Context: an optimization exercise on an open-source flow, tuned for small area and a short achievable clock period. The choices shown serve that exercise and are no tape-out recipe.
At most, simulation tests tie the RTL to the original design; equivalence was not proved.
The series may have gaps, and a smaller design here may also do less where the tests do not look.
No functional check of the RTL was part of run 7.

<file path="flow/config.mk">
export PLATFORM = sky130hd
export DESIGN_NAME = fft_complex_compute
export DESIGN_NICKNAME = fft_complex_compute
export VERILOG_FILES = /design/flow/design.v
export SDC_FILE = /design/flow/constraint.sdc
export NUM_CORES = 4
export LEC_CHECK = 0
export ABC_AREA = 1
export CAP_MARGIN = 20
export CORE_MARGIN = 2
export CORE_UTILIZATION = 40
export SETUP_SLACK_MARGIN = 4.5
export SLEW_MARGIN = 20
export SYNTH_HIERARCHICAL = 1
export SYNTH_MINIMUM_KEEP_SIZE = 0
</file>
<file path="flow/constraint.sdc">
create_clock -name core_clock -period 8.0 [get_ports {clk}]
set_input_delay 1.6000 -clock core_clock [delete_from_list [all_inputs] [get_ports {clk}]]
set_output_delay 1.6000 -clock core_clock [all_outputs]
set_load 0.01 [all_outputs]
</file>
<file path="flow/design.v">
module fft_complex_compute #(
  parameter DATA_WIDTH = 32
) (
  input  logic clk,
  input  logic [DATA_WIDTH-1:0] x_N,
  input  logic [DATA_WIDTH-1:0] x_M,
  input  logic [DATA_WIDTH-1:0] w_N,
  output logic [DATA_WIDTH-1:0] y_N,
  output logic [DATA_WIDTH-1:0] y_M
);
  logic [15:0] ar, ai, wr, wi;
  logic [15:0] ar2, ai2;
  logic [15:0] ynr, yni, ymr, ymi;
  logic [7:0] br_neg, br_one, br_two;
  logic [7:0] bi_neg, bi_one, bi_two;
  logic pp1;
  logic pp2;
  logic pp3;
  logic pp4;
  logic pp5;
  logic pp6;
  logic pp7;
  logic pp8;
  logic pp9;
  logic pp10;
  logic pp11;
  logic pp12;
  logic pp13;
  logic pp14;
  logic pp15;
  logic pp16;
  logic pp17;
  logic pp18;
  logic pp19;
  logic pp20;
  logic pp21;
  logic pp22;
  logic pp23;
  logic pp24;
  logic pp25;
  logic pp26;
  logic pp27;
  logic pp28;
  logic pp29;
  logic pp30;
  logic pp31;
  logic pp32;
  logic pp33;
  logic pp34;
  logic pp35;
  logic pp36;
  logic pp37;
  logic pp38;
  logic pp39;
  logic pp40;
  logic pp41;
  logic pp42;
  logic pp43;
  logic pp44;
  logic pp45;
  logic pp46;
  logic pp47;
  logic pp48;
  logic pp49;
  logic pp50;
  logic pp51;
  logic pp52;
  logic pp53;
  logic pp54;
  logic pp55;
  logic pp56;
  logic pp57;
  logic pp58;
  logic pp59;
  logic pp60;
  logic pp61;
  logic pp62;
  logic pp63;
  logic pp64;
  logic pp65;
  logic pp66;
  logic pp67;
  logic pp68;
  logic pp69;
  logic pp70;
  logic pp71;
  logic pp72;
  logic pp73;
  logic pp74;
  logic pp75;
  logic pp76;
  logic pp77;
  logic pp78;
  logic pp79;
  logic pp80;
  logic pp81;
  logic pp82;
  logic pp83;
  logic pp84;
  logic pp85;
  logic pp86;
  logic pp87;
  logic pp88;
  logic pp89;
  logic pp90;
  logic pp91;
  logic pp92;
  logic pp93;
  logic pp94;
  logic pp95;
  logic pp96;
  logic pp97;
  logic pp98;
  logic pp99;
  logic pp100;
  logic pp101;
  logic pp102;
  logic pp103;
  logic pp104;
  logic pp105;
  logic pp106;
  logic pp107;
  logic pp108;
  logic pp109;
  logic pp110;
  logic pp111;
  logic pp112;
  logic pp113;
  logic pp114;
  logic pp115;
  logic pp116;
  logic pp117;
  logic pp118;
  logic pp119;
  logic pp120;
  logic pp121;
  logic pp122;
  logic pp123;
  logic pp124;
  logic pp125;
  logic pp126;
  logic pp127;
  logic pp128;
  logic pp129;
  logic pp130;
  logic pp131;
  logic pp132;
  logic pp133;
  logic pp134;
  logic pp135;
  logic pp136;
  logic pp137;
  logic pp138;
  logic pp139;
  logic pp140;
  logic pp141;
  logic pp142;
  logic pp143;
  logic pp144;
  logic pp145;
  logic pp146;
  logic pp147;
  logic pp148;
  logic pp149;
  logic pp150;
  logic pp151;
  logic pp152;
  logic pp153;
  logic pp154;
  logic pp155;
  logic pp156;
  logic pp157;
  logic pp158;
  logic pp159;
  logic pp160;
  logic pp161;
  logic pp162;
  logic pp163;
  logic pp164;
  logic pp165;
  logic pp166;
  logic pp167;
  logic pp168;
  logic pp169;
  logic pp170;
  logic pp171;
  logic pp172;
  logic pp173;
  logic pp174;
  logic pp175;
  logic pp176;
  logic pp177;
  logic pp178;
  logic pp179;
  logic pp180;
  logic pp181;
  logic pp182;
  logic pp183;
  logic pp184;
  logic pp185;
  logic pp186;
  logic pp187;
  logic pp188;
  logic pp189;
  logic pp190;
  logic pp191;
  logic pp192;
  logic pp193;
  logic pp194;
  logic pp195;
  logic pp196;
  logic pp197;
  logic pp198;
  logic pp199;
  logic pp200;
  logic pp201;
  logic pp202;
  logic pp203;
  logic pp204;
  logic pp205;
  logic pp206;
  logic pp207;
  logic pp208;
  logic pp209;
  logic pp210;
  logic pp211;
  logic pp212;
  logic pp213;
  logic pp214;
  logic pp215;
  logic pp216;
  logic pp217;
  logic pp218;
  logic pp219;
  logic pp220;
  logic pp221;
  logic pp222;
  logic pp223;
  logic pp224;
  logic pp225;
  logic pp226;
  logic pp227;
  logic pp228;
  logic pp229;
  logic pp230;
  logic pp231;
  logic pp232;
  logic pp233;
  logic pp234;
  logic pp235;
  logic pp236;
  logic pp237;
  logic pp238;
  logic pp239;
  logic pp240;
  logic pp241;
  logic pp242;
  logic pp243;
  logic pp244;
  logic pp245;
  logic pp246;
  logic pp247;
  logic pp248;
  logic pp249;
  logic pp250;
  logic pp251;
  logic pp252;
  logic pp253;
  logic pp254;
  logic pp255;
  logic pp256;
  logic pp257;
  logic pp258;
  logic pp259;
  logic pp260;
  logic pp261;
  logic pp262;
  logic pp263;
  logic pp264;
  logic pp265;
  logic pp266;
  logic pp267;
  logic pp268;
  logic pp269;
  logic pp270;
  logic ng271;
  logic s272;
  logic c273;
  logic s274;
  logic c275;
  logic s276;
  logic c277;
  logic s278;
  logic c279;
  logic s280;
  logic c281;
  logic s282;
  logic c283;
  logic s284;
  logic c285;
  logic s286;
  logic c287;
  logic s288;
  logic c289;
  logic s290;
  logic c291;
  logic s292;
  logic c293;
  logic s294;
  logic c295;
  logic s296;
  logic c297;
  logic s298;
  logic c299;
  logic s300;
  logic c301;
  logic s302;
  logic c303;
  logic s304;
  logic c305;
  logic s306;
  logic c307;
  logic s308;
  logic c309;
  logic s310;
  logic c311;
  logic s312;
  logic c313;
  logic s314;
  logic c315;
  logic s316;
  logic c317;
  logic s318;
  logic c319;
  logic s320;
  logic c321;
  logic s322;
  logic c323;
  logic s324;
  logic c325;
  logic s326;
  logic c327;
  logic s328;
  logic c329;
  logic s330;
  logic c331;
  logic s332;
  logic c333;
  logic s334;
  logic c335;
  logic s336;
  logic c337;
  logic s338;
  logic c339;
  logic s340;
  logic c341;
  logic s342;
  logic c343;
  logic s344;
  logic c345;
  logic s346;
  logic c347;
  logic s348;
  logic c349;
  logic s350;
  logic c351;
  logic s352;
  logic c353;
  logic s354;
  logic c355;
  logic g356;
  logic p357;
  logic g358;
  logic p359;
  logic g360;
  logic p361;
  logic g362;
  logic p363;
  logic g364;
  logic p365;
  logic g366;
  logic p367;
  logic g368;
  logic p369;
  logic g370;
  logic p371;
  logic g372;
  logic p373;
  logic g374;
  logic g375;
  logic g376;
  logic p377;
  logic g378;
  logic g379;
  logic g380;
  logic g381;
  logic p382;
  logic g383;
  logic g384;
  logic g385;
  logic p386;
  logic g387;
  logic p388;
  logic g389;
  logic s390;
  logic c391;
  logic s392;
  logic c393;
  logic s394;
  logic c395;
  logic s396;
  logic c397;
  logic s398;
  logic c399;
  logic s400;
  logic c401;
  logic s402;
  logic c403;
  logic s404;
  logic c405;
  logic s406;
  logic c407;
  logic s408;
  logic c409;
  logic s410;
  logic c411;
  logic s412;
  logic c413;
  logic s414;
  logic c415;
  logic s416;
  logic c417;
  logic s418;
  logic c419;
  logic s420;
  logic c421;
  logic s422;
  logic c423;
  logic s424;
  logic c425;
  logic s426;
  logic c427;
  logic s428;
  logic c429;
  logic s430;
  logic c431;
  logic s432;
  logic c433;
  logic s434;
  logic c435;
  logic s436;
  logic c437;
  logic s438;
  logic c439;
  logic s440;
  logic c441;
  logic s442;
  logic c443;
  logic s444;
  logic c445;
  logic s446;
  logic c447;
  logic s448;
  logic c449;
  logic s450;
  logic c451;
  logic s452;
  logic c453;
  logic s454;
  logic c455;
  logic s456;
  logic c457;
  logic s458;
  logic c459;
  logic s460;
  logic c461;
  logic s462;
  logic c463;
  logic s464;
  logic c465;
  logic s466;
  logic c467;
  logic s468;
  logic c469;
  logic s470;
  logic c471;
  logic s472;
  logic c473;
  logic ci474;
  logic ci475;
  logic ci476;
  logic ci477;
  logic ci478;
  logic ci479;
  logic g480;
  logic p481;
  logic g482;
  logic p483;
  logic g484;
  logic p485;
  logic g486;
  logic p487;
  logic g488;
  logic p489;
  logic g490;
  logic p491;
  logic g492;
  logic p493;
  logic g494;
  logic p495;
  logic g496;
  logic p497;
  logic g498;
  logic g499;
  logic g500;
  logic p501;
  logic g502;
  logic g503;
  logic g504;
  logic g505;
  logic p506;
  logic g507;
  logic g508;
  logic g509;
  logic p510;
  logic g511;
  logic p512;
  logic g513;
  logic s514;
  logic c515;
  logic s516;
  logic c517;
  logic s518;
  logic c519;
  logic s520;
  logic c521;
  logic s522;
  logic c523;
  logic s524;
  logic c525;
  logic s526;
  logic c527;
  logic s528;
  logic c529;
  logic s530;
  logic c531;
  logic s532;
  logic c533;
  logic s534;
  logic c535;
  logic s536;
  logic c537;
  logic s538;
  logic c539;
  logic s540;
  logic c541;
  logic s542;
  logic c543;
  logic s544;
  logic c545;
  logic s546;
  logic c547;
  logic s548;
  logic c549;
  logic s550;
  logic c551;
  logic s552;
  logic c553;
  logic s554;
  logic c555;
  logic s556;
  logic c557;
  logic s558;
  logic c559;
  logic s560;
  logic c561;
  logic s562;
  logic c563;
  logic s564;
  logic c565;
  logic s566;
  logic c567;
  logic s568;
  logic c569;
  logic s570;
  logic c571;
  logic s572;
  logic c573;
  logic s574;
  logic c575;
  logic s576;
  logic c577;
  logic s578;
  logic c579;
  logic s580;
  logic c581;
  logic s582;
  logic c583;
  logic s584;
  logic c585;
  logic s586;
  logic c587;
  logic s588;
  logic c589;
  logic s590;
  logic c591;
  logic s592;
  logic c593;
  logic s594;
  logic c595;
  logic s596;
  logic c597;
  logic s598;
  logic c599;
  logic s600;
  logic c601;
  logic s602;
  logic c603;
  logic s604;
  logic c605;
  logic s606;
  logic c607;
  logic s608;
  logic c609;
  logic s610;
  logic c611;
  logic s612;
  logic c613;
  logic s614;
  logic c615;
  logic s616;
  logic c617;
  logic s618;
  logic c619;
  logic s620;
  logic c621;
  logic s622;
  logic c623;
  logic s624;
  logic c625;
  logic s626;
  logic c627;
  logic s628;
  logic c629;
  logic s630;
  logic c631;
  logic s632;
  logic c633;
  logic s634;
  logic c635;
  logic s636;
  logic c637;
  logic s638;
  logic c639;
  logic s640;
  logic c641;
  logic s642;
  logic c643;
  logic s644;
  logic c645;
  logic s646;
  logic c647;
  logic s648;
  logic c649;
  logic s650;
  logic c651;
  logic s652;
  logic c653;
  logic s654;
  logic c655;
  logic s656;
  logic c657;
  logic s658;
  logic c659;
  logic s660;
  logic c661;
  logic s662;
  logic c663;
  logic s664;
  logic c665;
  logic s666;
  logic c667;
  logic s668;
  logic c669;
  logic s670;
  logic c671;
  logic s672;
  logic c673;
  logic s674;
  logic c675;
  logic s676;
  logic c677;
  logic s678;
  logic c679;
  logic s680;
  logic c681;
  logic s682;
  logic c683;
  logic s684;
  logic c685;
  logic s686;
  logic c687;
  logic s688;
  logic c689;
  logic s690;
  logic c691;
  logic s692;
  logic c693;
  logic s694;
  logic c695;
  logic s696;
  logic c697;
  logic s698;
  logic c699;
  logic s700;
  logic c701;
  logic s702;
  logic c703;
  logic s704;
  logic c705;
  logic s706;
  logic c707;
  logic s708;
  logic c709;
  logic s710;
  logic c711;
  logic s712;
  logic c713;
  logic s714;
  logic c715;
  logic s716;
  logic c717;
  logic s718;
  logic c719;
  logic s720;
  logic c721;
  logic s722;
  logic c723;
  logic s724;
  logic c725;
  logic s726;
  logic c727;
  logic s728;
  logic c729;
  logic s730;
  logic c731;
  logic s732;
  logic c733;
  logic s734;
  logic c735;
  logic s736;
  logic c737;
  logic s738;
  logic c739;
  logic s740;
  logic c741;
  logic s742;
  logic c743;
  logic s744;
  logic c745;
  logic s746;
  logic c747;
  logic s748;
  logic c749;
  logic s750;
  logic c751;
  logic s752;
  logic c753;
  logic s754;
  logic c755;
  logic s756;
  logic c757;
  logic s758;
  logic c759;
  logic pp760;
  logic pp761;
  logic pp762;
  logic pp763;
  logic pp764;
  logic pp765;
  logic pp766;
  logic pp767;
  logic pp768;
  logic pp769;
  logic pp770;
  logic pp771;
  logic pp772;
  logic pp773;
  logic pp774;
  logic pp775;
  logic pp776;
  logic pp777;
  logic pp778;
  logic pp779;
  logic pp780;
  logic pp781;
  logic pp782;
  logic pp783;
  logic pp784;
  logic pp785;
  logic pp786;
  logic pp787;
  logic pp788;
  logic pp789;
  logic pp790;
  logic pp791;
  logic pp792;
  logic pp793;
  logic pp794;
  logic pp795;
  logic pp796;
  logic pp797;
  logic pp798;
  logic pp799;
  logic pp800;
  logic pp801;
  logic pp802;
  logic pp803;
  logic pp804;
  logic pp805;
  logic pp806;
  logic pp807;
  logic pp808;
  logic pp809;
  logic pp810;
  logic pp811;
  logic pp812;
  logic pp813;
  logic pp814;
  logic pp815;
  logic pp816;
  logic pp817;
  logic pp818;
  logic pp819;
  logic pp820;
  logic pp821;
  logic pp822;
  logic pp823;
  logic pp824;
  logic pp825;
  logic pp826;
  logic pp827;
  logic pp828;
  logic pp829;
  logic pp830;
  logic pp831;
  logic pp832;
  logic pp833;
  logic pp834;
  logic pp835;
  logic pp836;
  logic pp837;
  logic pp838;
  logic pp839;
  logic pp840;
  logic pp841;
  logic pp842;
  logic pp843;
  logic pp844;
  logic pp845;
  logic pp846;
  logic pp847;
  logic pp848;
  logic pp849;
  logic pp850;
  logic pp851;
  logic pp852;
  logic pp853;
  logic pp854;
  logic pp855;
  logic pp856;
  logic pp857;
  logic pp858;
  logic pp859;
  logic pp860;
  logic pp861;
  logic pp862;
  logic pp863;
  logic pp864;
  logic pp865;
  logic pp866;
  logic pp867;
  logic pp868;
  logic pp869;
  logic pp870;
  logic pp871;
  logic pp872;
  logic pp873;
  logic pp874;
  logic pp875;
  logic pp876;
  logic pp877;
  logic pp878;
  logic pp879;
  logic pp880;
  logic pp881;
  logic pp882;
  logic pp883;
  logic pp884;
  logic pp885;
  logic pp886;
  logic pp887;
  logic pp888;
  logic pp889;
  logic pp890;
  logic pp891;
  logic pp892;
  logic pp893;
  logic pp894;
  logic pp895;
  logic pp896;
  logic pp897;
  logic pp898;
  logic pp899;
  logic pp900;
  logic pp901;
  logic pp902;
  logic pp903;
  logic pp904;
  logic pp905;
  logic pp906;
  logic pp907;
  logic pp908;
  logic pp909;
  logic pp910;
  logic pp911;
  logic pp912;
  logic pp913;
  logic pp914;
  logic pp915;
  logic pp916;
  logic pp917;
  logic pp918;
  logic pp919;
  logic pp920;
  logic pp921;
  logic pp922;
  logic pp923;
  logic pp924;
  logic pp925;
  logic pp926;
  logic pp927;
  logic pp928;
  logic pp929;
  logic pp930;
  logic pp931;
  logic pp932;
  logic pp933;
  logic pp934;
  logic pp935;
  logic pp936;
  logic pp937;
  logic pp938;
  logic pp939;
  logic pp940;
  logic pp941;
  logic pp942;
  logic pp943;
  logic pp944;
  logic pp945;
  logic pp946;
  logic pp947;
  logic pp948;
  logic pp949;
  logic pp950;
  logic pp951;
  logic pp952;
  logic pp953;
  logic pp954;
  logic pp955;
  logic pp956;
  logic pp957;
  logic pp958;
  logic pp959;
  logic pp960;
  logic pp961;
  logic pp962;
  logic pp963;
  logic pp964;
  logic pp965;
  logic pp966;
  logic pp967;
  logic pp968;
  logic pp969;
  logic pp970;
  logic pp971;
  logic pp972;
  logic pp973;
  logic pp974;
  logic pp975;
  logic pp976;
  logic pp977;
  logic pp978;
  logic pp979;
  logic pp980;
  logic pp981;
  logic pp982;
  logic pp983;
  logic pp984;
  logic pp985;
  logic pp986;
  logic pp987;
  logic pp988;
  logic pp989;
  logic pp990;
  logic pp991;
  logic pp992;
  logic pp993;
  logic pp994;
  logic pp995;
  logic pp996;
  logic pp997;
  logic pp998;
  logic pp999;
  logic pp1000;
  logic pp1001;
  logic pp1002;
  logic pp1003;
  logic pp1004;
  logic pp1005;
  logic pp1006;
  logic pp1007;
  logic pp1008;
  logic pp1009;
  logic pp1010;
  logic pp1011;
  logic pp1012;
  logic pp1013;
  logic pp1014;
  logic pp1015;
  logic pp1016;
  logic pp1017;
  logic pp1018;
  logic pp1019;
  logic pp1020;
  logic pp1021;
  logic pp1022;
  logic pp1023;
  logic pp1024;
  logic pp1025;
  logic pp1026;
  logic pp1027;
  logic pp1028;
  logic pp1029;
  logic s1030;
  logic c1031;
  logic s1032;
  logic c1033;
  logic s1034;
  logic c1035;
  logic s1036;
  logic c1037;
  logic s1038;
  logic c1039;
  logic s1040;
  logic c1041;
  logic s1042;
  logic c1043;
  logic s1044;
  logic c1045;
  logic s1046;
  logic c1047;
  logic s1048;
  logic c1049;
  logic s1050;
  logic c1051;
  logic s1052;
  logic c1053;
  logic s1054;
  logic c1055;
  logic s1056;
  logic c1057;
  logic s1058;
  logic c1059;
  logic s1060;
  logic c1061;
  logic s1062;
  logic c1063;
  logic s1064;
  logic c1065;
  logic s1066;
  logic c1067;
  logic s1068;
  logic c1069;
  logic s1070;
  logic c1071;
  logic s1072;
  logic c1073;
  logic s1074;
  logic c1075;
  logic s1076;
  logic c1077;
  logic s1078;
  logic c1079;
  logic s1080;
  logic c1081;
  logic s1082;
  logic c1083;
  logic s1084;
  logic c1085;
  logic s1086;
  logic c1087;
  logic s1088;
  logic c1089;
  logic s1090;
  logic c1091;
  logic s1092;
  logic c1093;
  logic s1094;
  logic c1095;
  logic s1096;
  logic c1097;
  logic s1098;
  logic c1099;
  logic s1100;
  logic c1101;
  logic s1102;
  logic c1103;
  logic s1104;
  logic c1105;
  logic s1106;
  logic c1107;
  logic s1108;
  logic c1109;
  logic s1110;
  logic c1111;
  logic s1112;
  logic c1113;
  logic g1114;
  logic p1115;
  logic g1116;
  logic p1117;
  logic g1118;
  logic p1119;
  logic g1120;
  logic p1121;
  logic g1122;
  logic p1123;
  logic g1124;
  logic p1125;
  logic g1126;
  logic p1127;
  logic g1128;
  logic p1129;
  logic g1130;
  logic p1131;
  logic g1132;
  logic g1133;
  logic g1134;
  logic p1135;
  logic g1136;
  logic g1137;
  logic g1138;
  logic g1139;
  logic p1140;
  logic g1141;
  logic g1142;
  logic g1143;
  logic p1144;
  logic g1145;
  logic p1146;
  logic g1147;
  logic s1148;
  logic c1149;
  logic s1150;
  logic c1151;
  logic s1152;
  logic c1153;
  logic s1154;
  logic c1155;
  logic s1156;
  logic c1157;
  logic s1158;
  logic c1159;
  logic s1160;
  logic c1161;
  logic s1162;
  logic c1163;
  logic s1164;
  logic c1165;
  logic s1166;
  logic c1167;
  logic s1168;
  logic c1169;
  logic s1170;
  logic c1171;
  logic s1172;
  logic c1173;
  logic s1174;
  logic c1175;
  logic s1176;
  logic c1177;
  logic s1178;
  logic c1179;
  logic s1180;
  logic c1181;
  logic s1182;
  logic c1183;
  logic s1184;
  logic c1185;
  logic s1186;
  logic c1187;
  logic s1188;
  logic c1189;
  logic s1190;
  logic c1191;
  logic s1192;
  logic c1193;
  logic s1194;
  logic c1195;
  logic s1196;
  logic c1197;
  logic s1198;
  logic c1199;
  logic s1200;
  logic c1201;
  logic s1202;
  logic c1203;
  logic s1204;
  logic c1205;
  logic s1206;
  logic c1207;
  logic s1208;
  logic c1209;
  logic s1210;
  logic c1211;
  logic s1212;
  logic c1213;
  logic s1214;
  logic c1215;
  logic s1216;
  logic c1217;
  logic s1218;
  logic c1219;
  logic s1220;
  logic c1221;
  logic s1222;
  logic c1223;
  logic s1224;
  logic c1225;
  logic s1226;
  logic c1227;
  logic s1228;
  logic c1229;
  logic s1230;
  logic c1231;
  logic g1232;
  logic p1233;
  logic g1234;
  logic p1235;
  logic g1236;
  logic p1237;
  logic g1238;
  logic p1239;
  logic g1240;
  logic p1241;
  logic g1242;
  logic p1243;
  logic g1244;
  logic p1245;
  logic g1246;
  logic p1247;
  logic g1248;
  logic p1249;
  logic g1250;
  logic g1251;
  logic g1252;
  logic p1253;
  logic g1254;
  logic g1255;
  logic g1256;
  logic g1257;
  logic p1258;
  logic g1259;
  logic g1260;
  logic g1261;
  logic p1262;
  logic g1263;
  logic p1264;
  logic g1265;
  logic s1266;
  logic c1267;
  logic s1268;
  logic c1269;
  logic s1270;
  logic c1271;
  logic s1272;
  logic c1273;
  logic s1274;
  logic c1275;
  logic s1276;
  logic c1277;
  logic s1278;
  logic c1279;
  logic s1280;
  logic c1281;
  logic s1282;
  logic c1283;
  logic s1284;
  logic c1285;
  logic s1286;
  logic c1287;
  logic s1288;
  logic c1289;
  logic s1290;
  logic c1291;
  logic s1292;
  logic c1293;
  logic s1294;
  logic c1295;
  logic s1296;
  logic c1297;
  logic s1298;
  logic c1299;
  logic s1300;
  logic c1301;
  logic s1302;
  logic c1303;
  logic s1304;
  logic c1305;
  logic s1306;
  logic c1307;
  logic s1308;
  logic c1309;
  logic s1310;
  logic c1311;
  logic s1312;
  logic c1313;
  logic s1314;
  logic c1315;
  logic s1316;
  logic c1317;
  logic s1318;
  logic c1319;
  logic s1320;
  logic c1321;
  logic s1322;
  logic c1323;
  logic s1324;
  logic c1325;
  logic s1326;
  logic c1327;
  logic s1328;
  logic c1329;
  logic s1330;
  logic c1331;
  logic s1332;
  logic c1333;
  logic s1334;
  logic c1335;
  logic s1336;
  logic c1337;
  logic s1338;
  logic c1339;
  logic s1340;
  logic c1341;
  logic s1342;
  logic c1343;
  logic s1344;
  logic c1345;
  logic s1346;
  logic c1347;
  logic s1348;
  logic c1349;
  logic s1350;
  logic c1351;
  logic s1352;
  logic c1353;
  logic s1354;
  logic c1355;
  logic s1356;
  logic c1357;
  logic s1358;
  logic c1359;
  logic s1360;
  logic c1361;
  logic s1362;
  logic c1363;
  logic s1364;
  logic c1365;
  logic s1366;
  logic c1367;
  logic s1368;
  logic c1369;
  logic s1370;
  logic c1371;
  logic s1372;
  logic c1373;
  logic s1374;
  logic c1375;
  logic s1376;
  logic c1377;
  logic s1378;
  logic c1379;
  logic s1380;
  logic c1381;
  logic s1382;
  logic c1383;
  logic s1384;
  logic c1385;
  logic s1386;
  logic c1387;
  logic s1388;
  logic c1389;
  logic s1390;
  logic c1391;
  logic s1392;
  logic c1393;
  logic s1394;
  logic c1395;
  logic s1396;
  logic c1397;
  logic s1398;
  logic c1399;
  logic s1400;
  logic c1401;
  logic s1402;
  logic c1403;
  logic s1404;
  logic c1405;
  logic s1406;
  logic c1407;
  logic s1408;
  logic c1409;
  logic s1410;
  logic c1411;
  logic s1412;
  logic c1413;
  logic s1414;
  logic c1415;
  logic s1416;
  logic c1417;
  logic s1418;
  logic c1419;
  logic s1420;
  logic c1421;
  logic s1422;
  logic c1423;
  logic s1424;
  logic c1425;
  logic s1426;
  logic c1427;
  logic s1428;
  logic c1429;
  logic s1430;
  logic c1431;
  logic s1432;
  logic c1433;
  logic s1434;
  logic c1435;
  logic s1436;
  logic c1437;
  logic s1438;
  logic c1439;
  logic s1440;
  logic c1441;
  logic s1442;
  logic c1443;
  logic s1444;
  logic c1445;
  logic s1446;
  logic c1447;
  logic s1448;
  logic c1449;
  logic s1450;
  logic c1451;
  logic s1452;
  logic c1453;
  logic s1454;
  logic c1455;
  logic s1456;
  logic c1457;
  logic s1458;
  logic c1459;
  logic s1460;
  logic c1461;
  logic s1462;
  logic c1463;
  logic s1464;
  logic c1465;
  logic s1466;
  logic c1467;
  logic s1468;
  logic c1469;
  logic s1470;
  logic c1471;
  logic s1472;
  logic c1473;
  logic s1474;
  logic c1475;
  logic s1476;
  logic c1477;
  logic s1478;
  logic c1479;
  logic s1480;
  logic c1481;
  logic s1482;
  logic c1483;
  logic s1484;
  logic c1485;
  logic s1486;
  logic c1487;
  logic s1488;
  logic c1489;
  logic s1490;
  logic c1491;
  logic s1492;
  logic c1493;
  logic s1494;
  logic c1495;
  logic s1496;
  logic c1497;
  logic s1498;
  logic c1499;
  logic s1500;
  logic c1501;
  logic s1502;
  logic c1503;
  logic s1504;
  logic c1505;
  logic s1506;
  logic c1507;
  logic s1508;
  logic c1509;
  logic s1510;
  logic c1511;
  logic lc1512;
  logic lc1513;
  logic lc1514;
  logic s1515;
  logic c1516;
  logic s1517;
  logic c1518;
  logic s1519;
  logic c1520;
  logic s1521;
  logic c1522;
  logic s1523;
  logic c1524;
  logic s1525;
  logic c1526;
  logic s1527;
  logic c1528;
  logic s1529;
  logic c1530;
  logic s1531;
  logic c1532;
  logic s1533;
  logic c1534;
  logic s1535;
  logic c1536;
  logic s1537;
  logic c1538;
  logic s1539;
  logic c1540;
  logic s1541;
  logic c1542;
  logic s1543;
  logic c1544;
  logic s1545;
  logic c1546;
  logic s1547;
  logic c1548;
  logic s1549;
  logic c1550;
  logic s1551;
  logic c1552;
  logic s1553;
  logic c1554;
  logic s1555;
  logic c1556;
  logic s1557;
  logic c1558;
  logic s1559;
  logic c1560;
  logic s1561;
  logic c1562;
  logic s1563;
  logic c1564;
  logic s1565;
  logic c1566;
  logic s1567;
  logic c1568;
  logic s1569;
  logic c1570;
  logic s1571;
  logic c1572;
  logic s1573;
  logic c1574;
  logic s1575;
  logic c1576;
  logic s1577;
  logic c1578;
  logic s1579;
  logic c1580;
  logic s1581;
  logic c1582;
  logic s1583;
  logic c1584;
  logic s1585;
  logic c1586;
  logic s1587;
  logic c1588;
  logic s1589;
  logic c1590;
  logic s1591;
  logic c1592;
  logic s1593;
  logic c1594;
  logic s1595;
  logic c1596;
  logic s1597;
  logic c1598;
  logic s1599;
  logic c1600;
  logic s1601;
  logic c1602;
  logic s1603;
  logic c1604;
  logic s1605;
  logic c1606;
  logic s1607;
  logic c1608;
  logic s1609;
  logic c1610;
  logic [15:0] ynr_x1611;
  logic [15:0] ynr_y1612;
  logic na1613;
  logic na1614;
  logic na1615;
  logic na1616;
  logic na1617;
  logic na1618;
  logic na1619;
  logic na1620;
  logic na1621;
  logic na1622;
  logic na1623;
  logic na1624;
  logic na1625;
  logic na1626;
  logic na1627;
  logic na1628;
  logic s1629;
  logic c1630;
  logic s1631;
  logic c1632;
  logic s1633;
  logic c1634;
  logic s1635;
  logic c1636;
  logic s1637;
  logic c1638;
  logic s1639;
  logic c1640;
  logic s1641;
  logic c1642;
  logic s1643;
  logic c1644;
  logic s1645;
  logic c1646;
  logic s1647;
  logic c1648;
  logic s1649;
  logic c1650;
  logic s1651;
  logic c1652;
  logic s1653;
  logic c1654;
  logic s1655;
  logic c1656;
  logic s1657;
  logic c1658;
  logic s1659;
  logic c1660;
  logic [15:0] ymr_x1661;
  logic [15:0] ymr_y1662;
  logic lc1663;
  logic lc1664;
  logic s1665;
  logic c1666;
  logic s1667;
  logic c1668;
  logic s1669;
  logic c1670;
  logic s1671;
  logic c1672;
  logic s1673;
  logic c1674;
  logic s1675;
  logic c1676;
  logic s1677;
  logic c1678;
  logic s1679;
  logic c1680;
  logic s1681;
  logic c1682;
  logic s1683;
  logic c1684;
  logic s1685;
  logic c1686;
  logic s1687;
  logic c1688;
  logic s1689;
  logic c1690;
  logic s1691;
  logic c1692;
  logic s1693;
  logic c1694;
  logic s1695;
  logic c1696;
  logic s1697;
  logic c1698;
  logic s1699;
  logic c1700;
  logic s1701;
  logic c1702;
  logic s1703;
  logic c1704;
  logic s1705;
  logic c1706;
  logic s1707;
  logic c1708;
  logic s1709;
  logic c1710;
  logic s1711;
  logic c1712;
  logic s1713;
  logic c1714;
  logic s1715;
  logic c1716;
  logic s1717;
  logic c1718;
  logic s1719;
  logic c1720;
  logic s1721;
  logic c1722;
  logic s1723;
  logic c1724;
  logic s1725;
  logic c1726;
  logic s1727;
  logic c1728;
  logic s1729;
  logic c1730;
  logic s1731;
  logic c1732;
  logic s1733;
  logic c1734;
  logic s1735;
  logic c1736;
  logic s1737;
  logic c1738;
  logic s1739;
  logic c1740;
  logic s1741;
  logic c1742;
  logic s1743;
  logic c1744;
  logic s1745;
  logic c1746;
  logic s1747;
  logic c1748;
  logic s1749;
  logic c1750;
  logic s1751;
  logic c1752;
  logic s1753;
  logic c1754;
  logic s1755;
  logic c1756;
  logic s1757;
  logic c1758;
  logic s1759;
  logic c1760;
  logic [15:0] yni_x1761;
  logic [15:0] yni_y1762;
  logic na1763;
  logic na1764;
  logic na1765;
  logic na1766;
  logic na1767;
  logic na1768;
  logic na1769;
  logic na1770;
  logic na1771;
  logic na1772;
  logic na1773;
  logic na1774;
  logic na1775;
  logic na1776;
  logic na1777;
  logic na1778;
  logic s1779;
  logic c1780;
  logic s1781;
  logic c1782;
  logic s1783;
  logic c1784;
  logic s1785;
  logic c1786;
  logic s1787;
  logic c1788;
  logic s1789;
  logic c1790;
  logic s1791;
  logic c1792;
  logic s1793;
  logic c1794;
  logic s1795;
  logic c1796;
  logic s1797;
  logic c1798;
  logic s1799;
  logic c1800;
  logic s1801;
  logic c1802;
  logic s1803;
  logic c1804;
  logic s1805;
  logic c1806;
  logic s1807;
  logic c1808;
  logic s1809;
  logic c1810;
  logic [15:0] ymi_x1811;
  logic [15:0] ymi_y1812;
  wire [16:0] br_x = {x_M[31:16], 1'b0};
  always_ff @(posedge clk) begin
    for (int k = 0; k < 8; k++) begin
      br_neg[k] <= br_x[2*k+2];
      br_one[k] <= br_x[2*k+1] ^ br_x[2*k];
      br_two[k] <= (br_x[2*k+2] & ~br_x[2*k+1] & ~br_x[2*k]) |
                     (~br_x[2*k+2] & br_x[2*k+1] & br_x[2*k]);
    end
  end
  wire [16:0] bi_x = {x_M[15:0], 1'b0};
  always_ff @(posedge clk) begin
    for (int k = 0; k < 8; k++) begin
      bi_neg[k] <= bi_x[2*k+2];
      bi_one[k] <= bi_x[2*k+1] ^ bi_x[2*k];
      bi_two[k] <= (bi_x[2*k+2] & ~bi_x[2*k+1] & ~bi_x[2*k]) |
                     (~bi_x[2*k+2] & bi_x[2*k+1] & bi_x[2*k]);
    end
  end
  always_ff @(posedge clk) begin
    ar <= x_N[31:16]; ai <= x_N[15:0];
    wr <= w_N[31:16]; wi <= w_N[15:0];
  end
  assign pp1 = (br_one[0] & wr[0]) ^ br_neg[0];
  assign pp2 = ((br_one[0] & wr[1]) | (br_two[0] & wr[0])) ^ br_neg[0];
  assign pp3 = ((br_one[0] & wr[2]) | (br_two[0] & wr[1])) ^ br_neg[0];
  assign pp4 = ((br_one[0] & wr[3]) | (br_two[0] & wr[2])) ^ br_neg[0];
  assign pp5 = ((br_one[0] & wr[4]) | (br_two[0] & wr[3])) ^ br_neg[0];
  assign pp6 = ((br_one[0] & wr[5]) | (br_two[0] & wr[4])) ^ br_neg[0];
  assign pp7 = ((br_one[0] & wr[6]) | (br_two[0] & wr[5])) ^ br_neg[0];
  assign pp8 = ((br_one[0] & wr[7]) | (br_two[0] & wr[6])) ^ br_neg[0];
  assign pp9 = ((br_one[0] & wr[8]) | (br_two[0] & wr[7])) ^ br_neg[0];
  assign pp10 = ((br_one[0] & wr[9]) | (br_two[0] & wr[8])) ^ br_neg[0];
  assign pp11 = ((br_one[0] & wr[10]) | (br_two[0] & wr[9])) ^ br_neg[0];
  assign pp12 = ((br_one[0] & wr[11]) | (br_two[0] & wr[10])) ^ br_neg[0];
  assign pp13 = ((br_one[0] & wr[12]) | (br_two[0] & wr[11])) ^ br_neg[0];
  assign pp14 = ((br_one[0] & wr[13]) | (br_two[0] & wr[12])) ^ br_neg[0];
  assign pp15 = ((br_one[0] & wr[14]) | (br_two[0] & wr[13])) ^ br_neg[0];
  assign pp16 = ((br_one[0] & wr[15]) | (br_two[0] & wr[14])) ^ br_neg[0];
  assign pp17 = ((br_one[0] | br_two[0]) & wr[15]) ~^ br_neg[0];
  assign pp18 = (br_one[1] & wr[0]) ^ br_neg[1];
  assign pp19 = ((br_one[1] & wr[1]) | (br_two[1] & wr[0])) ^ br_neg[1];
  assign pp20 = ((br_one[1] & wr[2]) | (br_two[1] & wr[1])) ^ br_neg[1];
  assign pp21 = ((br_one[1] & wr[3]) | (br_two[1] & wr[2])) ^ br_neg[1];
  assign pp22 = ((br_one[1] & wr[4]) | (br_two[1] & wr[3])) ^ br_neg[1];
  assign pp23 = ((br_one[1] & wr[5]) | (br_two[1] & wr[4])) ^ br_neg[1];
  assign pp24 = ((br_one[1] & wr[6]) | (br_two[1] & wr[5])) ^ br_neg[1];
  assign pp25 = ((br_one[1] & wr[7]) | (br_two[1] & wr[6])) ^ br_neg[1];
  assign pp26 = ((br_one[1] & wr[8]) | (br_two[1] & wr[7])) ^ br_neg[1];
  assign pp27 = ((br_one[1] & wr[9]) | (br_two[1] & wr[8])) ^ br_neg[1];
  assign pp28 = ((br_one[1] & wr[10]) | (br_two[1] & wr[9])) ^ br_neg[1];
  assign pp29 = ((br_one[1] & wr[11]) | (br_two[1] & wr[10])) ^ br_neg[1];
  assign pp30 = ((br_one[1] & wr[12]) | (br_two[1] & wr[11])) ^ br_neg[1];
  assign pp31 = ((br_one[1] & wr[13]) | (br_two[1] & wr[12])) ^ br_neg[1];
  assign pp32 = ((br_one[1] & wr[14]) | (br_two[1] & wr[13])) ^ br_neg[1];
  assign pp33 = ((br_one[1] & wr[15]) | (br_two[1] & wr[14])) ^ br_neg[1];
  assign pp34 = ((br_one[1] | br_two[1]) & wr[15]) ~^ br_neg[1];
  assign pp35 = (br_one[2] & wr[0]) ^ br_neg[2];
  assign pp36 = ((br_one[2] & wr[1]) | (br_two[2] & wr[0])) ^ br_neg[2];
  assign pp37 = ((br_one[2] & wr[2]) | (br_two[2] & wr[1])) ^ br_neg[2];
  assign pp38 = ((br_one[2] & wr[3]) | (br_two[2] & wr[2])) ^ br_neg[2];
  assign pp39 = ((br_one[2] & wr[4]) | (br_two[2] & wr[3])) ^ br_neg[2];
  assign pp40 = ((br_one[2] & wr[5]) | (br_two[2] & wr[4])) ^ br_neg[2];
  assign pp41 = ((br_one[2] & wr[6]) | (br_two[2] & wr[5])) ^ br_neg[2];
  assign pp42 = ((br_one[2] & wr[7]) | (br_two[2] & wr[6])) ^ br_neg[2];
  assign pp43 = ((br_one[2] & wr[8]) | (br_two[2] & wr[7])) ^ br_neg[2];
  assign pp44 = ((br_one[2] & wr[9]) | (br_two[2] & wr[8])) ^ br_neg[2];
  assign pp45 = ((br_one[2] & wr[10]) | (br_two[2] & wr[9])) ^ br_neg[2];
  assign pp46 = ((br_one[2] & wr[11]) | (br_two[2] & wr[10])) ^ br_neg[2];
  assign pp47 = ((br_one[2] & wr[12]) | (br_two[2] & wr[11])) ^ br_neg[2];
  assign pp48 = ((br_one[2] & wr[13]) | (br_two[2] & wr[12])) ^ br_neg[2];
  assign pp49 = ((br_one[2] & wr[14]) | (br_two[2] & wr[13])) ^ br_neg[2];
  assign pp50 = ((br_one[2] & wr[15]) | (br_two[2] & wr[14])) ^ br_neg[2];
  assign pp51 = ((br_one[2] | br_two[2]) & wr[15]) ~^ br_neg[2];
  assign pp52 = (br_one[3] & wr[0]) ^ br_neg[3];
  assign pp53 = ((br_one[3] & wr[1]) | (br_two[3] & wr[0])) ^ br_neg[3];
  assign pp54 = ((br_one[3] & wr[2]) | (br_two[3] & wr[1])) ^ br_neg[3];
  assign pp55 = ((br_one[3] & wr[3]) | (br_two[3] & wr[2])) ^ br_neg[3];
  assign pp56 = ((br_one[3] & wr[4]) | (br_two[3] & wr[3])) ^ br_neg[3];
  assign pp57 = ((br_one[3] & wr[5]) | (br_two[3] & wr[4])) ^ br_neg[3];
  assign pp58 = ((br_one[3] & wr[6]) | (br_two[3] & wr[5])) ^ br_neg[3];
  assign pp59 = ((br_one[3] & wr[7]) | (br_two[3] & wr[6])) ^ br_neg[3];
  assign pp60 = ((br_one[3] & wr[8]) | (br_two[3] & wr[7])) ^ br_neg[3];
  assign pp61 = ((br_one[3] & wr[9]) | (br_two[3] & wr[8])) ^ br_neg[3];
  assign pp62 = ((br_one[3] & wr[10]) | (br_two[3] & wr[9])) ^ br_neg[3];
  assign pp63 = ((br_one[3] & wr[11]) | (br_two[3] & wr[10])) ^ br_neg[3];
  assign pp64 = ((br_one[3] & wr[12]) | (br_two[3] & wr[11])) ^ br_neg[3];
  assign pp65 = ((br_one[3] & wr[13]) | (br_two[3] & wr[12])) ^ br_neg[3];
  assign pp66 = ((br_one[3] & wr[14]) | (br_two[3] & wr[13])) ^ br_neg[3];
  assign pp67 = ((br_one[3] & wr[15]) | (br_two[3] & wr[14])) ^ br_neg[3];
  assign pp68 = ((br_one[3] | br_two[3]) & wr[15]) ~^ br_neg[3];
  assign pp69 = (br_one[4] & wr[0]) ^ br_neg[4];
  assign pp70 = ((br_one[4] & wr[1]) | (br_two[4] & wr[0])) ^ br_neg[4];
  assign pp71 = ((br_one[4] & wr[2]) | (br_two[4] & wr[1])) ^ br_neg[4];
  assign pp72 = ((br_one[4] & wr[3]) | (br_two[4] & wr[2])) ^ br_neg[4];
  assign pp73 = ((br_one[4] & wr[4]) | (br_two[4] & wr[3])) ^ br_neg[4];
  assign pp74 = ((br_one[4] & wr[5]) | (br_two[4] & wr[4])) ^ br_neg[4];
  assign pp75 = ((br_one[4] & wr[6]) | (br_two[4] & wr[5])) ^ br_neg[4];
  assign pp76 = ((br_one[4] & wr[7]) | (br_two[4] & wr[6])) ^ br_neg[4];
  assign pp77 = ((br_one[4] & wr[8]) | (br_two[4] & wr[7])) ^ br_neg[4];
  assign pp78 = ((br_one[4] & wr[9]) | (br_two[4] & wr[8])) ^ br_neg[4];
  assign pp79 = ((br_one[4] & wr[10]) | (br_two[4] & wr[9])) ^ br_neg[4];
  assign pp80 = ((br_one[4] & wr[11]) | (br_two[4] & wr[10])) ^ br_neg[4];
  assign pp81 = ((br_one[4] & wr[12]) | (br_two[4] & wr[11])) ^ br_neg[4];
  assign pp82 = ((br_one[4] & wr[13]) | (br_two[4] & wr[12])) ^ br_neg[4];
  assign pp83 = ((br_one[4] & wr[14]) | (br_two[4] & wr[13])) ^ br_neg[4];
  assign pp84 = ((br_one[4] & wr[15]) | (br_two[4] & wr[14])) ^ br_neg[4];
  assign pp85 = ((br_one[4] | br_two[4]) & wr[15]) ~^ br_neg[4];
  assign pp86 = (br_one[5] & wr[0]) ^ br_neg[5];
  assign pp87 = ((br_one[5] & wr[1]) | (br_two[5] & wr[0])) ^ br_neg[5];
  assign pp88 = ((br_one[5] & wr[2]) | (br_two[5] & wr[1])) ^ br_neg[5];
  assign pp89 = ((br_one[5] & wr[3]) | (br_two[5] & wr[2])) ^ br_neg[5];
  assign pp90 = ((br_one[5] & wr[4]) | (br_two[5] & wr[3])) ^ br_neg[5];
  assign pp91 = ((br_one[5] & wr[5]) | (br_two[5] & wr[4])) ^ br_neg[5];
  assign pp92 = ((br_one[5] & wr[6]) | (br_two[5] & wr[5])) ^ br_neg[5];
  assign pp93 = ((br_one[5] & wr[7]) | (br_two[5] & wr[6])) ^ br_neg[5];
  assign pp94 = ((br_one[5] & wr[8]) | (br_two[5] & wr[7])) ^ br_neg[5];
  assign pp95 = ((br_one[5] & wr[9]) | (br_two[5] & wr[8])) ^ br_neg[5];
  assign pp96 = ((br_one[5] & wr[10]) | (br_two[5] & wr[9])) ^ br_neg[5];
  assign pp97 = ((br_one[5] & wr[11]) | (br_two[5] & wr[10])) ^ br_neg[5];
  assign pp98 = ((br_one[5] & wr[12]) | (br_two[5] & wr[11])) ^ br_neg[5];
  assign pp99 = ((br_one[5] & wr[13]) | (br_two[5] & wr[12])) ^ br_neg[5];
  assign pp100 = ((br_one[5] & wr[14]) | (br_two[5] & wr[13])) ^ br_neg[5];
  assign pp101 = ((br_one[5] & wr[15]) | (br_two[5] & wr[14])) ^ br_neg[5];
  assign pp102 = ((br_one[5] | br_two[5]) & wr[15]) ~^ br_neg[5];
  assign pp103 = (br_one[6] & wr[0]) ^ br_neg[6];
  assign pp104 = ((br_one[6] & wr[1]) | (br_two[6] & wr[0])) ^ br_neg[6];
  assign pp105 = ((br_one[6] & wr[2]) | (br_two[6] & wr[1])) ^ br_neg[6];
  assign pp106 = ((br_one[6] & wr[3]) | (br_two[6] & wr[2])) ^ br_neg[6];
  assign pp107 = ((br_one[6] & wr[4]) | (br_two[6] & wr[3])) ^ br_neg[6];
  assign pp108 = ((br_one[6] & wr[5]) | (br_two[6] & wr[4])) ^ br_neg[6];
  assign pp109 = ((br_one[6] & wr[6]) | (br_two[6] & wr[5])) ^ br_neg[6];
  assign pp110 = ((br_one[6] & wr[7]) | (br_two[6] & wr[6])) ^ br_neg[6];
  assign pp111 = ((br_one[6] & wr[8]) | (br_two[6] & wr[7])) ^ br_neg[6];
  assign pp112 = ((br_one[6] & wr[9]) | (br_two[6] & wr[8])) ^ br_neg[6];
  assign pp113 = ((br_one[6] & wr[10]) | (br_two[6] & wr[9])) ^ br_neg[6];
  assign pp114 = ((br_one[6] & wr[11]) | (br_two[6] & wr[10])) ^ br_neg[6];
  assign pp115 = ((br_one[6] & wr[12]) | (br_two[6] & wr[11])) ^ br_neg[6];
  assign pp116 = ((br_one[6] & wr[13]) | (br_two[6] & wr[12])) ^ br_neg[6];
  assign pp117 = ((br_one[6] & wr[14]) | (br_two[6] & wr[13])) ^ br_neg[6];
  assign pp118 = ((br_one[6] & wr[15]) | (br_two[6] & wr[14])) ^ br_neg[6];
  assign pp119 = ((br_one[6] | br_two[6]) & wr[15]) ~^ br_neg[6];
  assign pp120 = (br_one[7] & wr[0]) ^ br_neg[7];
  assign pp121 = ((br_one[7] & wr[1]) | (br_two[7] & wr[0])) ^ br_neg[7];
  assign pp122 = ((br_one[7] & wr[2]) | (br_two[7] & wr[1])) ^ br_neg[7];
  assign pp123 = ((br_one[7] & wr[3]) | (br_two[7] & wr[2])) ^ br_neg[7];
  assign pp124 = ((br_one[7] & wr[4]) | (br_two[7] & wr[3])) ^ br_neg[7];
  assign pp125 = ((br_one[7] & wr[5]) | (br_two[7] & wr[4])) ^ br_neg[7];
  assign pp126 = ((br_one[7] & wr[6]) | (br_two[7] & wr[5])) ^ br_neg[7];
  assign pp127 = ((br_one[7] & wr[7]) | (br_two[7] & wr[6])) ^ br_neg[7];
  assign pp128 = ((br_one[7] & wr[8]) | (br_two[7] & wr[7])) ^ br_neg[7];
  assign pp129 = ((br_one[7] & wr[9]) | (br_two[7] & wr[8])) ^ br_neg[7];
  assign pp130 = ((br_one[7] & wr[10]) | (br_two[7] & wr[9])) ^ br_neg[7];
  assign pp131 = ((br_one[7] & wr[11]) | (br_two[7] & wr[10])) ^ br_neg[7];
  assign pp132 = ((br_one[7] & wr[12]) | (br_two[7] & wr[11])) ^ br_neg[7];
  assign pp133 = ((br_one[7] & wr[13]) | (br_two[7] & wr[12])) ^ br_neg[7];
  assign pp134 = ((br_one[7] & wr[14]) | (br_two[7] & wr[13])) ^ br_neg[7];
  assign pp135 = ((br_one[7] & wr[15]) | (br_two[7] & wr[14])) ^ br_neg[7];
  assign pp136 = (bi_one[0] & wi[0]) ^ bi_neg[0];
  assign pp137 = ((bi_one[0] & wi[1]) | (bi_two[0] & wi[0])) ^ bi_neg[0];
  assign pp138 = ((bi_one[0] & wi[2]) | (bi_two[0] & wi[1])) ^ bi_neg[0];
  assign pp139 = ((bi_one[0] & wi[3]) | (bi_two[0] & wi[2])) ^ bi_neg[0];
  assign pp140 = ((bi_one[0] & wi[4]) | (bi_two[0] & wi[3])) ^ bi_neg[0];
  assign pp141 = ((bi_one[0] & wi[5]) | (bi_two[0] & wi[4])) ^ bi_neg[0];
  assign pp142 = ((bi_one[0] & wi[6]) | (bi_two[0] & wi[5])) ^ bi_neg[0];
  assign pp143 = ((bi_one[0] & wi[7]) | (bi_two[0] & wi[6])) ^ bi_neg[0];
  assign pp144 = ((bi_one[0] & wi[8]) | (bi_two[0] & wi[7])) ^ bi_neg[0];
  assign pp145 = ((bi_one[0] & wi[9]) | (bi_two[0] & wi[8])) ^ bi_neg[0];
  assign pp146 = ((bi_one[0] & wi[10]) | (bi_two[0] & wi[9])) ^ bi_neg[0];
  assign pp147 = ((bi_one[0] & wi[11]) | (bi_two[0] & wi[10])) ^ bi_neg[0];
  assign pp148 = ((bi_one[0] & wi[12]) | (bi_two[0] & wi[11])) ^ bi_neg[0];
  assign pp149 = ((bi_one[0] & wi[13]) | (bi_two[0] & wi[12])) ^ bi_neg[0];
  assign pp150 = ((bi_one[0] & wi[14]) | (bi_two[0] & wi[13])) ~^ bi_neg[0];
  assign pp151 = ((bi_one[0] & wi[15]) | (bi_two[0] & wi[14])) ~^ bi_neg[0];
  assign pp152 = ((bi_one[0] | bi_two[0]) & wi[15]) ^ bi_neg[0];
  assign pp153 = (bi_one[1] & wi[0]) ^ bi_neg[1];
  assign pp154 = ((bi_one[1] & wi[1]) | (bi_two[1] & wi[0])) ^ bi_neg[1];
  assign pp155 = ((bi_one[1] & wi[2]) | (bi_two[1] & wi[1])) ^ bi_neg[1];
  assign pp156 = ((bi_one[1] & wi[3]) | (bi_two[1] & wi[2])) ^ bi_neg[1];
  assign pp157 = ((bi_one[1] & wi[4]) | (bi_two[1] & wi[3])) ^ bi_neg[1];
  assign pp158 = ((bi_one[1] & wi[5]) | (bi_two[1] & wi[4])) ^ bi_neg[1];
  assign pp159 = ((bi_one[1] & wi[6]) | (bi_two[1] & wi[5])) ^ bi_neg[1];
  assign pp160 = ((bi_one[1] & wi[7]) | (bi_two[1] & wi[6])) ^ bi_neg[1];
  assign pp161 = ((bi_one[1] & wi[8]) | (bi_two[1] & wi[7])) ^ bi_neg[1];
  assign pp162 = ((bi_one[1] & wi[9]) | (bi_two[1] & wi[8])) ^ bi_neg[1];
  assign pp163 = ((bi_one[1] & wi[10]) | (bi_two[1] & wi[9])) ^ bi_neg[1];
  assign pp164 = ((bi_one[1] & wi[11]) | (bi_two[1] & wi[10])) ^ bi_neg[1];
  assign pp165 = ((bi_one[1] & wi[12]) | (bi_two[1] & wi[11])) ~^ bi_neg[1];
  assign pp166 = ((bi_one[1] & wi[13]) | (bi_two[1] & wi[12])) ~^ bi_neg[1];
  assign pp167 = ((bi_one[1] & wi[14]) | (bi_two[1] & wi[13])) ~^ bi_neg[1];
  assign pp168 = ((bi_one[1] & wi[15]) | (bi_two[1] & wi[14])) ~^ bi_neg[1];
  assign pp169 = ((bi_one[1] | bi_two[1]) & wi[15]) ^ bi_neg[1];
  assign pp170 = (bi_one[2] & wi[0]) ^ bi_neg[2];
  assign pp171 = ((bi_one[2] & wi[1]) | (bi_two[2] & wi[0])) ^ bi_neg[2];
  assign pp172 = ((bi_one[2] & wi[2]) | (bi_two[2] & wi[1])) ^ bi_neg[2];
  assign pp173 = ((bi_one[2] & wi[3]) | (bi_two[2] & wi[2])) ^ bi_neg[2];
  assign pp174 = ((bi_one[2] & wi[4]) | (bi_two[2] & wi[3])) ^ bi_neg[2];
  assign pp175 = ((bi_one[2] & wi[5]) | (bi_two[2] & wi[4])) ^ bi_neg[2];
  assign pp176 = ((bi_one[2] & wi[6]) | (bi_two[2] & wi[5])) ^ bi_neg[2];
  assign pp177 = ((bi_one[2] & wi[7]) | (bi_two[2] & wi[6])) ^ bi_neg[2];
  assign pp178 = ((bi_one[2] & wi[8]) | (bi_two[2] & wi[7])) ^ bi_neg[2];
  assign pp179 = ((bi_one[2] & wi[9]) | (bi_two[2] & wi[8])) ^ bi_neg[2];
  assign pp180 = ((bi_one[2] & wi[10]) | (bi_two[2] & wi[9])) ~^ bi_neg[2];
  assign pp181 = ((bi_one[2] & wi[11]) | (bi_two[2] & wi[10])) ~^ bi_neg[2];
  assign pp182 = ((bi_one[2] & wi[12]) | (bi_two[2] & wi[11])) ~^ bi_neg[2];
  assign pp183 = ((bi_one[2] & wi[13]) | (bi_two[2] & wi[12])) ~^ bi_neg[2];
  assign pp184 = ((bi_one[2] & wi[14]) | (bi_two[2] & wi[13])) ~^ bi_neg[2];
  assign pp185 = ((bi_one[2] & wi[15]) | (bi_two[2] & wi[14])) ~^ bi_neg[2];
  assign pp186 = ((bi_one[2] | bi_two[2]) & wi[15]) ^ bi_neg[2];
  assign pp187 = (bi_one[3] & wi[0]) ^ bi_neg[3];
  assign pp188 = ((bi_one[3] & wi[1]) | (bi_two[3] & wi[0])) ^ bi_neg[3];
  assign pp189 = ((bi_one[3] & wi[2]) | (bi_two[3] & wi[1])) ^ bi_neg[3];
  assign pp190 = ((bi_one[3] & wi[3]) | (bi_two[3] & wi[2])) ^ bi_neg[3];
  assign pp191 = ((bi_one[3] & wi[4]) | (bi_two[3] & wi[3])) ^ bi_neg[3];
  assign pp192 = ((bi_one[3] & wi[5]) | (bi_two[3] & wi[4])) ^ bi_neg[3];
  assign pp193 = ((bi_one[3] & wi[6]) | (bi_two[3] & wi[5])) ^ bi_neg[3];
  assign pp194 = ((bi_one[3] & wi[7]) | (bi_two[3] & wi[6])) ^ bi_neg[3];
  assign pp195 = ((bi_one[3] & wi[8]) | (bi_two[3] & wi[7])) ~^ bi_neg[3];
  assign pp196 = ((bi_one[3] & wi[9]) | (bi_two[3] & wi[8])) ~^ bi_neg[3];
  assign pp197 = ((bi_one[3] & wi[10]) | (bi_two[3] & wi[9])) ~^ bi_neg[3];
  assign pp198 = ((bi_one[3] & wi[11]) | (bi_two[3] & wi[10])) ~^ bi_neg[3];
  assign pp199 = ((bi_one[3] & wi[12]) | (bi_two[3] & wi[11])) ~^ bi_neg[3];
  assign pp200 = ((bi_one[3] & wi[13]) | (bi_two[3] & wi[12])) ~^ bi_neg[3];
  assign pp201 = ((bi_one[3] & wi[14]) | (bi_two[3] & wi[13])) ~^ bi_neg[3];
  assign pp202 = ((bi_one[3] & wi[15]) | (bi_two[3] & wi[14])) ~^ bi_neg[3];
  assign pp203 = ((bi_one[3] | bi_two[3]) & wi[15]) ^ bi_neg[3];
  assign pp204 = (bi_one[4] & wi[0]) ^ bi_neg[4];
  assign pp205 = ((bi_one[4] & wi[1]) | (bi_two[4] & wi[0])) ^ bi_neg[4];
  assign pp206 = ((bi_one[4] & wi[2]) | (bi_two[4] & wi[1])) ^ bi_neg[4];
  assign pp207 = ((bi_one[4] & wi[3]) | (bi_two[4] & wi[2])) ^ bi_neg[4];
  assign pp208 = ((bi_one[4] & wi[4]) | (bi_two[4] & wi[3])) ^ bi_neg[4];
  assign pp209 = ((bi_one[4] & wi[5]) | (bi_two[4] & wi[4])) ^ bi_neg[4];
  assign pp210 = ((bi_one[4] & wi[6]) | (bi_two[4] & wi[5])) ~^ bi_neg[4];
  assign pp211 = ((bi_one[4] & wi[7]) | (bi_two[4] & wi[6])) ~^ bi_neg[4];
  assign pp212 = ((bi_one[4] & wi[8]) | (bi_two[4] & wi[7])) ~^ bi_neg[4];
  assign pp213 = ((bi_one[4] & wi[9]) | (bi_two[4] & wi[8])) ~^ bi_neg[4];
  assign pp214 = ((bi_one[4] & wi[10]) | (bi_two[4] & wi[9])) ~^ bi_neg[4];
  assign pp215 = ((bi_one[4] & wi[11]) | (bi_two[4] & wi[10])) ~^ bi_neg[4];
  assign pp216 = ((bi_one[4] & wi[12]) | (bi_two[4] & wi[11])) ~^ bi_neg[4];
  assign pp217 = ((bi_one[4] & wi[13]) | (bi_two[4] & wi[12])) ~^ bi_neg[4];
  assign pp218 = ((bi_one[4] & wi[14]) | (bi_two[4] & wi[13])) ~^ bi_neg[4];
  assign pp219 = ((bi_one[4] & wi[15]) | (bi_two[4] & wi[14])) ~^ bi_neg[4];
  assign pp220 = ((bi_one[4] | bi_two[4]) & wi[15]) ^ bi_neg[4];
  assign pp221 = (bi_one[5] & wi[0]) ^ bi_neg[5];
  assign pp222 = ((bi_one[5] & wi[1]) | (bi_two[5] & wi[0])) ^ bi_neg[5];
  assign pp223 = ((bi_one[5] & wi[2]) | (bi_two[5] & wi[1])) ^ bi_neg[5];
  assign pp224 = ((bi_one[5] & wi[3]) | (bi_two[5] & wi[2])) ^ bi_neg[5];
  assign pp225 = ((bi_one[5] & wi[4]) | (bi_two[5] & wi[3])) ~^ bi_neg[5];
  assign pp226 = ((bi_one[5] & wi[5]) | (bi_two[5] & wi[4])) ~^ bi_neg[5];
  assign pp227 = ((bi_one[5] & wi[6]) | (bi_two[5] & wi[5])) ~^ bi_neg[5];
  assign pp228 = ((bi_one[5] & wi[7]) | (bi_two[5] & wi[6])) ~^ bi_neg[5];
  assign pp229 = ((bi_one[5] & wi[8]) | (bi_two[5] & wi[7])) ~^ bi_neg[5];
  assign pp230 = ((bi_one[5] & wi[9]) | (bi_two[5] & wi[8])) ~^ bi_neg[5];
  assign pp231 = ((bi_one[5] & wi[10]) | (bi_two[5] & wi[9])) ~^ bi_neg[5];
  assign pp232 = ((bi_one[5] & wi[11]) | (bi_two[5] & wi[10])) ~^ bi_neg[5];
  assign pp233 = ((bi_one[5] & wi[12]) | (bi_two[5] & wi[11])) ~^ bi_neg[5];
  assign pp234 = ((bi_one[5] & wi[13]) | (bi_two[5] & wi[12])) ~^ bi_neg[5];
  assign pp235 = ((bi_one[5] & wi[14]) | (bi_two[5] & wi[13])) ~^ bi_neg[5];
  assign pp236 = ((bi_one[5] & wi[15]) | (bi_two[5] & wi[14])) ~^ bi_neg[5];
  assign pp237 = ((bi_one[5] | bi_two[5]) & wi[15]) ^ bi_neg[5];
  assign pp238 = (bi_one[6] & wi[0]) ^ bi_neg[6];
  assign pp239 = ((bi_one[6] & wi[1]) | (bi_two[6] & wi[0])) ^ bi_neg[6];
  assign pp240 = ((bi_one[6] & wi[2]) | (bi_two[6] & wi[1])) ~^ bi_neg[6];
  assign pp241 = ((bi_one[6] & wi[3]) | (bi_two[6] & wi[2])) ~^ bi_neg[6];
  assign pp242 = ((bi_one[6] & wi[4]) | (bi_two[6] & wi[3])) ~^ bi_neg[6];
  assign pp243 = ((bi_one[6] & wi[5]) | (bi_two[6] & wi[4])) ~^ bi_neg[6];
  assign pp244 = ((bi_one[6] & wi[6]) | (bi_two[6] & wi[5])) ~^ bi_neg[6];
  assign pp245 = ((bi_one[6] & wi[7]) | (bi_two[6] & wi[6])) ~^ bi_neg[6];
  assign pp246 = ((bi_one[6] & wi[8]) | (bi_two[6] & wi[7])) ~^ bi_neg[6];
  assign pp247 = ((bi_one[6] & wi[9]) | (bi_two[6] & wi[8])) ~^ bi_neg[6];
  assign pp248 = ((bi_one[6] & wi[10]) | (bi_two[6] & wi[9])) ~^ bi_neg[6];
  assign pp249 = ((bi_one[6] & wi[11]) | (bi_two[6] & wi[10])) ~^ bi_neg[6];
  assign pp250 = ((bi_one[6] & wi[12]) | (bi_two[6] & wi[11])) ~^ bi_neg[6];
  assign pp251 = ((bi_one[6] & wi[13]) | (bi_two[6] & wi[12])) ~^ bi_neg[6];
  assign pp252 = ((bi_one[6] & wi[14]) | (bi_two[6] & wi[13])) ~^ bi_neg[6];
  assign pp253 = ((bi_one[6] & wi[15]) | (bi_two[6] & wi[14])) ~^ bi_neg[6];
  assign pp254 = ((bi_one[6] | bi_two[6]) & wi[15]) ^ bi_neg[6];
  assign pp255 = (bi_one[7] & wi[0]) ~^ bi_neg[7];
  assign pp256 = ((bi_one[7] & wi[1]) | (bi_two[7] & wi[0])) ~^ bi_neg[7];
  assign pp257 = ((bi_one[7] & wi[2]) | (bi_two[7] & wi[1])) ~^ bi_neg[7];
  assign pp258 = ((bi_one[7] & wi[3]) | (bi_two[7] & wi[2])) ~^ bi_neg[7];
  assign pp259 = ((bi_one[7] & wi[4]) | (bi_two[7] & wi[3])) ~^ bi_neg[7];
  assign pp260 = ((bi_one[7] & wi[5]) | (bi_two[7] & wi[4])) ~^ bi_neg[7];
  assign pp261 = ((bi_one[7] & wi[6]) | (bi_two[7] & wi[5])) ~^ bi_neg[7];
  assign pp262 = ((bi_one[7] & wi[7]) | (bi_two[7] & wi[6])) ~^ bi_neg[7];
  assign pp263 = ((bi_one[7] & wi[8]) | (bi_two[7] & wi[7])) ~^ bi_neg[7];
  assign pp264 = ((bi_one[7] & wi[9]) | (bi_two[7] & wi[8])) ~^ bi_neg[7];
  assign pp265 = ((bi_one[7] & wi[10]) | (bi_two[7] & wi[9])) ~^ bi_neg[7];
  assign pp266 = ((bi_one[7] & wi[11]) | (bi_two[7] & wi[10])) ~^ bi_neg[7];
  assign pp267 = ((bi_one[7] & wi[12]) | (bi_two[7] & wi[11])) ~^ bi_neg[7];
  assign pp268 = ((bi_one[7] & wi[13]) | (bi_two[7] & wi[12])) ~^ bi_neg[7];
  assign pp269 = ((bi_one[7] & wi[14]) | (bi_two[7] & wi[13])) ~^ bi_neg[7];
  assign pp270 = ((bi_one[7] & wi[15]) | (bi_two[7] & wi[14])) ~^ bi_neg[7];
  assign ng271 = ~bi_neg[7];
  cbfly_fa u_s272 (.a(br_neg[1]), .b(pp3), .c(pp18), .s(s272), .co(c273));
  cbfly_ha u_s274 (.a(pp4), .b(pp19), .s(s274), .co(c275));
  cbfly_fa u_s276 (.a(br_neg[2]), .b(pp5), .c(pp20), .s(s276), .co(c277));
  cbfly_ha u_s278 (.a(pp35), .b(c275), .s(s278), .co(c279));
  cbfly_fa u_s280 (.a(pp6), .b(pp21), .c(pp36), .s(s280), .co(c281));
  cbfly_fa u_s282 (.a(c277), .b(c279), .c(s280), .s(s282), .co(c283));
  cbfly_fa u_s284 (.a(br_neg[3]), .b(pp7), .c(pp22), .s(s284), .co(c285));
  cbfly_fa u_s286 (.a(pp37), .b(pp52), .c(c281), .s(s286), .co(c287));
  cbfly_fa u_s288 (.a(s284), .b(c283), .c(s286), .s(s288), .co(c289));
  cbfly_fa u_s290 (.a(pp8), .b(pp23), .c(pp38), .s(s290), .co(c291));
  cbfly_fa u_s292 (.a(pp53), .b(c285), .c(s290), .s(s292), .co(c293));
  cbfly_ha u_s294 (.a(c287), .b(s292), .s(s294), .co(c295));
  cbfly_fa u_s296 (.a(br_neg[4]), .b(pp9), .c(pp24), .s(s296), .co(c297));
  cbfly_fa u_s298 (.a(pp39), .b(pp54), .c(pp69), .s(s298), .co(c299));
  cbfly_fa u_s300 (.a(c291), .b(s296), .c(s298), .s(s300), .co(c301));
  cbfly_ha u_s302 (.a(c293), .b(s300), .s(s302), .co(c303));
  cbfly_fa u_s304 (.a(pp10), .b(pp25), .c(pp40), .s(s304), .co(c305));
  cbfly_fa u_s306 (.a(pp55), .b(pp70), .c(c297), .s(s306), .co(c307));
  cbfly_fa u_s308 (.a(c299), .b(s304), .c(c301), .s(s308), .co(c309));
  cbfly_ha u_s310 (.a(s306), .b(c303), .s(s310), .co(c311));
  cbfly_fa u_s312 (.a(br_neg[5]), .b(pp11), .c(pp26), .s(s312), .co(c313));
  cbfly_fa u_s314 (.a(pp41), .b(pp56), .c(pp71), .s(s314), .co(c315));
  cbfly_fa u_s316 (.a(pp86), .b(c305), .c(s312), .s(s316), .co(c317));
  cbfly_fa u_s318 (.a(s314), .b(c307), .c(s316), .s(s318), .co(c319));
  cbfly_fa u_s320 (.a(c309), .b(c311), .c(s318), .s(s320), .co(c321));
  cbfly_fa u_s322 (.a(pp12), .b(pp27), .c(pp42), .s(s322), .co(c323));
  cbfly_fa u_s324 (.a(pp57), .b(pp72), .c(pp87), .s(s324), .co(c325));
  cbfly_fa u_s326 (.a(c313), .b(c315), .c(s322), .s(s326), .co(c327));
  cbfly_fa u_s328 (.a(s324), .b(c317), .c(s326), .s(s328), .co(c329));
  cbfly_ha u_s330 (.a(c319), .b(s328), .s(s330), .co(c331));
  cbfly_fa u_s332 (.a(br_neg[6]), .b(pp13), .c(pp28), .s(s332), .co(c333));
  cbfly_fa u_s334 (.a(pp43), .b(pp58), .c(pp73), .s(s334), .co(c335));
  cbfly_fa u_s336 (.a(pp88), .b(pp103), .c(c323), .s(s336), .co(c337));
  cbfly_fa u_s338 (.a(c325), .b(s332), .c(s334), .s(s338), .co(c339));
  cbfly_fa u_s340 (.a(c327), .b(s336), .c(s338), .s(s340), .co(c341));
  cbfly_ha u_s342 (.a(c329), .b(s340), .s(s342), .co(c343));
  cbfly_fa u_s344 (.a(pp14), .b(pp29), .c(pp44), .s(s344), .co(c345));
  cbfly_fa u_s346 (.a(pp59), .b(pp74), .c(pp89), .s(s346), .co(c347));
  cbfly_fa u_s348 (.a(pp104), .b(c333), .c(c335), .s(s348), .co(c349));
  cbfly_fa u_s350 (.a(s344), .b(s346), .c(c337), .s(s350), .co(c351));
  cbfly_fa u_s352 (.a(c339), .b(s348), .c(s350), .s(s352), .co(c353));
  cbfly_ha u_s354 (.a(c341), .b(c343), .s(s354), .co(c355));
  assign g356 = pp1 & br_neg[0];
  assign p357 = pp1 | br_neg[0];
  assign g358 = c273 & s274;
  assign p359 = c273 | s274;
  assign g360 = s276 & s278;
  assign p361 = s276 | s278;
  assign g362 = c289 & s294;
  assign p363 = c289 | s294;
  assign g364 = c295 & s302;
  assign p365 = c295 | s302;
  assign g366 = s308 & s310;
  assign p367 = s308 | s310;
  assign g368 = c321 & s330;
  assign p369 = c321 | s330;
  assign g370 = c331 & s342;
  assign p371 = c331 | s342;
  assign g372 = s352 & s354;
  assign p373 = s352 | s354;
  assign g374 = 1'b0 | (pp2 & g356);
  assign g375 = 1'b0 | (s272 & g374);
  assign g376 = g360 | (p361 & g358);
  assign p377 = p361 & p359;
  assign g378 = g376 | (p377 & g375);
  assign g379 = 1'b0 | (s282 & g378);
  assign g380 = 1'b0 | (s288 & g379);
  assign g381 = g364 | (p365 & g362);
  assign p382 = p365 & p363;
  assign g383 = g381 | (p382 & g380);
  assign g384 = g366 | (p367 & g383);
  assign g385 = g368 | (p369 & 1'b0);
  assign p386 = p369 & s320;
  assign g387 = g372 | (p373 & g370);
  assign p388 = p373 & p371;
  assign g389 = g385 | (p386 & g384);
  cbfly_fa u_s390 (.a(bi_neg[1]), .b(pp138), .c(pp153), .s(s390), .co(c391));
  cbfly_ha u_s392 (.a(pp139), .b(pp154), .s(s392), .co(c393));
  cbfly_fa u_s394 (.a(bi_neg[2]), .b(pp140), .c(pp155), .s(s394), .co(c395));
  cbfly_ha u_s396 (.a(pp170), .b(c393), .s(s396), .co(c397));
  cbfly_fa u_s398 (.a(pp141), .b(pp156), .c(pp171), .s(s398), .co(c399));
  cbfly_fa u_s400 (.a(c395), .b(c397), .c(s398), .s(s400), .co(c401));
  cbfly_fa u_s402 (.a(bi_neg[3]), .b(pp142), .c(pp157), .s(s402), .co(c403));
  cbfly_fa u_s404 (.a(pp172), .b(pp187), .c(c399), .s(s404), .co(c405));
  cbfly_fa u_s406 (.a(s402), .b(c401), .c(s404), .s(s406), .co(c407));
  cbfly_fa u_s408 (.a(pp143), .b(pp158), .c(pp173), .s(s408), .co(c409));
  cbfly_fa u_s410 (.a(pp188), .b(c403), .c(s408), .s(s410), .co(c411));
  cbfly_ha u_s412 (.a(c405), .b(s410), .s(s412), .co(c413));
  cbfly_fa u_s414 (.a(bi_neg[4]), .b(pp144), .c(pp159), .s(s414), .co(c415));
  cbfly_fa u_s416 (.a(pp174), .b(pp189), .c(pp204), .s(s416), .co(c417));
  cbfly_fa u_s418 (.a(c409), .b(s414), .c(s416), .s(s418), .co(c419));
  cbfly_ha u_s420 (.a(c411), .b(s418), .s(s420), .co(c421));
  cbfly_fa u_s422 (.a(pp145), .b(pp160), .c(pp175), .s(s422), .co(c423));
  cbfly_fa u_s424 (.a(pp190), .b(pp205), .c(c415), .s(s424), .co(c425));
  cbfly_fa u_s426 (.a(c417), .b(s422), .c(c419), .s(s426), .co(c427));
  cbfly_ha u_s428 (.a(s424), .b(c421), .s(s428), .co(c429));
  cbfly_fa u_s430 (.a(bi_neg[5]), .b(pp146), .c(pp161), .s(s430), .co(c431));
  cbfly_fa u_s432 (.a(pp176), .b(pp191), .c(pp206), .s(s432), .co(c433));
  cbfly_fa u_s434 (.a(pp221), .b(c423), .c(s430), .s(s434), .co(c435));
  cbfly_fa u_s436 (.a(s432), .b(c425), .c(s434), .s(s436), .co(c437));
  cbfly_fa u_s438 (.a(c427), .b(c429), .c(s436), .s(s438), .co(c439));
  cbfly_fa u_s440 (.a(pp147), .b(pp162), .c(pp177), .s(s440), .co(c441));
  cbfly_fa u_s442 (.a(pp192), .b(pp207), .c(pp222), .s(s442), .co(c443));
  cbfly_fa u_s444 (.a(c431), .b(c433), .c(s440), .s(s444), .co(c445));
  cbfly_fa u_s446 (.a(s442), .b(c435), .c(s444), .s(s446), .co(c447));
  cbfly_ha u_s448 (.a(c437), .b(s446), .s(s448), .co(c449));
  cbfly_fa u_s450 (.a(bi_neg[6]), .b(pp148), .c(pp163), .s(s450), .co(c451));
  cbfly_fa u_s452 (.a(pp178), .b(pp193), .c(pp208), .s(s452), .co(c453));
  cbfly_fa u_s454 (.a(pp223), .b(pp238), .c(c441), .s(s454), .co(c455));
  cbfly_fa u_s456 (.a(c443), .b(s450), .c(s452), .s(s456), .co(c457));
  cbfly_fa u_s458 (.a(c445), .b(s454), .c(s456), .s(s458), .co(c459));
  cbfly_ha u_s460 (.a(c447), .b(s458), .s(s460), .co(c461));
  cbfly_fa u_s462 (.a(pp149), .b(pp164), .c(pp179), .s(s462), .co(c463));
  cbfly_fa u_s464 (.a(pp194), .b(pp209), .c(pp224), .s(s464), .co(c465));
  cbfly_fa u_s466 (.a(pp239), .b(c451), .c(c453), .s(s466), .co(c467));
  cbfly_fa u_s468 (.a(s462), .b(s464), .c(c455), .s(s468), .co(c469));
  cbfly_fa u_s470 (.a(c457), .b(s466), .c(s468), .s(s470), .co(c471));
  cbfly_ha u_s472 (.a(c459), .b(c461), .s(s472), .co(c473));
  assign ci474 = ~c463;
  assign ci475 = ~c465;
  assign ci476 = ~c467;
  assign ci477 = ~c469;
  assign ci478 = ~c471;
  assign ci479 = ~c473;
  assign g480 = pp136 & bi_neg[0];
  assign p481 = pp136 | bi_neg[0];
  assign g482 = c391 & s392;
  assign p483 = c391 | s392;
  assign g484 = s394 & s396;
  assign p485 = s394 | s396;
  assign g486 = c407 & s412;
  assign p487 = c407 | s412;
  assign g488 = c413 & s420;
  assign p489 = c413 | s420;
  assign g490 = s426 & s428;
  assign p491 = s426 | s428;
  assign g492 = c439 & s448;
  assign p493 = c439 | s448;
  assign g494 = c449 & s460;
  assign p495 = c449 | s460;
  assign g496 = s470 & s472;
  assign p497 = s470 | s472;
  assign g498 = 1'b0 | (pp137 & g480);
  assign g499 = 1'b0 | (s390 & g498);
  assign g500 = g484 | (p485 & g482);
  assign p501 = p485 & p483;
  assign g502 = g500 | (p501 & g499);
  assign g503 = 1'b0 | (s400 & g502);
  assign g504 = 1'b0 | (s406 & g503);
  assign g505 = g488 | (p489 & g486);
  assign p506 = p489 & p487;
  assign g507 = g505 | (p506 & g504);
  assign g508 = g490 | (p491 & g507);
  assign g509 = g492 | (p493 & 1'b0);
  assign p510 = p493 & s438;
  assign g511 = g496 | (p497 & g494);
  assign p512 = p497 & p495;
  assign g513 = g509 | (p510 & g508);
  cbfly_fa u_s514 (.a(br_neg[7]), .b(ng271), .c(pp15), .s(s514), .co(c515));
  cbfly_fa u_s516 (.a(pp30), .b(pp45), .c(pp60), .s(s516), .co(c517));
  cbfly_fa u_s518 (.a(pp75), .b(pp90), .c(pp105), .s(s518), .co(c519));
  cbfly_fa u_s520 (.a(pp120), .b(pp150), .c(pp165), .s(s520), .co(c521));
  cbfly_fa u_s522 (.a(pp180), .b(pp195), .c(pp210), .s(s522), .co(c523));
  cbfly_fa u_s524 (.a(pp225), .b(pp240), .c(pp255), .s(s524), .co(c525));
  cbfly_fa u_s526 (.a(c345), .b(c347), .c(ci474), .s(s526), .co(c527));
  cbfly_fa u_s528 (.a(ci475), .b(s514), .c(s516), .s(s528), .co(c529));
  cbfly_fa u_s530 (.a(s518), .b(s520), .c(s522), .s(s530), .co(c531));
  cbfly_fa u_s532 (.a(s524), .b(c349), .c(ci476), .s(s532), .co(c533));
  cbfly_fa u_s534 (.a(s526), .b(s528), .c(s530), .s(s534), .co(c535));
  cbfly_fa u_s536 (.a(c351), .b(ci477), .c(s532), .s(s536), .co(c537));
  cbfly_fa u_s538 (.a(s534), .b(c353), .c(ci478), .s(s538), .co(c539));
  cbfly_fa u_s540 (.a(pp16), .b(pp31), .c(pp46), .s(s540), .co(c541));
  cbfly_fa u_s542 (.a(pp61), .b(pp76), .c(pp91), .s(s542), .co(c543));
  cbfly_fa u_s544 (.a(pp106), .b(pp121), .c(pp151), .s(s544), .co(c545));
  cbfly_fa u_s546 (.a(pp166), .b(pp181), .c(pp196), .s(s546), .co(c547));
  cbfly_fa u_s548 (.a(pp211), .b(pp226), .c(pp241), .s(s548), .co(c549));
  cbfly_fa u_s550 (.a(pp256), .b(c515), .c(c517), .s(s550), .co(c551));
  cbfly_fa u_s552 (.a(c519), .b(c521), .c(c523), .s(s552), .co(c553));
  cbfly_fa u_s554 (.a(c525), .b(s540), .c(s542), .s(s554), .co(c555));
  cbfly_fa u_s556 (.a(s544), .b(s546), .c(s548), .s(s556), .co(c557));
  cbfly_fa u_s558 (.a(c527), .b(c529), .c(c531), .s(s558), .co(c559));
  cbfly_fa u_s560 (.a(s550), .b(s552), .c(s554), .s(s560), .co(c561));
  cbfly_fa u_s562 (.a(s556), .b(c533), .c(c535), .s(s562), .co(c563));
  cbfly_ha u_s564 (.a(s558), .b(s560), .s(s564), .co(c565));
  cbfly_fa u_s566 (.a(pp17), .b(pp32), .c(pp47), .s(s566), .co(c567));
  cbfly_fa u_s568 (.a(pp62), .b(pp77), .c(pp92), .s(s568), .co(c569));
  cbfly_fa u_s570 (.a(pp107), .b(pp122), .c(pp152), .s(s570), .co(c571));
  cbfly_fa u_s572 (.a(pp167), .b(pp182), .c(pp197), .s(s572), .co(c573));
  cbfly_fa u_s574 (.a(pp212), .b(pp227), .c(pp242), .s(s574), .co(c575));
  cbfly_fa u_s576 (.a(pp257), .b(c541), .c(c543), .s(s576), .co(c577));
  cbfly_fa u_s578 (.a(c545), .b(c547), .c(c549), .s(s578), .co(c579));
  cbfly_fa u_s580 (.a(s566), .b(s568), .c(s570), .s(s580), .co(c581));
  cbfly_fa u_s582 (.a(s572), .b(s574), .c(c551), .s(s582), .co(c583));
  cbfly_fa u_s584 (.a(c553), .b(c555), .c(c557), .s(s584), .co(c585));
  cbfly_fa u_s586 (.a(s576), .b(s578), .c(s580), .s(s586), .co(c587));
  cbfly_fa u_s588 (.a(c559), .b(s582), .c(c561), .s(s588), .co(c589));
  cbfly_ha u_s590 (.a(s584), .b(s586), .s(s590), .co(c591));
  assign s592 = ~(pp33 ^ pp48);
  assign c593 = pp33 | pp48;
  cbfly_fa u_s594 (.a(pp63), .b(pp78), .c(pp93), .s(s594), .co(c595));
  cbfly_fa u_s596 (.a(pp108), .b(pp123), .c(pp168), .s(s596), .co(c597));
  cbfly_fa u_s598 (.a(pp183), .b(pp198), .c(pp213), .s(s598), .co(c599));
  cbfly_fa u_s600 (.a(pp228), .b(pp243), .c(pp258), .s(s600), .co(c601));
  cbfly_fa u_s602 (.a(s592), .b(c567), .c(c569), .s(s602), .co(c603));
  cbfly_fa u_s604 (.a(c571), .b(c573), .c(c575), .s(s604), .co(c605));
  cbfly_fa u_s606 (.a(s594), .b(s596), .c(s598), .s(s606), .co(c607));
  cbfly_fa u_s608 (.a(s600), .b(c577), .c(c579), .s(s608), .co(c609));
  cbfly_fa u_s610 (.a(c581), .b(s602), .c(s604), .s(s610), .co(c611));
  cbfly_fa u_s612 (.a(s606), .b(c583), .c(c585), .s(s612), .co(c613));
  cbfly_fa u_s614 (.a(s608), .b(c587), .c(s610), .s(s614), .co(c615));
  assign s616 = ~(pp34 ^ pp49);
  assign c617 = pp34 | pp49;
  cbfly_fa u_s618 (.a(pp64), .b(pp79), .c(pp94), .s(s618), .co(c619));
  cbfly_fa u_s620 (.a(pp109), .b(pp124), .c(pp169), .s(s620), .co(c621));
  cbfly_fa u_s622 (.a(pp184), .b(pp199), .c(pp214), .s(s622), .co(c623));
  cbfly_fa u_s624 (.a(pp229), .b(pp244), .c(pp259), .s(s624), .co(c625));
  cbfly_fa u_s626 (.a(c593), .b(s616), .c(c595), .s(s626), .co(c627));
  cbfly_fa u_s628 (.a(c597), .b(c599), .c(c601), .s(s628), .co(c629));
  cbfly_fa u_s630 (.a(s618), .b(s620), .c(s622), .s(s630), .co(c631));
  cbfly_fa u_s632 (.a(s624), .b(c603), .c(c605), .s(s632), .co(c633));
  cbfly_fa u_s634 (.a(c607), .b(s626), .c(s628), .s(s634), .co(c635));
  cbfly_fa u_s636 (.a(s630), .b(c609), .c(c611), .s(s636), .co(c637));
  cbfly_ha u_s638 (.a(s632), .b(s634), .s(s638), .co(c639));
  cbfly_fa u_s640 (.a(pp50), .b(pp65), .c(pp80), .s(s640), .co(c641));
  cbfly_fa u_s642 (.a(pp95), .b(pp110), .c(pp125), .s(s642), .co(c643));
  cbfly_fa u_s644 (.a(pp185), .b(pp200), .c(pp215), .s(s644), .co(c645));
  cbfly_fa u_s646 (.a(pp230), .b(pp245), .c(pp260), .s(s646), .co(c647));
  cbfly_fa u_s648 (.a(c617), .b(c619), .c(c621), .s(s648), .co(c649));
  cbfly_fa u_s650 (.a(c623), .b(c625), .c(s640), .s(s650), .co(c651));
  cbfly_fa u_s652 (.a(s642), .b(s644), .c(s646), .s(s652), .co(c653));
  cbfly_fa u_s654 (.a(c627), .b(c629), .c(c631), .s(s654), .co(c655));
  cbfly_fa u_s656 (.a(s648), .b(s650), .c(s652), .s(s656), .co(c657));
  cbfly_fa u_s658 (.a(c633), .b(c635), .c(s654), .s(s658), .co(c659));
  assign s660 = ~(pp51 ^ pp66);
  assign c661 = pp51 | pp66;
  cbfly_fa u_s662 (.a(pp81), .b(pp96), .c(pp111), .s(s662), .co(c663));
  cbfly_fa u_s664 (.a(pp126), .b(pp186), .c(pp201), .s(s664), .co(c665));
  cbfly_fa u_s666 (.a(pp216), .b(pp231), .c(pp246), .s(s666), .co(c667));
  cbfly_fa u_s668 (.a(pp261), .b(s660), .c(c641), .s(s668), .co(c669));
  cbfly_fa u_s670 (.a(c643), .b(c645), .c(c647), .s(s670), .co(c671));
  cbfly_fa u_s672 (.a(s662), .b(s664), .c(s666), .s(s672), .co(c673));
  cbfly_fa u_s674 (.a(c649), .b(c651), .c(c653), .s(s674), .co(c675));
  cbfly_fa u_s676 (.a(s668), .b(s670), .c(s672), .s(s676), .co(c677));
  cbfly_fa u_s678 (.a(c655), .b(c657), .c(s674), .s(s678), .co(c679));
  cbfly_fa u_s680 (.a(pp67), .b(pp82), .c(pp97), .s(s680), .co(c681));
  cbfly_fa u_s682 (.a(pp112), .b(pp127), .c(pp202), .s(s682), .co(c683));
  cbfly_fa u_s684 (.a(pp217), .b(pp232), .c(pp247), .s(s684), .co(c685));
  cbfly_fa u_s686 (.a(pp262), .b(c661), .c(c663), .s(s686), .co(c687));
  cbfly_fa u_s688 (.a(c665), .b(c667), .c(s680), .s(s688), .co(c689));
  cbfly_fa u_s690 (.a(s682), .b(s684), .c(c669), .s(s690), .co(c691));
  cbfly_fa u_s692 (.a(c671), .b(c673), .c(s686), .s(s692), .co(c693));
  cbfly_fa u_s694 (.a(s688), .b(c675), .c(s690), .s(s694), .co(c695));
  assign s696 = ~(pp68 ^ pp83);
  assign c697 = pp68 | pp83;
  cbfly_fa u_s698 (.a(pp98), .b(pp113), .c(pp128), .s(s698), .co(c699));
  cbfly_fa u_s700 (.a(pp203), .b(pp218), .c(pp233), .s(s700), .co(c701));
  cbfly_fa u_s702 (.a(pp248), .b(pp263), .c(s696), .s(s702), .co(c703));
  cbfly_fa u_s704 (.a(c681), .b(c683), .c(c685), .s(s704), .co(c705));
  cbfly_fa u_s706 (.a(s698), .b(s700), .c(s702), .s(s706), .co(c707));
  cbfly_fa u_s708 (.a(c687), .b(c689), .c(s704), .s(s708), .co(c709));
  cbfly_fa u_s710 (.a(c691), .b(s706), .c(c693), .s(s710), .co(c711));
  cbfly_fa u_s712 (.a(pp84), .b(pp99), .c(pp114), .s(s712), .co(c713));
  cbfly_fa u_s714 (.a(pp129), .b(pp219), .c(pp234), .s(s714), .co(c715));
  cbfly_fa u_s716 (.a(pp249), .b(pp264), .c(c697), .s(s716), .co(c717));
  cbfly_fa u_s718 (.a(c699), .b(c701), .c(s712), .s(s718), .co(c719));
  cbfly_fa u_s720 (.a(s714), .b(s716), .c(c703), .s(s720), .co(c721));
  cbfly_fa u_s722 (.a(c705), .b(s718), .c(s720), .s(s722), .co(c723));
  assign s724 = ~(pp85 ^ pp100);
  assign c725 = pp85 | pp100;
  cbfly_fa u_s726 (.a(pp115), .b(pp130), .c(pp220), .s(s726), .co(c727));
  cbfly_fa u_s728 (.a(pp235), .b(pp250), .c(pp265), .s(s728), .co(c729));
  cbfly_fa u_s730 (.a(s724), .b(c713), .c(c715), .s(s730), .co(c731));
  cbfly_fa u_s732 (.a(s726), .b(s728), .c(c717), .s(s732), .co(c733));
  cbfly_ha u_s734 (.a(c719), .b(s730), .s(s734), .co(c735));
  cbfly_fa u_s736 (.a(pp101), .b(pp116), .c(pp131), .s(s736), .co(c737));
  cbfly_fa u_s738 (.a(pp236), .b(pp251), .c(pp266), .s(s738), .co(c739));
  cbfly_fa u_s740 (.a(c725), .b(c727), .c(c729), .s(s740), .co(c741));
  cbfly_fa u_s742 (.a(s736), .b(s738), .c(c731), .s(s742), .co(c743));
  assign s744 = ~(pp102 ^ pp117);
  assign c745 = pp102 | pp117;
  cbfly_fa u_s746 (.a(pp132), .b(pp237), .c(pp252), .s(s746), .co(c747));
  cbfly_fa u_s748 (.a(pp267), .b(s744), .c(c737), .s(s748), .co(c749));
  cbfly_ha u_s750 (.a(c739), .b(s746), .s(s750), .co(c751));
  cbfly_fa u_s752 (.a(pp118), .b(pp133), .c(pp253), .s(s752), .co(c753));
  cbfly_fa u_s754 (.a(pp268), .b(c745), .c(c747), .s(s754), .co(c755));
  assign s756 = ~(pp119 ^ pp134);
  assign c757 = pp119 | pp134;
  cbfly_ha u_s758 (.a(pp254), .b(pp269), .s(s758), .co(c759));
  assign pp760 = (bi_one[0] & wr[0]) ^ bi_neg[0];
  assign pp761 = ((bi_one[0] & wr[1]) | (bi_two[0] & wr[0])) ^ bi_neg[0];
  assign pp762 = ((bi_one[0] & wr[2]) | (bi_two[0] & wr[1])) ^ bi_neg[0];
  assign pp763 = ((bi_one[0] & wr[3]) | (bi_two[0] & wr[2])) ^ bi_neg[0];
  assign pp764 = ((bi_one[0] & wr[4]) | (bi_two[0] & wr[3])) ^ bi_neg[0];
  assign pp765 = ((bi_one[0] & wr[5]) | (bi_two[0] & wr[4])) ^ bi_neg[0];
  assign pp766 = ((bi_one[0] & wr[6]) | (bi_two[0] & wr[5])) ^ bi_neg[0];
  assign pp767 = ((bi_one[0] & wr[7]) | (bi_two[0] & wr[6])) ^ bi_neg[0];
  assign pp768 = ((bi_one[0] & wr[8]) | (bi_two[0] & wr[7])) ^ bi_neg[0];
  assign pp769 = ((bi_one[0] & wr[9]) | (bi_two[0] & wr[8])) ^ bi_neg[0];
  assign pp770 = ((bi_one[0] & wr[10]) | (bi_two[0] & wr[9])) ^ bi_neg[0];
  assign pp771 = ((bi_one[0] & wr[11]) | (bi_two[0] & wr[10])) ^ bi_neg[0];
  assign pp772 = ((bi_one[0] & wr[12]) | (bi_two[0] & wr[11])) ^ bi_neg[0];
  assign pp773 = ((bi_one[0] & wr[13]) | (bi_two[0] & wr[12])) ^ bi_neg[0];
  assign pp774 = ((bi_one[0] & wr[14]) | (bi_two[0] & wr[13])) ^ bi_neg[0];
  assign pp775 = ((bi_one[0] & wr[15]) | (bi_two[0] & wr[14])) ^ bi_neg[0];
  assign pp776 = ((bi_one[0] | bi_two[0]) & wr[15]) ~^ bi_neg[0];
  assign pp777 = (bi_one[1] & wr[0]) ^ bi_neg[1];
  assign pp778 = ((bi_one[1] & wr[1]) | (bi_two[1] & wr[0])) ^ bi_neg[1];
  assign pp779 = ((bi_one[1] & wr[2]) | (bi_two[1] & wr[1])) ^ bi_neg[1];
  assign pp780 = ((bi_one[1] & wr[3]) | (bi_two[1] & wr[2])) ^ bi_neg[1];
  assign pp781 = ((bi_one[1] & wr[4]) | (bi_two[1] & wr[3])) ^ bi_neg[1];
  assign pp782 = ((bi_one[1] & wr[5]) | (bi_two[1] & wr[4])) ^ bi_neg[1];
  assign pp783 = ((bi_one[1] & wr[6]) | (bi_two[1] & wr[5])) ^ bi_neg[1];
  assign pp784 = ((bi_one[1] & wr[7]) | (bi_two[1] & wr[6])) ^ bi_neg[1];
  assign pp785 = ((bi_one[1] & wr[8]) | (bi_two[1] & wr[7])) ^ bi_neg[1];
  assign pp786 = ((bi_one[1] & wr[9]) | (bi_two[1] & wr[8])) ^ bi_neg[1];
  assign pp787 = ((bi_one[1] & wr[10]) | (bi_two[1] & wr[9])) ^ bi_neg[1];
  assign pp788 = ((bi_one[1] & wr[11]) | (bi_two[1] & wr[10])) ^ bi_neg[1];
  assign pp789 = ((bi_one[1] & wr[12]) | (bi_two[1] & wr[11])) ^ bi_neg[1];
  assign pp790 = ((bi_one[1] & wr[13]) | (bi_two[1] & wr[12])) ^ bi_neg[1];
  assign pp791 = ((bi_one[1] & wr[14]) | (bi_two[1] & wr[13])) ^ bi_neg[1];
  assign pp792 = ((bi_one[1] & wr[15]) | (bi_two[1] & wr[14])) ^ bi_neg[1];
  assign pp793 = ((bi_one[1] | bi_two[1]) & wr[15]) ~^ bi_neg[1];
  assign pp794 = (bi_one[2] & wr[0]) ^ bi_neg[2];
  assign pp795 = ((bi_one[2] & wr[1]) | (bi_two[2] & wr[0])) ^ bi_neg[2];
  assign pp796 = ((bi_one[2] & wr[2]) | (bi_two[2] & wr[1])) ^ bi_neg[2];
  assign pp797 = ((bi_one[2] & wr[3]) | (bi_two[2] & wr[2])) ^ bi_neg[2];
  assign pp798 = ((bi_one[2] & wr[4]) | (bi_two[2] & wr[3])) ^ bi_neg[2];
  assign pp799 = ((bi_one[2] & wr[5]) | (bi_two[2] & wr[4])) ^ bi_neg[2];
  assign pp800 = ((bi_one[2] & wr[6]) | (bi_two[2] & wr[5])) ^ bi_neg[2];
  assign pp801 = ((bi_one[2] & wr[7]) | (bi_two[2] & wr[6])) ^ bi_neg[2];
  assign pp802 = ((bi_one[2] & wr[8]) | (bi_two[2] & wr[7])) ^ bi_neg[2];
  assign pp803 = ((bi_one[2] & wr[9]) | (bi_two[2] & wr[8])) ^ bi_neg[2];
  assign pp804 = ((bi_one[2] & wr[10]) | (bi_two[2] & wr[9])) ^ bi_neg[2];
  assign pp805 = ((bi_one[2] & wr[11]) | (bi_two[2] & wr[10])) ^ bi_neg[2];
  assign pp806 = ((bi_one[2] & wr[12]) | (bi_two[2] & wr[11])) ^ bi_neg[2];
  assign pp807 = ((bi_one[2] & wr[13]) | (bi_two[2] & wr[12])) ^ bi_neg[2];
  assign pp808 = ((bi_one[2] & wr[14]) | (bi_two[2] & wr[13])) ^ bi_neg[2];
  assign pp809 = ((bi_one[2] & wr[15]) | (bi_two[2] & wr[14])) ^ bi_neg[2];
  assign pp810 = ((bi_one[2] | bi_two[2]) & wr[15]) ~^ bi_neg[2];
  assign pp811 = (bi_one[3] & wr[0]) ^ bi_neg[3];
  assign pp812 = ((bi_one[3] & wr[1]) | (bi_two[3] & wr[0])) ^ bi_neg[3];
  assign pp813 = ((bi_one[3] & wr[2]) | (bi_two[3] & wr[1])) ^ bi_neg[3];
  assign pp814 = ((bi_one[3] & wr[3]) | (bi_two[3] & wr[2])) ^ bi_neg[3];
  assign pp815 = ((bi_one[3] & wr[4]) | (bi_two[3] & wr[3])) ^ bi_neg[3];
  assign pp816 = ((bi_one[3] & wr[5]) | (bi_two[3] & wr[4])) ^ bi_neg[3];
  assign pp817 = ((bi_one[3] & wr[6]) | (bi_two[3] & wr[5])) ^ bi_neg[3];
  assign pp818 = ((bi_one[3] & wr[7]) | (bi_two[3] & wr[6])) ^ bi_neg[3];
  assign pp819 = ((bi_one[3] & wr[8]) | (bi_two[3] & wr[7])) ^ bi_neg[3];
  assign pp820 = ((bi_one[3] & wr[9]) | (bi_two[3] & wr[8])) ^ bi_neg[3];
  assign pp821 = ((bi_one[3] & wr[10]) | (bi_two[3] & wr[9])) ^ bi_neg[3];
  assign pp822 = ((bi_one[3] & wr[11]) | (bi_two[3] & wr[10])) ^ bi_neg[3];
  assign pp823 = ((bi_one[3] & wr[12]) | (bi_two[3] & wr[11])) ^ bi_neg[3];
  assign pp824 = ((bi_one[3] & wr[13]) | (bi_two[3] & wr[12])) ^ bi_neg[3];
  assign pp825 = ((bi_one[3] & wr[14]) | (bi_two[3] & wr[13])) ^ bi_neg[3];
  assign pp826 = ((bi_one[3] & wr[15]) | (bi_two[3] & wr[14])) ^ bi_neg[3];
  assign pp827 = ((bi_one[3] | bi_two[3]) & wr[15]) ~^ bi_neg[3];
  assign pp828 = (bi_one[4] & wr[0]) ^ bi_neg[4];
  assign pp829 = ((bi_one[4] & wr[1]) | (bi_two[4] & wr[0])) ^ bi_neg[4];
  assign pp830 = ((bi_one[4] & wr[2]) | (bi_two[4] & wr[1])) ^ bi_neg[4];
  assign pp831 = ((bi_one[4] & wr[3]) | (bi_two[4] & wr[2])) ^ bi_neg[4];
  assign pp832 = ((bi_one[4] & wr[4]) | (bi_two[4] & wr[3])) ^ bi_neg[4];
  assign pp833 = ((bi_one[4] & wr[5]) | (bi_two[4] & wr[4])) ^ bi_neg[4];
  assign pp834 = ((bi_one[4] & wr[6]) | (bi_two[4] & wr[5])) ^ bi_neg[4];
  assign pp835 = ((bi_one[4] & wr[7]) | (bi_two[4] & wr[6])) ^ bi_neg[4];
  assign pp836 = ((bi_one[4] & wr[8]) | (bi_two[4] & wr[7])) ^ bi_neg[4];
  assign pp837 = ((bi_one[4] & wr[9]) | (bi_two[4] & wr[8])) ^ bi_neg[4];
  assign pp838 = ((bi_one[4] & wr[10]) | (bi_two[4] & wr[9])) ^ bi_neg[4];
  assign pp839 = ((bi_one[4] & wr[11]) | (bi_two[4] & wr[10])) ^ bi_neg[4];
  assign pp840 = ((bi_one[4] & wr[12]) | (bi_two[4] & wr[11])) ^ bi_neg[4];
  assign pp841 = ((bi_one[4] & wr[13]) | (bi_two[4] & wr[12])) ^ bi_neg[4];
  assign pp842 = ((bi_one[4] & wr[14]) | (bi_two[4] & wr[13])) ^ bi_neg[4];
  assign pp843 = ((bi_one[4] & wr[15]) | (bi_two[4] & wr[14])) ^ bi_neg[4];
  assign pp844 = ((bi_one[4] | bi_two[4]) & wr[15]) ~^ bi_neg[4];
  assign pp845 = (bi_one[5] & wr[0]) ^ bi_neg[5];
  assign pp846 = ((bi_one[5] & wr[1]) | (bi_two[5] & wr[0])) ^ bi_neg[5];
  assign pp847 = ((bi_one[5] & wr[2]) | (bi_two[5] & wr[1])) ^ bi_neg[5];
  assign pp848 = ((bi_one[5] & wr[3]) | (bi_two[5] & wr[2])) ^ bi_neg[5];
  assign pp849 = ((bi_one[5] & wr[4]) | (bi_two[5] & wr[3])) ^ bi_neg[5];
  assign pp850 = ((bi_one[5] & wr[5]) | (bi_two[5] & wr[4])) ^ bi_neg[5];
  assign pp851 = ((bi_one[5] & wr[6]) | (bi_two[5] & wr[5])) ^ bi_neg[5];
  assign pp852 = ((bi_one[5] & wr[7]) | (bi_two[5] & wr[6])) ^ bi_neg[5];
  assign pp853 = ((bi_one[5] & wr[8]) | (bi_two[5] & wr[7])) ^ bi_neg[5];
  assign pp854 = ((bi_one[5] & wr[9]) | (bi_two[5] & wr[8])) ^ bi_neg[5];
  assign pp855 = ((bi_one[5] & wr[10]) | (bi_two[5] & wr[9])) ^ bi_neg[5];
  assign pp856 = ((bi_one[5] & wr[11]) | (bi_two[5] & wr[10])) ^ bi_neg[5];
  assign pp857 = ((bi_one[5] & wr[12]) | (bi_two[5] & wr[11])) ^ bi_neg[5];
  assign pp858 = ((bi_one[5] & wr[13]) | (bi_two[5] & wr[12])) ^ bi_neg[5];
  assign pp859 = ((bi_one[5] & wr[14]) | (bi_two[5] & wr[13])) ^ bi_neg[5];
  assign pp860 = ((bi_one[5] & wr[15]) | (bi_two[5] & wr[14])) ^ bi_neg[5];
  assign pp861 = ((bi_one[5] | bi_two[5]) & wr[15]) ~^ bi_neg[5];
  assign pp862 = (bi_one[6] & wr[0]) ^ bi_neg[6];
  assign pp863 = ((bi_one[6] & wr[1]) | (bi_two[6] & wr[0])) ^ bi_neg[6];
  assign pp864 = ((bi_one[6] & wr[2]) | (bi_two[6] & wr[1])) ^ bi_neg[6];
  assign pp865 = ((bi_one[6] & wr[3]) | (bi_two[6] & wr[2])) ^ bi_neg[6];
  assign pp866 = ((bi_one[6] & wr[4]) | (bi_two[6] & wr[3])) ^ bi_neg[6];
  assign pp867 = ((bi_one[6] & wr[5]) | (bi_two[6] & wr[4])) ^ bi_neg[6];
  assign pp868 = ((bi_one[6] & wr[6]) | (bi_two[6] & wr[5])) ^ bi_neg[6];
  assign pp869 = ((bi_one[6] & wr[7]) | (bi_two[6] & wr[6])) ^ bi_neg[6];
  assign pp870 = ((bi_one[6] & wr[8]) | (bi_two[6] & wr[7])) ^ bi_neg[6];
  assign pp871 = ((bi_one[6] & wr[9]) | (bi_two[6] & wr[8])) ^ bi_neg[6];
  assign pp872 = ((bi_one[6] & wr[10]) | (bi_two[6] & wr[9])) ^ bi_neg[6];
  assign pp873 = ((bi_one[6] & wr[11]) | (bi_two[6] & wr[10])) ^ bi_neg[6];
  assign pp874 = ((bi_one[6] & wr[12]) | (bi_two[6] & wr[11])) ^ bi_neg[6];
  assign pp875 = ((bi_one[6] & wr[13]) | (bi_two[6] & wr[12])) ^ bi_neg[6];
  assign pp876 = ((bi_one[6] & wr[14]) | (bi_two[6] & wr[13])) ^ bi_neg[6];
  assign pp877 = ((bi_one[6] & wr[15]) | (bi_two[6] & wr[14])) ^ bi_neg[6];
  assign pp878 = ((bi_one[6] | bi_two[6]) & wr[15]) ~^ bi_neg[6];
  assign pp879 = (bi_one[7] & wr[0]) ^ bi_neg[7];
  assign pp880 = ((bi_one[7] & wr[1]) | (bi_two[7] & wr[0])) ^ bi_neg[7];
  assign pp881 = ((bi_one[7] & wr[2]) | (bi_two[7] & wr[1])) ^ bi_neg[7];
  assign pp882 = ((bi_one[7] & wr[3]) | (bi_two[7] & wr[2])) ^ bi_neg[7];
  assign pp883 = ((bi_one[7] & wr[4]) | (bi_two[7] & wr[3])) ^ bi_neg[7];
  assign pp884 = ((bi_one[7] & wr[5]) | (bi_two[7] & wr[4])) ^ bi_neg[7];
  assign pp885 = ((bi_one[7] & wr[6]) | (bi_two[7] & wr[5])) ^ bi_neg[7];
  assign pp886 = ((bi_one[7] & wr[7]) | (bi_two[7] & wr[6])) ^ bi_neg[7];
  assign pp887 = ((bi_one[7] & wr[8]) | (bi_two[7] & wr[7])) ^ bi_neg[7];
  assign pp888 = ((bi_one[7] & wr[9]) | (bi_two[7] & wr[8])) ^ bi_neg[7];
  assign pp889 = ((bi_one[7] & wr[10]) | (bi_two[7] & wr[9])) ^ bi_neg[7];
  assign pp890 = ((bi_one[7] & wr[11]) | (bi_two[7] & wr[10])) ^ bi_neg[7];
  assign pp891 = ((bi_one[7] & wr[12]) | (bi_two[7] & wr[11])) ^ bi_neg[7];
  assign pp892 = ((bi_one[7] & wr[13]) | (bi_two[7] & wr[12])) ^ bi_neg[7];
  assign pp893 = ((bi_one[7] & wr[14]) | (bi_two[7] & wr[13])) ^ bi_neg[7];
  assign pp894 = ((bi_one[7] & wr[15]) | (bi_two[7] & wr[14])) ^ bi_neg[7];
  assign pp895 = (br_one[0] & wi[0]) ^ br_neg[0];
  assign pp896 = ((br_one[0] & wi[1]) | (br_two[0] & wi[0])) ^ br_neg[0];
  assign pp897 = ((br_one[0] & wi[2]) | (br_two[0] & wi[1])) ^ br_neg[0];
  assign pp898 = ((br_one[0] & wi[3]) | (br_two[0] & wi[2])) ^ br_neg[0];
  assign pp899 = ((br_one[0] & wi[4]) | (br_two[0] & wi[3])) ^ br_neg[0];
  assign pp900 = ((br_one[0] & wi[5]) | (br_two[0] & wi[4])) ^ br_neg[0];
  assign pp901 = ((br_one[0] & wi[6]) | (br_two[0] & wi[5])) ^ br_neg[0];
  assign pp902 = ((br_one[0] & wi[7]) | (br_two[0] & wi[6])) ^ br_neg[0];
  assign pp903 = ((br_one[0] & wi[8]) | (br_two[0] & wi[7])) ^ br_neg[0];
  assign pp904 = ((br_one[0] & wi[9]) | (br_two[0] & wi[8])) ^ br_neg[0];
  assign pp905 = ((br_one[0] & wi[10]) | (br_two[0] & wi[9])) ^ br_neg[0];
  assign pp906 = ((br_one[0] & wi[11]) | (br_two[0] & wi[10])) ^ br_neg[0];
  assign pp907 = ((br_one[0] & wi[12]) | (br_two[0] & wi[11])) ^ br_neg[0];
  assign pp908 = ((br_one[0] & wi[13]) | (br_two[0] & wi[12])) ^ br_neg[0];
  assign pp909 = ((br_one[0] & wi[14]) | (br_two[0] & wi[13])) ^ br_neg[0];
  assign pp910 = ((br_one[0] & wi[15]) | (br_two[0] & wi[14])) ^ br_neg[0];
  assign pp911 = ((br_one[0] | br_two[0]) & wi[15]) ~^ br_neg[0];
  assign pp912 = (br_one[1] & wi[0]) ^ br_neg[1];
  assign pp913 = ((br_one[1] & wi[1]) | (br_two[1] & wi[0])) ^ br_neg[1];
  assign pp914 = ((br_one[1] & wi[2]) | (br_two[1] & wi[1])) ^ br_neg[1];
  assign pp915 = ((br_one[1] & wi[3]) | (br_two[1] & wi[2])) ^ br_neg[1];
  assign pp916 = ((br_one[1] & wi[4]) | (br_two[1] & wi[3])) ^ br_neg[1];
  assign pp917 = ((br_one[1] & wi[5]) | (br_two[1] & wi[4])) ^ br_neg[1];
  assign pp918 = ((br_one[1] & wi[6]) | (br_two[1] & wi[5])) ^ br_neg[1];
  assign pp919 = ((br_one[1] & wi[7]) | (br_two[1] & wi[6])) ^ br_neg[1];
  assign pp920 = ((br_one[1] & wi[8]) | (br_two[1] & wi[7])) ^ br_neg[1];
  assign pp921 = ((br_one[1] & wi[9]) | (br_two[1] & wi[8])) ^ br_neg[1];
  assign pp922 = ((br_one[1] & wi[10]) | (br_two[1] & wi[9])) ^ br_neg[1];
  assign pp923 = ((br_one[1] & wi[11]) | (br_two[1] & wi[10])) ^ br_neg[1];
  assign pp924 = ((br_one[1] & wi[12]) | (br_two[1] & wi[11])) ^ br_neg[1];
  assign pp925 = ((br_one[1] & wi[13]) | (br_two[1] & wi[12])) ^ br_neg[1];
  assign pp926 = ((br_one[1] & wi[14]) | (br_two[1] & wi[13])) ^ br_neg[1];
  assign pp927 = ((br_one[1] & wi[15]) | (br_two[1] & wi[14])) ^ br_neg[1];
  assign pp928 = ((br_one[1] | br_two[1]) & wi[15]) ~^ br_neg[1];
  assign pp929 = (br_one[2] & wi[0]) ^ br_neg[2];
  assign pp930 = ((br_one[2] & wi[1]) | (br_two[2] & wi[0])) ^ br_neg[2];
  assign pp931 = ((br_one[2] & wi[2]) | (br_two[2] & wi[1])) ^ br_neg[2];
  assign pp932 = ((br_one[2] & wi[3]) | (br_two[2] & wi[2])) ^ br_neg[2];
  assign pp933 = ((br_one[2] & wi[4]) | (br_two[2] & wi[3])) ^ br_neg[2];
  assign pp934 = ((br_one[2] & wi[5]) | (br_two[2] & wi[4])) ^ br_neg[2];
  assign pp935 = ((br_one[2] & wi[6]) | (br_two[2] & wi[5])) ^ br_neg[2];
  assign pp936 = ((br_one[2] & wi[7]) | (br_two[2] & wi[6])) ^ br_neg[2];
  assign pp937 = ((br_one[2] & wi[8]) | (br_two[2] & wi[7])) ^ br_neg[2];
  assign pp938 = ((br_one[2] & wi[9]) | (br_two[2] & wi[8])) ^ br_neg[2];
  assign pp939 = ((br_one[2] & wi[10]) | (br_two[2] & wi[9])) ^ br_neg[2];
  assign pp940 = ((br_one[2] & wi[11]) | (br_two[2] & wi[10])) ^ br_neg[2];
  assign pp941 = ((br_one[2] & wi[12]) | (br_two[2] & wi[11])) ^ br_neg[2];
  assign pp942 = ((br_one[2] & wi[13]) | (br_two[2] & wi[12])) ^ br_neg[2];
  assign pp943 = ((br_one[2] & wi[14]) | (br_two[2] & wi[13])) ^ br_neg[2];
  assign pp944 = ((br_one[2] & wi[15]) | (br_two[2] & wi[14])) ^ br_neg[2];
  assign pp945 = ((br_one[2] | br_two[2]) & wi[15]) ~^ br_neg[2];
  assign pp946 = (br_one[3] & wi[0]) ^ br_neg[3];
  assign pp947 = ((br_one[3] & wi[1]) | (br_two[3] & wi[0])) ^ br_neg[3];
  assign pp948 = ((br_one[3] & wi[2]) | (br_two[3] & wi[1])) ^ br_neg[3];
  assign pp949 = ((br_one[3] & wi[3]) | (br_two[3] & wi[2])) ^ br_neg[3];
  assign pp950 = ((br_one[3] & wi[4]) | (br_two[3] & wi[3])) ^ br_neg[3];
  assign pp951 = ((br_one[3] & wi[5]) | (br_two[3] & wi[4])) ^ br_neg[3];
  assign pp952 = ((br_one[3] & wi[6]) | (br_two[3] & wi[5])) ^ br_neg[3];
  assign pp953 = ((br_one[3] & wi[7]) | (br_two[3] & wi[6])) ^ br_neg[3];
  assign pp954 = ((br_one[3] & wi[8]) | (br_two[3] & wi[7])) ^ br_neg[3];
  assign pp955 = ((br_one[3] & wi[9]) | (br_two[3] & wi[8])) ^ br_neg[3];
  assign pp956 = ((br_one[3] & wi[10]) | (br_two[3] & wi[9])) ^ br_neg[3];
  assign pp957 = ((br_one[3] & wi[11]) | (br_two[3] & wi[10])) ^ br_neg[3];
  assign pp958 = ((br_one[3] & wi[12]) | (br_two[3] & wi[11])) ^ br_neg[3];
  assign pp959 = ((br_one[3] & wi[13]) | (br_two[3] & wi[12])) ^ br_neg[3];
  assign pp960 = ((br_one[3] & wi[14]) | (br_two[3] & wi[13])) ^ br_neg[3];
  assign pp961 = ((br_one[3] & wi[15]) | (br_two[3] & wi[14])) ^ br_neg[3];
  assign pp962 = ((br_one[3] | br_two[3]) & wi[15]) ~^ br_neg[3];
  assign pp963 = (br_one[4] & wi[0]) ^ br_neg[4];
  assign pp964 = ((br_one[4] & wi[1]) | (br_two[4] & wi[0])) ^ br_neg[4];
  assign pp965 = ((br_one[4] & wi[2]) | (br_two[4] & wi[1])) ^ br_neg[4];
  assign pp966 = ((br_one[4] & wi[3]) | (br_two[4] & wi[2])) ^ br_neg[4];
  assign pp967 = ((br_one[4] & wi[4]) | (br_two[4] & wi[3])) ^ br_neg[4];
  assign pp968 = ((br_one[4] & wi[5]) | (br_two[4] & wi[4])) ^ br_neg[4];
  assign pp969 = ((br_one[4] & wi[6]) | (br_two[4] & wi[5])) ^ br_neg[4];
  assign pp970 = ((br_one[4] & wi[7]) | (br_two[4] & wi[6])) ^ br_neg[4];
  assign pp971 = ((br_one[4] & wi[8]) | (br_two[4] & wi[7])) ^ br_neg[4];
  assign pp972 = ((br_one[4] & wi[9]) | (br_two[4] & wi[8])) ^ br_neg[4];
  assign pp973 = ((br_one[4] & wi[10]) | (br_two[4] & wi[9])) ^ br_neg[4];
  assign pp974 = ((br_one[4] & wi[11]) | (br_two[4] & wi[10])) ^ br_neg[4];
  assign pp975 = ((br_one[4] & wi[12]) | (br_two[4] & wi[11])) ^ br_neg[4];
  assign pp976 = ((br_one[4] & wi[13]) | (br_two[4] & wi[12])) ^ br_neg[4];
  assign pp977 = ((br_one[4] & wi[14]) | (br_two[4] & wi[13])) ^ br_neg[4];
  assign pp978 = ((br_one[4] & wi[15]) | (br_two[4] & wi[14])) ^ br_neg[4];
  assign pp979 = ((br_one[4] | br_two[4]) & wi[15]) ~^ br_neg[4];
  assign pp980 = (br_one[5] & wi[0]) ^ br_neg[5];
  assign pp981 = ((br_one[5] & wi[1]) | (br_two[5] & wi[0])) ^ br_neg[5];
  assign pp982 = ((br_one[5] & wi[2]) | (br_two[5] & wi[1])) ^ br_neg[5];
  assign pp983 = ((br_one[5] & wi[3]) | (br_two[5] & wi[2])) ^ br_neg[5];
  assign pp984 = ((br_one[5] & wi[4]) | (br_two[5] & wi[3])) ^ br_neg[5];
  assign pp985 = ((br_one[5] & wi[5]) | (br_two[5] & wi[4])) ^ br_neg[5];
  assign pp986 = ((br_one[5] & wi[6]) | (br_two[5] & wi[5])) ^ br_neg[5];
  assign pp987 = ((br_one[5] & wi[7]) | (br_two[5] & wi[6])) ^ br_neg[5];
  assign pp988 = ((br_one[5] & wi[8]) | (br_two[5] & wi[7])) ^ br_neg[5];
  assign pp989 = ((br_one[5] & wi[9]) | (br_two[5] & wi[8])) ^ br_neg[5];
  assign pp990 = ((br_one[5] & wi[10]) | (br_two[5] & wi[9])) ^ br_neg[5];
  assign pp991 = ((br_one[5] & wi[11]) | (br_two[5] & wi[10])) ^ br_neg[5];
  assign pp992 = ((br_one[5] & wi[12]) | (br_two[5] & wi[11])) ^ br_neg[5];
  assign pp993 = ((br_one[5] & wi[13]) | (br_two[5] & wi[12])) ^ br_neg[5];
  assign pp994 = ((br_one[5] & wi[14]) | (br_two[5] & wi[13])) ^ br_neg[5];
  assign pp995 = ((br_one[5] & wi[15]) | (br_two[5] & wi[14])) ^ br_neg[5];
  assign pp996 = ((br_one[5] | br_two[5]) & wi[15]) ~^ br_neg[5];
  assign pp997 = (br_one[6] & wi[0]) ^ br_neg[6];
  assign pp998 = ((br_one[6] & wi[1]) | (br_two[6] & wi[0])) ^ br_neg[6];
  assign pp999 = ((br_one[6] & wi[2]) | (br_two[6] & wi[1])) ^ br_neg[6];
  assign pp1000 = ((br_one[6] & wi[3]) | (br_two[6] & wi[2])) ^ br_neg[6];
  assign pp1001 = ((br_one[6] & wi[4]) | (br_two[6] & wi[3])) ^ br_neg[6];
  assign pp1002 = ((br_one[6] & wi[5]) | (br_two[6] & wi[4])) ^ br_neg[6];
  assign pp1003 = ((br_one[6] & wi[6]) | (br_two[6] & wi[5])) ^ br_neg[6];
  assign pp1004 = ((br_one[6] & wi[7]) | (br_two[6] & wi[6])) ^ br_neg[6];
  assign pp1005 = ((br_one[6] & wi[8]) | (br_two[6] & wi[7])) ^ br_neg[6];
  assign pp1006 = ((br_one[6] & wi[9]) | (br_two[6] & wi[8])) ^ br_neg[6];
  assign pp1007 = ((br_one[6] & wi[10]) | (br_two[6] & wi[9])) ^ br_neg[6];
  assign pp1008 = ((br_one[6] & wi[11]) | (br_two[6] & wi[10])) ^ br_neg[6];
  assign pp1009 = ((br_one[6] & wi[12]) | (br_two[6] & wi[11])) ^ br_neg[6];
  assign pp1010 = ((br_one[6] & wi[13]) | (br_two[6] & wi[12])) ^ br_neg[6];
  assign pp1011 = ((br_one[6] & wi[14]) | (br_two[6] & wi[13])) ^ br_neg[6];
  assign pp1012 = ((br_one[6] & wi[15]) | (br_two[6] & wi[14])) ^ br_neg[6];
  assign pp1013 = ((br_one[6] | br_two[6]) & wi[15]) ~^ br_neg[6];
  assign pp1014 = (br_one[7] & wi[0]) ^ br_neg[7];
  assign pp1015 = ((br_one[7] & wi[1]) | (br_two[7] & wi[0])) ^ br_neg[7];
  assign pp1016 = ((br_one[7] & wi[2]) | (br_two[7] & wi[1])) ^ br_neg[7];
  assign pp1017 = ((br_one[7] & wi[3]) | (br_two[7] & wi[2])) ^ br_neg[7];
  assign pp1018 = ((br_one[7] & wi[4]) | (br_two[7] & wi[3])) ^ br_neg[7];
  assign pp1019 = ((br_one[7] & wi[5]) | (br_two[7] & wi[4])) ^ br_neg[7];
  assign pp1020 = ((br_one[7] & wi[6]) | (br_two[7] & wi[5])) ^ br_neg[7];
  assign pp1021 = ((br_one[7] & wi[7]) | (br_two[7] & wi[6])) ^ br_neg[7];
  assign pp1022 = ((br_one[7] & wi[8]) | (br_two[7] & wi[7])) ^ br_neg[7];
  assign pp1023 = ((br_one[7] & wi[9]) | (br_two[7] & wi[8])) ^ br_neg[7];
  assign pp1024 = ((br_one[7] & wi[10]) | (br_two[7] & wi[9])) ^ br_neg[7];
  assign pp1025 = ((br_one[7] & wi[11]) | (br_two[7] & wi[10])) ^ br_neg[7];
  assign pp1026 = ((br_one[7] & wi[12]) | (br_two[7] & wi[11])) ^ br_neg[7];
  assign pp1027 = ((br_one[7] & wi[13]) | (br_two[7] & wi[12])) ^ br_neg[7];
  assign pp1028 = ((br_one[7] & wi[14]) | (br_two[7] & wi[13])) ^ br_neg[7];
  assign pp1029 = ((br_one[7] & wi[15]) | (br_two[7] & wi[14])) ^ br_neg[7];
  cbfly_fa u_s1030 (.a(bi_neg[1]), .b(pp762), .c(pp777), .s(s1030), .co(c1031));
  cbfly_ha u_s1032 (.a(pp763), .b(pp778), .s(s1032), .co(c1033));
  cbfly_fa u_s1034 (.a(bi_neg[2]), .b(pp764), .c(pp779), .s(s1034), .co(c1035));
  cbfly_ha u_s1036 (.a(pp794), .b(c1033), .s(s1036), .co(c1037));
  cbfly_fa u_s1038 (.a(pp765), .b(pp780), .c(pp795), .s(s1038), .co(c1039));
  cbfly_fa u_s1040 (.a(c1035), .b(c1037), .c(s1038), .s(s1040), .co(c1041));
  cbfly_fa u_s1042 (.a(bi_neg[3]), .b(pp766), .c(pp781), .s(s1042), .co(c1043));
  cbfly_fa u_s1044 (.a(pp796), .b(pp811), .c(c1039), .s(s1044), .co(c1045));
  cbfly_fa u_s1046 (.a(s1042), .b(c1041), .c(s1044), .s(s1046), .co(c1047));
  cbfly_fa u_s1048 (.a(pp767), .b(pp782), .c(pp797), .s(s1048), .co(c1049));
  cbfly_fa u_s1050 (.a(pp812), .b(c1043), .c(s1048), .s(s1050), .co(c1051));
  cbfly_ha u_s1052 (.a(c1045), .b(s1050), .s(s1052), .co(c1053));
  cbfly_fa u_s1054 (.a(bi_neg[4]), .b(pp768), .c(pp783), .s(s1054), .co(c1055));
  cbfly_fa u_s1056 (.a(pp798), .b(pp813), .c(pp828), .s(s1056), .co(c1057));
  cbfly_fa u_s1058 (.a(c1049), .b(s1054), .c(s1056), .s(s1058), .co(c1059));
  cbfly_ha u_s1060 (.a(c1051), .b(s1058), .s(s1060), .co(c1061));
  cbfly_fa u_s1062 (.a(pp769), .b(pp784), .c(pp799), .s(s1062), .co(c1063));
  cbfly_fa u_s1064 (.a(pp814), .b(pp829), .c(c1055), .s(s1064), .co(c1065));
  cbfly_fa u_s1066 (.a(c1057), .b(s1062), .c(c1059), .s(s1066), .co(c1067));
  cbfly_ha u_s1068 (.a(s1064), .b(c1061), .s(s1068), .co(c1069));
  cbfly_fa u_s1070 (.a(bi_neg[5]), .b(pp770), .c(pp785), .s(s1070), .co(c1071));
  cbfly_fa u_s1072 (.a(pp800), .b(pp815), .c(pp830), .s(s1072), .co(c1073));
  cbfly_fa u_s1074 (.a(pp845), .b(c1063), .c(s1070), .s(s1074), .co(c1075));
  cbfly_fa u_s1076 (.a(s1072), .b(c1065), .c(s1074), .s(s1076), .co(c1077));
  cbfly_fa u_s1078 (.a(c1067), .b(c1069), .c(s1076), .s(s1078), .co(c1079));
  cbfly_fa u_s1080 (.a(pp771), .b(pp786), .c(pp801), .s(s1080), .co(c1081));
  cbfly_fa u_s1082 (.a(pp816), .b(pp831), .c(pp846), .s(s1082), .co(c1083));
  cbfly_fa u_s1084 (.a(c1071), .b(c1073), .c(s1080), .s(s1084), .co(c1085));
  cbfly_fa u_s1086 (.a(s1082), .b(c1075), .c(s1084), .s(s1086), .co(c1087));
  cbfly_ha u_s1088 (.a(c1077), .b(s1086), .s(s1088), .co(c1089));
  cbfly_fa u_s1090 (.a(bi_neg[6]), .b(pp772), .c(pp787), .s(s1090), .co(c1091));
  cbfly_fa u_s1092 (.a(pp802), .b(pp817), .c(pp832), .s(s1092), .co(c1093));
  cbfly_fa u_s1094 (.a(pp847), .b(pp862), .c(c1081), .s(s1094), .co(c1095));
  cbfly_fa u_s1096 (.a(c1083), .b(s1090), .c(s1092), .s(s1096), .co(c1097));
  cbfly_fa u_s1098 (.a(c1085), .b(s1094), .c(s1096), .s(s1098), .co(c1099));
  cbfly_ha u_s1100 (.a(c1087), .b(s1098), .s(s1100), .co(c1101));
  cbfly_fa u_s1102 (.a(pp773), .b(pp788), .c(pp803), .s(s1102), .co(c1103));
  cbfly_fa u_s1104 (.a(pp818), .b(pp833), .c(pp848), .s(s1104), .co(c1105));
  cbfly_fa u_s1106 (.a(pp863), .b(c1091), .c(c1093), .s(s1106), .co(c1107));
  cbfly_fa u_s1108 (.a(s1102), .b(s1104), .c(c1095), .s(s1108), .co(c1109));
  cbfly_fa u_s1110 (.a(c1097), .b(s1106), .c(s1108), .s(s1110), .co(c1111));
  cbfly_ha u_s1112 (.a(c1099), .b(c1101), .s(s1112), .co(c1113));
  assign g1114 = pp760 & bi_neg[0];
  assign p1115 = pp760 | bi_neg[0];
  assign g1116 = c1031 & s1032;
  assign p1117 = c1031 | s1032;
  assign g1118 = s1034 & s1036;
  assign p1119 = s1034 | s1036;
  assign g1120 = c1047 & s1052;
  assign p1121 = c1047 | s1052;
  assign g1122 = c1053 & s1060;
  assign p1123 = c1053 | s1060;
  assign g1124 = s1066 & s1068;
  assign p1125 = s1066 | s1068;
  assign g1126 = c1079 & s1088;
  assign p1127 = c1079 | s1088;
  assign g1128 = c1089 & s1100;
  assign p1129 = c1089 | s1100;
  assign g1130 = s1110 & s1112;
  assign p1131 = s1110 | s1112;
  assign g1132 = 1'b0 | (pp761 & g1114);
  assign g1133 = 1'b0 | (s1030 & g1132);
  assign g1134 = g1118 | (p1119 & g1116);
  assign p1135 = p1119 & p1117;
  assign g1136 = g1134 | (p1135 & g1133);
  assign g1137 = 1'b0 | (s1040 & g1136);
  assign g1138 = 1'b0 | (s1046 & g1137);
  assign g1139 = g1122 | (p1123 & g1120);
  assign p1140 = p1123 & p1121;
  assign g1141 = g1139 | (p1140 & g1138);
  assign g1142 = g1124 | (p1125 & g1141);
  assign g1143 = g1126 | (p1127 & 1'b0);
  assign p1144 = p1127 & s1078;
  assign g1145 = g1130 | (p1131 & g1128);
  assign p1146 = p1131 & p1129;
  assign g1147 = g1143 | (p1144 & g1142);
  cbfly_fa u_s1148 (.a(br_neg[1]), .b(pp897), .c(pp912), .s(s1148), .co(c1149));
  cbfly_ha u_s1150 (.a(pp898), .b(pp913), .s(s1150), .co(c1151));
  cbfly_fa u_s1152 (.a(br_neg[2]), .b(pp899), .c(pp914), .s(s1152), .co(c1153));
  cbfly_ha u_s1154 (.a(pp929), .b(c1151), .s(s1154), .co(c1155));
  cbfly_fa u_s1156 (.a(pp900), .b(pp915), .c(pp930), .s(s1156), .co(c1157));
  cbfly_fa u_s1158 (.a(c1153), .b(c1155), .c(s1156), .s(s1158), .co(c1159));
  cbfly_fa u_s1160 (.a(br_neg[3]), .b(pp901), .c(pp916), .s(s1160), .co(c1161));
  cbfly_fa u_s1162 (.a(pp931), .b(pp946), .c(c1157), .s(s1162), .co(c1163));
  cbfly_fa u_s1164 (.a(s1160), .b(c1159), .c(s1162), .s(s1164), .co(c1165));
  cbfly_fa u_s1166 (.a(pp902), .b(pp917), .c(pp932), .s(s1166), .co(c1167));
  cbfly_fa u_s1168 (.a(pp947), .b(c1161), .c(s1166), .s(s1168), .co(c1169));
  cbfly_ha u_s1170 (.a(c1163), .b(s1168), .s(s1170), .co(c1171));
  cbfly_fa u_s1172 (.a(br_neg[4]), .b(pp903), .c(pp918), .s(s1172), .co(c1173));
  cbfly_fa u_s1174 (.a(pp933), .b(pp948), .c(pp963), .s(s1174), .co(c1175));
  cbfly_fa u_s1176 (.a(c1167), .b(s1172), .c(s1174), .s(s1176), .co(c1177));
  cbfly_ha u_s1178 (.a(c1169), .b(s1176), .s(s1178), .co(c1179));
  cbfly_fa u_s1180 (.a(pp904), .b(pp919), .c(pp934), .s(s1180), .co(c1181));
  cbfly_fa u_s1182 (.a(pp949), .b(pp964), .c(c1173), .s(s1182), .co(c1183));
  cbfly_fa u_s1184 (.a(c1175), .b(s1180), .c(c1177), .s(s1184), .co(c1185));
  cbfly_ha u_s1186 (.a(s1182), .b(c1179), .s(s1186), .co(c1187));
  cbfly_fa u_s1188 (.a(br_neg[5]), .b(pp905), .c(pp920), .s(s1188), .co(c1189));
  cbfly_fa u_s1190 (.a(pp935), .b(pp950), .c(pp965), .s(s1190), .co(c1191));
  cbfly_fa u_s1192 (.a(pp980), .b(c1181), .c(s1188), .s(s1192), .co(c1193));
  cbfly_fa u_s1194 (.a(s1190), .b(c1183), .c(s1192), .s(s1194), .co(c1195));
  cbfly_fa u_s1196 (.a(c1185), .b(c1187), .c(s1194), .s(s1196), .co(c1197));
  cbfly_fa u_s1198 (.a(pp906), .b(pp921), .c(pp936), .s(s1198), .co(c1199));
  cbfly_fa u_s1200 (.a(pp951), .b(pp966), .c(pp981), .s(s1200), .co(c1201));
  cbfly_fa u_s1202 (.a(c1189), .b(c1191), .c(s1198), .s(s1202), .co(c1203));
  cbfly_fa u_s1204 (.a(s1200), .b(c1193), .c(s1202), .s(s1204), .co(c1205));
  cbfly_ha u_s1206 (.a(c1195), .b(s1204), .s(s1206), .co(c1207));
  cbfly_fa u_s1208 (.a(br_neg[6]), .b(pp907), .c(pp922), .s(s1208), .co(c1209));
  cbfly_fa u_s1210 (.a(pp937), .b(pp952), .c(pp967), .s(s1210), .co(c1211));
  cbfly_fa u_s1212 (.a(pp982), .b(pp997), .c(c1199), .s(s1212), .co(c1213));
  cbfly_fa u_s1214 (.a(c1201), .b(s1208), .c(s1210), .s(s1214), .co(c1215));
  cbfly_fa u_s1216 (.a(c1203), .b(s1212), .c(s1214), .s(s1216), .co(c1217));
  cbfly_ha u_s1218 (.a(c1205), .b(s1216), .s(s1218), .co(c1219));
  cbfly_fa u_s1220 (.a(pp908), .b(pp923), .c(pp938), .s(s1220), .co(c1221));
  cbfly_fa u_s1222 (.a(pp953), .b(pp968), .c(pp983), .s(s1222), .co(c1223));
  cbfly_fa u_s1224 (.a(pp998), .b(c1209), .c(c1211), .s(s1224), .co(c1225));
  cbfly_fa u_s1226 (.a(s1220), .b(s1222), .c(c1213), .s(s1226), .co(c1227));
  cbfly_fa u_s1228 (.a(c1215), .b(s1224), .c(s1226), .s(s1228), .co(c1229));
  cbfly_ha u_s1230 (.a(c1217), .b(c1219), .s(s1230), .co(c1231));
  assign g1232 = pp895 & br_neg[0];
  assign p1233 = pp895 | br_neg[0];
  assign g1234 = c1149 & s1150;
  assign p1235 = c1149 | s1150;
  assign g1236 = s1152 & s1154;
  assign p1237 = s1152 | s1154;
  assign g1238 = c1165 & s1170;
  assign p1239 = c1165 | s1170;
  assign g1240 = c1171 & s1178;
  assign p1241 = c1171 | s1178;
  assign g1242 = s1184 & s1186;
  assign p1243 = s1184 | s1186;
  assign g1244 = c1197 & s1206;
  assign p1245 = c1197 | s1206;
  assign g1246 = c1207 & s1218;
  assign p1247 = c1207 | s1218;
  assign g1248 = s1228 & s1230;
  assign p1249 = s1228 | s1230;
  assign g1250 = 1'b0 | (pp896 & g1232);
  assign g1251 = 1'b0 | (s1148 & g1250);
  assign g1252 = g1236 | (p1237 & g1234);
  assign p1253 = p1237 & p1235;
  assign g1254 = g1252 | (p1253 & g1251);
  assign g1255 = 1'b0 | (s1158 & g1254);
  assign g1256 = 1'b0 | (s1164 & g1255);
  assign g1257 = g1240 | (p1241 & g1238);
  assign p1258 = p1241 & p1239;
  assign g1259 = g1257 | (p1258 & g1256);
  assign g1260 = g1242 | (p1243 & g1259);
  assign g1261 = g1244 | (p1245 & 1'b0);
  assign p1262 = p1245 & s1196;
  assign g1263 = g1248 | (p1249 & g1246);
  assign p1264 = p1249 & p1247;
  assign g1265 = g1261 | (p1262 & g1260);
  cbfly_fa u_s1266 (.a(bi_neg[7]), .b(br_neg[7]), .c(pp774), .s(s1266), .co(c1267));
  cbfly_fa u_s1268 (.a(pp789), .b(pp804), .c(pp819), .s(s1268), .co(c1269));
  cbfly_fa u_s1270 (.a(pp834), .b(pp849), .c(pp864), .s(s1270), .co(c1271));
  cbfly_fa u_s1272 (.a(pp879), .b(pp909), .c(pp924), .s(s1272), .co(c1273));
  cbfly_fa u_s1274 (.a(pp939), .b(pp954), .c(pp969), .s(s1274), .co(c1275));
  cbfly_fa u_s1276 (.a(pp984), .b(pp999), .c(pp1014), .s(s1276), .co(c1277));
  cbfly_fa u_s1278 (.a(c1103), .b(c1105), .c(c1221), .s(s1278), .co(c1279));
  cbfly_fa u_s1280 (.a(c1223), .b(s1266), .c(s1268), .s(s1280), .co(c1281));
  cbfly_fa u_s1282 (.a(s1270), .b(s1272), .c(s1274), .s(s1282), .co(c1283));
  cbfly_fa u_s1284 (.a(s1276), .b(c1107), .c(c1225), .s(s1284), .co(c1285));
  cbfly_fa u_s1286 (.a(s1278), .b(s1280), .c(s1282), .s(s1286), .co(c1287));
  cbfly_fa u_s1288 (.a(c1109), .b(c1227), .c(s1284), .s(s1288), .co(c1289));
  cbfly_fa u_s1290 (.a(s1286), .b(c1111), .c(c1229), .s(s1290), .co(c1291));
  cbfly_fa u_s1292 (.a(pp775), .b(pp790), .c(pp805), .s(s1292), .co(c1293));
  cbfly_fa u_s1294 (.a(pp820), .b(pp835), .c(pp850), .s(s1294), .co(c1295));
  cbfly_fa u_s1296 (.a(pp865), .b(pp880), .c(pp910), .s(s1296), .co(c1297));
  cbfly_fa u_s1298 (.a(pp925), .b(pp940), .c(pp955), .s(s1298), .co(c1299));
  cbfly_fa u_s1300 (.a(pp970), .b(pp985), .c(pp1000), .s(s1300), .co(c1301));
  cbfly_fa u_s1302 (.a(pp1015), .b(c1267), .c(c1269), .s(s1302), .co(c1303));
  cbfly_fa u_s1304 (.a(c1271), .b(c1273), .c(c1275), .s(s1304), .co(c1305));
  cbfly_fa u_s1306 (.a(c1277), .b(s1292), .c(s1294), .s(s1306), .co(c1307));
  cbfly_fa u_s1308 (.a(s1296), .b(s1298), .c(s1300), .s(s1308), .co(c1309));
  cbfly_fa u_s1310 (.a(c1279), .b(c1281), .c(c1283), .s(s1310), .co(c1311));
  cbfly_fa u_s1312 (.a(s1302), .b(s1304), .c(s1306), .s(s1312), .co(c1313));
  cbfly_fa u_s1314 (.a(s1308), .b(c1285), .c(c1287), .s(s1314), .co(c1315));
  cbfly_ha u_s1316 (.a(s1310), .b(s1312), .s(s1316), .co(c1317));
  cbfly_fa u_s1318 (.a(pp776), .b(pp791), .c(pp806), .s(s1318), .co(c1319));
  cbfly_fa u_s1320 (.a(pp821), .b(pp836), .c(pp851), .s(s1320), .co(c1321));
  cbfly_fa u_s1322 (.a(pp866), .b(pp881), .c(pp911), .s(s1322), .co(c1323));
  cbfly_fa u_s1324 (.a(pp926), .b(pp941), .c(pp956), .s(s1324), .co(c1325));
  cbfly_fa u_s1326 (.a(pp971), .b(pp986), .c(pp1001), .s(s1326), .co(c1327));
  cbfly_fa u_s1328 (.a(pp1016), .b(c1293), .c(c1295), .s(s1328), .co(c1329));
  cbfly_fa u_s1330 (.a(c1297), .b(c1299), .c(c1301), .s(s1330), .co(c1331));
  cbfly_fa u_s1332 (.a(s1318), .b(s1320), .c(s1322), .s(s1332), .co(c1333));
  cbfly_fa u_s1334 (.a(s1324), .b(s1326), .c(c1303), .s(s1334), .co(c1335));
  cbfly_fa u_s1336 (.a(c1305), .b(c1307), .c(c1309), .s(s1336), .co(c1337));
  cbfly_fa u_s1338 (.a(s1328), .b(s1330), .c(s1332), .s(s1338), .co(c1339));
  cbfly_fa u_s1340 (.a(c1311), .b(s1334), .c(c1313), .s(s1340), .co(c1341));
  cbfly_ha u_s1342 (.a(s1336), .b(s1338), .s(s1342), .co(c1343));
  assign s1344 = ~(pp792 ^ pp807);
  assign c1345 = pp792 | pp807;
  cbfly_fa u_s1346 (.a(pp822), .b(pp837), .c(pp852), .s(s1346), .co(c1347));
  cbfly_fa u_s1348 (.a(pp867), .b(pp882), .c(pp927), .s(s1348), .co(c1349));
  cbfly_fa u_s1350 (.a(pp942), .b(pp957), .c(pp972), .s(s1350), .co(c1351));
  cbfly_fa u_s1352 (.a(pp987), .b(pp1002), .c(pp1017), .s(s1352), .co(c1353));
  cbfly_fa u_s1354 (.a(s1344), .b(c1319), .c(c1321), .s(s1354), .co(c1355));
  cbfly_fa u_s1356 (.a(c1323), .b(c1325), .c(c1327), .s(s1356), .co(c1357));
  cbfly_fa u_s1358 (.a(s1346), .b(s1348), .c(s1350), .s(s1358), .co(c1359));
  cbfly_fa u_s1360 (.a(s1352), .b(c1329), .c(c1331), .s(s1360), .co(c1361));
  cbfly_fa u_s1362 (.a(c1333), .b(s1354), .c(s1356), .s(s1362), .co(c1363));
  cbfly_fa u_s1364 (.a(s1358), .b(c1335), .c(c1337), .s(s1364), .co(c1365));
  cbfly_fa u_s1366 (.a(s1360), .b(c1339), .c(s1362), .s(s1366), .co(c1367));
  assign s1368 = ~(pp793 ^ pp808);
  assign c1369 = pp793 | pp808;
  cbfly_fa u_s1370 (.a(pp823), .b(pp838), .c(pp853), .s(s1370), .co(c1371));
  cbfly_fa u_s1372 (.a(pp868), .b(pp883), .c(pp928), .s(s1372), .co(c1373));
  cbfly_fa u_s1374 (.a(pp943), .b(pp958), .c(pp973), .s(s1374), .co(c1375));
  cbfly_fa u_s1376 (.a(pp988), .b(pp1003), .c(pp1018), .s(s1376), .co(c1377));
  cbfly_fa u_s1378 (.a(c1345), .b(s1368), .c(c1347), .s(s1378), .co(c1379));
  cbfly_fa u_s1380 (.a(c1349), .b(c1351), .c(c1353), .s(s1380), .co(c1381));
  cbfly_fa u_s1382 (.a(s1370), .b(s1372), .c(s1374), .s(s1382), .co(c1383));
  cbfly_fa u_s1384 (.a(s1376), .b(c1355), .c(c1357), .s(s1384), .co(c1385));
  cbfly_fa u_s1386 (.a(c1359), .b(s1378), .c(s1380), .s(s1386), .co(c1387));
  cbfly_fa u_s1388 (.a(s1382), .b(c1361), .c(c1363), .s(s1388), .co(c1389));
  cbfly_ha u_s1390 (.a(s1384), .b(s1386), .s(s1390), .co(c1391));
  cbfly_fa u_s1392 (.a(pp809), .b(pp824), .c(pp839), .s(s1392), .co(c1393));
  cbfly_fa u_s1394 (.a(pp854), .b(pp869), .c(pp884), .s(s1394), .co(c1395));
  cbfly_fa u_s1396 (.a(pp944), .b(pp959), .c(pp974), .s(s1396), .co(c1397));
  cbfly_fa u_s1398 (.a(pp989), .b(pp1004), .c(pp1019), .s(s1398), .co(c1399));
  cbfly_fa u_s1400 (.a(c1369), .b(c1371), .c(c1373), .s(s1400), .co(c1401));
  cbfly_fa u_s1402 (.a(c1375), .b(c1377), .c(s1392), .s(s1402), .co(c1403));
  cbfly_fa u_s1404 (.a(s1394), .b(s1396), .c(s1398), .s(s1404), .co(c1405));
  cbfly_fa u_s1406 (.a(c1379), .b(c1381), .c(c1383), .s(s1406), .co(c1407));
  cbfly_fa u_s1408 (.a(s1400), .b(s1402), .c(s1404), .s(s1408), .co(c1409));
  cbfly_fa u_s1410 (.a(c1385), .b(c1387), .c(s1406), .s(s1410), .co(c1411));
  assign s1412 = ~(pp810 ^ pp825);
  assign c1413 = pp810 | pp825;
  cbfly_fa u_s1414 (.a(pp840), .b(pp855), .c(pp870), .s(s1414), .co(c1415));
  cbfly_fa u_s1416 (.a(pp885), .b(pp945), .c(pp960), .s(s1416), .co(c1417));
  cbfly_fa u_s1418 (.a(pp975), .b(pp990), .c(pp1005), .s(s1418), .co(c1419));
  cbfly_fa u_s1420 (.a(pp1020), .b(s1412), .c(c1393), .s(s1420), .co(c1421));
  cbfly_fa u_s1422 (.a(c1395), .b(c1397), .c(c1399), .s(s1422), .co(c1423));
  cbfly_fa u_s1424 (.a(s1414), .b(s1416), .c(s1418), .s(s1424), .co(c1425));
  cbfly_fa u_s1426 (.a(c1401), .b(c1403), .c(c1405), .s(s1426), .co(c1427));
  cbfly_fa u_s1428 (.a(s1420), .b(s1422), .c(s1424), .s(s1428), .co(c1429));
  cbfly_fa u_s1430 (.a(c1407), .b(c1409), .c(s1426), .s(s1430), .co(c1431));
  cbfly_fa u_s1432 (.a(pp826), .b(pp841), .c(pp856), .s(s1432), .co(c1433));
  cbfly_fa u_s1434 (.a(pp871), .b(pp886), .c(pp961), .s(s1434), .co(c1435));
  cbfly_fa u_s1436 (.a(pp976), .b(pp991), .c(pp1006), .s(s1436), .co(c1437));
  cbfly_fa u_s1438 (.a(pp1021), .b(c1413), .c(c1415), .s(s1438), .co(c1439));
  cbfly_fa u_s1440 (.a(c1417), .b(c1419), .c(s1432), .s(s1440), .co(c1441));
  cbfly_fa u_s1442 (.a(s1434), .b(s1436), .c(c1421), .s(s1442), .co(c1443));
  cbfly_fa u_s1444 (.a(c1423), .b(c1425), .c(s1438), .s(s1444), .co(c1445));
  cbfly_fa u_s1446 (.a(s1440), .b(c1427), .c(s1442), .s(s1446), .co(c1447));
  assign s1448 = ~(pp827 ^ pp842);
  assign c1449 = pp827 | pp842;
  cbfly_fa u_s1450 (.a(pp857), .b(pp872), .c(pp887), .s(s1450), .co(c1451));
  cbfly_fa u_s1452 (.a(pp962), .b(pp977), .c(pp992), .s(s1452), .co(c1453));
  cbfly_fa u_s1454 (.a(pp1007), .b(pp1022), .c(s1448), .s(s1454), .co(c1455));
  cbfly_fa u_s1456 (.a(c1433), .b(c1435), .c(c1437), .s(s1456), .co(c1457));
  cbfly_fa u_s1458 (.a(s1450), .b(s1452), .c(s1454), .s(s1458), .co(c1459));
  cbfly_fa u_s1460 (.a(c1439), .b(c1441), .c(s1456), .s(s1460), .co(c1461));
  cbfly_fa u_s1462 (.a(c1443), .b(s1458), .c(c1445), .s(s1462), .co(c1463));
  cbfly_fa u_s1464 (.a(pp843), .b(pp858), .c(pp873), .s(s1464), .co(c1465));
  cbfly_fa u_s1466 (.a(pp888), .b(pp978), .c(pp993), .s(s1466), .co(c1467));
  cbfly_fa u_s1468 (.a(pp1008), .b(pp1023), .c(c1449), .s(s1468), .co(c1469));
  cbfly_fa u_s1470 (.a(c1451), .b(c1453), .c(s1464), .s(s1470), .co(c1471));
  cbfly_fa u_s1472 (.a(s1466), .b(s1468), .c(c1455), .s(s1472), .co(c1473));
  cbfly_fa u_s1474 (.a(c1457), .b(s1470), .c(s1472), .s(s1474), .co(c1475));
  assign s1476 = ~(pp844 ^ pp859);
  assign c1477 = pp844 | pp859;
  cbfly_fa u_s1478 (.a(pp874), .b(pp889), .c(pp979), .s(s1478), .co(c1479));
  cbfly_fa u_s1480 (.a(pp994), .b(pp1009), .c(pp1024), .s(s1480), .co(c1481));
  cbfly_fa u_s1482 (.a(s1476), .b(c1465), .c(c1467), .s(s1482), .co(c1483));
  cbfly_fa u_s1484 (.a(s1478), .b(s1480), .c(c1469), .s(s1484), .co(c1485));
  cbfly_ha u_s1486 (.a(c1471), .b(s1482), .s(s1486), .co(c1487));
  cbfly_fa u_s1488 (.a(pp860), .b(pp875), .c(pp890), .s(s1488), .co(c1489));
  cbfly_fa u_s1490 (.a(pp995), .b(pp1010), .c(pp1025), .s(s1490), .co(c1491));
  cbfly_fa u_s1492 (.a(c1477), .b(c1479), .c(c1481), .s(s1492), .co(c1493));
  cbfly_fa u_s1494 (.a(s1488), .b(s1490), .c(c1483), .s(s1494), .co(c1495));
  assign s1496 = ~(pp861 ^ pp876);
  assign c1497 = pp861 | pp876;
  cbfly_fa u_s1498 (.a(pp891), .b(pp996), .c(pp1011), .s(s1498), .co(c1499));
  cbfly_fa u_s1500 (.a(pp1026), .b(s1496), .c(c1489), .s(s1500), .co(c1501));
  cbfly_ha u_s1502 (.a(c1491), .b(s1498), .s(s1502), .co(c1503));
  cbfly_fa u_s1504 (.a(pp877), .b(pp892), .c(pp1012), .s(s1504), .co(c1505));
  cbfly_fa u_s1506 (.a(pp1027), .b(c1497), .c(c1499), .s(s1506), .co(c1507));
  assign s1508 = ~(pp878 ^ pp893);
  assign c1509 = pp878 | pp893;
  cbfly_ha u_s1510 (.a(pp1013), .b(pp1028), .s(s1510), .co(c1511));
  logic qr_h0_0;
  logic qr_h0_1;
  logic qr_h0_2;
  logic qr_h0_3;
  logic qr_h1_0;
  logic qr_h1_1;
  logic qr_h1_2;
  logic qr_h1_3;
  logic qr_h2_0;
  logic qr_h2_1;
  logic qr_h2_2;
  logic qr_h2_3;
  logic qr_h3_0;
  logic qr_h3_1;
  logic qr_h3_2;
  logic qr_h3_3;
  logic qr_h4_0;
  logic qr_h4_1;
  logic qr_h4_2;
  logic qr_h4_3;
  logic qr_h5_0;
  logic qr_h5_1;
  logic qr_h5_2;
  logic qr_h5_3;
  logic qr_h6_0;
  logic qr_h6_1;
  logic qr_h6_2;
  logic qr_h7_0;
  logic qr_h7_1;
  logic qr_h7_2;
  logic qr_h7_3;
  logic qr_h8_0;
  logic qr_h8_1;
  logic qr_h8_2;
  logic qr_h9_0;
  logic qr_h9_1;
  logic qr_h9_2;
  logic qr_h9_3;
  logic qr_h10_0;
  logic qr_h10_1;
  logic qr_h10_2;
  logic qr_h10_3;
  logic qr_h11_0;
  logic qr_h11_1;
  logic qr_h11_2;
  logic qr_h11_3;
  logic qr_h12_0;
  logic qr_h12_1;
  logic qr_h12_2;
  logic qr_h12_3;
  logic qr_h13_0;
  logic qr_h13_1;
  logic qr_h13_2;
  logic qr_h13_3;
  logic qr_h14_0;
  logic qr_h14_1;
  logic qr_h14_2;
  logic qr_h14_3;
  logic qr_h15_0;
  logic qr_h15_1;
  logic qr_h15_2;
  logic qr_h15_3;
  logic qr_l0g0;
  logic qr_l0g1;
  logic qr_l0p1;
  logic qr_l1g0;
  logic qr_l1g1;
  logic qr_l1p1;
  logic qi_h0_0;
  logic qi_h0_1;
  logic qi_h0_2;
  logic qi_h0_3;
  logic qi_h1_0;
  logic qi_h1_1;
  logic qi_h1_2;
  logic qi_h1_3;
  logic qi_h2_0;
  logic qi_h2_1;
  logic qi_h2_2;
  logic qi_h2_3;
  logic qi_h3_0;
  logic qi_h3_1;
  logic qi_h3_2;
  logic qi_h3_3;
  logic qi_h4_0;
  logic qi_h4_1;
  logic qi_h4_2;
  logic qi_h4_3;
  logic qi_h5_0;
  logic qi_h5_1;
  logic qi_h5_2;
  logic qi_h5_3;
  logic qi_h6_0;
  logic qi_h6_1;
  logic qi_h6_2;
  logic qi_h7_0;
  logic qi_h7_1;
  logic qi_h7_2;
  logic qi_h7_3;
  logic qi_h8_0;
  logic qi_h8_1;
  logic qi_h8_2;
  logic qi_h9_0;
  logic qi_h9_1;
  logic qi_h9_2;
  logic qi_h9_3;
  logic qi_h10_0;
  logic qi_h10_1;
  logic qi_h10_2;
  logic qi_h10_3;
  logic qi_h11_0;
  logic qi_h11_1;
  logic qi_h11_2;
  logic qi_h11_3;
  logic qi_h12_0;
  logic qi_h12_1;
  logic qi_h12_2;
  logic qi_h12_3;
  logic qi_h13_0;
  logic qi_h13_1;
  logic qi_h13_2;
  logic qi_h13_3;
  logic qi_h14_0;
  logic qi_h14_1;
  logic qi_h14_2;
  logic qi_h14_3;
  logic qi_h15_0;
  logic qi_h15_1;
  logic qi_h15_2;
  logic qi_h15_3;
  logic qi_l0g0;
  logic qi_l0g1;
  logic qi_l0p1;
  logic qi_l1g0;
  logic qi_l1g1;
  logic qi_l1p1;
  always_ff @(posedge clk) begin
    ar2 <= ar; ai2 <= ai;
    qr_h0_0 <= s536;
    qr_h0_1 <= c355;
    qr_h0_2 <= ci479;
    qr_h0_3 <= s538;
    qr_h1_0 <= c537;
    qr_h1_1 <= s562;
    qr_h1_2 <= c539;
    qr_h1_3 <= s564;
    qr_h2_0 <= c565;
    qr_h2_1 <= c563;
    qr_h2_2 <= s588;
    qr_h2_3 <= s590;
    qr_h3_0 <= c591;
    qr_h3_1 <= c589;
    qr_h3_2 <= s612;
    qr_h3_3 <= s614;
    qr_h4_0 <= c613;
    qr_h4_1 <= c615;
    qr_h4_2 <= s636;
    qr_h4_3 <= s638;
    qr_h5_0 <= s656;
    qr_h5_1 <= c639;
    qr_h5_2 <= c637;
    qr_h5_3 <= s658;
    qr_h6_0 <= s676;
    qr_h6_1 <= c659;
    qr_h6_2 <= s678;
    qr_h7_0 <= c677;
    qr_h7_1 <= s692;
    qr_h7_2 <= c679;
    qr_h7_3 <= s694;
    qr_h8_0 <= s708;
    qr_h8_1 <= c695;
    qr_h8_2 <= s710;
    qr_h9_0 <= c707;
    qr_h9_1 <= c709;
    qr_h9_2 <= c711;
    qr_h9_3 <= s722;
    qr_h10_0 <= s732;
    qr_h10_1 <= c721;
    qr_h10_2 <= c723;
    qr_h10_3 <= s734;
    qr_h11_0 <= s740;
    qr_h11_1 <= c733;
    qr_h11_2 <= c735;
    qr_h11_3 <= s742;
    qr_h12_0 <= c741;
    qr_h12_1 <= s748;
    qr_h12_2 <= c743;
    qr_h12_3 <= s750;
    qr_h13_0 <= s752;
    qr_h13_1 <= c751;
    qr_h13_2 <= c749;
    qr_h13_3 <= s754;
    qr_h14_0 <= s756;
    qr_h14_1 <= c753;
    qr_h14_2 <= c755;
    qr_h14_3 <= s758;
    qr_h15_0 <= pp135;
    qr_h15_1 <= pp270;
    qr_h15_2 <= c757;
    qr_h15_3 <= c759;
    qr_l0g0 <= g389;
    qr_l0g1 <= g387;
    qr_l0p1 <= p388;
    qr_l1g0 <= g513;
    qr_l1g1 <= g511;
    qr_l1p1 <= p512;
    qi_h0_0 <= s1288;
    qi_h0_1 <= c1113;
    qi_h0_2 <= c1231;
    qi_h0_3 <= s1290;
    qi_h1_0 <= c1289;
    qi_h1_1 <= s1314;
    qi_h1_2 <= c1291;
    qi_h1_3 <= s1316;
    qi_h2_0 <= c1317;
    qi_h2_1 <= c1315;
    qi_h2_2 <= s1340;
    qi_h2_3 <= s1342;
    qi_h3_0 <= c1343;
    qi_h3_1 <= c1341;
    qi_h3_2 <= s1364;
    qi_h3_3 <= s1366;
    qi_h4_0 <= c1365;
    qi_h4_1 <= c1367;
    qi_h4_2 <= s1388;
    qi_h4_3 <= s1390;
    qi_h5_0 <= s1408;
    qi_h5_1 <= c1391;
    qi_h5_2 <= c1389;
    qi_h5_3 <= s1410;
    qi_h6_0 <= s1428;
    qi_h6_1 <= c1411;
    qi_h6_2 <= s1430;
    qi_h7_0 <= c1429;
    qi_h7_1 <= s1444;
    qi_h7_2 <= c1431;
    qi_h7_3 <= s1446;
    qi_h8_0 <= s1460;
    qi_h8_1 <= c1447;
    qi_h8_2 <= s1462;
    qi_h9_0 <= c1459;
    qi_h9_1 <= c1461;
    qi_h9_2 <= c1463;
    qi_h9_3 <= s1474;
    qi_h10_0 <= s1484;
    qi_h10_1 <= c1473;
    qi_h10_2 <= c1475;
    qi_h10_3 <= s1486;
    qi_h11_0 <= s1492;
    qi_h11_1 <= c1485;
    qi_h11_2 <= c1487;
    qi_h11_3 <= s1494;
    qi_h12_0 <= c1493;
    qi_h12_1 <= s1500;
    qi_h12_2 <= c1495;
    qi_h12_3 <= s1502;
    qi_h13_0 <= s1504;
    qi_h13_1 <= c1503;
    qi_h13_2 <= c1501;
    qi_h13_3 <= s1506;
    qi_h14_0 <= s1508;
    qi_h14_1 <= c1505;
    qi_h14_2 <= c1507;
    qi_h14_3 <= s1510;
    qi_h15_0 <= pp894;
    qi_h15_1 <= pp1029;
    qi_h15_2 <= c1509;
    qi_h15_3 <= c1511;
    qi_l0g0 <= g1147;
    qi_l0g1 <= g1145;
    qi_l0p1 <= p1146;
    qi_l1g0 <= g1265;
    qi_l1g1 <= g1263;
    qi_l1p1 <= p1264;
  end
  assign lc1512 = qr_l0g1 | (qr_l0p1 & qr_l0g0);
  assign lc1513 = qr_l1g1 | (qr_l1p1 & qr_l1g0);
  assign lc1514 = ~lc1513;
  cbfly_fa u_s1515 (.a(qr_h0_0), .b(qr_h0_1), .c(qr_h0_2), .s(s1515), .co(c1516));
  cbfly_fa u_s1517 (.a(qr_h0_3), .b(lc1512), .c(lc1514), .s(s1517), .co(c1518));
  cbfly_fa u_s1519 (.a(qr_h1_0), .b(qr_h1_1), .c(qr_h1_2), .s(s1519), .co(c1520));
  cbfly_fa u_s1521 (.a(qr_h1_3), .b(c1516), .c(s1519), .s(s1521), .co(c1522));
  cbfly_fa u_s1523 (.a(qr_h2_0), .b(qr_h2_1), .c(qr_h2_2), .s(s1523), .co(c1524));
  cbfly_fa u_s1525 (.a(qr_h2_3), .b(c1520), .c(s1523), .s(s1525), .co(c1526));
  cbfly_fa u_s1527 (.a(qr_h3_0), .b(qr_h3_1), .c(qr_h3_2), .s(s1527), .co(c1528));
  cbfly_fa u_s1529 (.a(qr_h3_3), .b(c1524), .c(s1527), .s(s1529), .co(c1530));
  cbfly_fa u_s1531 (.a(qr_h4_0), .b(qr_h4_1), .c(qr_h4_2), .s(s1531), .co(c1532));
  cbfly_fa u_s1533 (.a(qr_h4_3), .b(c1528), .c(s1531), .s(s1533), .co(c1534));
  cbfly_fa u_s1535 (.a(qr_h5_0), .b(qr_h5_1), .c(qr_h5_2), .s(s1535), .co(c1536));
  cbfly_fa u_s1537 (.a(qr_h5_3), .b(c1532), .c(s1535), .s(s1537), .co(c1538));
  cbfly_fa u_s1539 (.a(qr_h6_0), .b(qr_h6_1), .c(qr_h6_2), .s(s1539), .co(c1540));
  cbfly_ha u_s1541 (.a(c1536), .b(s1539), .s(s1541), .co(c1542));
  cbfly_fa u_s1543 (.a(qr_h7_0), .b(qr_h7_1), .c(qr_h7_2), .s(s1543), .co(c1544));
  cbfly_fa u_s1545 (.a(qr_h7_3), .b(c1540), .c(s1543), .s(s1545), .co(c1546));
  cbfly_fa u_s1547 (.a(qr_h8_0), .b(qr_h8_1), .c(qr_h8_2), .s(s1547), .co(c1548));
  cbfly_ha u_s1549 (.a(c1544), .b(s1547), .s(s1549), .co(c1550));
  cbfly_fa u_s1551 (.a(qr_h9_0), .b(qr_h9_1), .c(qr_h9_2), .s(s1551), .co(c1552));
  cbfly_fa u_s1553 (.a(qr_h9_3), .b(c1548), .c(s1551), .s(s1553), .co(c1554));
  cbfly_fa u_s1555 (.a(qr_h10_0), .b(qr_h10_1), .c(qr_h10_2), .s(s1555), .co(c1556));
  cbfly_fa u_s1557 (.a(qr_h10_3), .b(c1552), .c(s1555), .s(s1557), .co(c1558));
  cbfly_fa u_s1559 (.a(qr_h11_0), .b(qr_h11_1), .c(qr_h11_2), .s(s1559), .co(c1560));
  cbfly_fa u_s1561 (.a(qr_h11_3), .b(c1556), .c(s1559), .s(s1561), .co(c1562));
  cbfly_fa u_s1563 (.a(qr_h12_0), .b(qr_h12_1), .c(qr_h12_2), .s(s1563), .co(c1564));
  cbfly_fa u_s1565 (.a(qr_h12_3), .b(c1560), .c(s1563), .s(s1565), .co(c1566));
  cbfly_fa u_s1567 (.a(qr_h13_0), .b(qr_h13_1), .c(qr_h13_2), .s(s1567), .co(c1568));
  cbfly_fa u_s1569 (.a(qr_h13_3), .b(c1564), .c(s1567), .s(s1569), .co(c1570));
  cbfly_fa u_s1571 (.a(qr_h14_0), .b(qr_h14_1), .c(qr_h14_2), .s(s1571), .co(c1572));
  cbfly_fa u_s1573 (.a(qr_h14_3), .b(c1568), .c(s1571), .s(s1573), .co(c1574));
  cbfly_fa u_s1575 (.a(qr_h15_0), .b(qr_h15_1), .c(qr_h15_2), .s(s1575), .co(c1576));
  cbfly_fa u_s1577 (.a(qr_h15_3), .b(c1572), .c(s1575), .s(s1577), .co(c1578));
  cbfly_ha u_s1579 (.a(ar2[0]), .b(s1515), .s(s1579), .co(c1580));
  cbfly_fa u_s1581 (.a(ar2[1]), .b(c1518), .c(c1580), .s(s1581), .co(c1582));
  cbfly_fa u_s1583 (.a(ar2[2]), .b(c1522), .c(s1525), .s(s1583), .co(c1584));
  cbfly_fa u_s1585 (.a(ar2[3]), .b(c1526), .c(s1529), .s(s1585), .co(c1586));
  cbfly_fa u_s1587 (.a(ar2[4]), .b(c1530), .c(s1533), .s(s1587), .co(c1588));
  cbfly_fa u_s1589 (.a(ar2[5]), .b(c1534), .c(s1537), .s(s1589), .co(c1590));
  cbfly_fa u_s1591 (.a(ar2[6]), .b(s1541), .c(c1538), .s(s1591), .co(c1592));
  cbfly_fa u_s1593 (.a(ar2[7]), .b(c1542), .c(s1545), .s(s1593), .co(c1594));
  cbfly_fa u_s1595 (.a(ar2[8]), .b(s1549), .c(c1546), .s(s1595), .co(c1596));
  cbfly_fa u_s1597 (.a(ar2[9]), .b(c1550), .c(s1553), .s(s1597), .co(c1598));
  cbfly_fa u_s1599 (.a(ar2[10]), .b(c1554), .c(s1557), .s(s1599), .co(c1600));
  cbfly_fa u_s1601 (.a(ar2[11]), .b(c1558), .c(s1561), .s(s1601), .co(c1602));
  cbfly_fa u_s1603 (.a(ar2[12]), .b(c1562), .c(s1565), .s(s1603), .co(c1604));
  cbfly_fa u_s1605 (.a(ar2[13]), .b(c1566), .c(s1569), .s(s1605), .co(c1606));
  cbfly_fa u_s1607 (.a(ar2[14]), .b(c1570), .c(s1573), .s(s1607), .co(c1608));
  cbfly_fa u_s1609 (.a(ar2[15]), .b(c1574), .c(s1577), .s(s1609), .co(c1610));
  assign ynr_x1611 = {c1608, c1606, c1604, c1602, c1600, c1598, c1596, c1594, c1592, c1590, c1588, c1586, c1584, c1582, s1521, s1517};
  assign ynr_y1612 = {s1609, s1607, s1605, s1603, s1601, s1599, s1597, s1595, s1593, s1591, s1589, s1587, s1585, s1583, s1581, s1579};
  always_ff @(posedge clk) ynr <= ynr_x1611 + ynr_y1612;
  assign na1613 = ~ar2[0];
  assign na1614 = ~ar2[1];
  assign na1615 = ~ar2[2];
  assign na1616 = ~ar2[3];
  assign na1617 = ~ar2[4];
  assign na1618 = ~ar2[5];
  assign na1619 = ~ar2[6];
  assign na1620 = ~ar2[7];
  assign na1621 = ~ar2[8];
  assign na1622 = ~ar2[9];
  assign na1623 = ~ar2[10];
  assign na1624 = ~ar2[11];
  assign na1625 = ~ar2[12];
  assign na1626 = ~ar2[13];
  assign na1627 = ~ar2[14];
  assign na1628 = ~ar2[15];
  cbfly_ha u_s1629 (.a(na1613), .b(s1515), .s(s1629), .co(c1630));
  cbfly_fa u_s1631 (.a(na1614), .b(c1518), .c(c1630), .s(s1631), .co(c1632));
  cbfly_fa u_s1633 (.a(na1615), .b(c1522), .c(s1525), .s(s1633), .co(c1634));
  cbfly_fa u_s1635 (.a(na1616), .b(c1526), .c(s1529), .s(s1635), .co(c1636));
  cbfly_fa u_s1637 (.a(na1617), .b(c1530), .c(s1533), .s(s1637), .co(c1638));
  cbfly_fa u_s1639 (.a(na1618), .b(c1534), .c(s1537), .s(s1639), .co(c1640));
  cbfly_fa u_s1641 (.a(na1619), .b(s1541), .c(c1538), .s(s1641), .co(c1642));
  cbfly_fa u_s1643 (.a(na1620), .b(c1542), .c(s1545), .s(s1643), .co(c1644));
  cbfly_fa u_s1645 (.a(na1621), .b(s1549), .c(c1546), .s(s1645), .co(c1646));
  cbfly_fa u_s1647 (.a(na1622), .b(c1550), .c(s1553), .s(s1647), .co(c1648));
  cbfly_fa u_s1649 (.a(na1623), .b(c1554), .c(s1557), .s(s1649), .co(c1650));
  cbfly_fa u_s1651 (.a(na1624), .b(c1558), .c(s1561), .s(s1651), .co(c1652));
  cbfly_fa u_s1653 (.a(na1625), .b(c1562), .c(s1565), .s(s1653), .co(c1654));
  cbfly_fa u_s1655 (.a(na1626), .b(c1566), .c(s1569), .s(s1655), .co(c1656));
  cbfly_fa u_s1657 (.a(na1627), .b(c1570), .c(s1573), .s(s1657), .co(c1658));
  cbfly_fa u_s1659 (.a(na1628), .b(c1574), .c(s1577), .s(s1659), .co(c1660));
  assign ymr_x1661 = {c1658, c1656, c1654, c1652, c1650, c1648, c1646, c1644, c1642, c1640, c1638, c1636, c1634, c1632, s1521, s1517};
  assign ymr_y1662 = {s1659, s1657, s1655, s1653, s1651, s1649, s1647, s1645, s1643, s1641, s1639, s1637, s1635, s1633, s1631, s1629};
  always_ff @(posedge clk) ymr <= ~(ymr_x1661 + ymr_y1662);
  assign lc1663 = qi_l0g1 | (qi_l0p1 & qi_l0g0);
  assign lc1664 = qi_l1g1 | (qi_l1p1 & qi_l1g0);
  cbfly_fa u_s1665 (.a(qi_h0_0), .b(qi_h0_1), .c(qi_h0_2), .s(s1665), .co(c1666));
  cbfly_fa u_s1667 (.a(qi_h0_3), .b(lc1663), .c(lc1664), .s(s1667), .co(c1668));
  cbfly_fa u_s1669 (.a(qi_h1_0), .b(qi_h1_1), .c(qi_h1_2), .s(s1669), .co(c1670));
  cbfly_fa u_s1671 (.a(qi_h1_3), .b(c1666), .c(s1669), .s(s1671), .co(c1672));
  cbfly_fa u_s1673 (.a(qi_h2_0), .b(qi_h2_1), .c(qi_h2_2), .s(s1673), .co(c1674));
  cbfly_fa u_s1675 (.a(qi_h2_3), .b(c1670), .c(s1673), .s(s1675), .co(c1676));
  cbfly_fa u_s1677 (.a(qi_h3_0), .b(qi_h3_1), .c(qi_h3_2), .s(s1677), .co(c1678));
  cbfly_fa u_s1679 (.a(qi_h3_3), .b(c1674), .c(s1677), .s(s1679), .co(c1680));
  cbfly_fa u_s1681 (.a(qi_h4_0), .b(qi_h4_1), .c(qi_h4_2), .s(s1681), .co(c1682));
  cbfly_fa u_s1683 (.a(qi_h4_3), .b(c1678), .c(s1681), .s(s1683), .co(c1684));
  cbfly_fa u_s1685 (.a(qi_h5_0), .b(qi_h5_1), .c(qi_h5_2), .s(s1685), .co(c1686));
  cbfly_fa u_s1687 (.a(qi_h5_3), .b(c1682), .c(s1685), .s(s1687), .co(c1688));
  cbfly_fa u_s1689 (.a(qi_h6_0), .b(qi_h6_1), .c(qi_h6_2), .s(s1689), .co(c1690));
  cbfly_ha u_s1691 (.a(c1686), .b(s1689), .s(s1691), .co(c1692));
  cbfly_fa u_s1693 (.a(qi_h7_0), .b(qi_h7_1), .c(qi_h7_2), .s(s1693), .co(c1694));
  cbfly_fa u_s1695 (.a(qi_h7_3), .b(c1690), .c(s1693), .s(s1695), .co(c1696));
  cbfly_fa u_s1697 (.a(qi_h8_0), .b(qi_h8_1), .c(qi_h8_2), .s(s1697), .co(c1698));
  cbfly_ha u_s1699 (.a(c1694), .b(s1697), .s(s1699), .co(c1700));
  cbfly_fa u_s1701 (.a(qi_h9_0), .b(qi_h9_1), .c(qi_h9_2), .s(s1701), .co(c1702));
  cbfly_fa u_s1703 (.a(qi_h9_3), .b(c1698), .c(s1701), .s(s1703), .co(c1704));
  cbfly_fa u_s1705 (.a(qi_h10_0), .b(qi_h10_1), .c(qi_h10_2), .s(s1705), .co(c1706));
  cbfly_fa u_s1707 (.a(qi_h10_3), .b(c1702), .c(s1705), .s(s1707), .co(c1708));
  cbfly_fa u_s1709 (.a(qi_h11_0), .b(qi_h11_1), .c(qi_h11_2), .s(s1709), .co(c1710));
  cbfly_fa u_s1711 (.a(qi_h11_3), .b(c1706), .c(s1709), .s(s1711), .co(c1712));
  cbfly_fa u_s1713 (.a(qi_h12_0), .b(qi_h12_1), .c(qi_h12_2), .s(s1713), .co(c1714));
  cbfly_fa u_s1715 (.a(qi_h12_3), .b(c1710), .c(s1713), .s(s1715), .co(c1716));
  cbfly_fa u_s1717 (.a(qi_h13_0), .b(qi_h13_1), .c(qi_h13_2), .s(s1717), .co(c1718));
  cbfly_fa u_s1719 (.a(qi_h13_3), .b(c1714), .c(s1717), .s(s1719), .co(c1720));
  cbfly_fa u_s1721 (.a(qi_h14_0), .b(qi_h14_1), .c(qi_h14_2), .s(s1721), .co(c1722));
  cbfly_fa u_s1723 (.a(qi_h14_3), .b(c1718), .c(s1721), .s(s1723), .co(c1724));
  cbfly_fa u_s1725 (.a(qi_h15_0), .b(qi_h15_1), .c(qi_h15_2), .s(s1725), .co(c1726));
  cbfly_fa u_s1727 (.a(qi_h15_3), .b(c1722), .c(s1725), .s(s1727), .co(c1728));
  cbfly_ha u_s1729 (.a(ai2[0]), .b(s1665), .s(s1729), .co(c1730));
  cbfly_fa u_s1731 (.a(ai2[1]), .b(c1668), .c(c1730), .s(s1731), .co(c1732));
  cbfly_fa u_s1733 (.a(ai2[2]), .b(c1672), .c(s1675), .s(s1733), .co(c1734));
  cbfly_fa u_s1735 (.a(ai2[3]), .b(c1676), .c(s1679), .s(s1735), .co(c1736));
  cbfly_fa u_s1737 (.a(ai2[4]), .b(c1680), .c(s1683), .s(s1737), .co(c1738));
  cbfly_fa u_s1739 (.a(ai2[5]), .b(c1684), .c(s1687), .s(s1739), .co(c1740));
  cbfly_fa u_s1741 (.a(ai2[6]), .b(s1691), .c(c1688), .s(s1741), .co(c1742));
  cbfly_fa u_s1743 (.a(ai2[7]), .b(c1692), .c(s1695), .s(s1743), .co(c1744));
  cbfly_fa u_s1745 (.a(ai2[8]), .b(s1699), .c(c1696), .s(s1745), .co(c1746));
  cbfly_fa u_s1747 (.a(ai2[9]), .b(c1700), .c(s1703), .s(s1747), .co(c1748));
  cbfly_fa u_s1749 (.a(ai2[10]), .b(c1704), .c(s1707), .s(s1749), .co(c1750));
  cbfly_fa u_s1751 (.a(ai2[11]), .b(c1708), .c(s1711), .s(s1751), .co(c1752));
  cbfly_fa u_s1753 (.a(ai2[12]), .b(c1712), .c(s1715), .s(s1753), .co(c1754));
  cbfly_fa u_s1755 (.a(ai2[13]), .b(c1716), .c(s1719), .s(s1755), .co(c1756));
  cbfly_fa u_s1757 (.a(ai2[14]), .b(c1720), .c(s1723), .s(s1757), .co(c1758));
  cbfly_fa u_s1759 (.a(ai2[15]), .b(c1724), .c(s1727), .s(s1759), .co(c1760));
  assign yni_x1761 = {c1758, c1756, c1754, c1752, c1750, c1748, c1746, c1744, c1742, c1740, c1738, c1736, c1734, c1732, s1671, s1667};
  assign yni_y1762 = {s1759, s1757, s1755, s1753, s1751, s1749, s1747, s1745, s1743, s1741, s1739, s1737, s1735, s1733, s1731, s1729};
  always_ff @(posedge clk) yni <= yni_x1761 + yni_y1762;
  assign na1763 = ~ai2[0];
  assign na1764 = ~ai2[1];
  assign na1765 = ~ai2[2];
  assign na1766 = ~ai2[3];
  assign na1767 = ~ai2[4];
  assign na1768 = ~ai2[5];
  assign na1769 = ~ai2[6];
  assign na1770 = ~ai2[7];
  assign na1771 = ~ai2[8];
  assign na1772 = ~ai2[9];
  assign na1773 = ~ai2[10];
  assign na1774 = ~ai2[11];
  assign na1775 = ~ai2[12];
  assign na1776 = ~ai2[13];
  assign na1777 = ~ai2[14];
  assign na1778 = ~ai2[15];
  cbfly_ha u_s1779 (.a(na1763), .b(s1665), .s(s1779), .co(c1780));
  cbfly_fa u_s1781 (.a(na1764), .b(c1668), .c(c1780), .s(s1781), .co(c1782));
  cbfly_fa u_s1783 (.a(na1765), .b(c1672), .c(s1675), .s(s1783), .co(c1784));
  cbfly_fa u_s1785 (.a(na1766), .b(c1676), .c(s1679), .s(s1785), .co(c1786));
  cbfly_fa u_s1787 (.a(na1767), .b(c1680), .c(s1683), .s(s1787), .co(c1788));
  cbfly_fa u_s1789 (.a(na1768), .b(c1684), .c(s1687), .s(s1789), .co(c1790));
  cbfly_fa u_s1791 (.a(na1769), .b(s1691), .c(c1688), .s(s1791), .co(c1792));
  cbfly_fa u_s1793 (.a(na1770), .b(c1692), .c(s1695), .s(s1793), .co(c1794));
  cbfly_fa u_s1795 (.a(na1771), .b(s1699), .c(c1696), .s(s1795), .co(c1796));
  cbfly_fa u_s1797 (.a(na1772), .b(c1700), .c(s1703), .s(s1797), .co(c1798));
  cbfly_fa u_s1799 (.a(na1773), .b(c1704), .c(s1707), .s(s1799), .co(c1800));
  cbfly_fa u_s1801 (.a(na1774), .b(c1708), .c(s1711), .s(s1801), .co(c1802));
  cbfly_fa u_s1803 (.a(na1775), .b(c1712), .c(s1715), .s(s1803), .co(c1804));
  cbfly_fa u_s1805 (.a(na1776), .b(c1716), .c(s1719), .s(s1805), .co(c1806));
  cbfly_fa u_s1807 (.a(na1777), .b(c1720), .c(s1723), .s(s1807), .co(c1808));
  cbfly_fa u_s1809 (.a(na1778), .b(c1724), .c(s1727), .s(s1809), .co(c1810));
  assign ymi_x1811 = {c1808, c1806, c1804, c1802, c1800, c1798, c1796, c1794, c1792, c1790, c1788, c1786, c1784, c1782, s1671, s1667};
  assign ymi_y1812 = {s1809, s1807, s1805, s1803, s1801, s1799, s1797, s1795, s1793, s1791, s1789, s1787, s1785, s1783, s1781, s1779};
  always_ff @(posedge clk) ymi <= ~(ymi_x1811 + ymi_y1812);
  assign y_N = {ynr, yni};
  assign y_M = {ymr, ymi};
endmodule
module cbfly_fa (input logic a, b, c, output logic s, co);
  assign s = a ^ b ^ c;
  assign co = (a & b) | (a & c) | (b & c);
endmodule
module cbfly_ha (input logic a, b, output logic s, co);
  assign s = a ^ b;
  assign co = a & b;
endmodule
</file>
<file path="flow/run.sh">
#!/bin/bash
# synth_recipe.tcl (not shown) runs the flow's synth.tcl, then flattens the netlist and writes it again
# the make line also repeats each setting of config.mk as NAME=value (left out here)
make -C /OpenROAD-flow-scripts/flow DESIGN_CONFIG=/design/flow/config.mk WORK_HOME=/design/flow/orfs CLKGATE_MAP_FILE= SYNTH_SCRIPT=/design/flow/synth_recipe.tcl finish
</file>
==> run_1/m1.png <==
Bar = 100 um. Supply wires on this layer in gray.
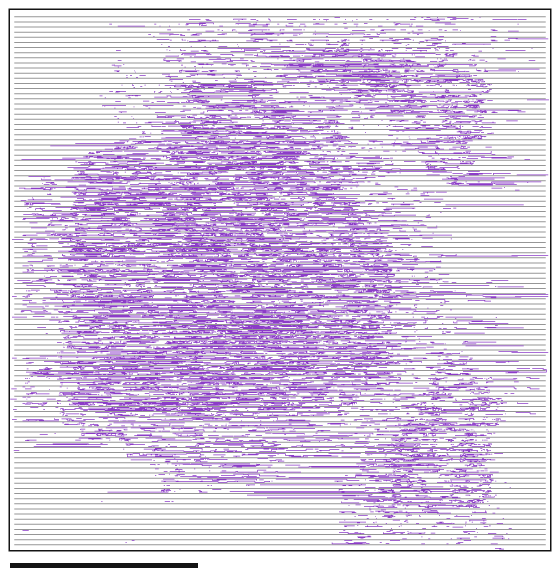
main direction = horizontal
nets with wire on the layer = 3727
wire length on this layer = 41.3 mm
count of vias placed by the detailed router: 25200
global routing met1 resource utilization: 33.7%
final WL: 105000 um

==> run_1/m2.png <==
Bar = 100 um.
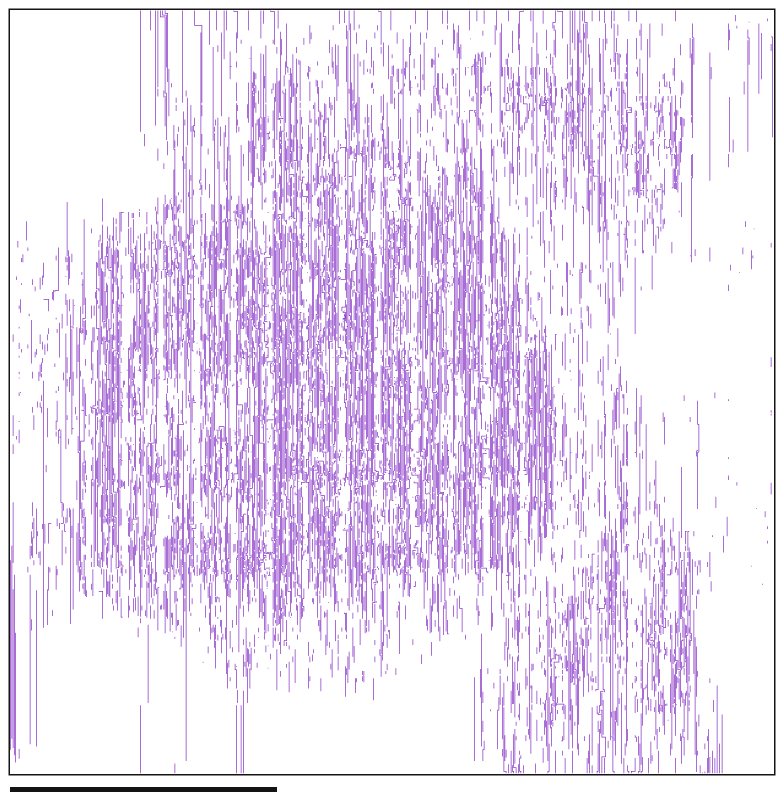
main direction = vertical
share of all routed wire = 42%
grt met2 use: 38.4%

==> run_1/m3.png <==
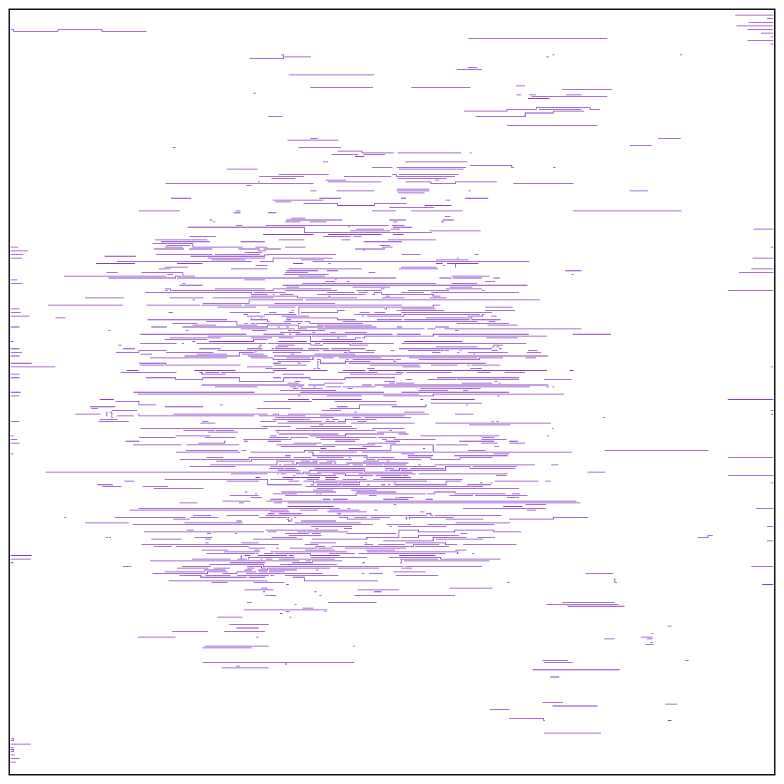
nets with wire on the layer = 442
share of all routed wire = 13%
longest straight run = 116 um
fraction of met3 tracks used by global routing: 7.66%

==> run_1/m4.png <==
Bar = 100 um. Supply wires on this layer in gray.
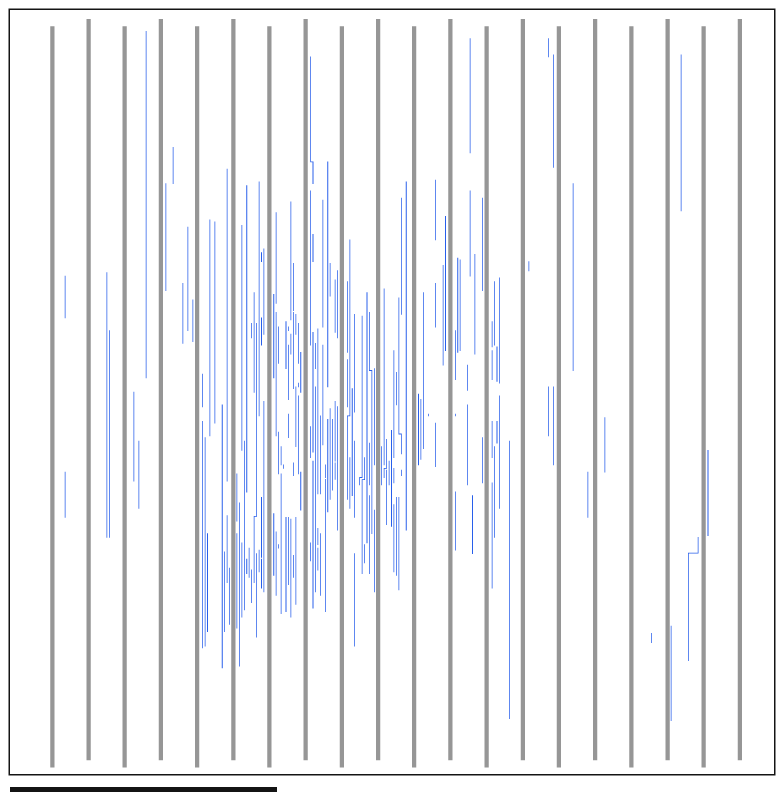
longest straight run = 131 um
wire length on this layer = 6140 um
nets with wire on the layer = 144

==> results.sh, run 1 <==
export IMPL_result_of_the_run="no timing/DRC/antenna violations"
export IMPL_grt_setup_unrepaired="true"
export IMPL_flops_and_latches=344
export IMPL_synthesized_netlist_net_count=3996
export IMPL_cp_endpoint="qr_h8_2$_DFF_P_"
export IMPL_synth_edf_count=0
export IMPL_worst_r2r_startpoint="bi_one[2]$_DFF_P_"
export IMPL_share_of_the_synthesized_area_in_the_top_cell_type_pct=30.1
export IMPL_cts_buffer_depth=3
export IMPL_synth_xor_xnor_area_share_pct=15.5
export IMPL_yosysWarnings=7
export IMPL_worst_path_top_cell_family_by_delay="adder cells"
export IMPL_synth_top_cells_by_count="xor2_1 (544), fa_1 (480), o22ai_1 (476), nand2_1 (422), dfxtp_1 (344)"
export IMPL_clock_latency_on_the_worst_skew_pair_ps=590
export IMPL_total_number_of_multi_input_combinational_cells=2378
export IMPL_seqCellArea_sq_mm=0.00694
export IMPL_finClkSkew_ps=25.0
export IMPL_critical_path_max_stage_delay_ps=910
export IMPL_drcViolationCount=0
export IMPL_global_placer_s_final_weighted_congestion=0.954
export IMPL_critical_path_startpoint_type="register"
export IMPL_number_of_cells_on_the_worst_reg_to_reg_path=6
export IMPL_grt_pass1_vias=25500
export IMPL_crit_path_top_delay_cell="o21ai_0"
export IMPL_cts_num_sinks=344
export IMPL_grt_start_max_net_pins=34
export IMPL_cp_buffers_inverters=0
export IMPL_yosysUniqueCellTypes=31
export IMPL_timing_final_crit_period_ps=3500
export IMPL_synthesis_area_per_instance_sq_um=9.69
export IMPL_globalRoute_totalOverflow=0
export IMPL_layout_non_clock_buffers=280
export IMPL_topRoutingLayerUsed="met5"
export IMPL_number_of_placement_rows=103
export IMPL_dr_wl_met2_um=44400
==> run 1: per-module statistics from Yosys, one instance, submodules excluded <==
module / copies in the design / cell area [sq um]
fft_complex_compute: 1 / 21700
cbfly_fa: 476 / 20.0
cbfly_ha: 52 / 12.5
==> run 1: repair_timing <==
item / CTS / global route
endpoints found under the setup margin: 73 / 45
gates resized for setup: 59 / 114
setup buffers: 49 / 5
gates cloned: 7 / 0
pin swaps: 0 / 2
==> run 1: layout by cell type, fill, tap and decap left out, drive strengths merged <==
cell type,n
xor2,544
fa,480
o22ai,476
nand2,423
dfxtp,344
inv,313
clkdlybuf4s50,160
ha,126
nor2,114
buf,114
nand3,60
clkbuf,59
o21ai,38
a21oi,37
clkinvlp,27
xnor2,20
mux2,14
clkinv,12
nand4,10
nor3,6
nand3b,6
and2,6
or2,5
o221a,4
bufinv,4
o21a,3
a22oi,3
a21o,3
==> run 1: kinds of logic after synthesis <==
kind of cell	after synthesis
fa+ha+maj	606
buf+inv	571
mux	14
simple gates	630
compound gates	564
xor+xnor	564
flops	344
--- run 2 (diff from run 1) ---
--- a/flow/config.mk
+++ b/flow/config.mk
@@ -9,7 +9,7 @@
 export CAP_MARGIN = 20
 export CORE_MARGIN = 2
 export CORE_UTILIZATION = 40
-export SETUP_SLACK_MARGIN = 4.5
+export SETUP_SLACK_MARGIN = 4.0
 export SLEW_MARGIN = 20
 export SYNTH_HIERARCHICAL = 1
 export SYNTH_MINIMUM_KEEP_SIZE = 0
==> results.sh, run 2 <==
export IMPL_result_of_the_run="no timing/DRC/antenna violations"
export IMPL_synth_top_cells_by_count="xor2_1 (544), fa_1 (480), o22ai_1 (476), nand2_1 (422), dfxtp_1 (344)"
export IMPL_worstHoldStart="ai[12]$_DFF_P_"
export IMPL_share_of_the_synthesized_area_in_the_top_cell_type_pct=30.1
export IMPL_drcViolationCount=0
export IMPL_yosys_top_cells_area="fa_1 (30%), dfxtp_1 (22%), xor2_1 (15%)"
export IMPL_cts_tree="yes"
export IMPL_yosysUniqueCellTypes=31
export IMPL_layout_cells_most_common_list="xor2_1 (544), fa_1 (480), o22ai_1 (476)"
export IMPL_worst_pin_slew_ps=1030
export IMPL_cts_num_sinks=344
export IMPL_final_common_cell="xor2_1"
export IMPL_total_number_of_multi_input_combinational_cells=2378
export IMPL_flops_and_latches=344
export IMPL_globalRouteMet3Util_pct=6.75
export IMPL_finClkSkew_ps=23.6
export IMPL_worst_r2r_startpoint="bi_one[3]$_DFF_P_"
export IMPL_timing_final_crit_period_ps=3930
export IMPL_synth_edf_count=0
export IMPL_drt_initial_drc_count=2630
export IMPL_cts_buffer_depth=3
export IMPL_hold_buffers=0
export IMPL_number_of_cells_on_the_worst_reg_to_reg_path=10
export IMPL_drive_above_1_share_pct=5.66
export IMPL_topRoutingLayerUsed="met4"
export IMPL_clock_latency_on_the_worst_skew_pair_ps=590
export IMPL_grt_met2_use_pct=37.7
export IMPL_critical_path_startpoint_type="register"
export IMPL_synth_register_bits=344
export IMPL_grt_pass1_vias=25000
export IMPL_slew_violations=0
export IMPL_grt_start_max_net_pins=34
export IMPL_seqCellArea_sq_mm=0.00690
export IMPL_dr_wl_met2_um=44200
export IMPL_synthesized_netlist_net_count=3996
export IMPL_layout_non_clock_buffers=233
export IMPL_hold_path_end="ai2[12]$_DFF_P_"
export IMPL_cp_endpoint="qi_l0g1$_DFF_P_"
export IMPL_globalRoute_totalOverflow=0
export IMPL_number_of_placement_rows=103
export IMPL_fp_dieH_um=286
export IMPL_grt_setup_unrepaired="true"
export IMPL_global_placer_s_final_weighted_congestion=0.954
export IMPL_synthesis_area_per_instance_sq_um=9.69
export IMPL_grtUsageMet1_pct=33.2
export IMPL_yosysWarnings=7
-- run 2: cell families after synthesis --
group,share of synthesized area [%]
buf+inv,8.64
flops,21.6
simple gates,7.91
compound gates,10.9
mux,0.494
xor+xnor,15.5
fa+ha+maj,35.0
-- run 2: stage by stage --
step | cell area [sq um] | setup WS, ps | util (%) | hold slack (ps)
after CTS | 35200 | 4020 | 44.5 | 316
after global routing | 35300 | 3930 | 44.7 | 317
after global placement | 33800 | 4030 | 42.8 | 312
after floorplan | 31900 | 4730 | - | 310
final | 35300 | 4070 | 44.7 | 319
after detailed placement | 33800 | 3990 | 42.8 | 313
-- run 2: critical path, cell delays in order (launching register included) --
cell and delay, ps:
dfxtp_1 460, clkinvlp_4 610, o22ai_1 390, xor2_1 220, fa_1 470, fa_1 540, fa_1 440, ha_1 200
ha_1 280, nor2_1 130, o21ai_0 90
-- run 2: what timing repair did --
item / 4_1_cts / 5_1_grt
gates resized for setup: 1 / 8
setup endpoints to repair: 1 / 58
buffers inserted: 0 / 5
cloned: 0 / 1
==> run_2/congestion_map.png <==
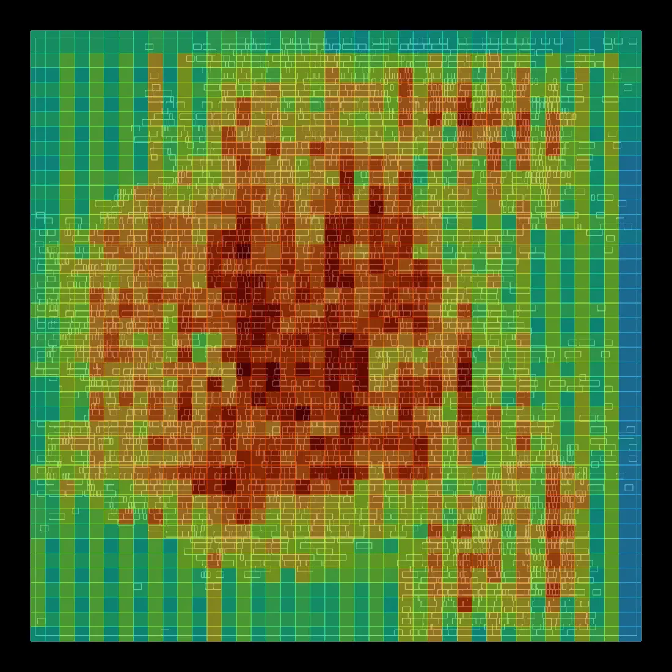
Total GRT Usage: 24.9%
most used routing layer in global routing: met2

==> run_2/m4.png <==
Bar = 100 um. Supply wires on this layer in gray.
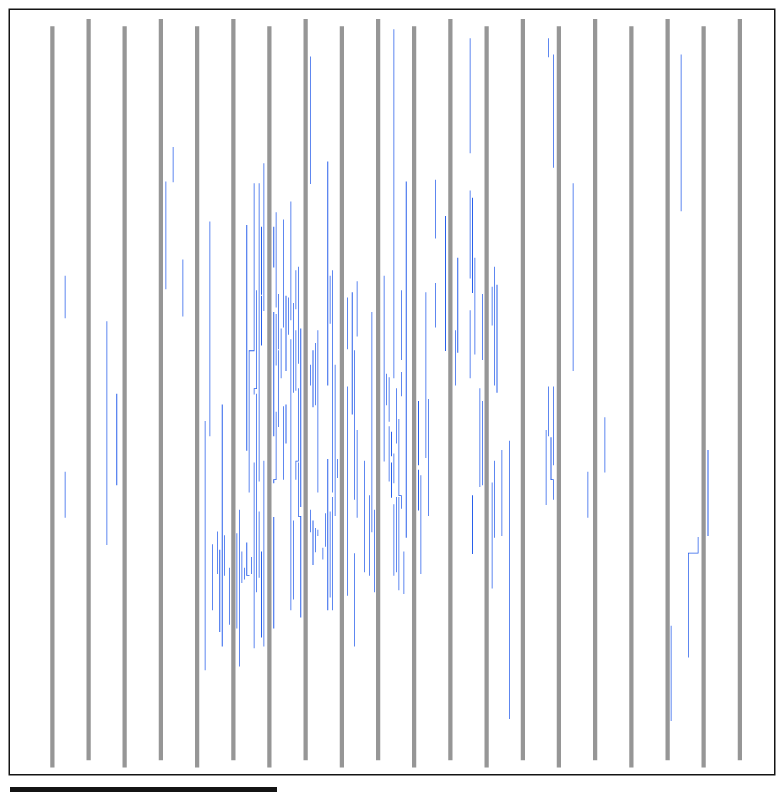
share of all routed wire = 5.1%
wire length on this layer = 5270 um
longest straight run = 133 um
count of vias placed by the detailed router: 24900
final WL: 103000 um

--- run 3 (diff from run 2) ---
--- a/flow/config.mk
+++ b/flow/config.mk
@@ -9,7 +9,7 @@
 export CAP_MARGIN = 20
 export CORE_MARGIN = 2
 export CORE_UTILIZATION = 40
-export SETUP_SLACK_MARGIN = 4.0
+export SETUP_SLACK_MARGIN = 5.0
 export SLEW_MARGIN = 20
 export SYNTH_HIERARCHICAL = 1
 export SYNTH_MINIMUM_KEEP_SIZE = 0
==> results.sh, run 3 <==
export IMPL_result_of_the_run="no timing/DRC/antenna violations"
export IMPL_cts_buffer_depth=3
export IMPL_critical_path_depth=11
export IMPL_fp_dieH_um=286
export IMPL_place_port_buffers=160
export IMPL_grt_busiest_layer="met2"
export IMPL_routed_via_count=27800
export IMPL_crit_path_top_delay_cell="fa_1"
export IMPL_yosysWarnings=7
export IMPL_critical_path_max_stage_delay_ps=550
export IMPL_worstHoldStart="ai[13]$_DFF_P_"
export IMPL_timing_critical_path_cells="inv_6, buf_12, o22ai_2, xor2_1, fa_1, fa_1, fa_1, fa_2, o221a_2, nand2_1, nand2_1"
export IMPL_final_common_cell="xor2_1"
export IMPL_grt_met2_use_pct=40.8
export IMPL_synth_top_cells_by_count="xor2_1 (544), fa_1 (480), o22ai_1 (476), nand2_1 (422), dfxtp_1 (344)"
export IMPL_synth_simple_gate_area_share_pct=7.91
export IMPL_globalRoute_totalOverflow=0
export IMPL_timing_final_crit_period_ps=3340
export IMPL_synth_area_mux_share_pct=0.494
export IMPL_routed_wl_um=126000
export IMPL_hold_path_end="ai2[13]$_DFF_P_"
export IMPL_synthesized_netlist_net_count=3996
export IMPL_grt_antenna_before_repair=0
export IMPL_slew_violations=0
export IMPL_layout_cells_most_common_list="xor2_1 (486), o22ai_1 (350), fa_1 (336)"
export IMPL_synth_edf_count=0
export IMPL_number_of_placement_rows=103
export IMPL_synthesis_area_per_instance_sq_um=9.69
export IMPL_cts_tree="yes"
export IMPL_postCtsResizedCells=631
export IMPL_cp_endpoint="qr_l1g0$_DFF_P_"
export IMPL_cp_buffers_inverters=2
export IMPL_drcViolationCount=0
export IMPL_crit_top_cell="fa_1"
export IMPL_globalRouteMet3Util_pct=12.8
export IMPL_grt_start_max_net_pins=34
export IMPL_drive_above_1_share_pct=29.7
export IMPL_hold_buffers=0
export IMPL_synth_fa_ha_area_share_pct=35.0
export IMPL_finClkSkew_ps=26.5
export IMPL_grt_setup_unrepaired="true"
export IMPL_share_of_the_synthesized_area_in_the_top_cell_type_pct=30.1
export IMPL_worst_pin_slew_ps=1180
export IMPL_clock_latency_on_the_worst_skew_pair_ps=600
export IMPL_critical_path_startpoint_type="register"
export IMPL_drt_initial_drc_count=4038
export IMPL_dr_wl_met2_um=51400
export IMPL_synth_compound_area_share_pct=10.9
export IMPL_synth_xor_xnor_area_share_pct=15.5
export IMPL_synth_register_bits=344
export IMPL_floorplan_die_width_um=286
export IMPL_yosys_top_cells_area="fa_1 (30%), dfxtp_1 (22%), xor2_1 (15%)"
export IMPL_cts_post_setup_buffers_inserted=112
[run 3: stage by stage]
step	hold slack [ps]	utilization, %	setup WS, ps	cell area, sq um
finish	314	53.5	4660	42200
global route	318	53.5	4630	42200
CTS	312	49.8	4770	39300
detailed placement	312	43.1	4110	34000
global placement	310	43.1	4110	34000
floorplan	310	-	4940	32300
[run 3: layout make-up]
cell class,count,area (sq um)
multi-input cells,2378,25400
well taps,1050,1310
clock inverters,16,135
clock buffers,62,1260
inverters,328,1520
fillers,6619,36800
flip-flops and latches,344,7040
repair inverters,6,48.8
repair buffers,435,5490
[run 3: worst reg2reg max path, stage by stage, from the launching register on]
cell and delay, ps:
dfxtp_2 350, inv_6 70, buf_12 170, o22ai_2 210, xor2_1 250, fa_1 470, fa_1 550, fa_1 450
fa_2 540, o221a_2 170, nand2_1 50, nand2_1 40
==> run_3/clock_nets.png <==
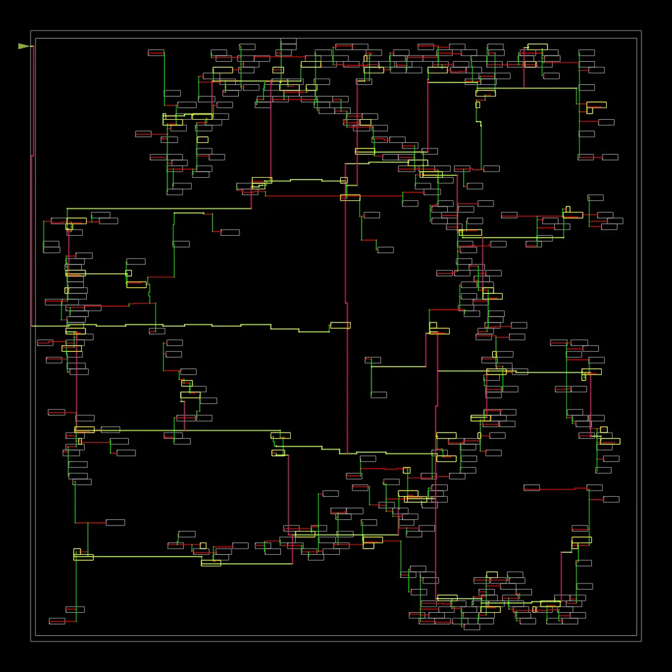
number of buffers created by CTS: 42
number of sinks driven by the clock tree: 344

==> run_3/congestion_map.png <==
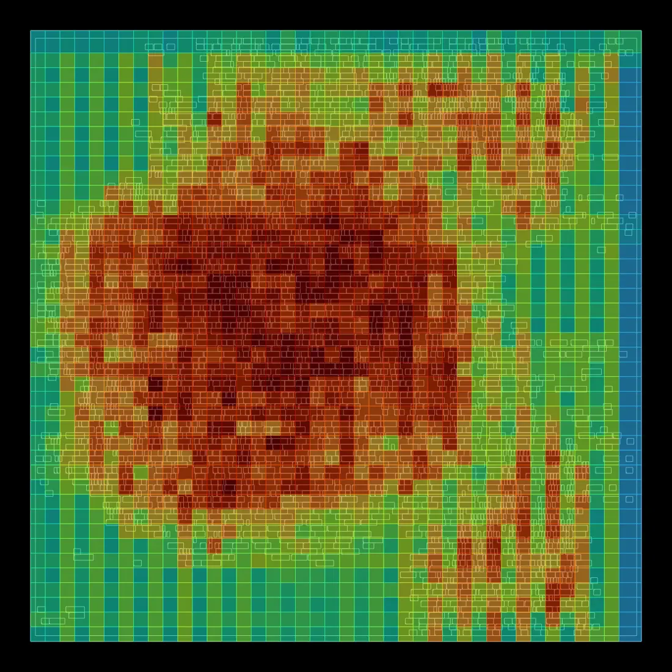
post-DR wirelength/cell: 27.3 um
global routing met1 resource utilization: 34.5%
utilization of the core after routing: 53.5%
Total GRT Usage: 28.4%

--- run 4 (diff from run 3) ---
--- a/flow/config.mk
+++ b/flow/config.mk
@@ -9,7 +9,7 @@
 export CAP_MARGIN = 20
 export CORE_MARGIN = 2
 export CORE_UTILIZATION = 40
-export SETUP_SLACK_MARGIN = 5.0
+export SETUP_SLACK_MARGIN = 4.7
 export SLEW_MARGIN = 20
 export SYNTH_HIERARCHICAL = 1
 export SYNTH_MINIMUM_KEEP_SIZE = 0
==> results.sh, run 4 <==
export IMPL_layout_non_clock_buffers=362
export IMPL_number_of_placement_rows=103
export IMPL_grt_total_usage_pct=26.2
export IMPL_fp_dieH_um=286
export IMPL_clock_latency_on_the_worst_skew_pair_ps=590
export IMPL_grt_antenna_before_repair=4
export IMPL_globalRoute_totalOverflow=0
export IMPL_synthesized_netlist_net_count=3996
export IMPL_worstHoldStart="ai[12]$_DFF_P_"
export IMPL_route_detailed_wl_per_inst_um=24.7
export IMPL_multi_input_combinational_cell_area_sq_mm=0.0232
export IMPL_cp_endpoint="qr_h0_3$_DFF_P_"
export IMPL_crit_path_top_delay_cell="fa_1"
export IMPL_timing_final_crit_period_ps=3390
export IMPL_grt_start_max_net_pins=34
export IMPL_synth_compound_area_share_pct=10.9
export IMPL_seqCellArea_sq_mm=0.00699
export IMPL_cts_num_sinks=344
export IMPL_total_number_of_multi_input_combinational_cells=2378
export IMPL_floorplan_die_width_um=286
export IMPL_period_share_pct=42.3
export IMPL_clock_area_share_pct=3.56
export IMPL_grt_setup_unrepaired="true"
export IMPL_final_common_cell="xor2_1"
export IMPL_drive_above_1_share_pct=15.0
export IMPL_synthesis_area_per_instance_sq_um=9.69
export IMPL_synth_simple_gate_area_share_pct=7.91
export IMPL_layout_setup_ws_ps=4610
export IMPL_totalNegativeSetupSlack_ps=0
export IMPL_critical_path_startpoint_type="register"
export IMPL_post_place_ws_ps=3990
export IMPL_timing_critical_path_cells="inv_1, buf_12, o22ai_2, xor2_1, fa_1, fa_1, fa_1, fa_1, inv_2, fa_1"
export IMPL_worst_pin_slew_ps=1130
export IMPL_synth_xor_xnor_area_share_pct=15.5
export IMPL_multi_input_area_share_pct=60.2
export IMPL_synth_fa_ha_area_share_pct=35.0
export IMPL_slew_violations=0
export IMPL_synth_top_cells_by_count="xor2_1 (544), fa_1 (480), o22ai_1 (476), nand2_1 (422), dfxtp_1 (344)"
export IMPL_flops_and_latches=344
export IMPL_area_share_sequential_pct=18.1
export IMPL_hold_buffers=0
export IMPL_layout_cells_most_common_list="xor2_1 (514), fa_1 (450), nand2_1 (422)"
export IMPL_detail_route_antenna_nets=0
export IMPL_fin_util_pct=48.8
export IMPL_cts_tree="yes"
export IMPL_cts_buffer_depth=3
export IMPL_critical_path_max_stage_delay_ps=490
export IMPL_finClkSkew_ps=22.1
export IMPL_synth_register_bits=344
export IMPL_worst_hold_slack_ps=321
export IMPL_synth_area_mux_share_pct=0.494
export IMPL_clock_buffers=53
export IMPL_yosys_top_cells_area="fa_1 (30%), dfxtp_1 (22%), xor2_1 (15%)"
export IMPL_final_fill_count=7259
export IMPL_hold_path_end="ai2[12]$_DFF_P_"
export IMPL_share_of_the_synthesized_area_in_the_top_cell_type_pct=30.1
export IMPL_result_of_the_run="no timing/DRC/antenna violations"
run 4: what timing repair did:
action | 4_1_cts | 5_1_grt
buffers inserted | 89 | 27
pin swaps | 21 | 81
gates resized for setup | 236 | 207
endpoints found under the setup margin | 87 | 48
gates cloned | 15 | 12
run 4: critical path, delay by kind of cell (launching register included):
family	cells	cell delay, ps
fa+ha+maj	5	2110
buf+inv	3	470
flops	1	330
xor+xnor	1	190
compound gates	1	130
run 4: Yosys stat by module (local to each module, per instance):
module	times used	flip-flops and latches	cells
fft_complex_compute	1	344	2765
cbfly_fa	476	0	1
cbfly_ha	52	0	1
run 4: per-layer routing:
layer / share of wire (%) / wire length [um] / GRT usage, % / up-vias
li1: - / - / - / 11000
met1: 38 / 42100 / 34.1 / 12600
met2: 42 / 46700 / 38.9 / 1900
met3: 14 / 15400 / 8.43 / 513
met4: 7.1 / 7950 / 13.4 / 4
met5: 0.024 / 27 / 0 / -
==> run_4/m1.png <==
Bar = 100 um. Supply wires on this layer in gray.
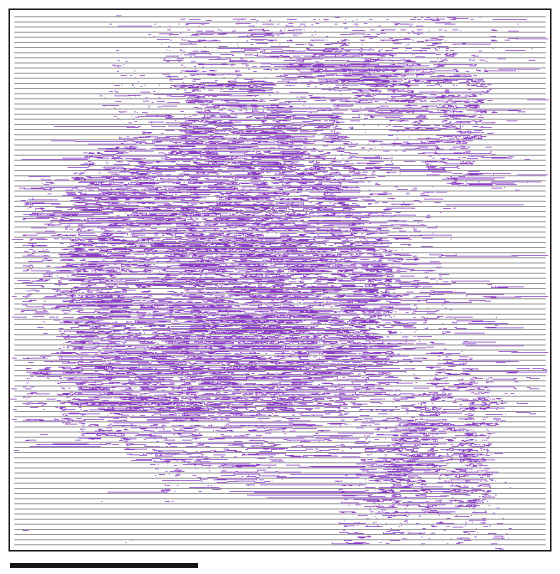
nets with wire on the layer = 3798
share of all routed wire = 38%
main direction = horizontal
global routing met1 resource utilization: 34.1%
count of vias placed by the detailed router: 26000
final WL: 112000 um

==> run_4/m2.png <==
Bar = 100 um.
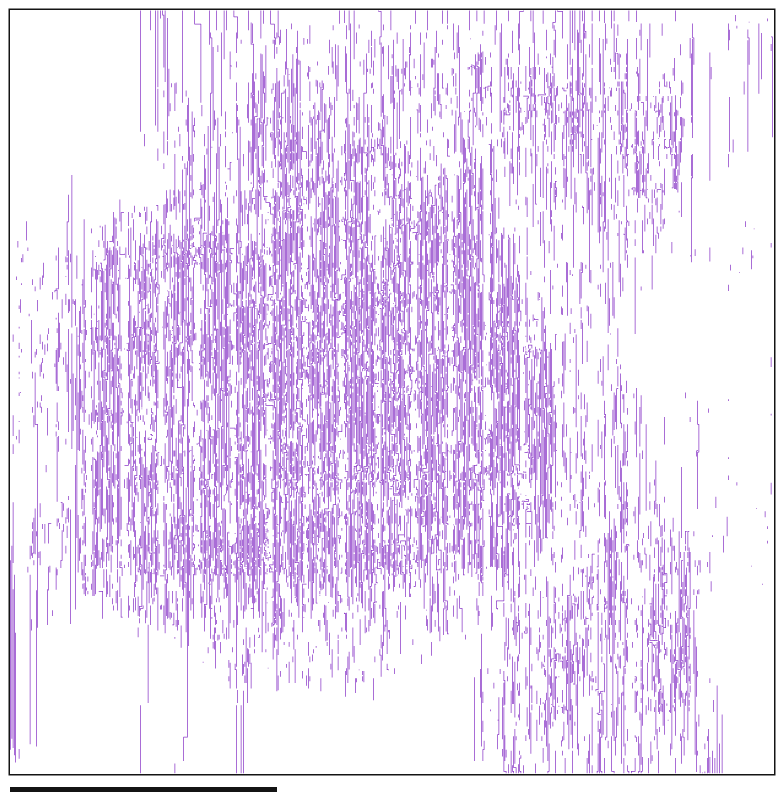
share of all routed wire = 42%
nets with wire on the layer = 3481
longest straight run = 79.9 um
main direction = vertical
grt met2 use: 38.9%

--- run 5 (diff from run 4) ---
--- a/flow/config.mk
+++ b/flow/config.mk
@@ -8,8 +8,9 @@
 export ABC_AREA = 1
 export CAP_MARGIN = 20
 export CORE_MARGIN = 2
-export CORE_UTILIZATION = 40
-export SETUP_SLACK_MARGIN = 4.7
+export CORE_UTILIZATION = 60
+export PLACE_DENSITY = 0.7
+export SETUP_SLACK_MARGIN = 4.5
 export SLEW_MARGIN = 20
 export SYNTH_HIERARCHICAL = 1
 export SYNTH_MINIMUM_KEEP_SIZE = 0
==> results.sh, run 5 <==
export IMPL_floorplan_die_width_um=235
export IMPL_layout_cells_most_common_list="xor2_1 (537), fa_1 (476), o22ai_1 (469)"
export IMPL_synthesis_area_per_instance_sq_um=9.69
export IMPL_final_fill_count=4153
export IMPL_layout_setup_ws_ps=4470
export IMPL_synthesized_netlist_net_count=3996
export IMPL_cts_num_sinks=344
export IMPL_hold_buffers=0
export IMPL_synth_register_bits=344
export IMPL_synth_simple_gate_area_share_pct=7.91
export IMPL_hold_path_end="ar2[4]$_DFF_P_"
export IMPL_number_of_cells_on_the_worst_reg_to_reg_path=9
export IMPL_grt_start_max_net_pins=34
export IMPL_totalNegativeSetupSlack_ps=0
export IMPL_seqCellArea_sq_mm=0.00693
export IMPL_route_detailed_wl_per_inst_um=25.3
export IMPL_synth_sequential_area_ratio_pct=21.6
export IMPL_synth_area_mux_share_pct=0.494
export IMPL_share_of_the_synthesized_area_in_the_top_cell_type_pct=30.1
export IMPL_synth_top_cells_by_count="xor2_1 (544), fa_1 (480), o22ai_1 (476), nand2_1 (422), dfxtp_1 (344)"
export IMPL_cts_tree="yes"
export IMPL_cts_buffer_depth=3
export IMPL_synth_xor_xnor_area_share_pct=15.5
export IMPL_place_port_buffers=160
export IMPL_synth_fa_ha_area_share_pct=35.0
export IMPL_grt_antenna_before_repair=0
export IMPL_slew_violations=0
export IMPL_multi_input_combinational_cell_area_sq_mm=0.0224
export IMPL_grt_total_usage_pct=36.9
export IMPL_worstHoldStart="ar[4]$_DFF_P_"
export IMPL_number_of_placement_rows=84
export IMPL_detail_route_antenna_nets=0
export IMPL_post_place_ws_ps=3920
export IMPL_yosys_top_cells_area="fa_1 (30%), dfxtp_1 (22%), xor2_1 (15%)"
export IMPL_numPlacedInstances=3967
export IMPL_final_common_cell="xor2_1"
export IMPL_period_share_pct=44.2
export IMPL_worst_hold_slack_ps=325
export IMPL_global_placer_s_final_weighted_congestion=1.02
export IMPL_globalRoute_totalOverflow=0
export IMPL_result_of_the_run="no timing/DRC/antenna violations"
export IMPL_cp_endpoint="qr_l0g0$_DFF_P_"
export IMPL_fin_util_pct=67.3
export IMPL_synth_compound_area_share_pct=10.9
export IMPL_hpwlAfterDp_um=70800
export IMPL_drive_above_1_share_pct=7.26
export IMPL_grt_setup_unrepaired="true"
run 5: cell counts after synthesis:
Identical to the previous run, type by type.
run 5: per-layer routing:
metal	vias up	track usage [%]	wire length, um
met5	-	0	0
met4	0	20.6	6420
met3	451	11.4	12700
met2	1795	54.9	44300
met1	12300	48.0	39500
li1	10800	-	-
run 5: area by class of cell:
cell class	count	area share (%)
Multi-Input combinational cell	2378	63.3
Timing Repair inverter	2	0.0424
Sequential cell	344	19.6
Clock inverter	16	0.630
Antenna cell	1	0.00707
Clock buffer	49	3.03
Tap cell	688	2.43
Inverter	328	3.66
Timing Repair Buffer	257	7.35
run 5: what timing repair did:
action	4_1_cts	5_1_grt
pin swaps	0	8
gates resized for setup	47	83
endpoints found under the setup margin	71	40
gates cloned	2	0
setup buffers	26	2
run 5: per-module statistics from Yosys, one instance, submodules excluded:
module               flops+latches  copies in the design  cells  area, sq um
cbfly_fa                         0                   476      1         20.0
cbfly_ha                         0                    52      1         12.5
fft_complex_compute            344                     1   2765        21700
run 5: critical path, cell delays in order, from the launching register on:
cell     delay, ps
dfxtp_2        310
buf_4          610
inv_1          320
xor2_1         470
fa_1           490
fa_1           470
fa_1           400
o221a_2        270
nand2_1         60
nand2_1         40
==> run_5/clock_nets.png <==
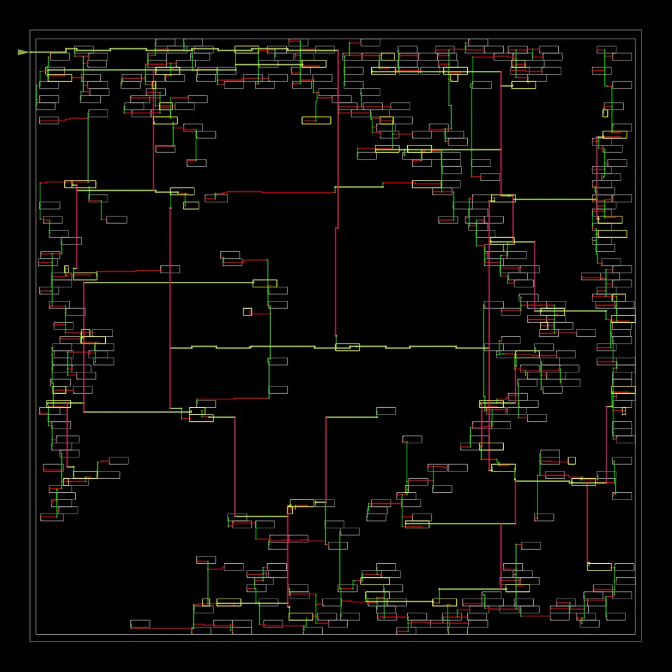
count of flip-flops and latches: 344
number of buffers created by CTS: 38
Clock Buffer Count: 49
clk_skew: 37.0 ps
clock latency on the worst-skew pair: 590 ps

==> run_5/m1.png <==
Bar = 50 um. Supply wires on this layer in gray.
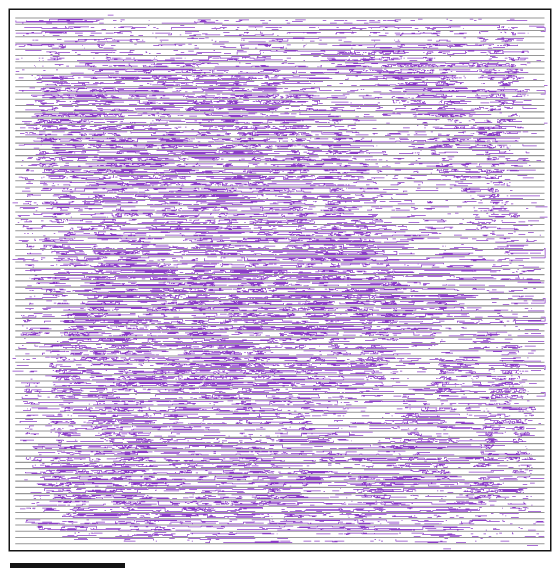
global routing met1 resource utilization: 48.0%
count of vias placed by the detailed router: 25400
final WL: 103000 um

--- run 6 (diff from run 5) ---
--- a/flow/config.mk
+++ b/flow/config.mk
@@ -8,8 +8,8 @@
 export ABC_AREA = 1
 export CAP_MARGIN = 20
 export CORE_MARGIN = 2
-export CORE_UTILIZATION = 60
-export PLACE_DENSITY = 0.7
+export CORE_UTILIZATION = 40
+export CTS_BUF_LIST = sky130_fd_sc_hd__clkbuf_8
 export SETUP_SLACK_MARGIN = 4.5
 export SLEW_MARGIN = 20
 export SYNTH_HIERARCHICAL = 1
==> results.sh, run 6 <==
export IMPL_cts_tree="yes"
export IMPL_met3RoutedLength_um=13100
export IMPL_dr_wl_met2_um=44700
export IMPL_synth_register_bits=344
export IMPL_hpwlAfterDp_um=71900
export IMPL_synth_top_cells_by_count="xor2_1 (544), fa_1 (480), o22ai_1 (476), nand2_1 (422), dfxtp_1 (344)"
export IMPL_clock_latency_on_the_worst_skew_pair_ps=710
export IMPL_globalRoute_totalOverflow=0
export IMPL_layout_cells_most_common_list="xor2_1 (538), fa_1 (479), o22ai_1 (472)"
export IMPL_cts_inserted_buffers=66
export IMPL_period_share_pct=44.0
export IMPL_seqCellArea_sq_mm=0.00694
export IMPL_result_of_the_run="no timing/DRC/antenna violations"
export IMPL_grt_total_usage_pct=25.7
export IMPL_worstHoldStart="ai[12]$_DFF_P_"
export IMPL_synth_xor_xnor_area_share_pct=15.5
export IMPL_drive_above_1_share_pct=9.24
export IMPL_grt_setup_unrepaired="true"
export IMPL_grtUsageMet1_pct=33.7
export IMPL_finClkSkew_ps=53.6
export IMPL_cts_num_sinks=344
export IMPL_worst_hold_slack_ps=311
export IMPL_number_of_cells_on_the_worst_reg_to_reg_path=7
export IMPL_global_placer_s_final_weighted_congestion=0.954
export IMPL_slew_violations=0
export IMPL_detail_route_antenna_nets=0
export IMPL_grt_antenna_before_repair=4
export IMPL_synth_compound_area_share_pct=10.9
export IMPL_timing_critical_path_cells="buf_6, inv_1, xor2_1, fa_1, fa_1, fa_1, fa_1"
export IMPL_floorplan_die_width_um=286
export IMPL_synth_fa_ha_area_share_pct=35.0
export IMPL_globalRouteMet3Util_pct=8.28
run 6: cell count changes in the layout (fill, tap and decap cells not counted), moves of 5 or more:
cell / before / now
clkinvlp_4: 15 / 28
clkinv_2: 3 / 8
clkbuf_16: 39 / 1
clkbuf_8: 7 / 84
inv_1: 304 / 314
buf_4: 52 / 59
dfxtp_1: 322 / 313
dfxtp_2: 17 / 26
buf_12: 10 / 19
run 6: cell type report:
class	instances	share of cell area (%)
clock inverters	39	0.889
clock buffers	80	3.03
repair buffers	276	7.96
inverters	328	3.67
well taps	1050	3.62
flip-flops and latches	344	19.1
repair inverters	7	0.145
multi-input cells	2378	61.6
diodes	3	0.0207
run 6: repair_timing:
item	in CTS	in global routing
setup buffers	46	3
hold buffers	0	0
setup endpoints to repair	74	49
gates cloned	7	1
pin swaps	0	2
resized for setup	59	100
==> run_6/m4.png <==
Bar = 100 um. Supply wires on this layer in gray.
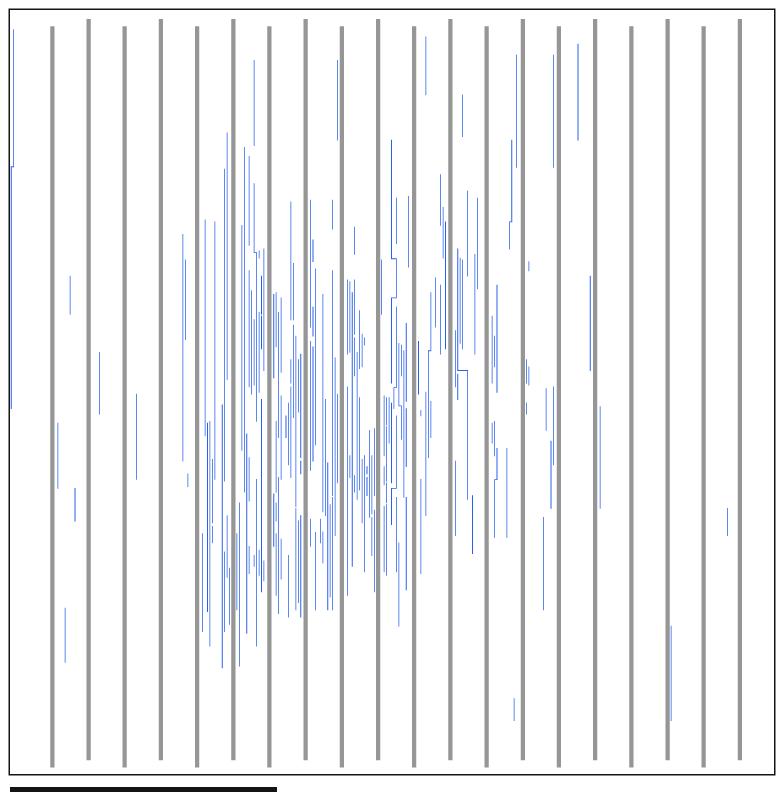
main direction = vertical
longest straight run = 129 um
nets with wire on the layer = 148
final WL: 106000 um
count of vias placed by the detailed router: 25500

==> run_6/m2.png <==
Bar = 100 um.
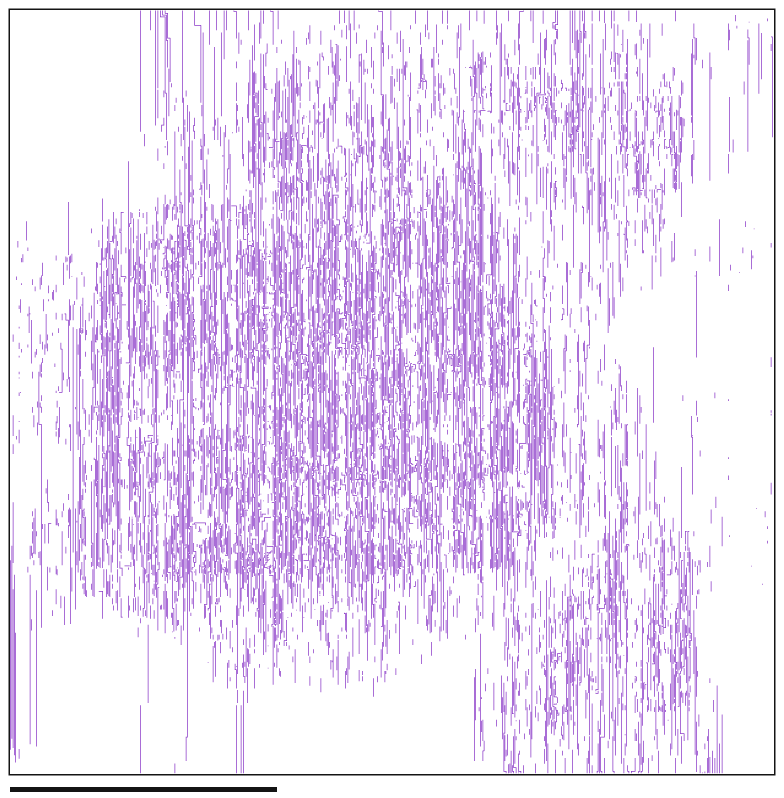
grt met2 use: 38.0%

--- run 7: outline of the changes from run 6 ---
flow/design.v: 3423 -> 3164 lines; modules unchanged: 2
  fft_complex_compute: edited, 3415 -> 3156 lines
--- a/flow/config.mk
+++ b/flow/config.mk
@@ -10,5 +10,4 @@
 export CORE_MARGIN = 2
 export CORE_UTILIZATION = 40
-export CTS_BUF_LIST = sky130_fd_sc_hd__clkbuf_8
 export SETUP_SLACK_MARGIN = 4.5
 export SLEW_MARGIN = 20
==> results.sh, run 7 <==
export IMPL_cts_num_sinks=344
export IMPL_grt_met2_use_pct=40.4
export IMPL_synth_main_ff_cell="dfxtp_1"
export IMPL_detail_route_antenna_nets=0
export IMPL_timing_critical_path_cells="ha_4, buf_4, nor2_4, inv_2, nor2_4, nand4_1, nand3_1, nand2_1, nand2_1, buf_2"
export IMPL_drive_above_1_share_pct=22.3
export IMPL_grt_antenna_before_repair=0
export IMPL_synth_top_cells_by_count="xor2_1 (572), o22ai_1 (476), nand2_1 (467), fa_1 (422), inv_1 (356)"
export IMPL_route_detailed_wl_per_inst_um=22.6
export IMPL_cts_tree="yes"
export IMPL_hpwlAfterDp_um=73300
export IMPL_floorplan_die_width_um=287
export IMPL_layout_cells_most_common_list="xor2_1 (553), o22ai_1 (465), fa_1 (417)"
export IMPL_yosys_top_cells_area="fa_1 (26%), dfxtp_1 (21%), xor2_1 (16%)"
export IMPL_synth_xor_xnor_area_share_pct=15.8
export IMPL_globalRoute_totalOverflow=0
export IMPL_globalRouteMet3Util_pct=6.01
export IMPL_global_placer_s_final_weighted_congestion=0.961
export IMPL_dr_wl_met2_um=49000
export IMPL_worstHoldStart="ar2[0]$_DFF_P_"
export IMPL_synth_register_bits=344
export IMPL_slew_violations=0
export IMPL_synth_cells=3547
export IMPL_cp_buffers_inverters=3
export IMPL_place_port_buffers=160
export IMPL_postCtsResizedCells=589
export IMPL_period_share_pct=48.1
export IMPL_grtUsageMet1_pct=33.5
export IMPL_cts_post_setup_buffers_inserted=94
export IMPL_met3RoutedLength_um=11000
export IMPL_top_level_ports=161
export IMPL_hold_violation_total_from_the_final_report=0
export IMPL_synth_fa_ha_area_share_pct=32.2
export IMPL_placed_area_sq_mm=0.0344
export IMPL_grt_total_usage_pct=25.6
export IMPL_result_of_the_run="no timing/DRC/antenna violations"
export IMPL_post_synth_instance_area_sq_mm=0.0321
export IMPL_grt_setup_unrepaired="true"
export IMPL_criticalPathCategory="reg2out"
export IMPL_worst_hold_slack_ps=318
export IMPL_cts_inserted_buffers=42
-- run 7: cell count changes after synthesis, sizes merged, moves of 32 or more --
| cell | previous run | this run |
|---|---|---|
| buf | 233 | 90 |
| clkbuf | 10 | 173 |
| nand2 | 423 | 486 |
| fa | 480 | 422 |
| inv | 326 | 371 |
| nand3 | 60 | 92 |
-- run 7: final timing paths --
| path | end | depth (start not counted) |
|---|---|---|
| setup / recovery | y_N[10] | 10 |
| hold / removal | ar3[0]$_DFF_P_ | 0 |
| setup reg to reg | qr_h5_3$_DFF_P_ | 7 |
| hold reg to reg | ar3[0]$_DFF_P_ | 0 |
-- run 7: cell type report --
cell class	instances	area [sq um]
fill	7332	40200
multi-input combinational	2567	24200
sequential	344	7020
timing repair buffer	383	3460
inverter	373	1570
tap	1050	1310
clock buffer	55	1160
clock inverter	22	236
timing repair inverter	4	30.0
antenna	1	2.50
==> run_7/clock_nets.png <==
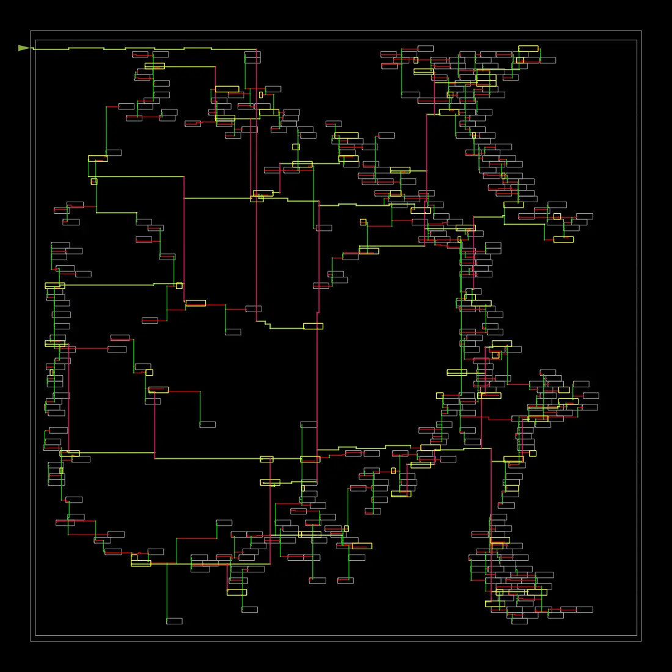
clock latency on the worst-skew pair: 600 ps
Clock Buffer Count: 55

==> run_7/m4.png <==
Bar = 100 um. Supply wires on this layer in gray.
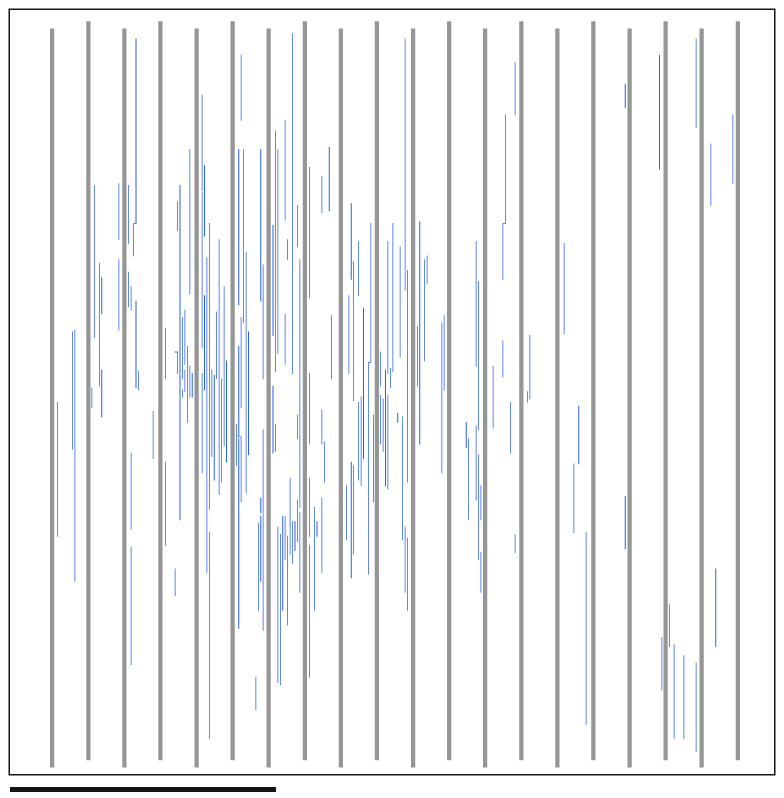
final WL: 109000 um
count of vias placed by the detailed router: 27100

--- run 8: outline of the changes from run 7 ---
flow/design.v: 3164 -> 3852 lines; modules unchanged: 2
  fft_complex_compute: edited, 3156 -> 3844 lines
==> results.sh, run 8 <==
export IMPL_cp_endpoint="qi_l1g0$_DFF_P_"
export IMPL_cts_num_sinks=344
export IMPL_globalRoute_totalOverflow=0
export IMPL_layout_cells_most_common_list="xor2_1 (537), fa_1 (482), o22ai_1 (427)"
export IMPL_criticalPathCategory="reg2reg"
export IMPL_synth_cells=3047
export IMPL_inverters_excl_clock=287
export IMPL_cts_inserted_buffers=42
export IMPL_detail_route_antenna_nets=0
export IMPL_non_clock_buffer_area_share_pct=7.89
export IMPL_synth_main_ff_cell="dfxtp_1"
export IMPL_post_synth_instance_area_sq_mm=0.0313
export IMPL_hold_path_cell_count=0
export IMPL_synth_register_bits=344
export IMPL_grt_antenna_before_repair=3
export IMPL_period_share_pct=43.5
export IMPL_cts_tree="yes"
export IMPL_place_port_buffers=160
export IMPL_global_placer_s_final_weighted_congestion=0.920
export IMPL_hold_path_end="ai2[10]$_DFF_P_"
export IMPL_total_number_of_multi_input_combinational_cells=2176
export IMPL_multi_input_combinational_cell_area_sq_mm=0.0220
export IMPL_floorplan_die_width_um=284
export IMPL_diodes=1
export IMPL_hold_violation_total_from_the_final_report=0
export IMPL_grt_setup_unrepaired="true"
export IMPL_timing_critical_path_cells="inv_1, buf_12, o22ai_2, xor2_1, fa_1, fa_2, fa_2, fa_2, o221a_2, nand2_1, nand2_1"
export IMPL_hpwlAfterDp_um=65500
export IMPL_result_of_the_run="no timing/DRC/antenna violations"
export IMPL_top_level_ports=161
export IMPL_area_share_sequential_pct=19.5
export IMPL_route_detailed_wl_per_inst_um=23.3
export IMPL_slew_violations=0
export IMPL_final_fill_count=7270
export IMPL_postCtsResizedCells=87
export IMPL_area_dominant_class="multi-input gates"
export IMPL_synth_top_cells_by_count="xor2_1 (544), fa_1 (492), o22ai_1 (431), dfxtp_1 (344), nand2_1 (300)"
export IMPL_seqCellArea_sq_mm=0.00695
export IMPL_grt_total_usage_pct=24.0
export IMPL_n_tap_cell=1040
export IMPL_regToRegEndpoint="qi_l1g0$_DFF_P_"
export IMPL_clock_area_share_pct=4.07
export IMPL_clock_buffers=56
export IMPL_flops_and_latches=344
export IMPL_worst_hold_slack_ps=322
export IMPL_placed_area_sq_mm=0.0332
export IMPL_yosys_top_cells_area="fa_1 (31%), dfxtp_1 (22%), xor2_1 (15%)"
export IMPL_drive_above_1_share_pct=11.0
export IMPL_worstHoldStart="ai[10]$_DFF_P_"
[run 8: cell types whose count changed in the layout (fill, tap and decap cells not counted), sizes merged, moves of 54 or more]
| cell | previous run | this run |
|---|---|---|
| nand2 | 486 | 303 |
| clkdlybuf4s50 | 100 | 160 |
| nand3 | 92 | 36 |
| nor2 | 142 | 88 |
| fa | 422 | 492 |
| buf | 276 | 106 |
| inv | 352 | 263 |
[run 8: modules after synthesis (local to each module, per instance)]
module / times used / flops+latches / area (sq um)
fft_complex_compute: 1 / 344 / 21100
cbfly_ha: 52 / 0 / 12.5
cbfly_fa: 476 / 0 / 20.0
[run 8: routing by layer]
metal  wire (um)  GRT usage (%)
met5         156              0
met4        6030           12.6
met3       11200           6.81
met2       43500           37.3
met1       37000           30.2
[run 8: critical path: cells and delay by family (launching register included)]
kind	cells	cell delay, ps
AOI/OAI and AO/OA	2	300
xor gates and xnor gates	1	210
adders and majority gates	4	2100
buffers and inverters	2	270
DFF	1	390
and+or+nand+nor	2	100
[run 8: cells by family after synthesis]
kind of cell	Yosys count	synth area share [%]
compound gates	560	11.9
xor+xnor	554	15.5
fa+ha+maj	614	36.4
buf+inv	527	8.26
flops	344	22.0
mux	14	0.504
simple gates	434	5.42
==> run_8/m3.png <==
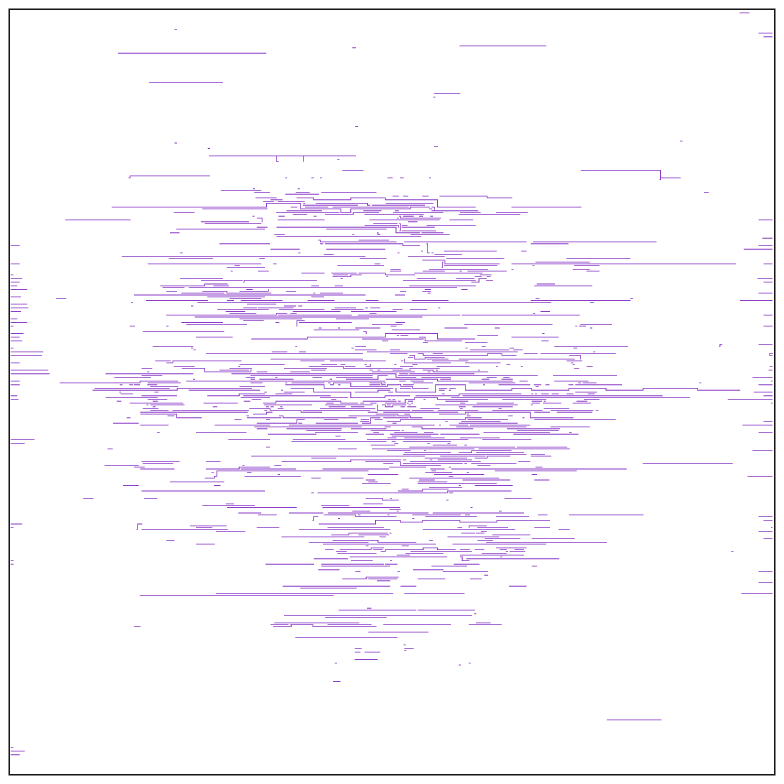
share of all routed wire = 11%
wire length on this layer = 11200 um
longest straight run = 131 um
count of vias placed by the detailed router: 23600
final WL: 97900 um
fraction of met3 tracks used by global routing: 6.81%

==> run_8/m2.png <==
Bar = 100 um.
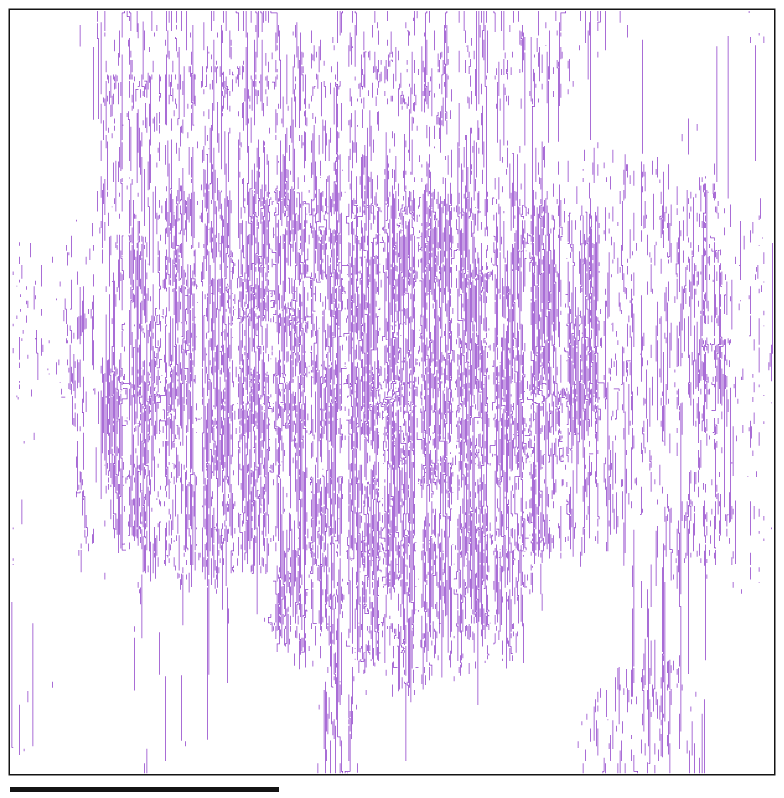
share of all routed wire = 44%
nets with wire on the layer = 3157
longest straight run = 73.3 um
main direction = vertical
wire length on this layer = 43.5 mm
grt met2 use: 37.3%

--- run 9 (diff from run 8) ---
--- a/flow/config.mk
+++ b/flow/config.mk
@@ -9,6 +9,8 @@
 export CAP_MARGIN = 20
 export CORE_MARGIN = 2
 export CORE_UTILIZATION = 40
+export CTS_CLUSTER_DIAMETER = 150
+export CTS_CLUSTER_SIZE = 30
 export SETUP_SLACK_MARGIN = 4.5
 export SLEW_MARGIN = 20
 export SYNTH_HIERARCHICAL = 1
==> results.sh, run 9 <==
export IMPL_result_of_the_run="no timing/DRC/antenna violations"
export IMPL_clock_area_share_pct=1.39
export IMPL_worst_hold_slack_ps=337
export IMPL_floorplan_die_width_um=284
export IMPL_seqCellArea_sq_mm=0.00696
export IMPL_synth_register_bits=344
export IMPL_hold_path_end="ai2[3]$_DFF_P_"
export IMPL_flops_and_latches=344
export IMPL_area_dominant_class="multi-input gates"
export IMPL_topRoutingLayerUsed="met5"
export IMPL_grt_antenna_before_repair=1
export IMPL_top_level_ports=161
export IMPL_layout_cells_most_common_list="xor2_1 (536), fa_1 (481), o22ai_1 (428)"
export IMPL_regToRegEndpoint="qi_l1g0$_DFF_P_"
export IMPL_inverters_excl_clock=287
export IMPL_slew_violations=0
export IMPL_worst_path_top_cell_family_by_delay="adder cells"
export IMPL_multi_input_combinational_cell_area_sq_mm=0.0220
export IMPL_area_share_sequential_pct=20.1
export IMPL_n_tap_cell=1040
export IMPL_synth_cells=3047
export IMPL_postCtsResizedCells=85
export IMPL_clock_buffers=18
export IMPL_global_placer_s_final_weighted_congestion=0.920
export IMPL_synth_main_ff_cell="dfxtp_1"
export IMPL_criticalPathCategory="reg2reg"
export IMPL_globalRoute_totalOverflow=0
export IMPL_cts_tree="yes"
[run 9: metrics by stage]
step	worst slack (ps)	instance area (sq um)	util, %
floorplan	4730	31300	-
global placement	4040	33200	42.9
detailed placement	4020	33200	42.9
CTS	4440	34200	44.1
global route	4410	34700	44.7
finish	4490	34700	44.7
[run 9: how the worst max path moves through the flow]
stage | end | slack (ps) | cells past startpoint | startpoint
after global routing | qi_l1g0$_DFF_P_ | 4410 | 11 | br_one[1]$_DFF_P_
after floorplan | qi_l0g0$_DFF_P_ | 4730 | 10 | bi_neg[1]$_DFF_P_
final | qi_l1g0$_DFF_P_ | 4490 | 11 | br_one[1]$_DFF_P_
after detailed placement | qr_h0_3$_DFF_P_ | 4020 | 7 | bi_neg[3]$_DFF_P_
after global placement | qr_h0_3$_DFF_P_ | 4040 | 7 | bi_neg[3]$_DFF_P_
after CTS | qr_h0_3$_DFF_P_ | 4440 | 10 | wi[11]$_DFF_P_
[run 9: logic make-up after synthesis]
logic type / after synthesis / share of synthesized area, %
mux: 14 / 0.504
xor+xnor: 554 / 15.5
fa+ha+maj: 614 / 36.4
simple gates: 434 / 5.42
flops: 344 / 22.0
buf+inv: 527 / 8.26
compound gates: 560 / 11.9
==> run_9/m3.png <==
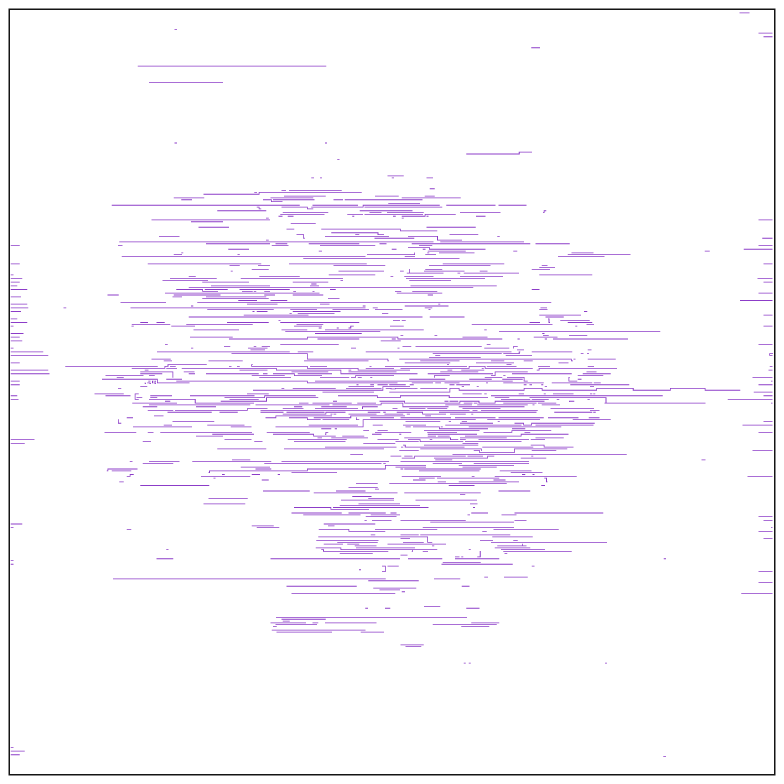
count of vias placed by the detailed router: 23200
final WL: 96100 um
fraction of met3 tracks used by global routing: 5.67%

==> run_9/m4.png <==
Bar = 100 um. Supply wires on this layer in gray.
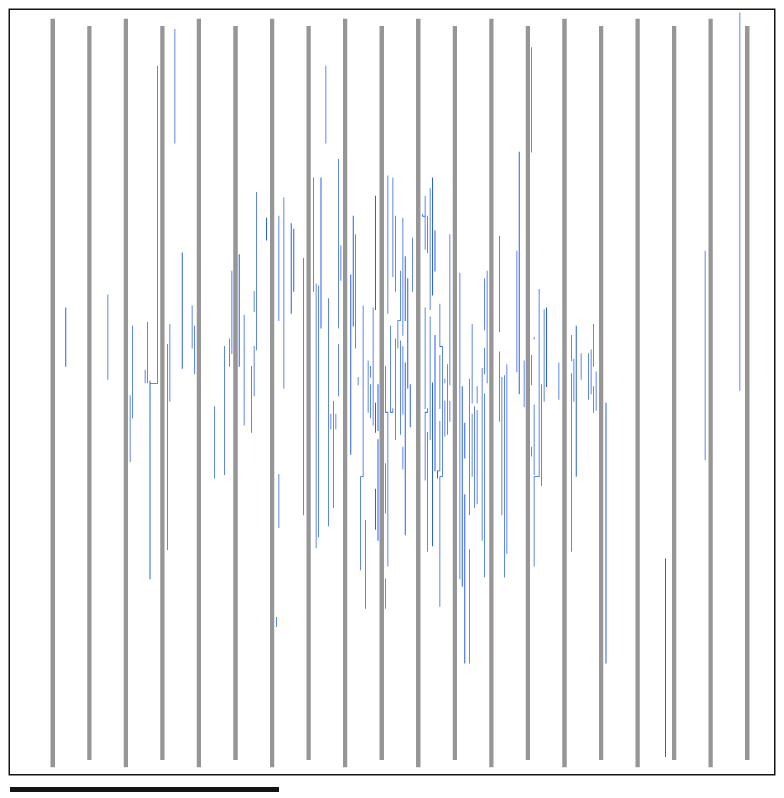
share of all routed wire = 5.7%
main direction = vertical
nets with wire on the layer = 113
longest straight run = 140 um

--- run 10 (diff from run 9) ---
==> flow/flow/run.sh (new file) <==
#!/bin/bash
# The standard layout (standard.sh: ORFS synthesis through finish,
# unchanged), except that the port buffers that global placement inserts on
# every input and output are the platform's smallest buffer (buf_1) rather
# than the one buffer_ports picks by default.  Timing repair still resizes
# them where a path needs it.  The tools' output goes to standard.log.
set -euo pipefail
export BUFFER_PORTS_ARGS="-buffer_cell sky130_fd_sc_hd__buf_1"
bash standard.sh > standard.log 2>&1
==> flow/standard.sh (new file) <==
#!/bin/bash
# synth_recipe.tcl (not shown) runs the flow's synth.tcl, then flattens the netlist and writes it again
# the make line also repeats each setting of config.mk as NAME=value (left out here)
make -C /OpenROAD-flow-scripts/flow DESIGN_CONFIG=/design/flow/config.mk WORK_HOME=/design/flow/orfs CLKGATE_MAP_FILE= SYNTH_SCRIPT=/design/flow/synth_recipe.tcl "${@:-finish}"
--- a/flow/config.mk
+++ b/flow/config.mk
@@ -9,8 +9,6 @@
 export CAP_MARGIN = 20
 export CORE_MARGIN = 2
 export CORE_UTILIZATION = 40
-export CTS_CLUSTER_DIAMETER = 150
-export CTS_CLUSTER_SIZE = 30
 export SETUP_SLACK_MARGIN = 4.5
 export SLEW_MARGIN = 20
 export SYNTH_HIERARCHICAL = 1
removed: flow/run.sh
==> results.sh, run 10 <==
export IMPL_first_pass_grt_wire_length_um=146000
export IMPL_area_share_sequential_pct=20.2
export IMPL_top_level_ports=161
export IMPL_fin_util_pct=44.5
export IMPL_drv_cap=0
export IMPL_worst_hold_slack_ps=320
export IMPL_inverters_excl_clock=286
export IMPL_synth_xor_xnor_area_share_pct=15.5
export IMPL_synth_simple_gate_area_share_pct=5.42
export IMPL_synth_register_bits=344
export IMPL_post_route_cell_area_sq_mm=0.0345
export IMPL_seqCellArea_sq_mm=0.00695
export IMPL_regToRegEndpoint="qi_l1g0$_DFF_P_"
export IMPL_criticalPathCategory="reg2reg"
export IMPL_global_placer_s_final_weighted_congestion=0.921
export IMPL_synth_main_ff_cell="dfxtp_1"
export IMPL_worst_path_top_cell_family_by_delay="adder cells"
export IMPL_hold_buffers=0
export IMPL_result_of_the_run="no timing/DRC/antenna violations"
export IMPL_cts_root_buffer="clkbuf_16"
export IMPL_area_dominant_class="multi-input gates"
export IMPL_detail_route_antenna_nets=0
export IMPL_flops_and_latches=344
export IMPL_clock_buffers=54
export IMPL_n_tap_cell=1040
export IMPL_cts_tree="yes"
export IMPL_largest_family_of_logic_cells_by_synthesized_area="adder cells"
export IMPL_layout_cells_most_common_list="xor2_1 (538), fa_1 (485), o22ai_1 (425)"
export IMPL_synth_fa_ha_area_share_pct=36.4
export IMPL_post_place_ws_ps=3970
export IMPL_clock_area_share_pct=3.99
export IMPL_slew_violations=0
export IMPL_period_share_pct=43.5
export IMPL_clock_fmax_ghz=0.287
export IMPL_floorplan_die_width_um=284
export IMPL_hold_class="reg2reg"
export IMPL_layout_setup_ws_ps=4520
export IMPL_synth_cells=3047
export IMPL_fp_dieH_um=284
export IMPL_grt_antenna_before_repair=2
export IMPL_placed_area_sq_mm=0.0322
export IMPL_synth_area_mux_share_pct=0.504
export IMPL_postCtsResizedCells=89
export IMPL_globalRoute_totalOverflow=0
export IMPL_synth_compound_area_share_pct=11.9
export IMPL_yosys_top_cells_area="fa_1 (31%), dfxtp_1 (22%), xor2_1 (15%)"
export IMPL_ff2ff_setup_slack_ps=4520
export IMPL_multi_input_combinational_cell_area_sq_mm=0.0219
## run 10: cell counts after synthesis
No cell type changed its count.
## run 10: cells by family after synthesis
group	Yosys count
buffers and inverters	527
AOI/OAI and AO/OA	560
and+or+nand+nor	434
xor gates and xnor gates	554
adders and majority gates	614
DFF	344
muxes	14
## run 10: worst max path at each step
stage / from / end / depth (start not counted)
2_1_floorplan: bi_neg[1]$_DFF_P_ / qi_l0g0$_DFF_P_ / 10
3_3_place_gp: bi_neg[3]$_DFF_P_ / qr_h0_3$_DFF_P_ / 7
3_5_place_dp: wi[15]$_DFF_P_ / qr_h6_2$_DFF_P_ / 7
4_1_cts: qr_h3_1$_DFF_P_ / ynr[9]$_DFF_P_ / 11
5_1_grt: bi_one[3]$_DFF_P_ / qr_l1g0$_DFF_P_ / 12
6_report: wi[7]$_DFF_P_ / qi_l1g0$_DFF_P_ / 11
## run 10: routing by layer
| layer | vias up | wire (um) | GRT usage, % |
|---|---|---|---|
| li1 | 10100 | - | - |
| met1 | 11300 | 37000 | 29.9 |
| met2 | 1495 | 42600 | 37.4 |
| met3 | 351 | 11100 | 6.55 |
| met4 | 2 | 5390 | 11.6 |
| met5 | - | 84 | 0.774 |
==> run_10/m2.png <==
Bar = 100 um.
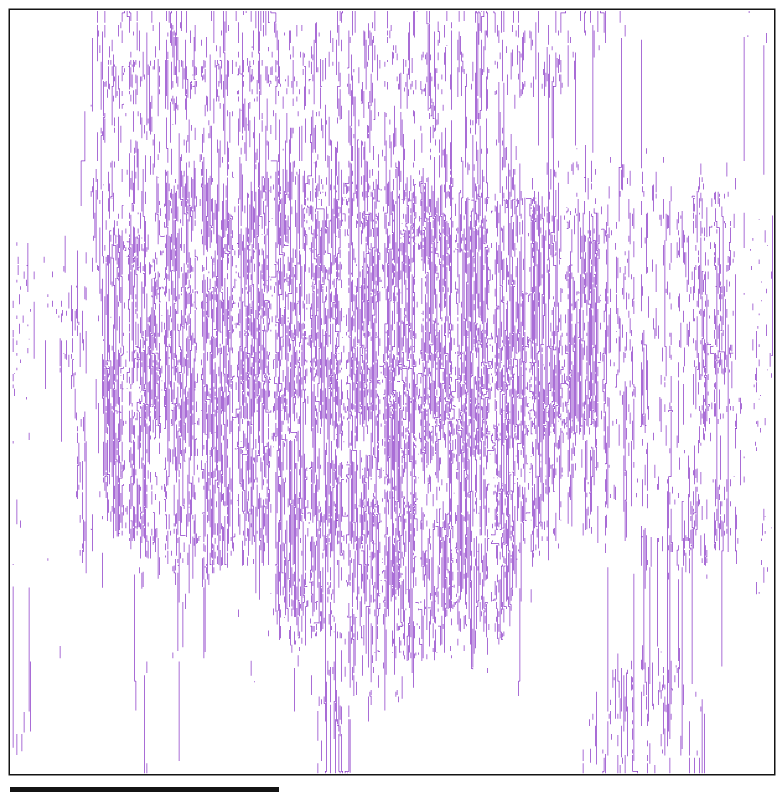
final WL: 96100 um
count of vias placed by the detailed router: 23300
grt met2 use: 37.4%

==> run_10/congestion_map.png <==
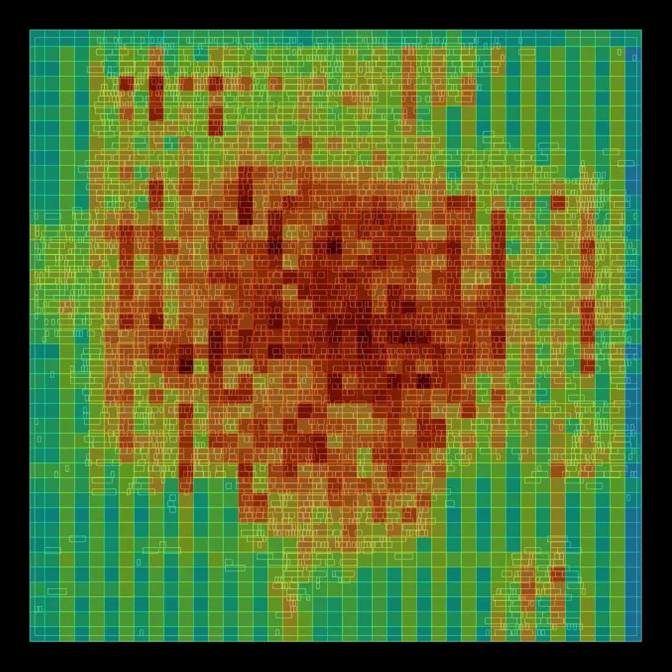
post-DR wirelength/cell: 23.0 um
fraction of met3 tracks used by global routing: 6.55%

--- run 11 (diff from run 10) ---
--- a/flow/config.mk
+++ b/flow/config.mk
@@ -9,6 +9,8 @@
 export CAP_MARGIN = 20
 export CORE_MARGIN = 2
 export CORE_UTILIZATION = 40
+export CTS_CLUSTER_DIAMETER = 120
+export CTS_CLUSTER_SIZE = 20
 export SETUP_SLACK_MARGIN = 4.5
 export SLEW_MARGIN = 20
 export SYNTH_HIERARCHICAL = 1
==> results.sh, run 11 <==
export IMPL_result_of_the_run="no timing/DRC/antenna violations"
export IMPL_postCtsResizedCells=86
export IMPL_layout_cells_most_common_list="xor2_1 (538), fa_1 (484), o22ai_1 (427)"
export IMPL_hold_class="reg2reg"
export IMPL_route_detailed_wl_per_inst_um=23.0
export IMPL_area_growth_synth_to_final_pct=7.93
export IMPL_cp_endpoint="qr_h0_3$_DFF_P_"
export IMPL_cell_with_the_most_instances_after_synthesis="xor2_1"
export IMPL_globalRoute_totalOverflow=0
export IMPL_worst_path_top_cell_family_by_delay="adder cells"
export IMPL_synth_compound_area_share_pct=11.9
export IMPL_clock_fmax_ghz=0.289
export IMPL_criticalPathCategory="reg2reg"
export IMPL_yosysUniqueCellTypes=28
export IMPL_yosys_top_cells_area="fa_1 (31%), dfxtp_1 (22%), xor2_1 (15%)"
export IMPL_floorplan_die_width_um=284
export IMPL_placed_area_sq_mm=0.0322
export IMPL_timing_final_crit_period_ps=3460
export IMPL_post_route_cell_area_sq_mm=0.0338
export IMPL_synth_main_ff_cell="dfxtp_1"
export IMPL_critical_path_depth=10
export IMPL_ff2ff_setup_slack_ps=4540
export IMPL_grtUsageMet1_pct=30.0
export IMPL_hold_buffers=0
export IMPL_slew_violations=0
export IMPL_first_pass_grt_wire_length_um=145000
export IMPL_grt_antenna_before_repair=1
export IMPL_globalRouteMet3Util_pct=6.41
export IMPL_global_placer_s_final_weighted_congestion=0.921
export IMPL_clk_pin_slew_ps=100
export IMPL_worst_hold_slack_ps=329
export IMPL_fp_dieH_um=284
export IMPL_synth_cells=3047
export IMPL_setup_crit_start="bi_two[2]$_DFF_P_"
export IMPL_fin_util_pct=43.6
export IMPL_largest_family_of_logic_cells_by_synthesized_area="adder cells"
export IMPL_synth_register_bits=344
export IMPL_period_share_pct=43.3
export IMPL_layout_setup_ws_ps=4540
export IMPL_regToRegEndpoint="qr_h0_3$_DFF_P_"
export IMPL_grt_busiest_layer="met2"
export IMPL_post_place_ws_ps=3970
export IMPL_crit_top_cell="fa_1"
export IMPL_synth_simple_gate_area_share_pct=5.42
export IMPL_drcViolationCount=0
export IMPL_top_level_ports=161
export IMPL_cts_root_buffer="clkbuf_16"
export IMPL_cts_tree="yes"
export IMPL_synth_area_mux_share_pct=0.504
export IMPL_critical_path_arrival_ps=3960
export IMPL_number_of_placement_rows=102
export IMPL_synth_xor_xnor_area_share_pct=15.5
export IMPL_drv_cap=0
export IMPL_synth_fa_ha_area_share_pct=36.4
export IMPL_detail_route_antenna_nets=0
==> run 11: metal layers <==
metal / up-vias / routed length, um
met5: - / 0
met4: 0 / 5580
met3: 354 / 10700
met2: 1369 / 42200
met1: 11300 / 36700
li1: 9984 / -
==> run 11: area by class of cell <==
type | count | area [sq um] | area share, %
sequential | 344 | 6950 | 20.6
clock inverter | 8 | 116 | 0.345
clock buffer | 23 | 576 | 1.70
timing repair inverter | 2 | 15.0 | 0.0445
tap | 1040 | 1300 | 3.85
timing repair buffer | 259 | 1690 | 4.99
multi-input combinational | 2176 | 22000 | 65.0
inverter | 284 | 1160 | 3.43
==> run 11: logic make-up after synthesis <==
group / after synthesis
adder cells (fa/ha/maj): 614
AND/OR/NAND/NOR: 434
multiplexers: 14
XOR/XNOR: 554
AO/OA/AOI/OAI: 560
buffers and inverters: 527
flip-flops: 344
==> run_11/clock_nets.png <==
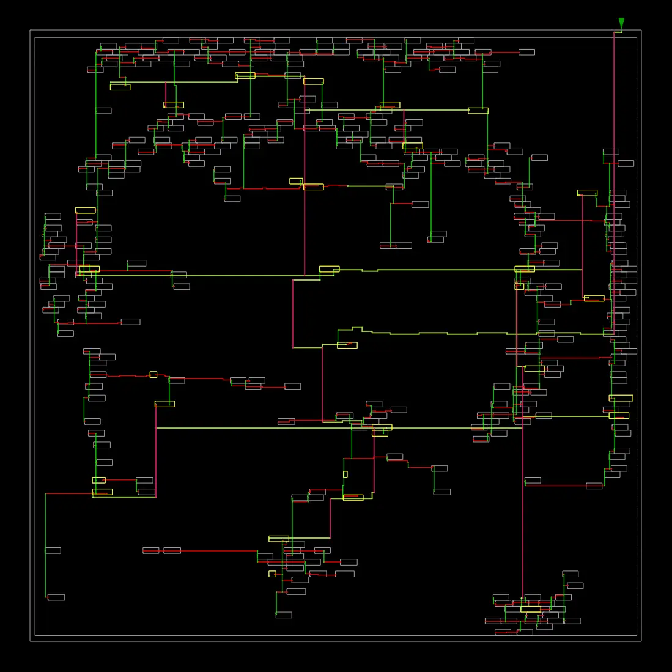
number of buffers created by CTS: 23
clk_skew: 23.1 ps
Clock Buffer Count: 23
clock latency on the worst-skew pair: 610 ps

==> run_11/m2.png <==
Bar = 100 um.
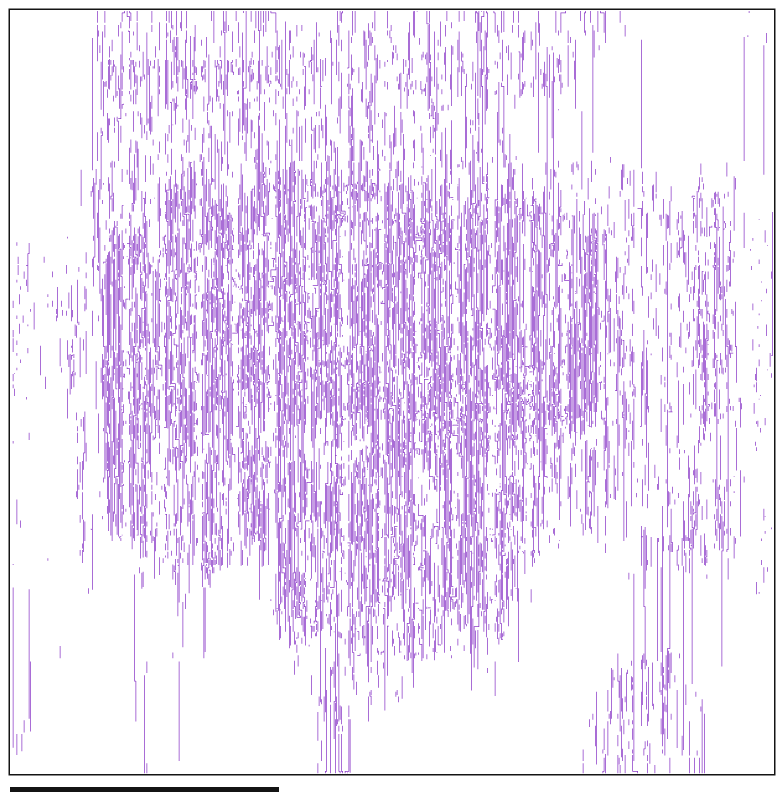
longest straight run = 97.2 um
nets with wire on the layer = 3070
main direction = vertical
wire length on this layer = 42.2 mm
final WL: 95200 um
count of vias placed by the detailed router: 23000
grt met2 use: 37.1%

--- run 12 (diff from run 11) ---
--- a/flow/config.mk
+++ b/flow/config.mk
@@ -15,3 +15,4 @@
 export SLEW_MARGIN = 20
 export SYNTH_HIERARCHICAL = 1
 export SYNTH_MINIMUM_KEEP_SIZE = 0
+export TNS_END_PERCENT = 5
==> results.sh, run 12 <==
export IMPL_largest_family_of_logic_cells_by_synthesized_area="adder cells"
export IMPL_placed_area_sq_mm=0.0322
export IMPL_yosysUniqueCellTypes=28
export IMPL_clock_buffers=23
export IMPL_postCtsResizedCells=55
export IMPL_drcViolationCount=0
export IMPL_area_dominant_class="multi-input gates"
export IMPL_multi_input_area_share_pct=65.3
export IMPL_fin_util_pct=43.2
export IMPL_synth_register_bits=344
export IMPL_clock_area_share_pct=2.07
export IMPL_route_detailed_wl_per_inst_um=23.0
export IMPL_synth_fa_ha_area_share_pct=36.4
export IMPL_cts_root_buffer="clkbuf_16"
export IMPL_dr_wl_met2_um=42000
export IMPL_global_placer_s_final_weighted_congestion=0.921
export IMPL_area_share_sequential_pct=20.7
export IMPL_synth_simple_gate_area_share_pct=5.42
export IMPL_globalRoute_totalOverflow=0
export IMPL_cts_inserted_buffers=23
export IMPL_post_route_cell_area_sq_mm=0.0334
export IMPL_result_of_the_run="no timing/DRC/antenna violations"
export IMPL_area_growth_synth_to_final_pct=6.93
export IMPL_grt_busiest_layer="met2"
export IMPL_yosys_top_cells_area="fa_1 (31%), dfxtp_1 (22%), xor2_1 (15%)"
export IMPL_cts_tree="yes"
export IMPL_layout_non_clock_buffers=257
export IMPL_slew_violations=0
export IMPL_total_number_of_multi_input_combinational_cells=2176
export IMPL_synth_area_mux_share_pct=0.504
export IMPL_first_pass_grt_wire_length_um=145000
export IMPL_period_share_pct=45.2
export IMPL_synth_xor_xnor_area_share_pct=15.5
export IMPL_number_of_placement_rows=102
export IMPL_timing_final_crit_period_ps=3610
export IMPL_hold_class="reg2reg"
export IMPL_detail_route_antenna_nets=0
export IMPL_detail_route_wirelength_met1_um=36900
export IMPL_met3RoutedLength_um=10600
export IMPL_synth_cells=3047
export IMPL_layout_setup_ws_ps=4390
export IMPL_ff2ff_setup_slack_ps=4390
export IMPL_synth_main_ff_cell="dfxtp_1"
export IMPL_top_level_ports=161
export IMPL_clock_latency_on_the_worst_skew_pair_ps=610
export IMPL_grt_antenna_before_repair=1
export IMPL_hold_buffers=0
export IMPL_floorplan_die_width_um=284
==> run 12: changes by cell type in the layout (fill, tap and decap cells not counted), moves of 5 or more <==
cell / delta
dfxtp_2: -8
fa_1: +6
buf_4: +14
inv_2: +5
buf_12: -8
fa_2: -6
dfxtp_1: +9
==> run 12: critical path, stage by stage (launching register included) <==
cell and delay [ps]:
dfxtp_1 320, inv_1 50, buf_4 440, o22ai_1 160, xor2_1 180, fa_1 410
fa_1 450, fa_1 470, fa_1 510, fa_1 500
==> run 12: final timing paths <==
check	end	from
setup / recovery	qi_h0_3$_DFF_P_	wr[6]$_DFF_P_
hold / removal	ar2[2]$_DFF_P_	ar[2]$_DFF_P_
setup reg to reg	qi_h0_3$_DFF_P_	wr[6]$_DFF_P_
hold reg to reg	ar2[2]$_DFF_P_	ar[2]$_DFF_P_
==> run_12/m3.png <==
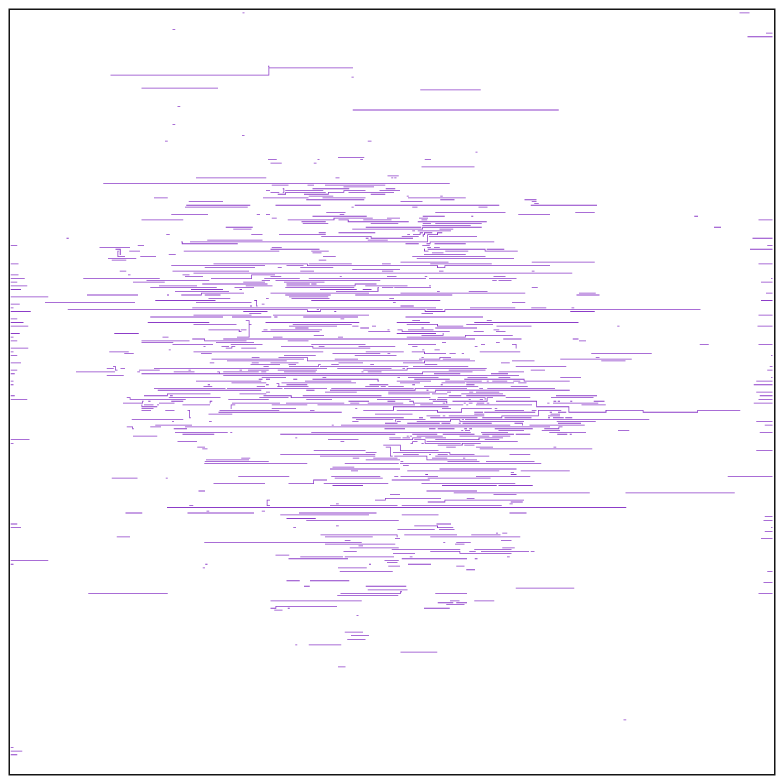
count of vias placed by the detailed router: 23100
fraction of met3 tracks used by global routing: 5.85%
final WL: 95000 um

==> run_12/m1.png <==
Bar = 100 um. Supply wires on this layer in gray.
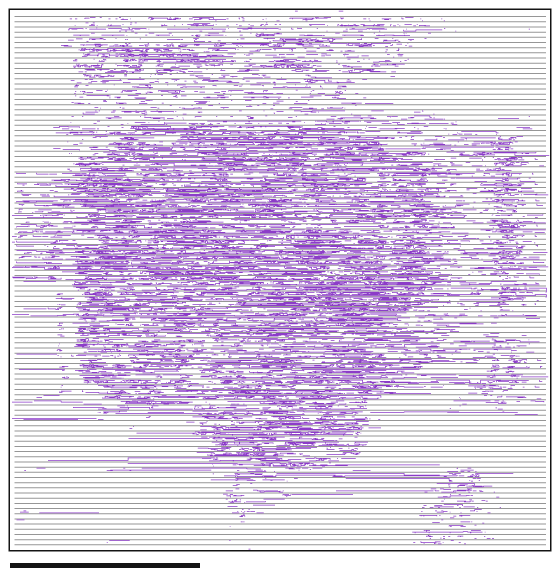
share of all routed wire = 39%
main direction = horizontal
wire length on this layer = 36.9 mm
longest straight run = 80.5 um
global routing met1 resource utilization: 30.3%

--- run 13 (diff from run 12) ---
--- a/flow/config.mk
+++ b/flow/config.mk
@@ -15,4 +15,4 @@
 export SLEW_MARGIN = 20
 export SYNTH_HIERARCHICAL = 1
 export SYNTH_MINIMUM_KEEP_SIZE = 0
-export TNS_END_PERCENT = 5
+export TNS_END_PERCENT = 25
==> results.sh, run 13 <==
export IMPL_clock_buffers=23
export IMPL_clock_latency_on_the_worst_skew_pair_ps=600
export IMPL_hold_path_end="ar2[2]$_DFF_P_"
export IMPL_crit_path_top_delay_cell="fa_1"
export IMPL_total_number_of_multi_input_combinational_cells=2176
export IMPL_synth_main_ff_cell="dfxtp_1"
export IMPL_period_share_pct=43.8
export IMPL_yosys_top_cells_area="fa_1 (31%), dfxtp_1 (22%), xor2_1 (15%)"
export IMPL_synth_cells=3047
export IMPL_ff2ff_setup_slack_ps=4500
export IMPL_layout_non_clock_buffers=261
export IMPL_worstHoldStart="ar[2]$_DFF_P_"
export IMPL_result_of_the_run="no timing/DRC/antenna violations"
export IMPL_globalRoute_totalOverflow=0
export IMPL_cts_inserted_buffers=23
export IMPL_cp_endpoint="qr_h0_3$_DFF_P_"
export IMPL_timing_critical_path_cells="inv_2, buf_12, o22ai_1, xor2_1, fa_1, fa_1, fa_1, fa_1, inv_1, fa_1"
export IMPL_top_level_ports=161
export IMPL_clock_area_share_pct=2.05
export IMPL_detail_route_antenna_nets=0
export IMPL_hold_buffers=0
export IMPL_slew_violations=0
export IMPL_yosysUniqueCellTypes=28
export IMPL_crit_top_cell="fa_1"
-- run 13: cell counts after synthesis --
No cell type changed its count.
-- run 13: critical path: cells and delay by family (launching register included) --
| family | cells | cell delay, ps |
|---|---|---|
| adders and majority gates | 5 | 2200 |
| AOI/OAI and AO/OA | 1 | 120 |
| buffers and inverters | 3 | 540 |
| DFF | 1 | 350 |
| xor gates and xnor gates | 1 | 180 |
-- run 13: metal layers --
layer / GRT usage (%) / share of wire [%]
met5: 0 / 0
met4: 11.2 / 5.5
met3: 5.97 / 11
met2: 37.2 / 45
met1: 30.2 / 39
-- run 13: through the flow --
step	cell area (sq um)	instances	hold WS [ps]	setup slack, ps
after floorplan	31300	3047	310	4730
after global placement	32200	4074	310	4060
after detailed placement	32200	4074	313	3970
after CTS	33300	4133	332	4450
after global routing	33700	4138	334	4450
final	33700	4138	329	4500
-- run 13: kinds of logic after synthesis --
family	Yosys count	synth area share, %
adder cells (fa/ha/maj)	614	36.4
AO/OA/AOI/OAI	560	11.9
XOR/XNOR	554	15.5
buffers and inverters	527	8.26
AND/OR/NAND/NOR	434	5.42
flip-flops	344	22.0
multiplexers	14	0.504
==> run_13/m2.png <==
Bar = 100 um.
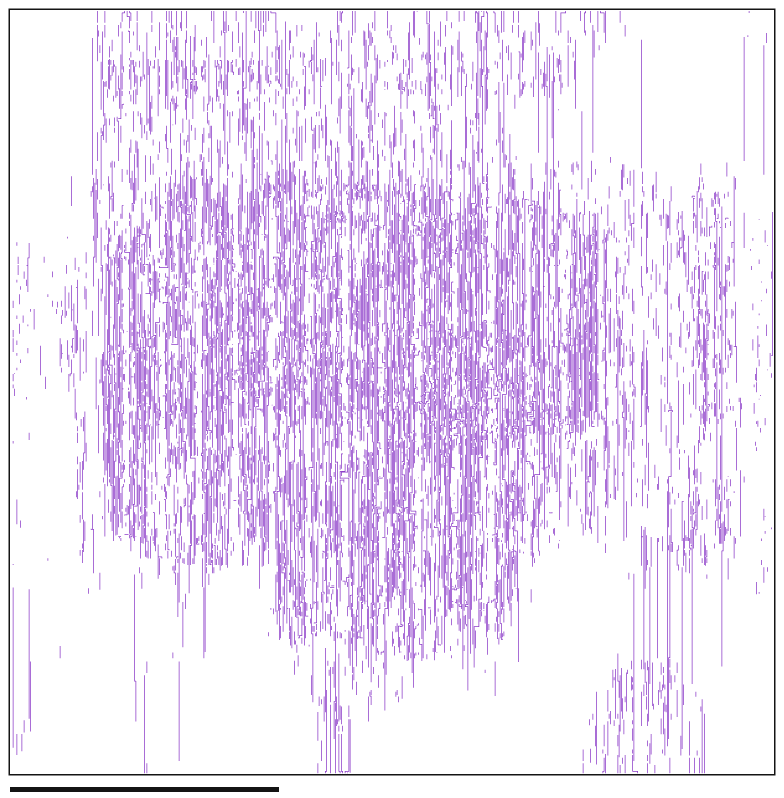
count of vias placed by the detailed router: 23100
grt met2 use: 37.2%
final WL: 95500 um

==> run_13/congestion_map.png <==
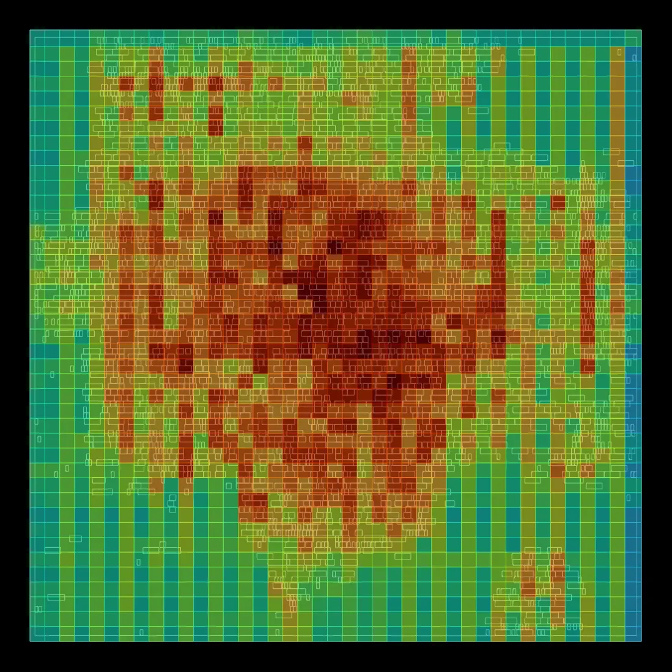
global routing met1 resource utilization: 30.2%
utilization of the core after routing: 43.5%


==> screenshots <==
Routing congestion.
image #1
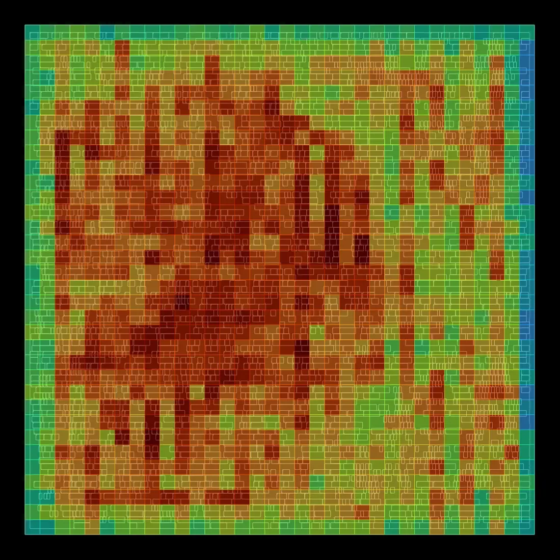
image #2
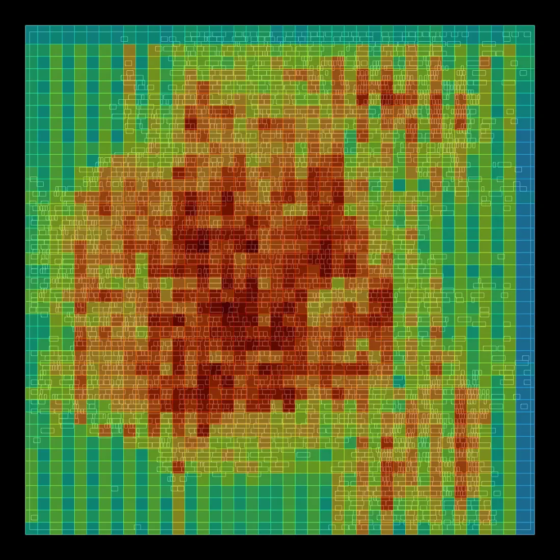
image #3
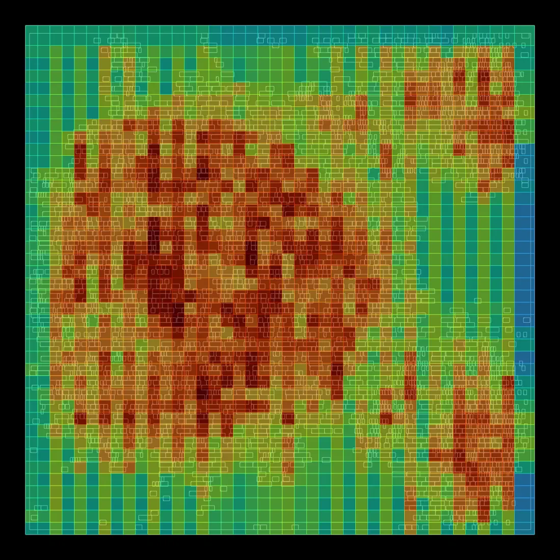
image #4
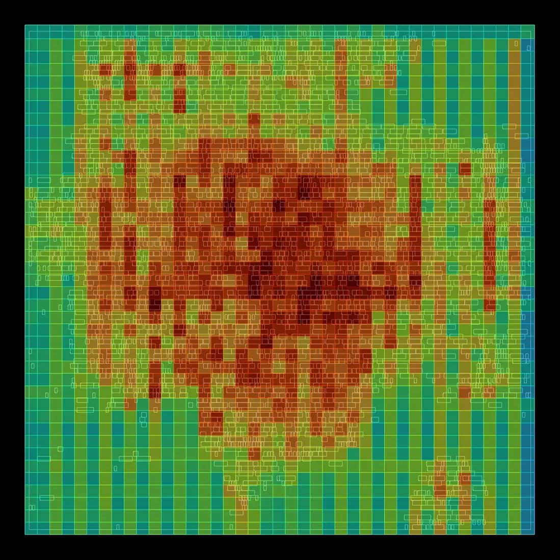
Of these, highest track usage: image #1
- image #3 = run 7
- image #2 = run 6
- image #1 = run 5
- image #4 = run 12


==> gallery <==
Routing congestion.
panel A
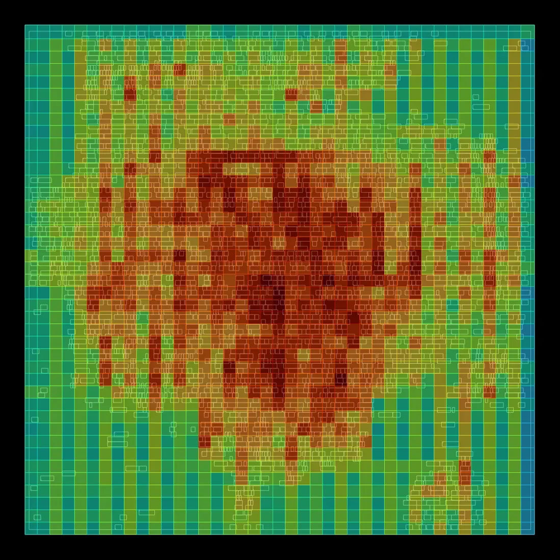
panel B
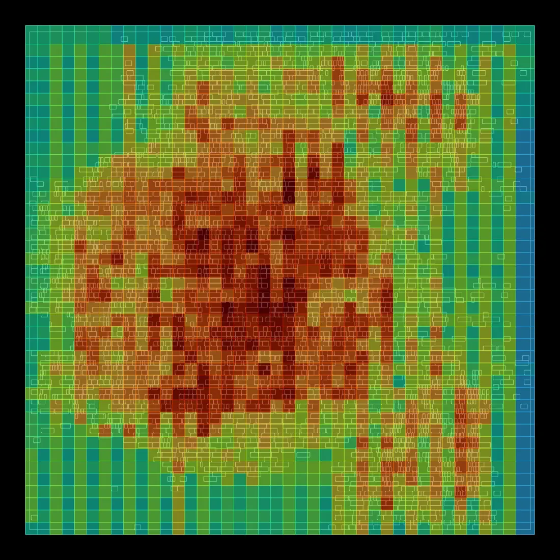
- panel A = run 8
- panel B = run 1

==> static timing again, ports no longer ideal <==
Ports are ideal in the flow. The routed layouts listed here were re-timed in OpenROAD. Step 1: set_driving_cell puts a clkbuf_16 on clk and a buf_2 on each other input, an assumption about the parent block. Step 2 also shifts input and output timing later by t, the mid clock arrival at the registers, as if the neighbouring blocks saw the same clock. Slacks: no drivers / after step 1 / after step 2; pairs: no drivers / after step 1.
run | t (ns) | setup slack, ns | latest minus earliest clock arrival (ns) | worst register clock-pin slew, ns
run 1 | 0.647 | 4.499 / 4.499 / 4.499 | 0.026 / 0.025 | 0.07 / 0.07
run 2 | 0.643 | 4.066 / 4.066 / 4.066 | 0.025 / 0.025 | 0.06 / 0.06
run 3 | 0.650 | 4.662 / 4.662 / 4.662 | 0.027 / 0.026 | 0.07 / 0.07
run 4 | 0.643 | 4.615 / 4.615 / 4.615 | 0.024 / 0.023 | 0.06 / 0.06
run 5 | 0.637 | 4.467 / 4.467 / 4.467 | 0.037 / 0.037 | 0.07 / 0.07
run 6 | 0.747 | 4.478 / 4.478 / 4.478 | 0.054 / 0.054 | 0.07 / 0.07
run 7 | 0.643 | 4.149 / 4.086 / 4.542 | 0.034 / 0.034 | 0.07 / 0.07
run 8 | 0.663 | 4.522 / 4.522 / 4.522 | 0.046 / 0.046 | 0.07 / 0.07
run 9 | 0.634 | 4.493 / 4.493 / 4.493 | 0.031 / 0.032 | 0.12 / 0.12
run 10 | 0.649 | 4.519 / 4.519 / 4.519 | 0.024 / 0.024 | 0.07 / 0.07
run 11 | 0.673 | 4.540 / 4.540 / 4.540 | 0.024 / 0.023 | 0.10 / 0.10
run 12 | 0.667 | 4.388 / 4.388 / 4.388 | 0.027 / 0.026 | 0.10 / 0.10
run 13 | 0.661 | 4.498 / 4.498 / 4.498 | 0.025 / 0.024 | 0.10 / 0.10
After both steps every run listed still meets setup and hold.
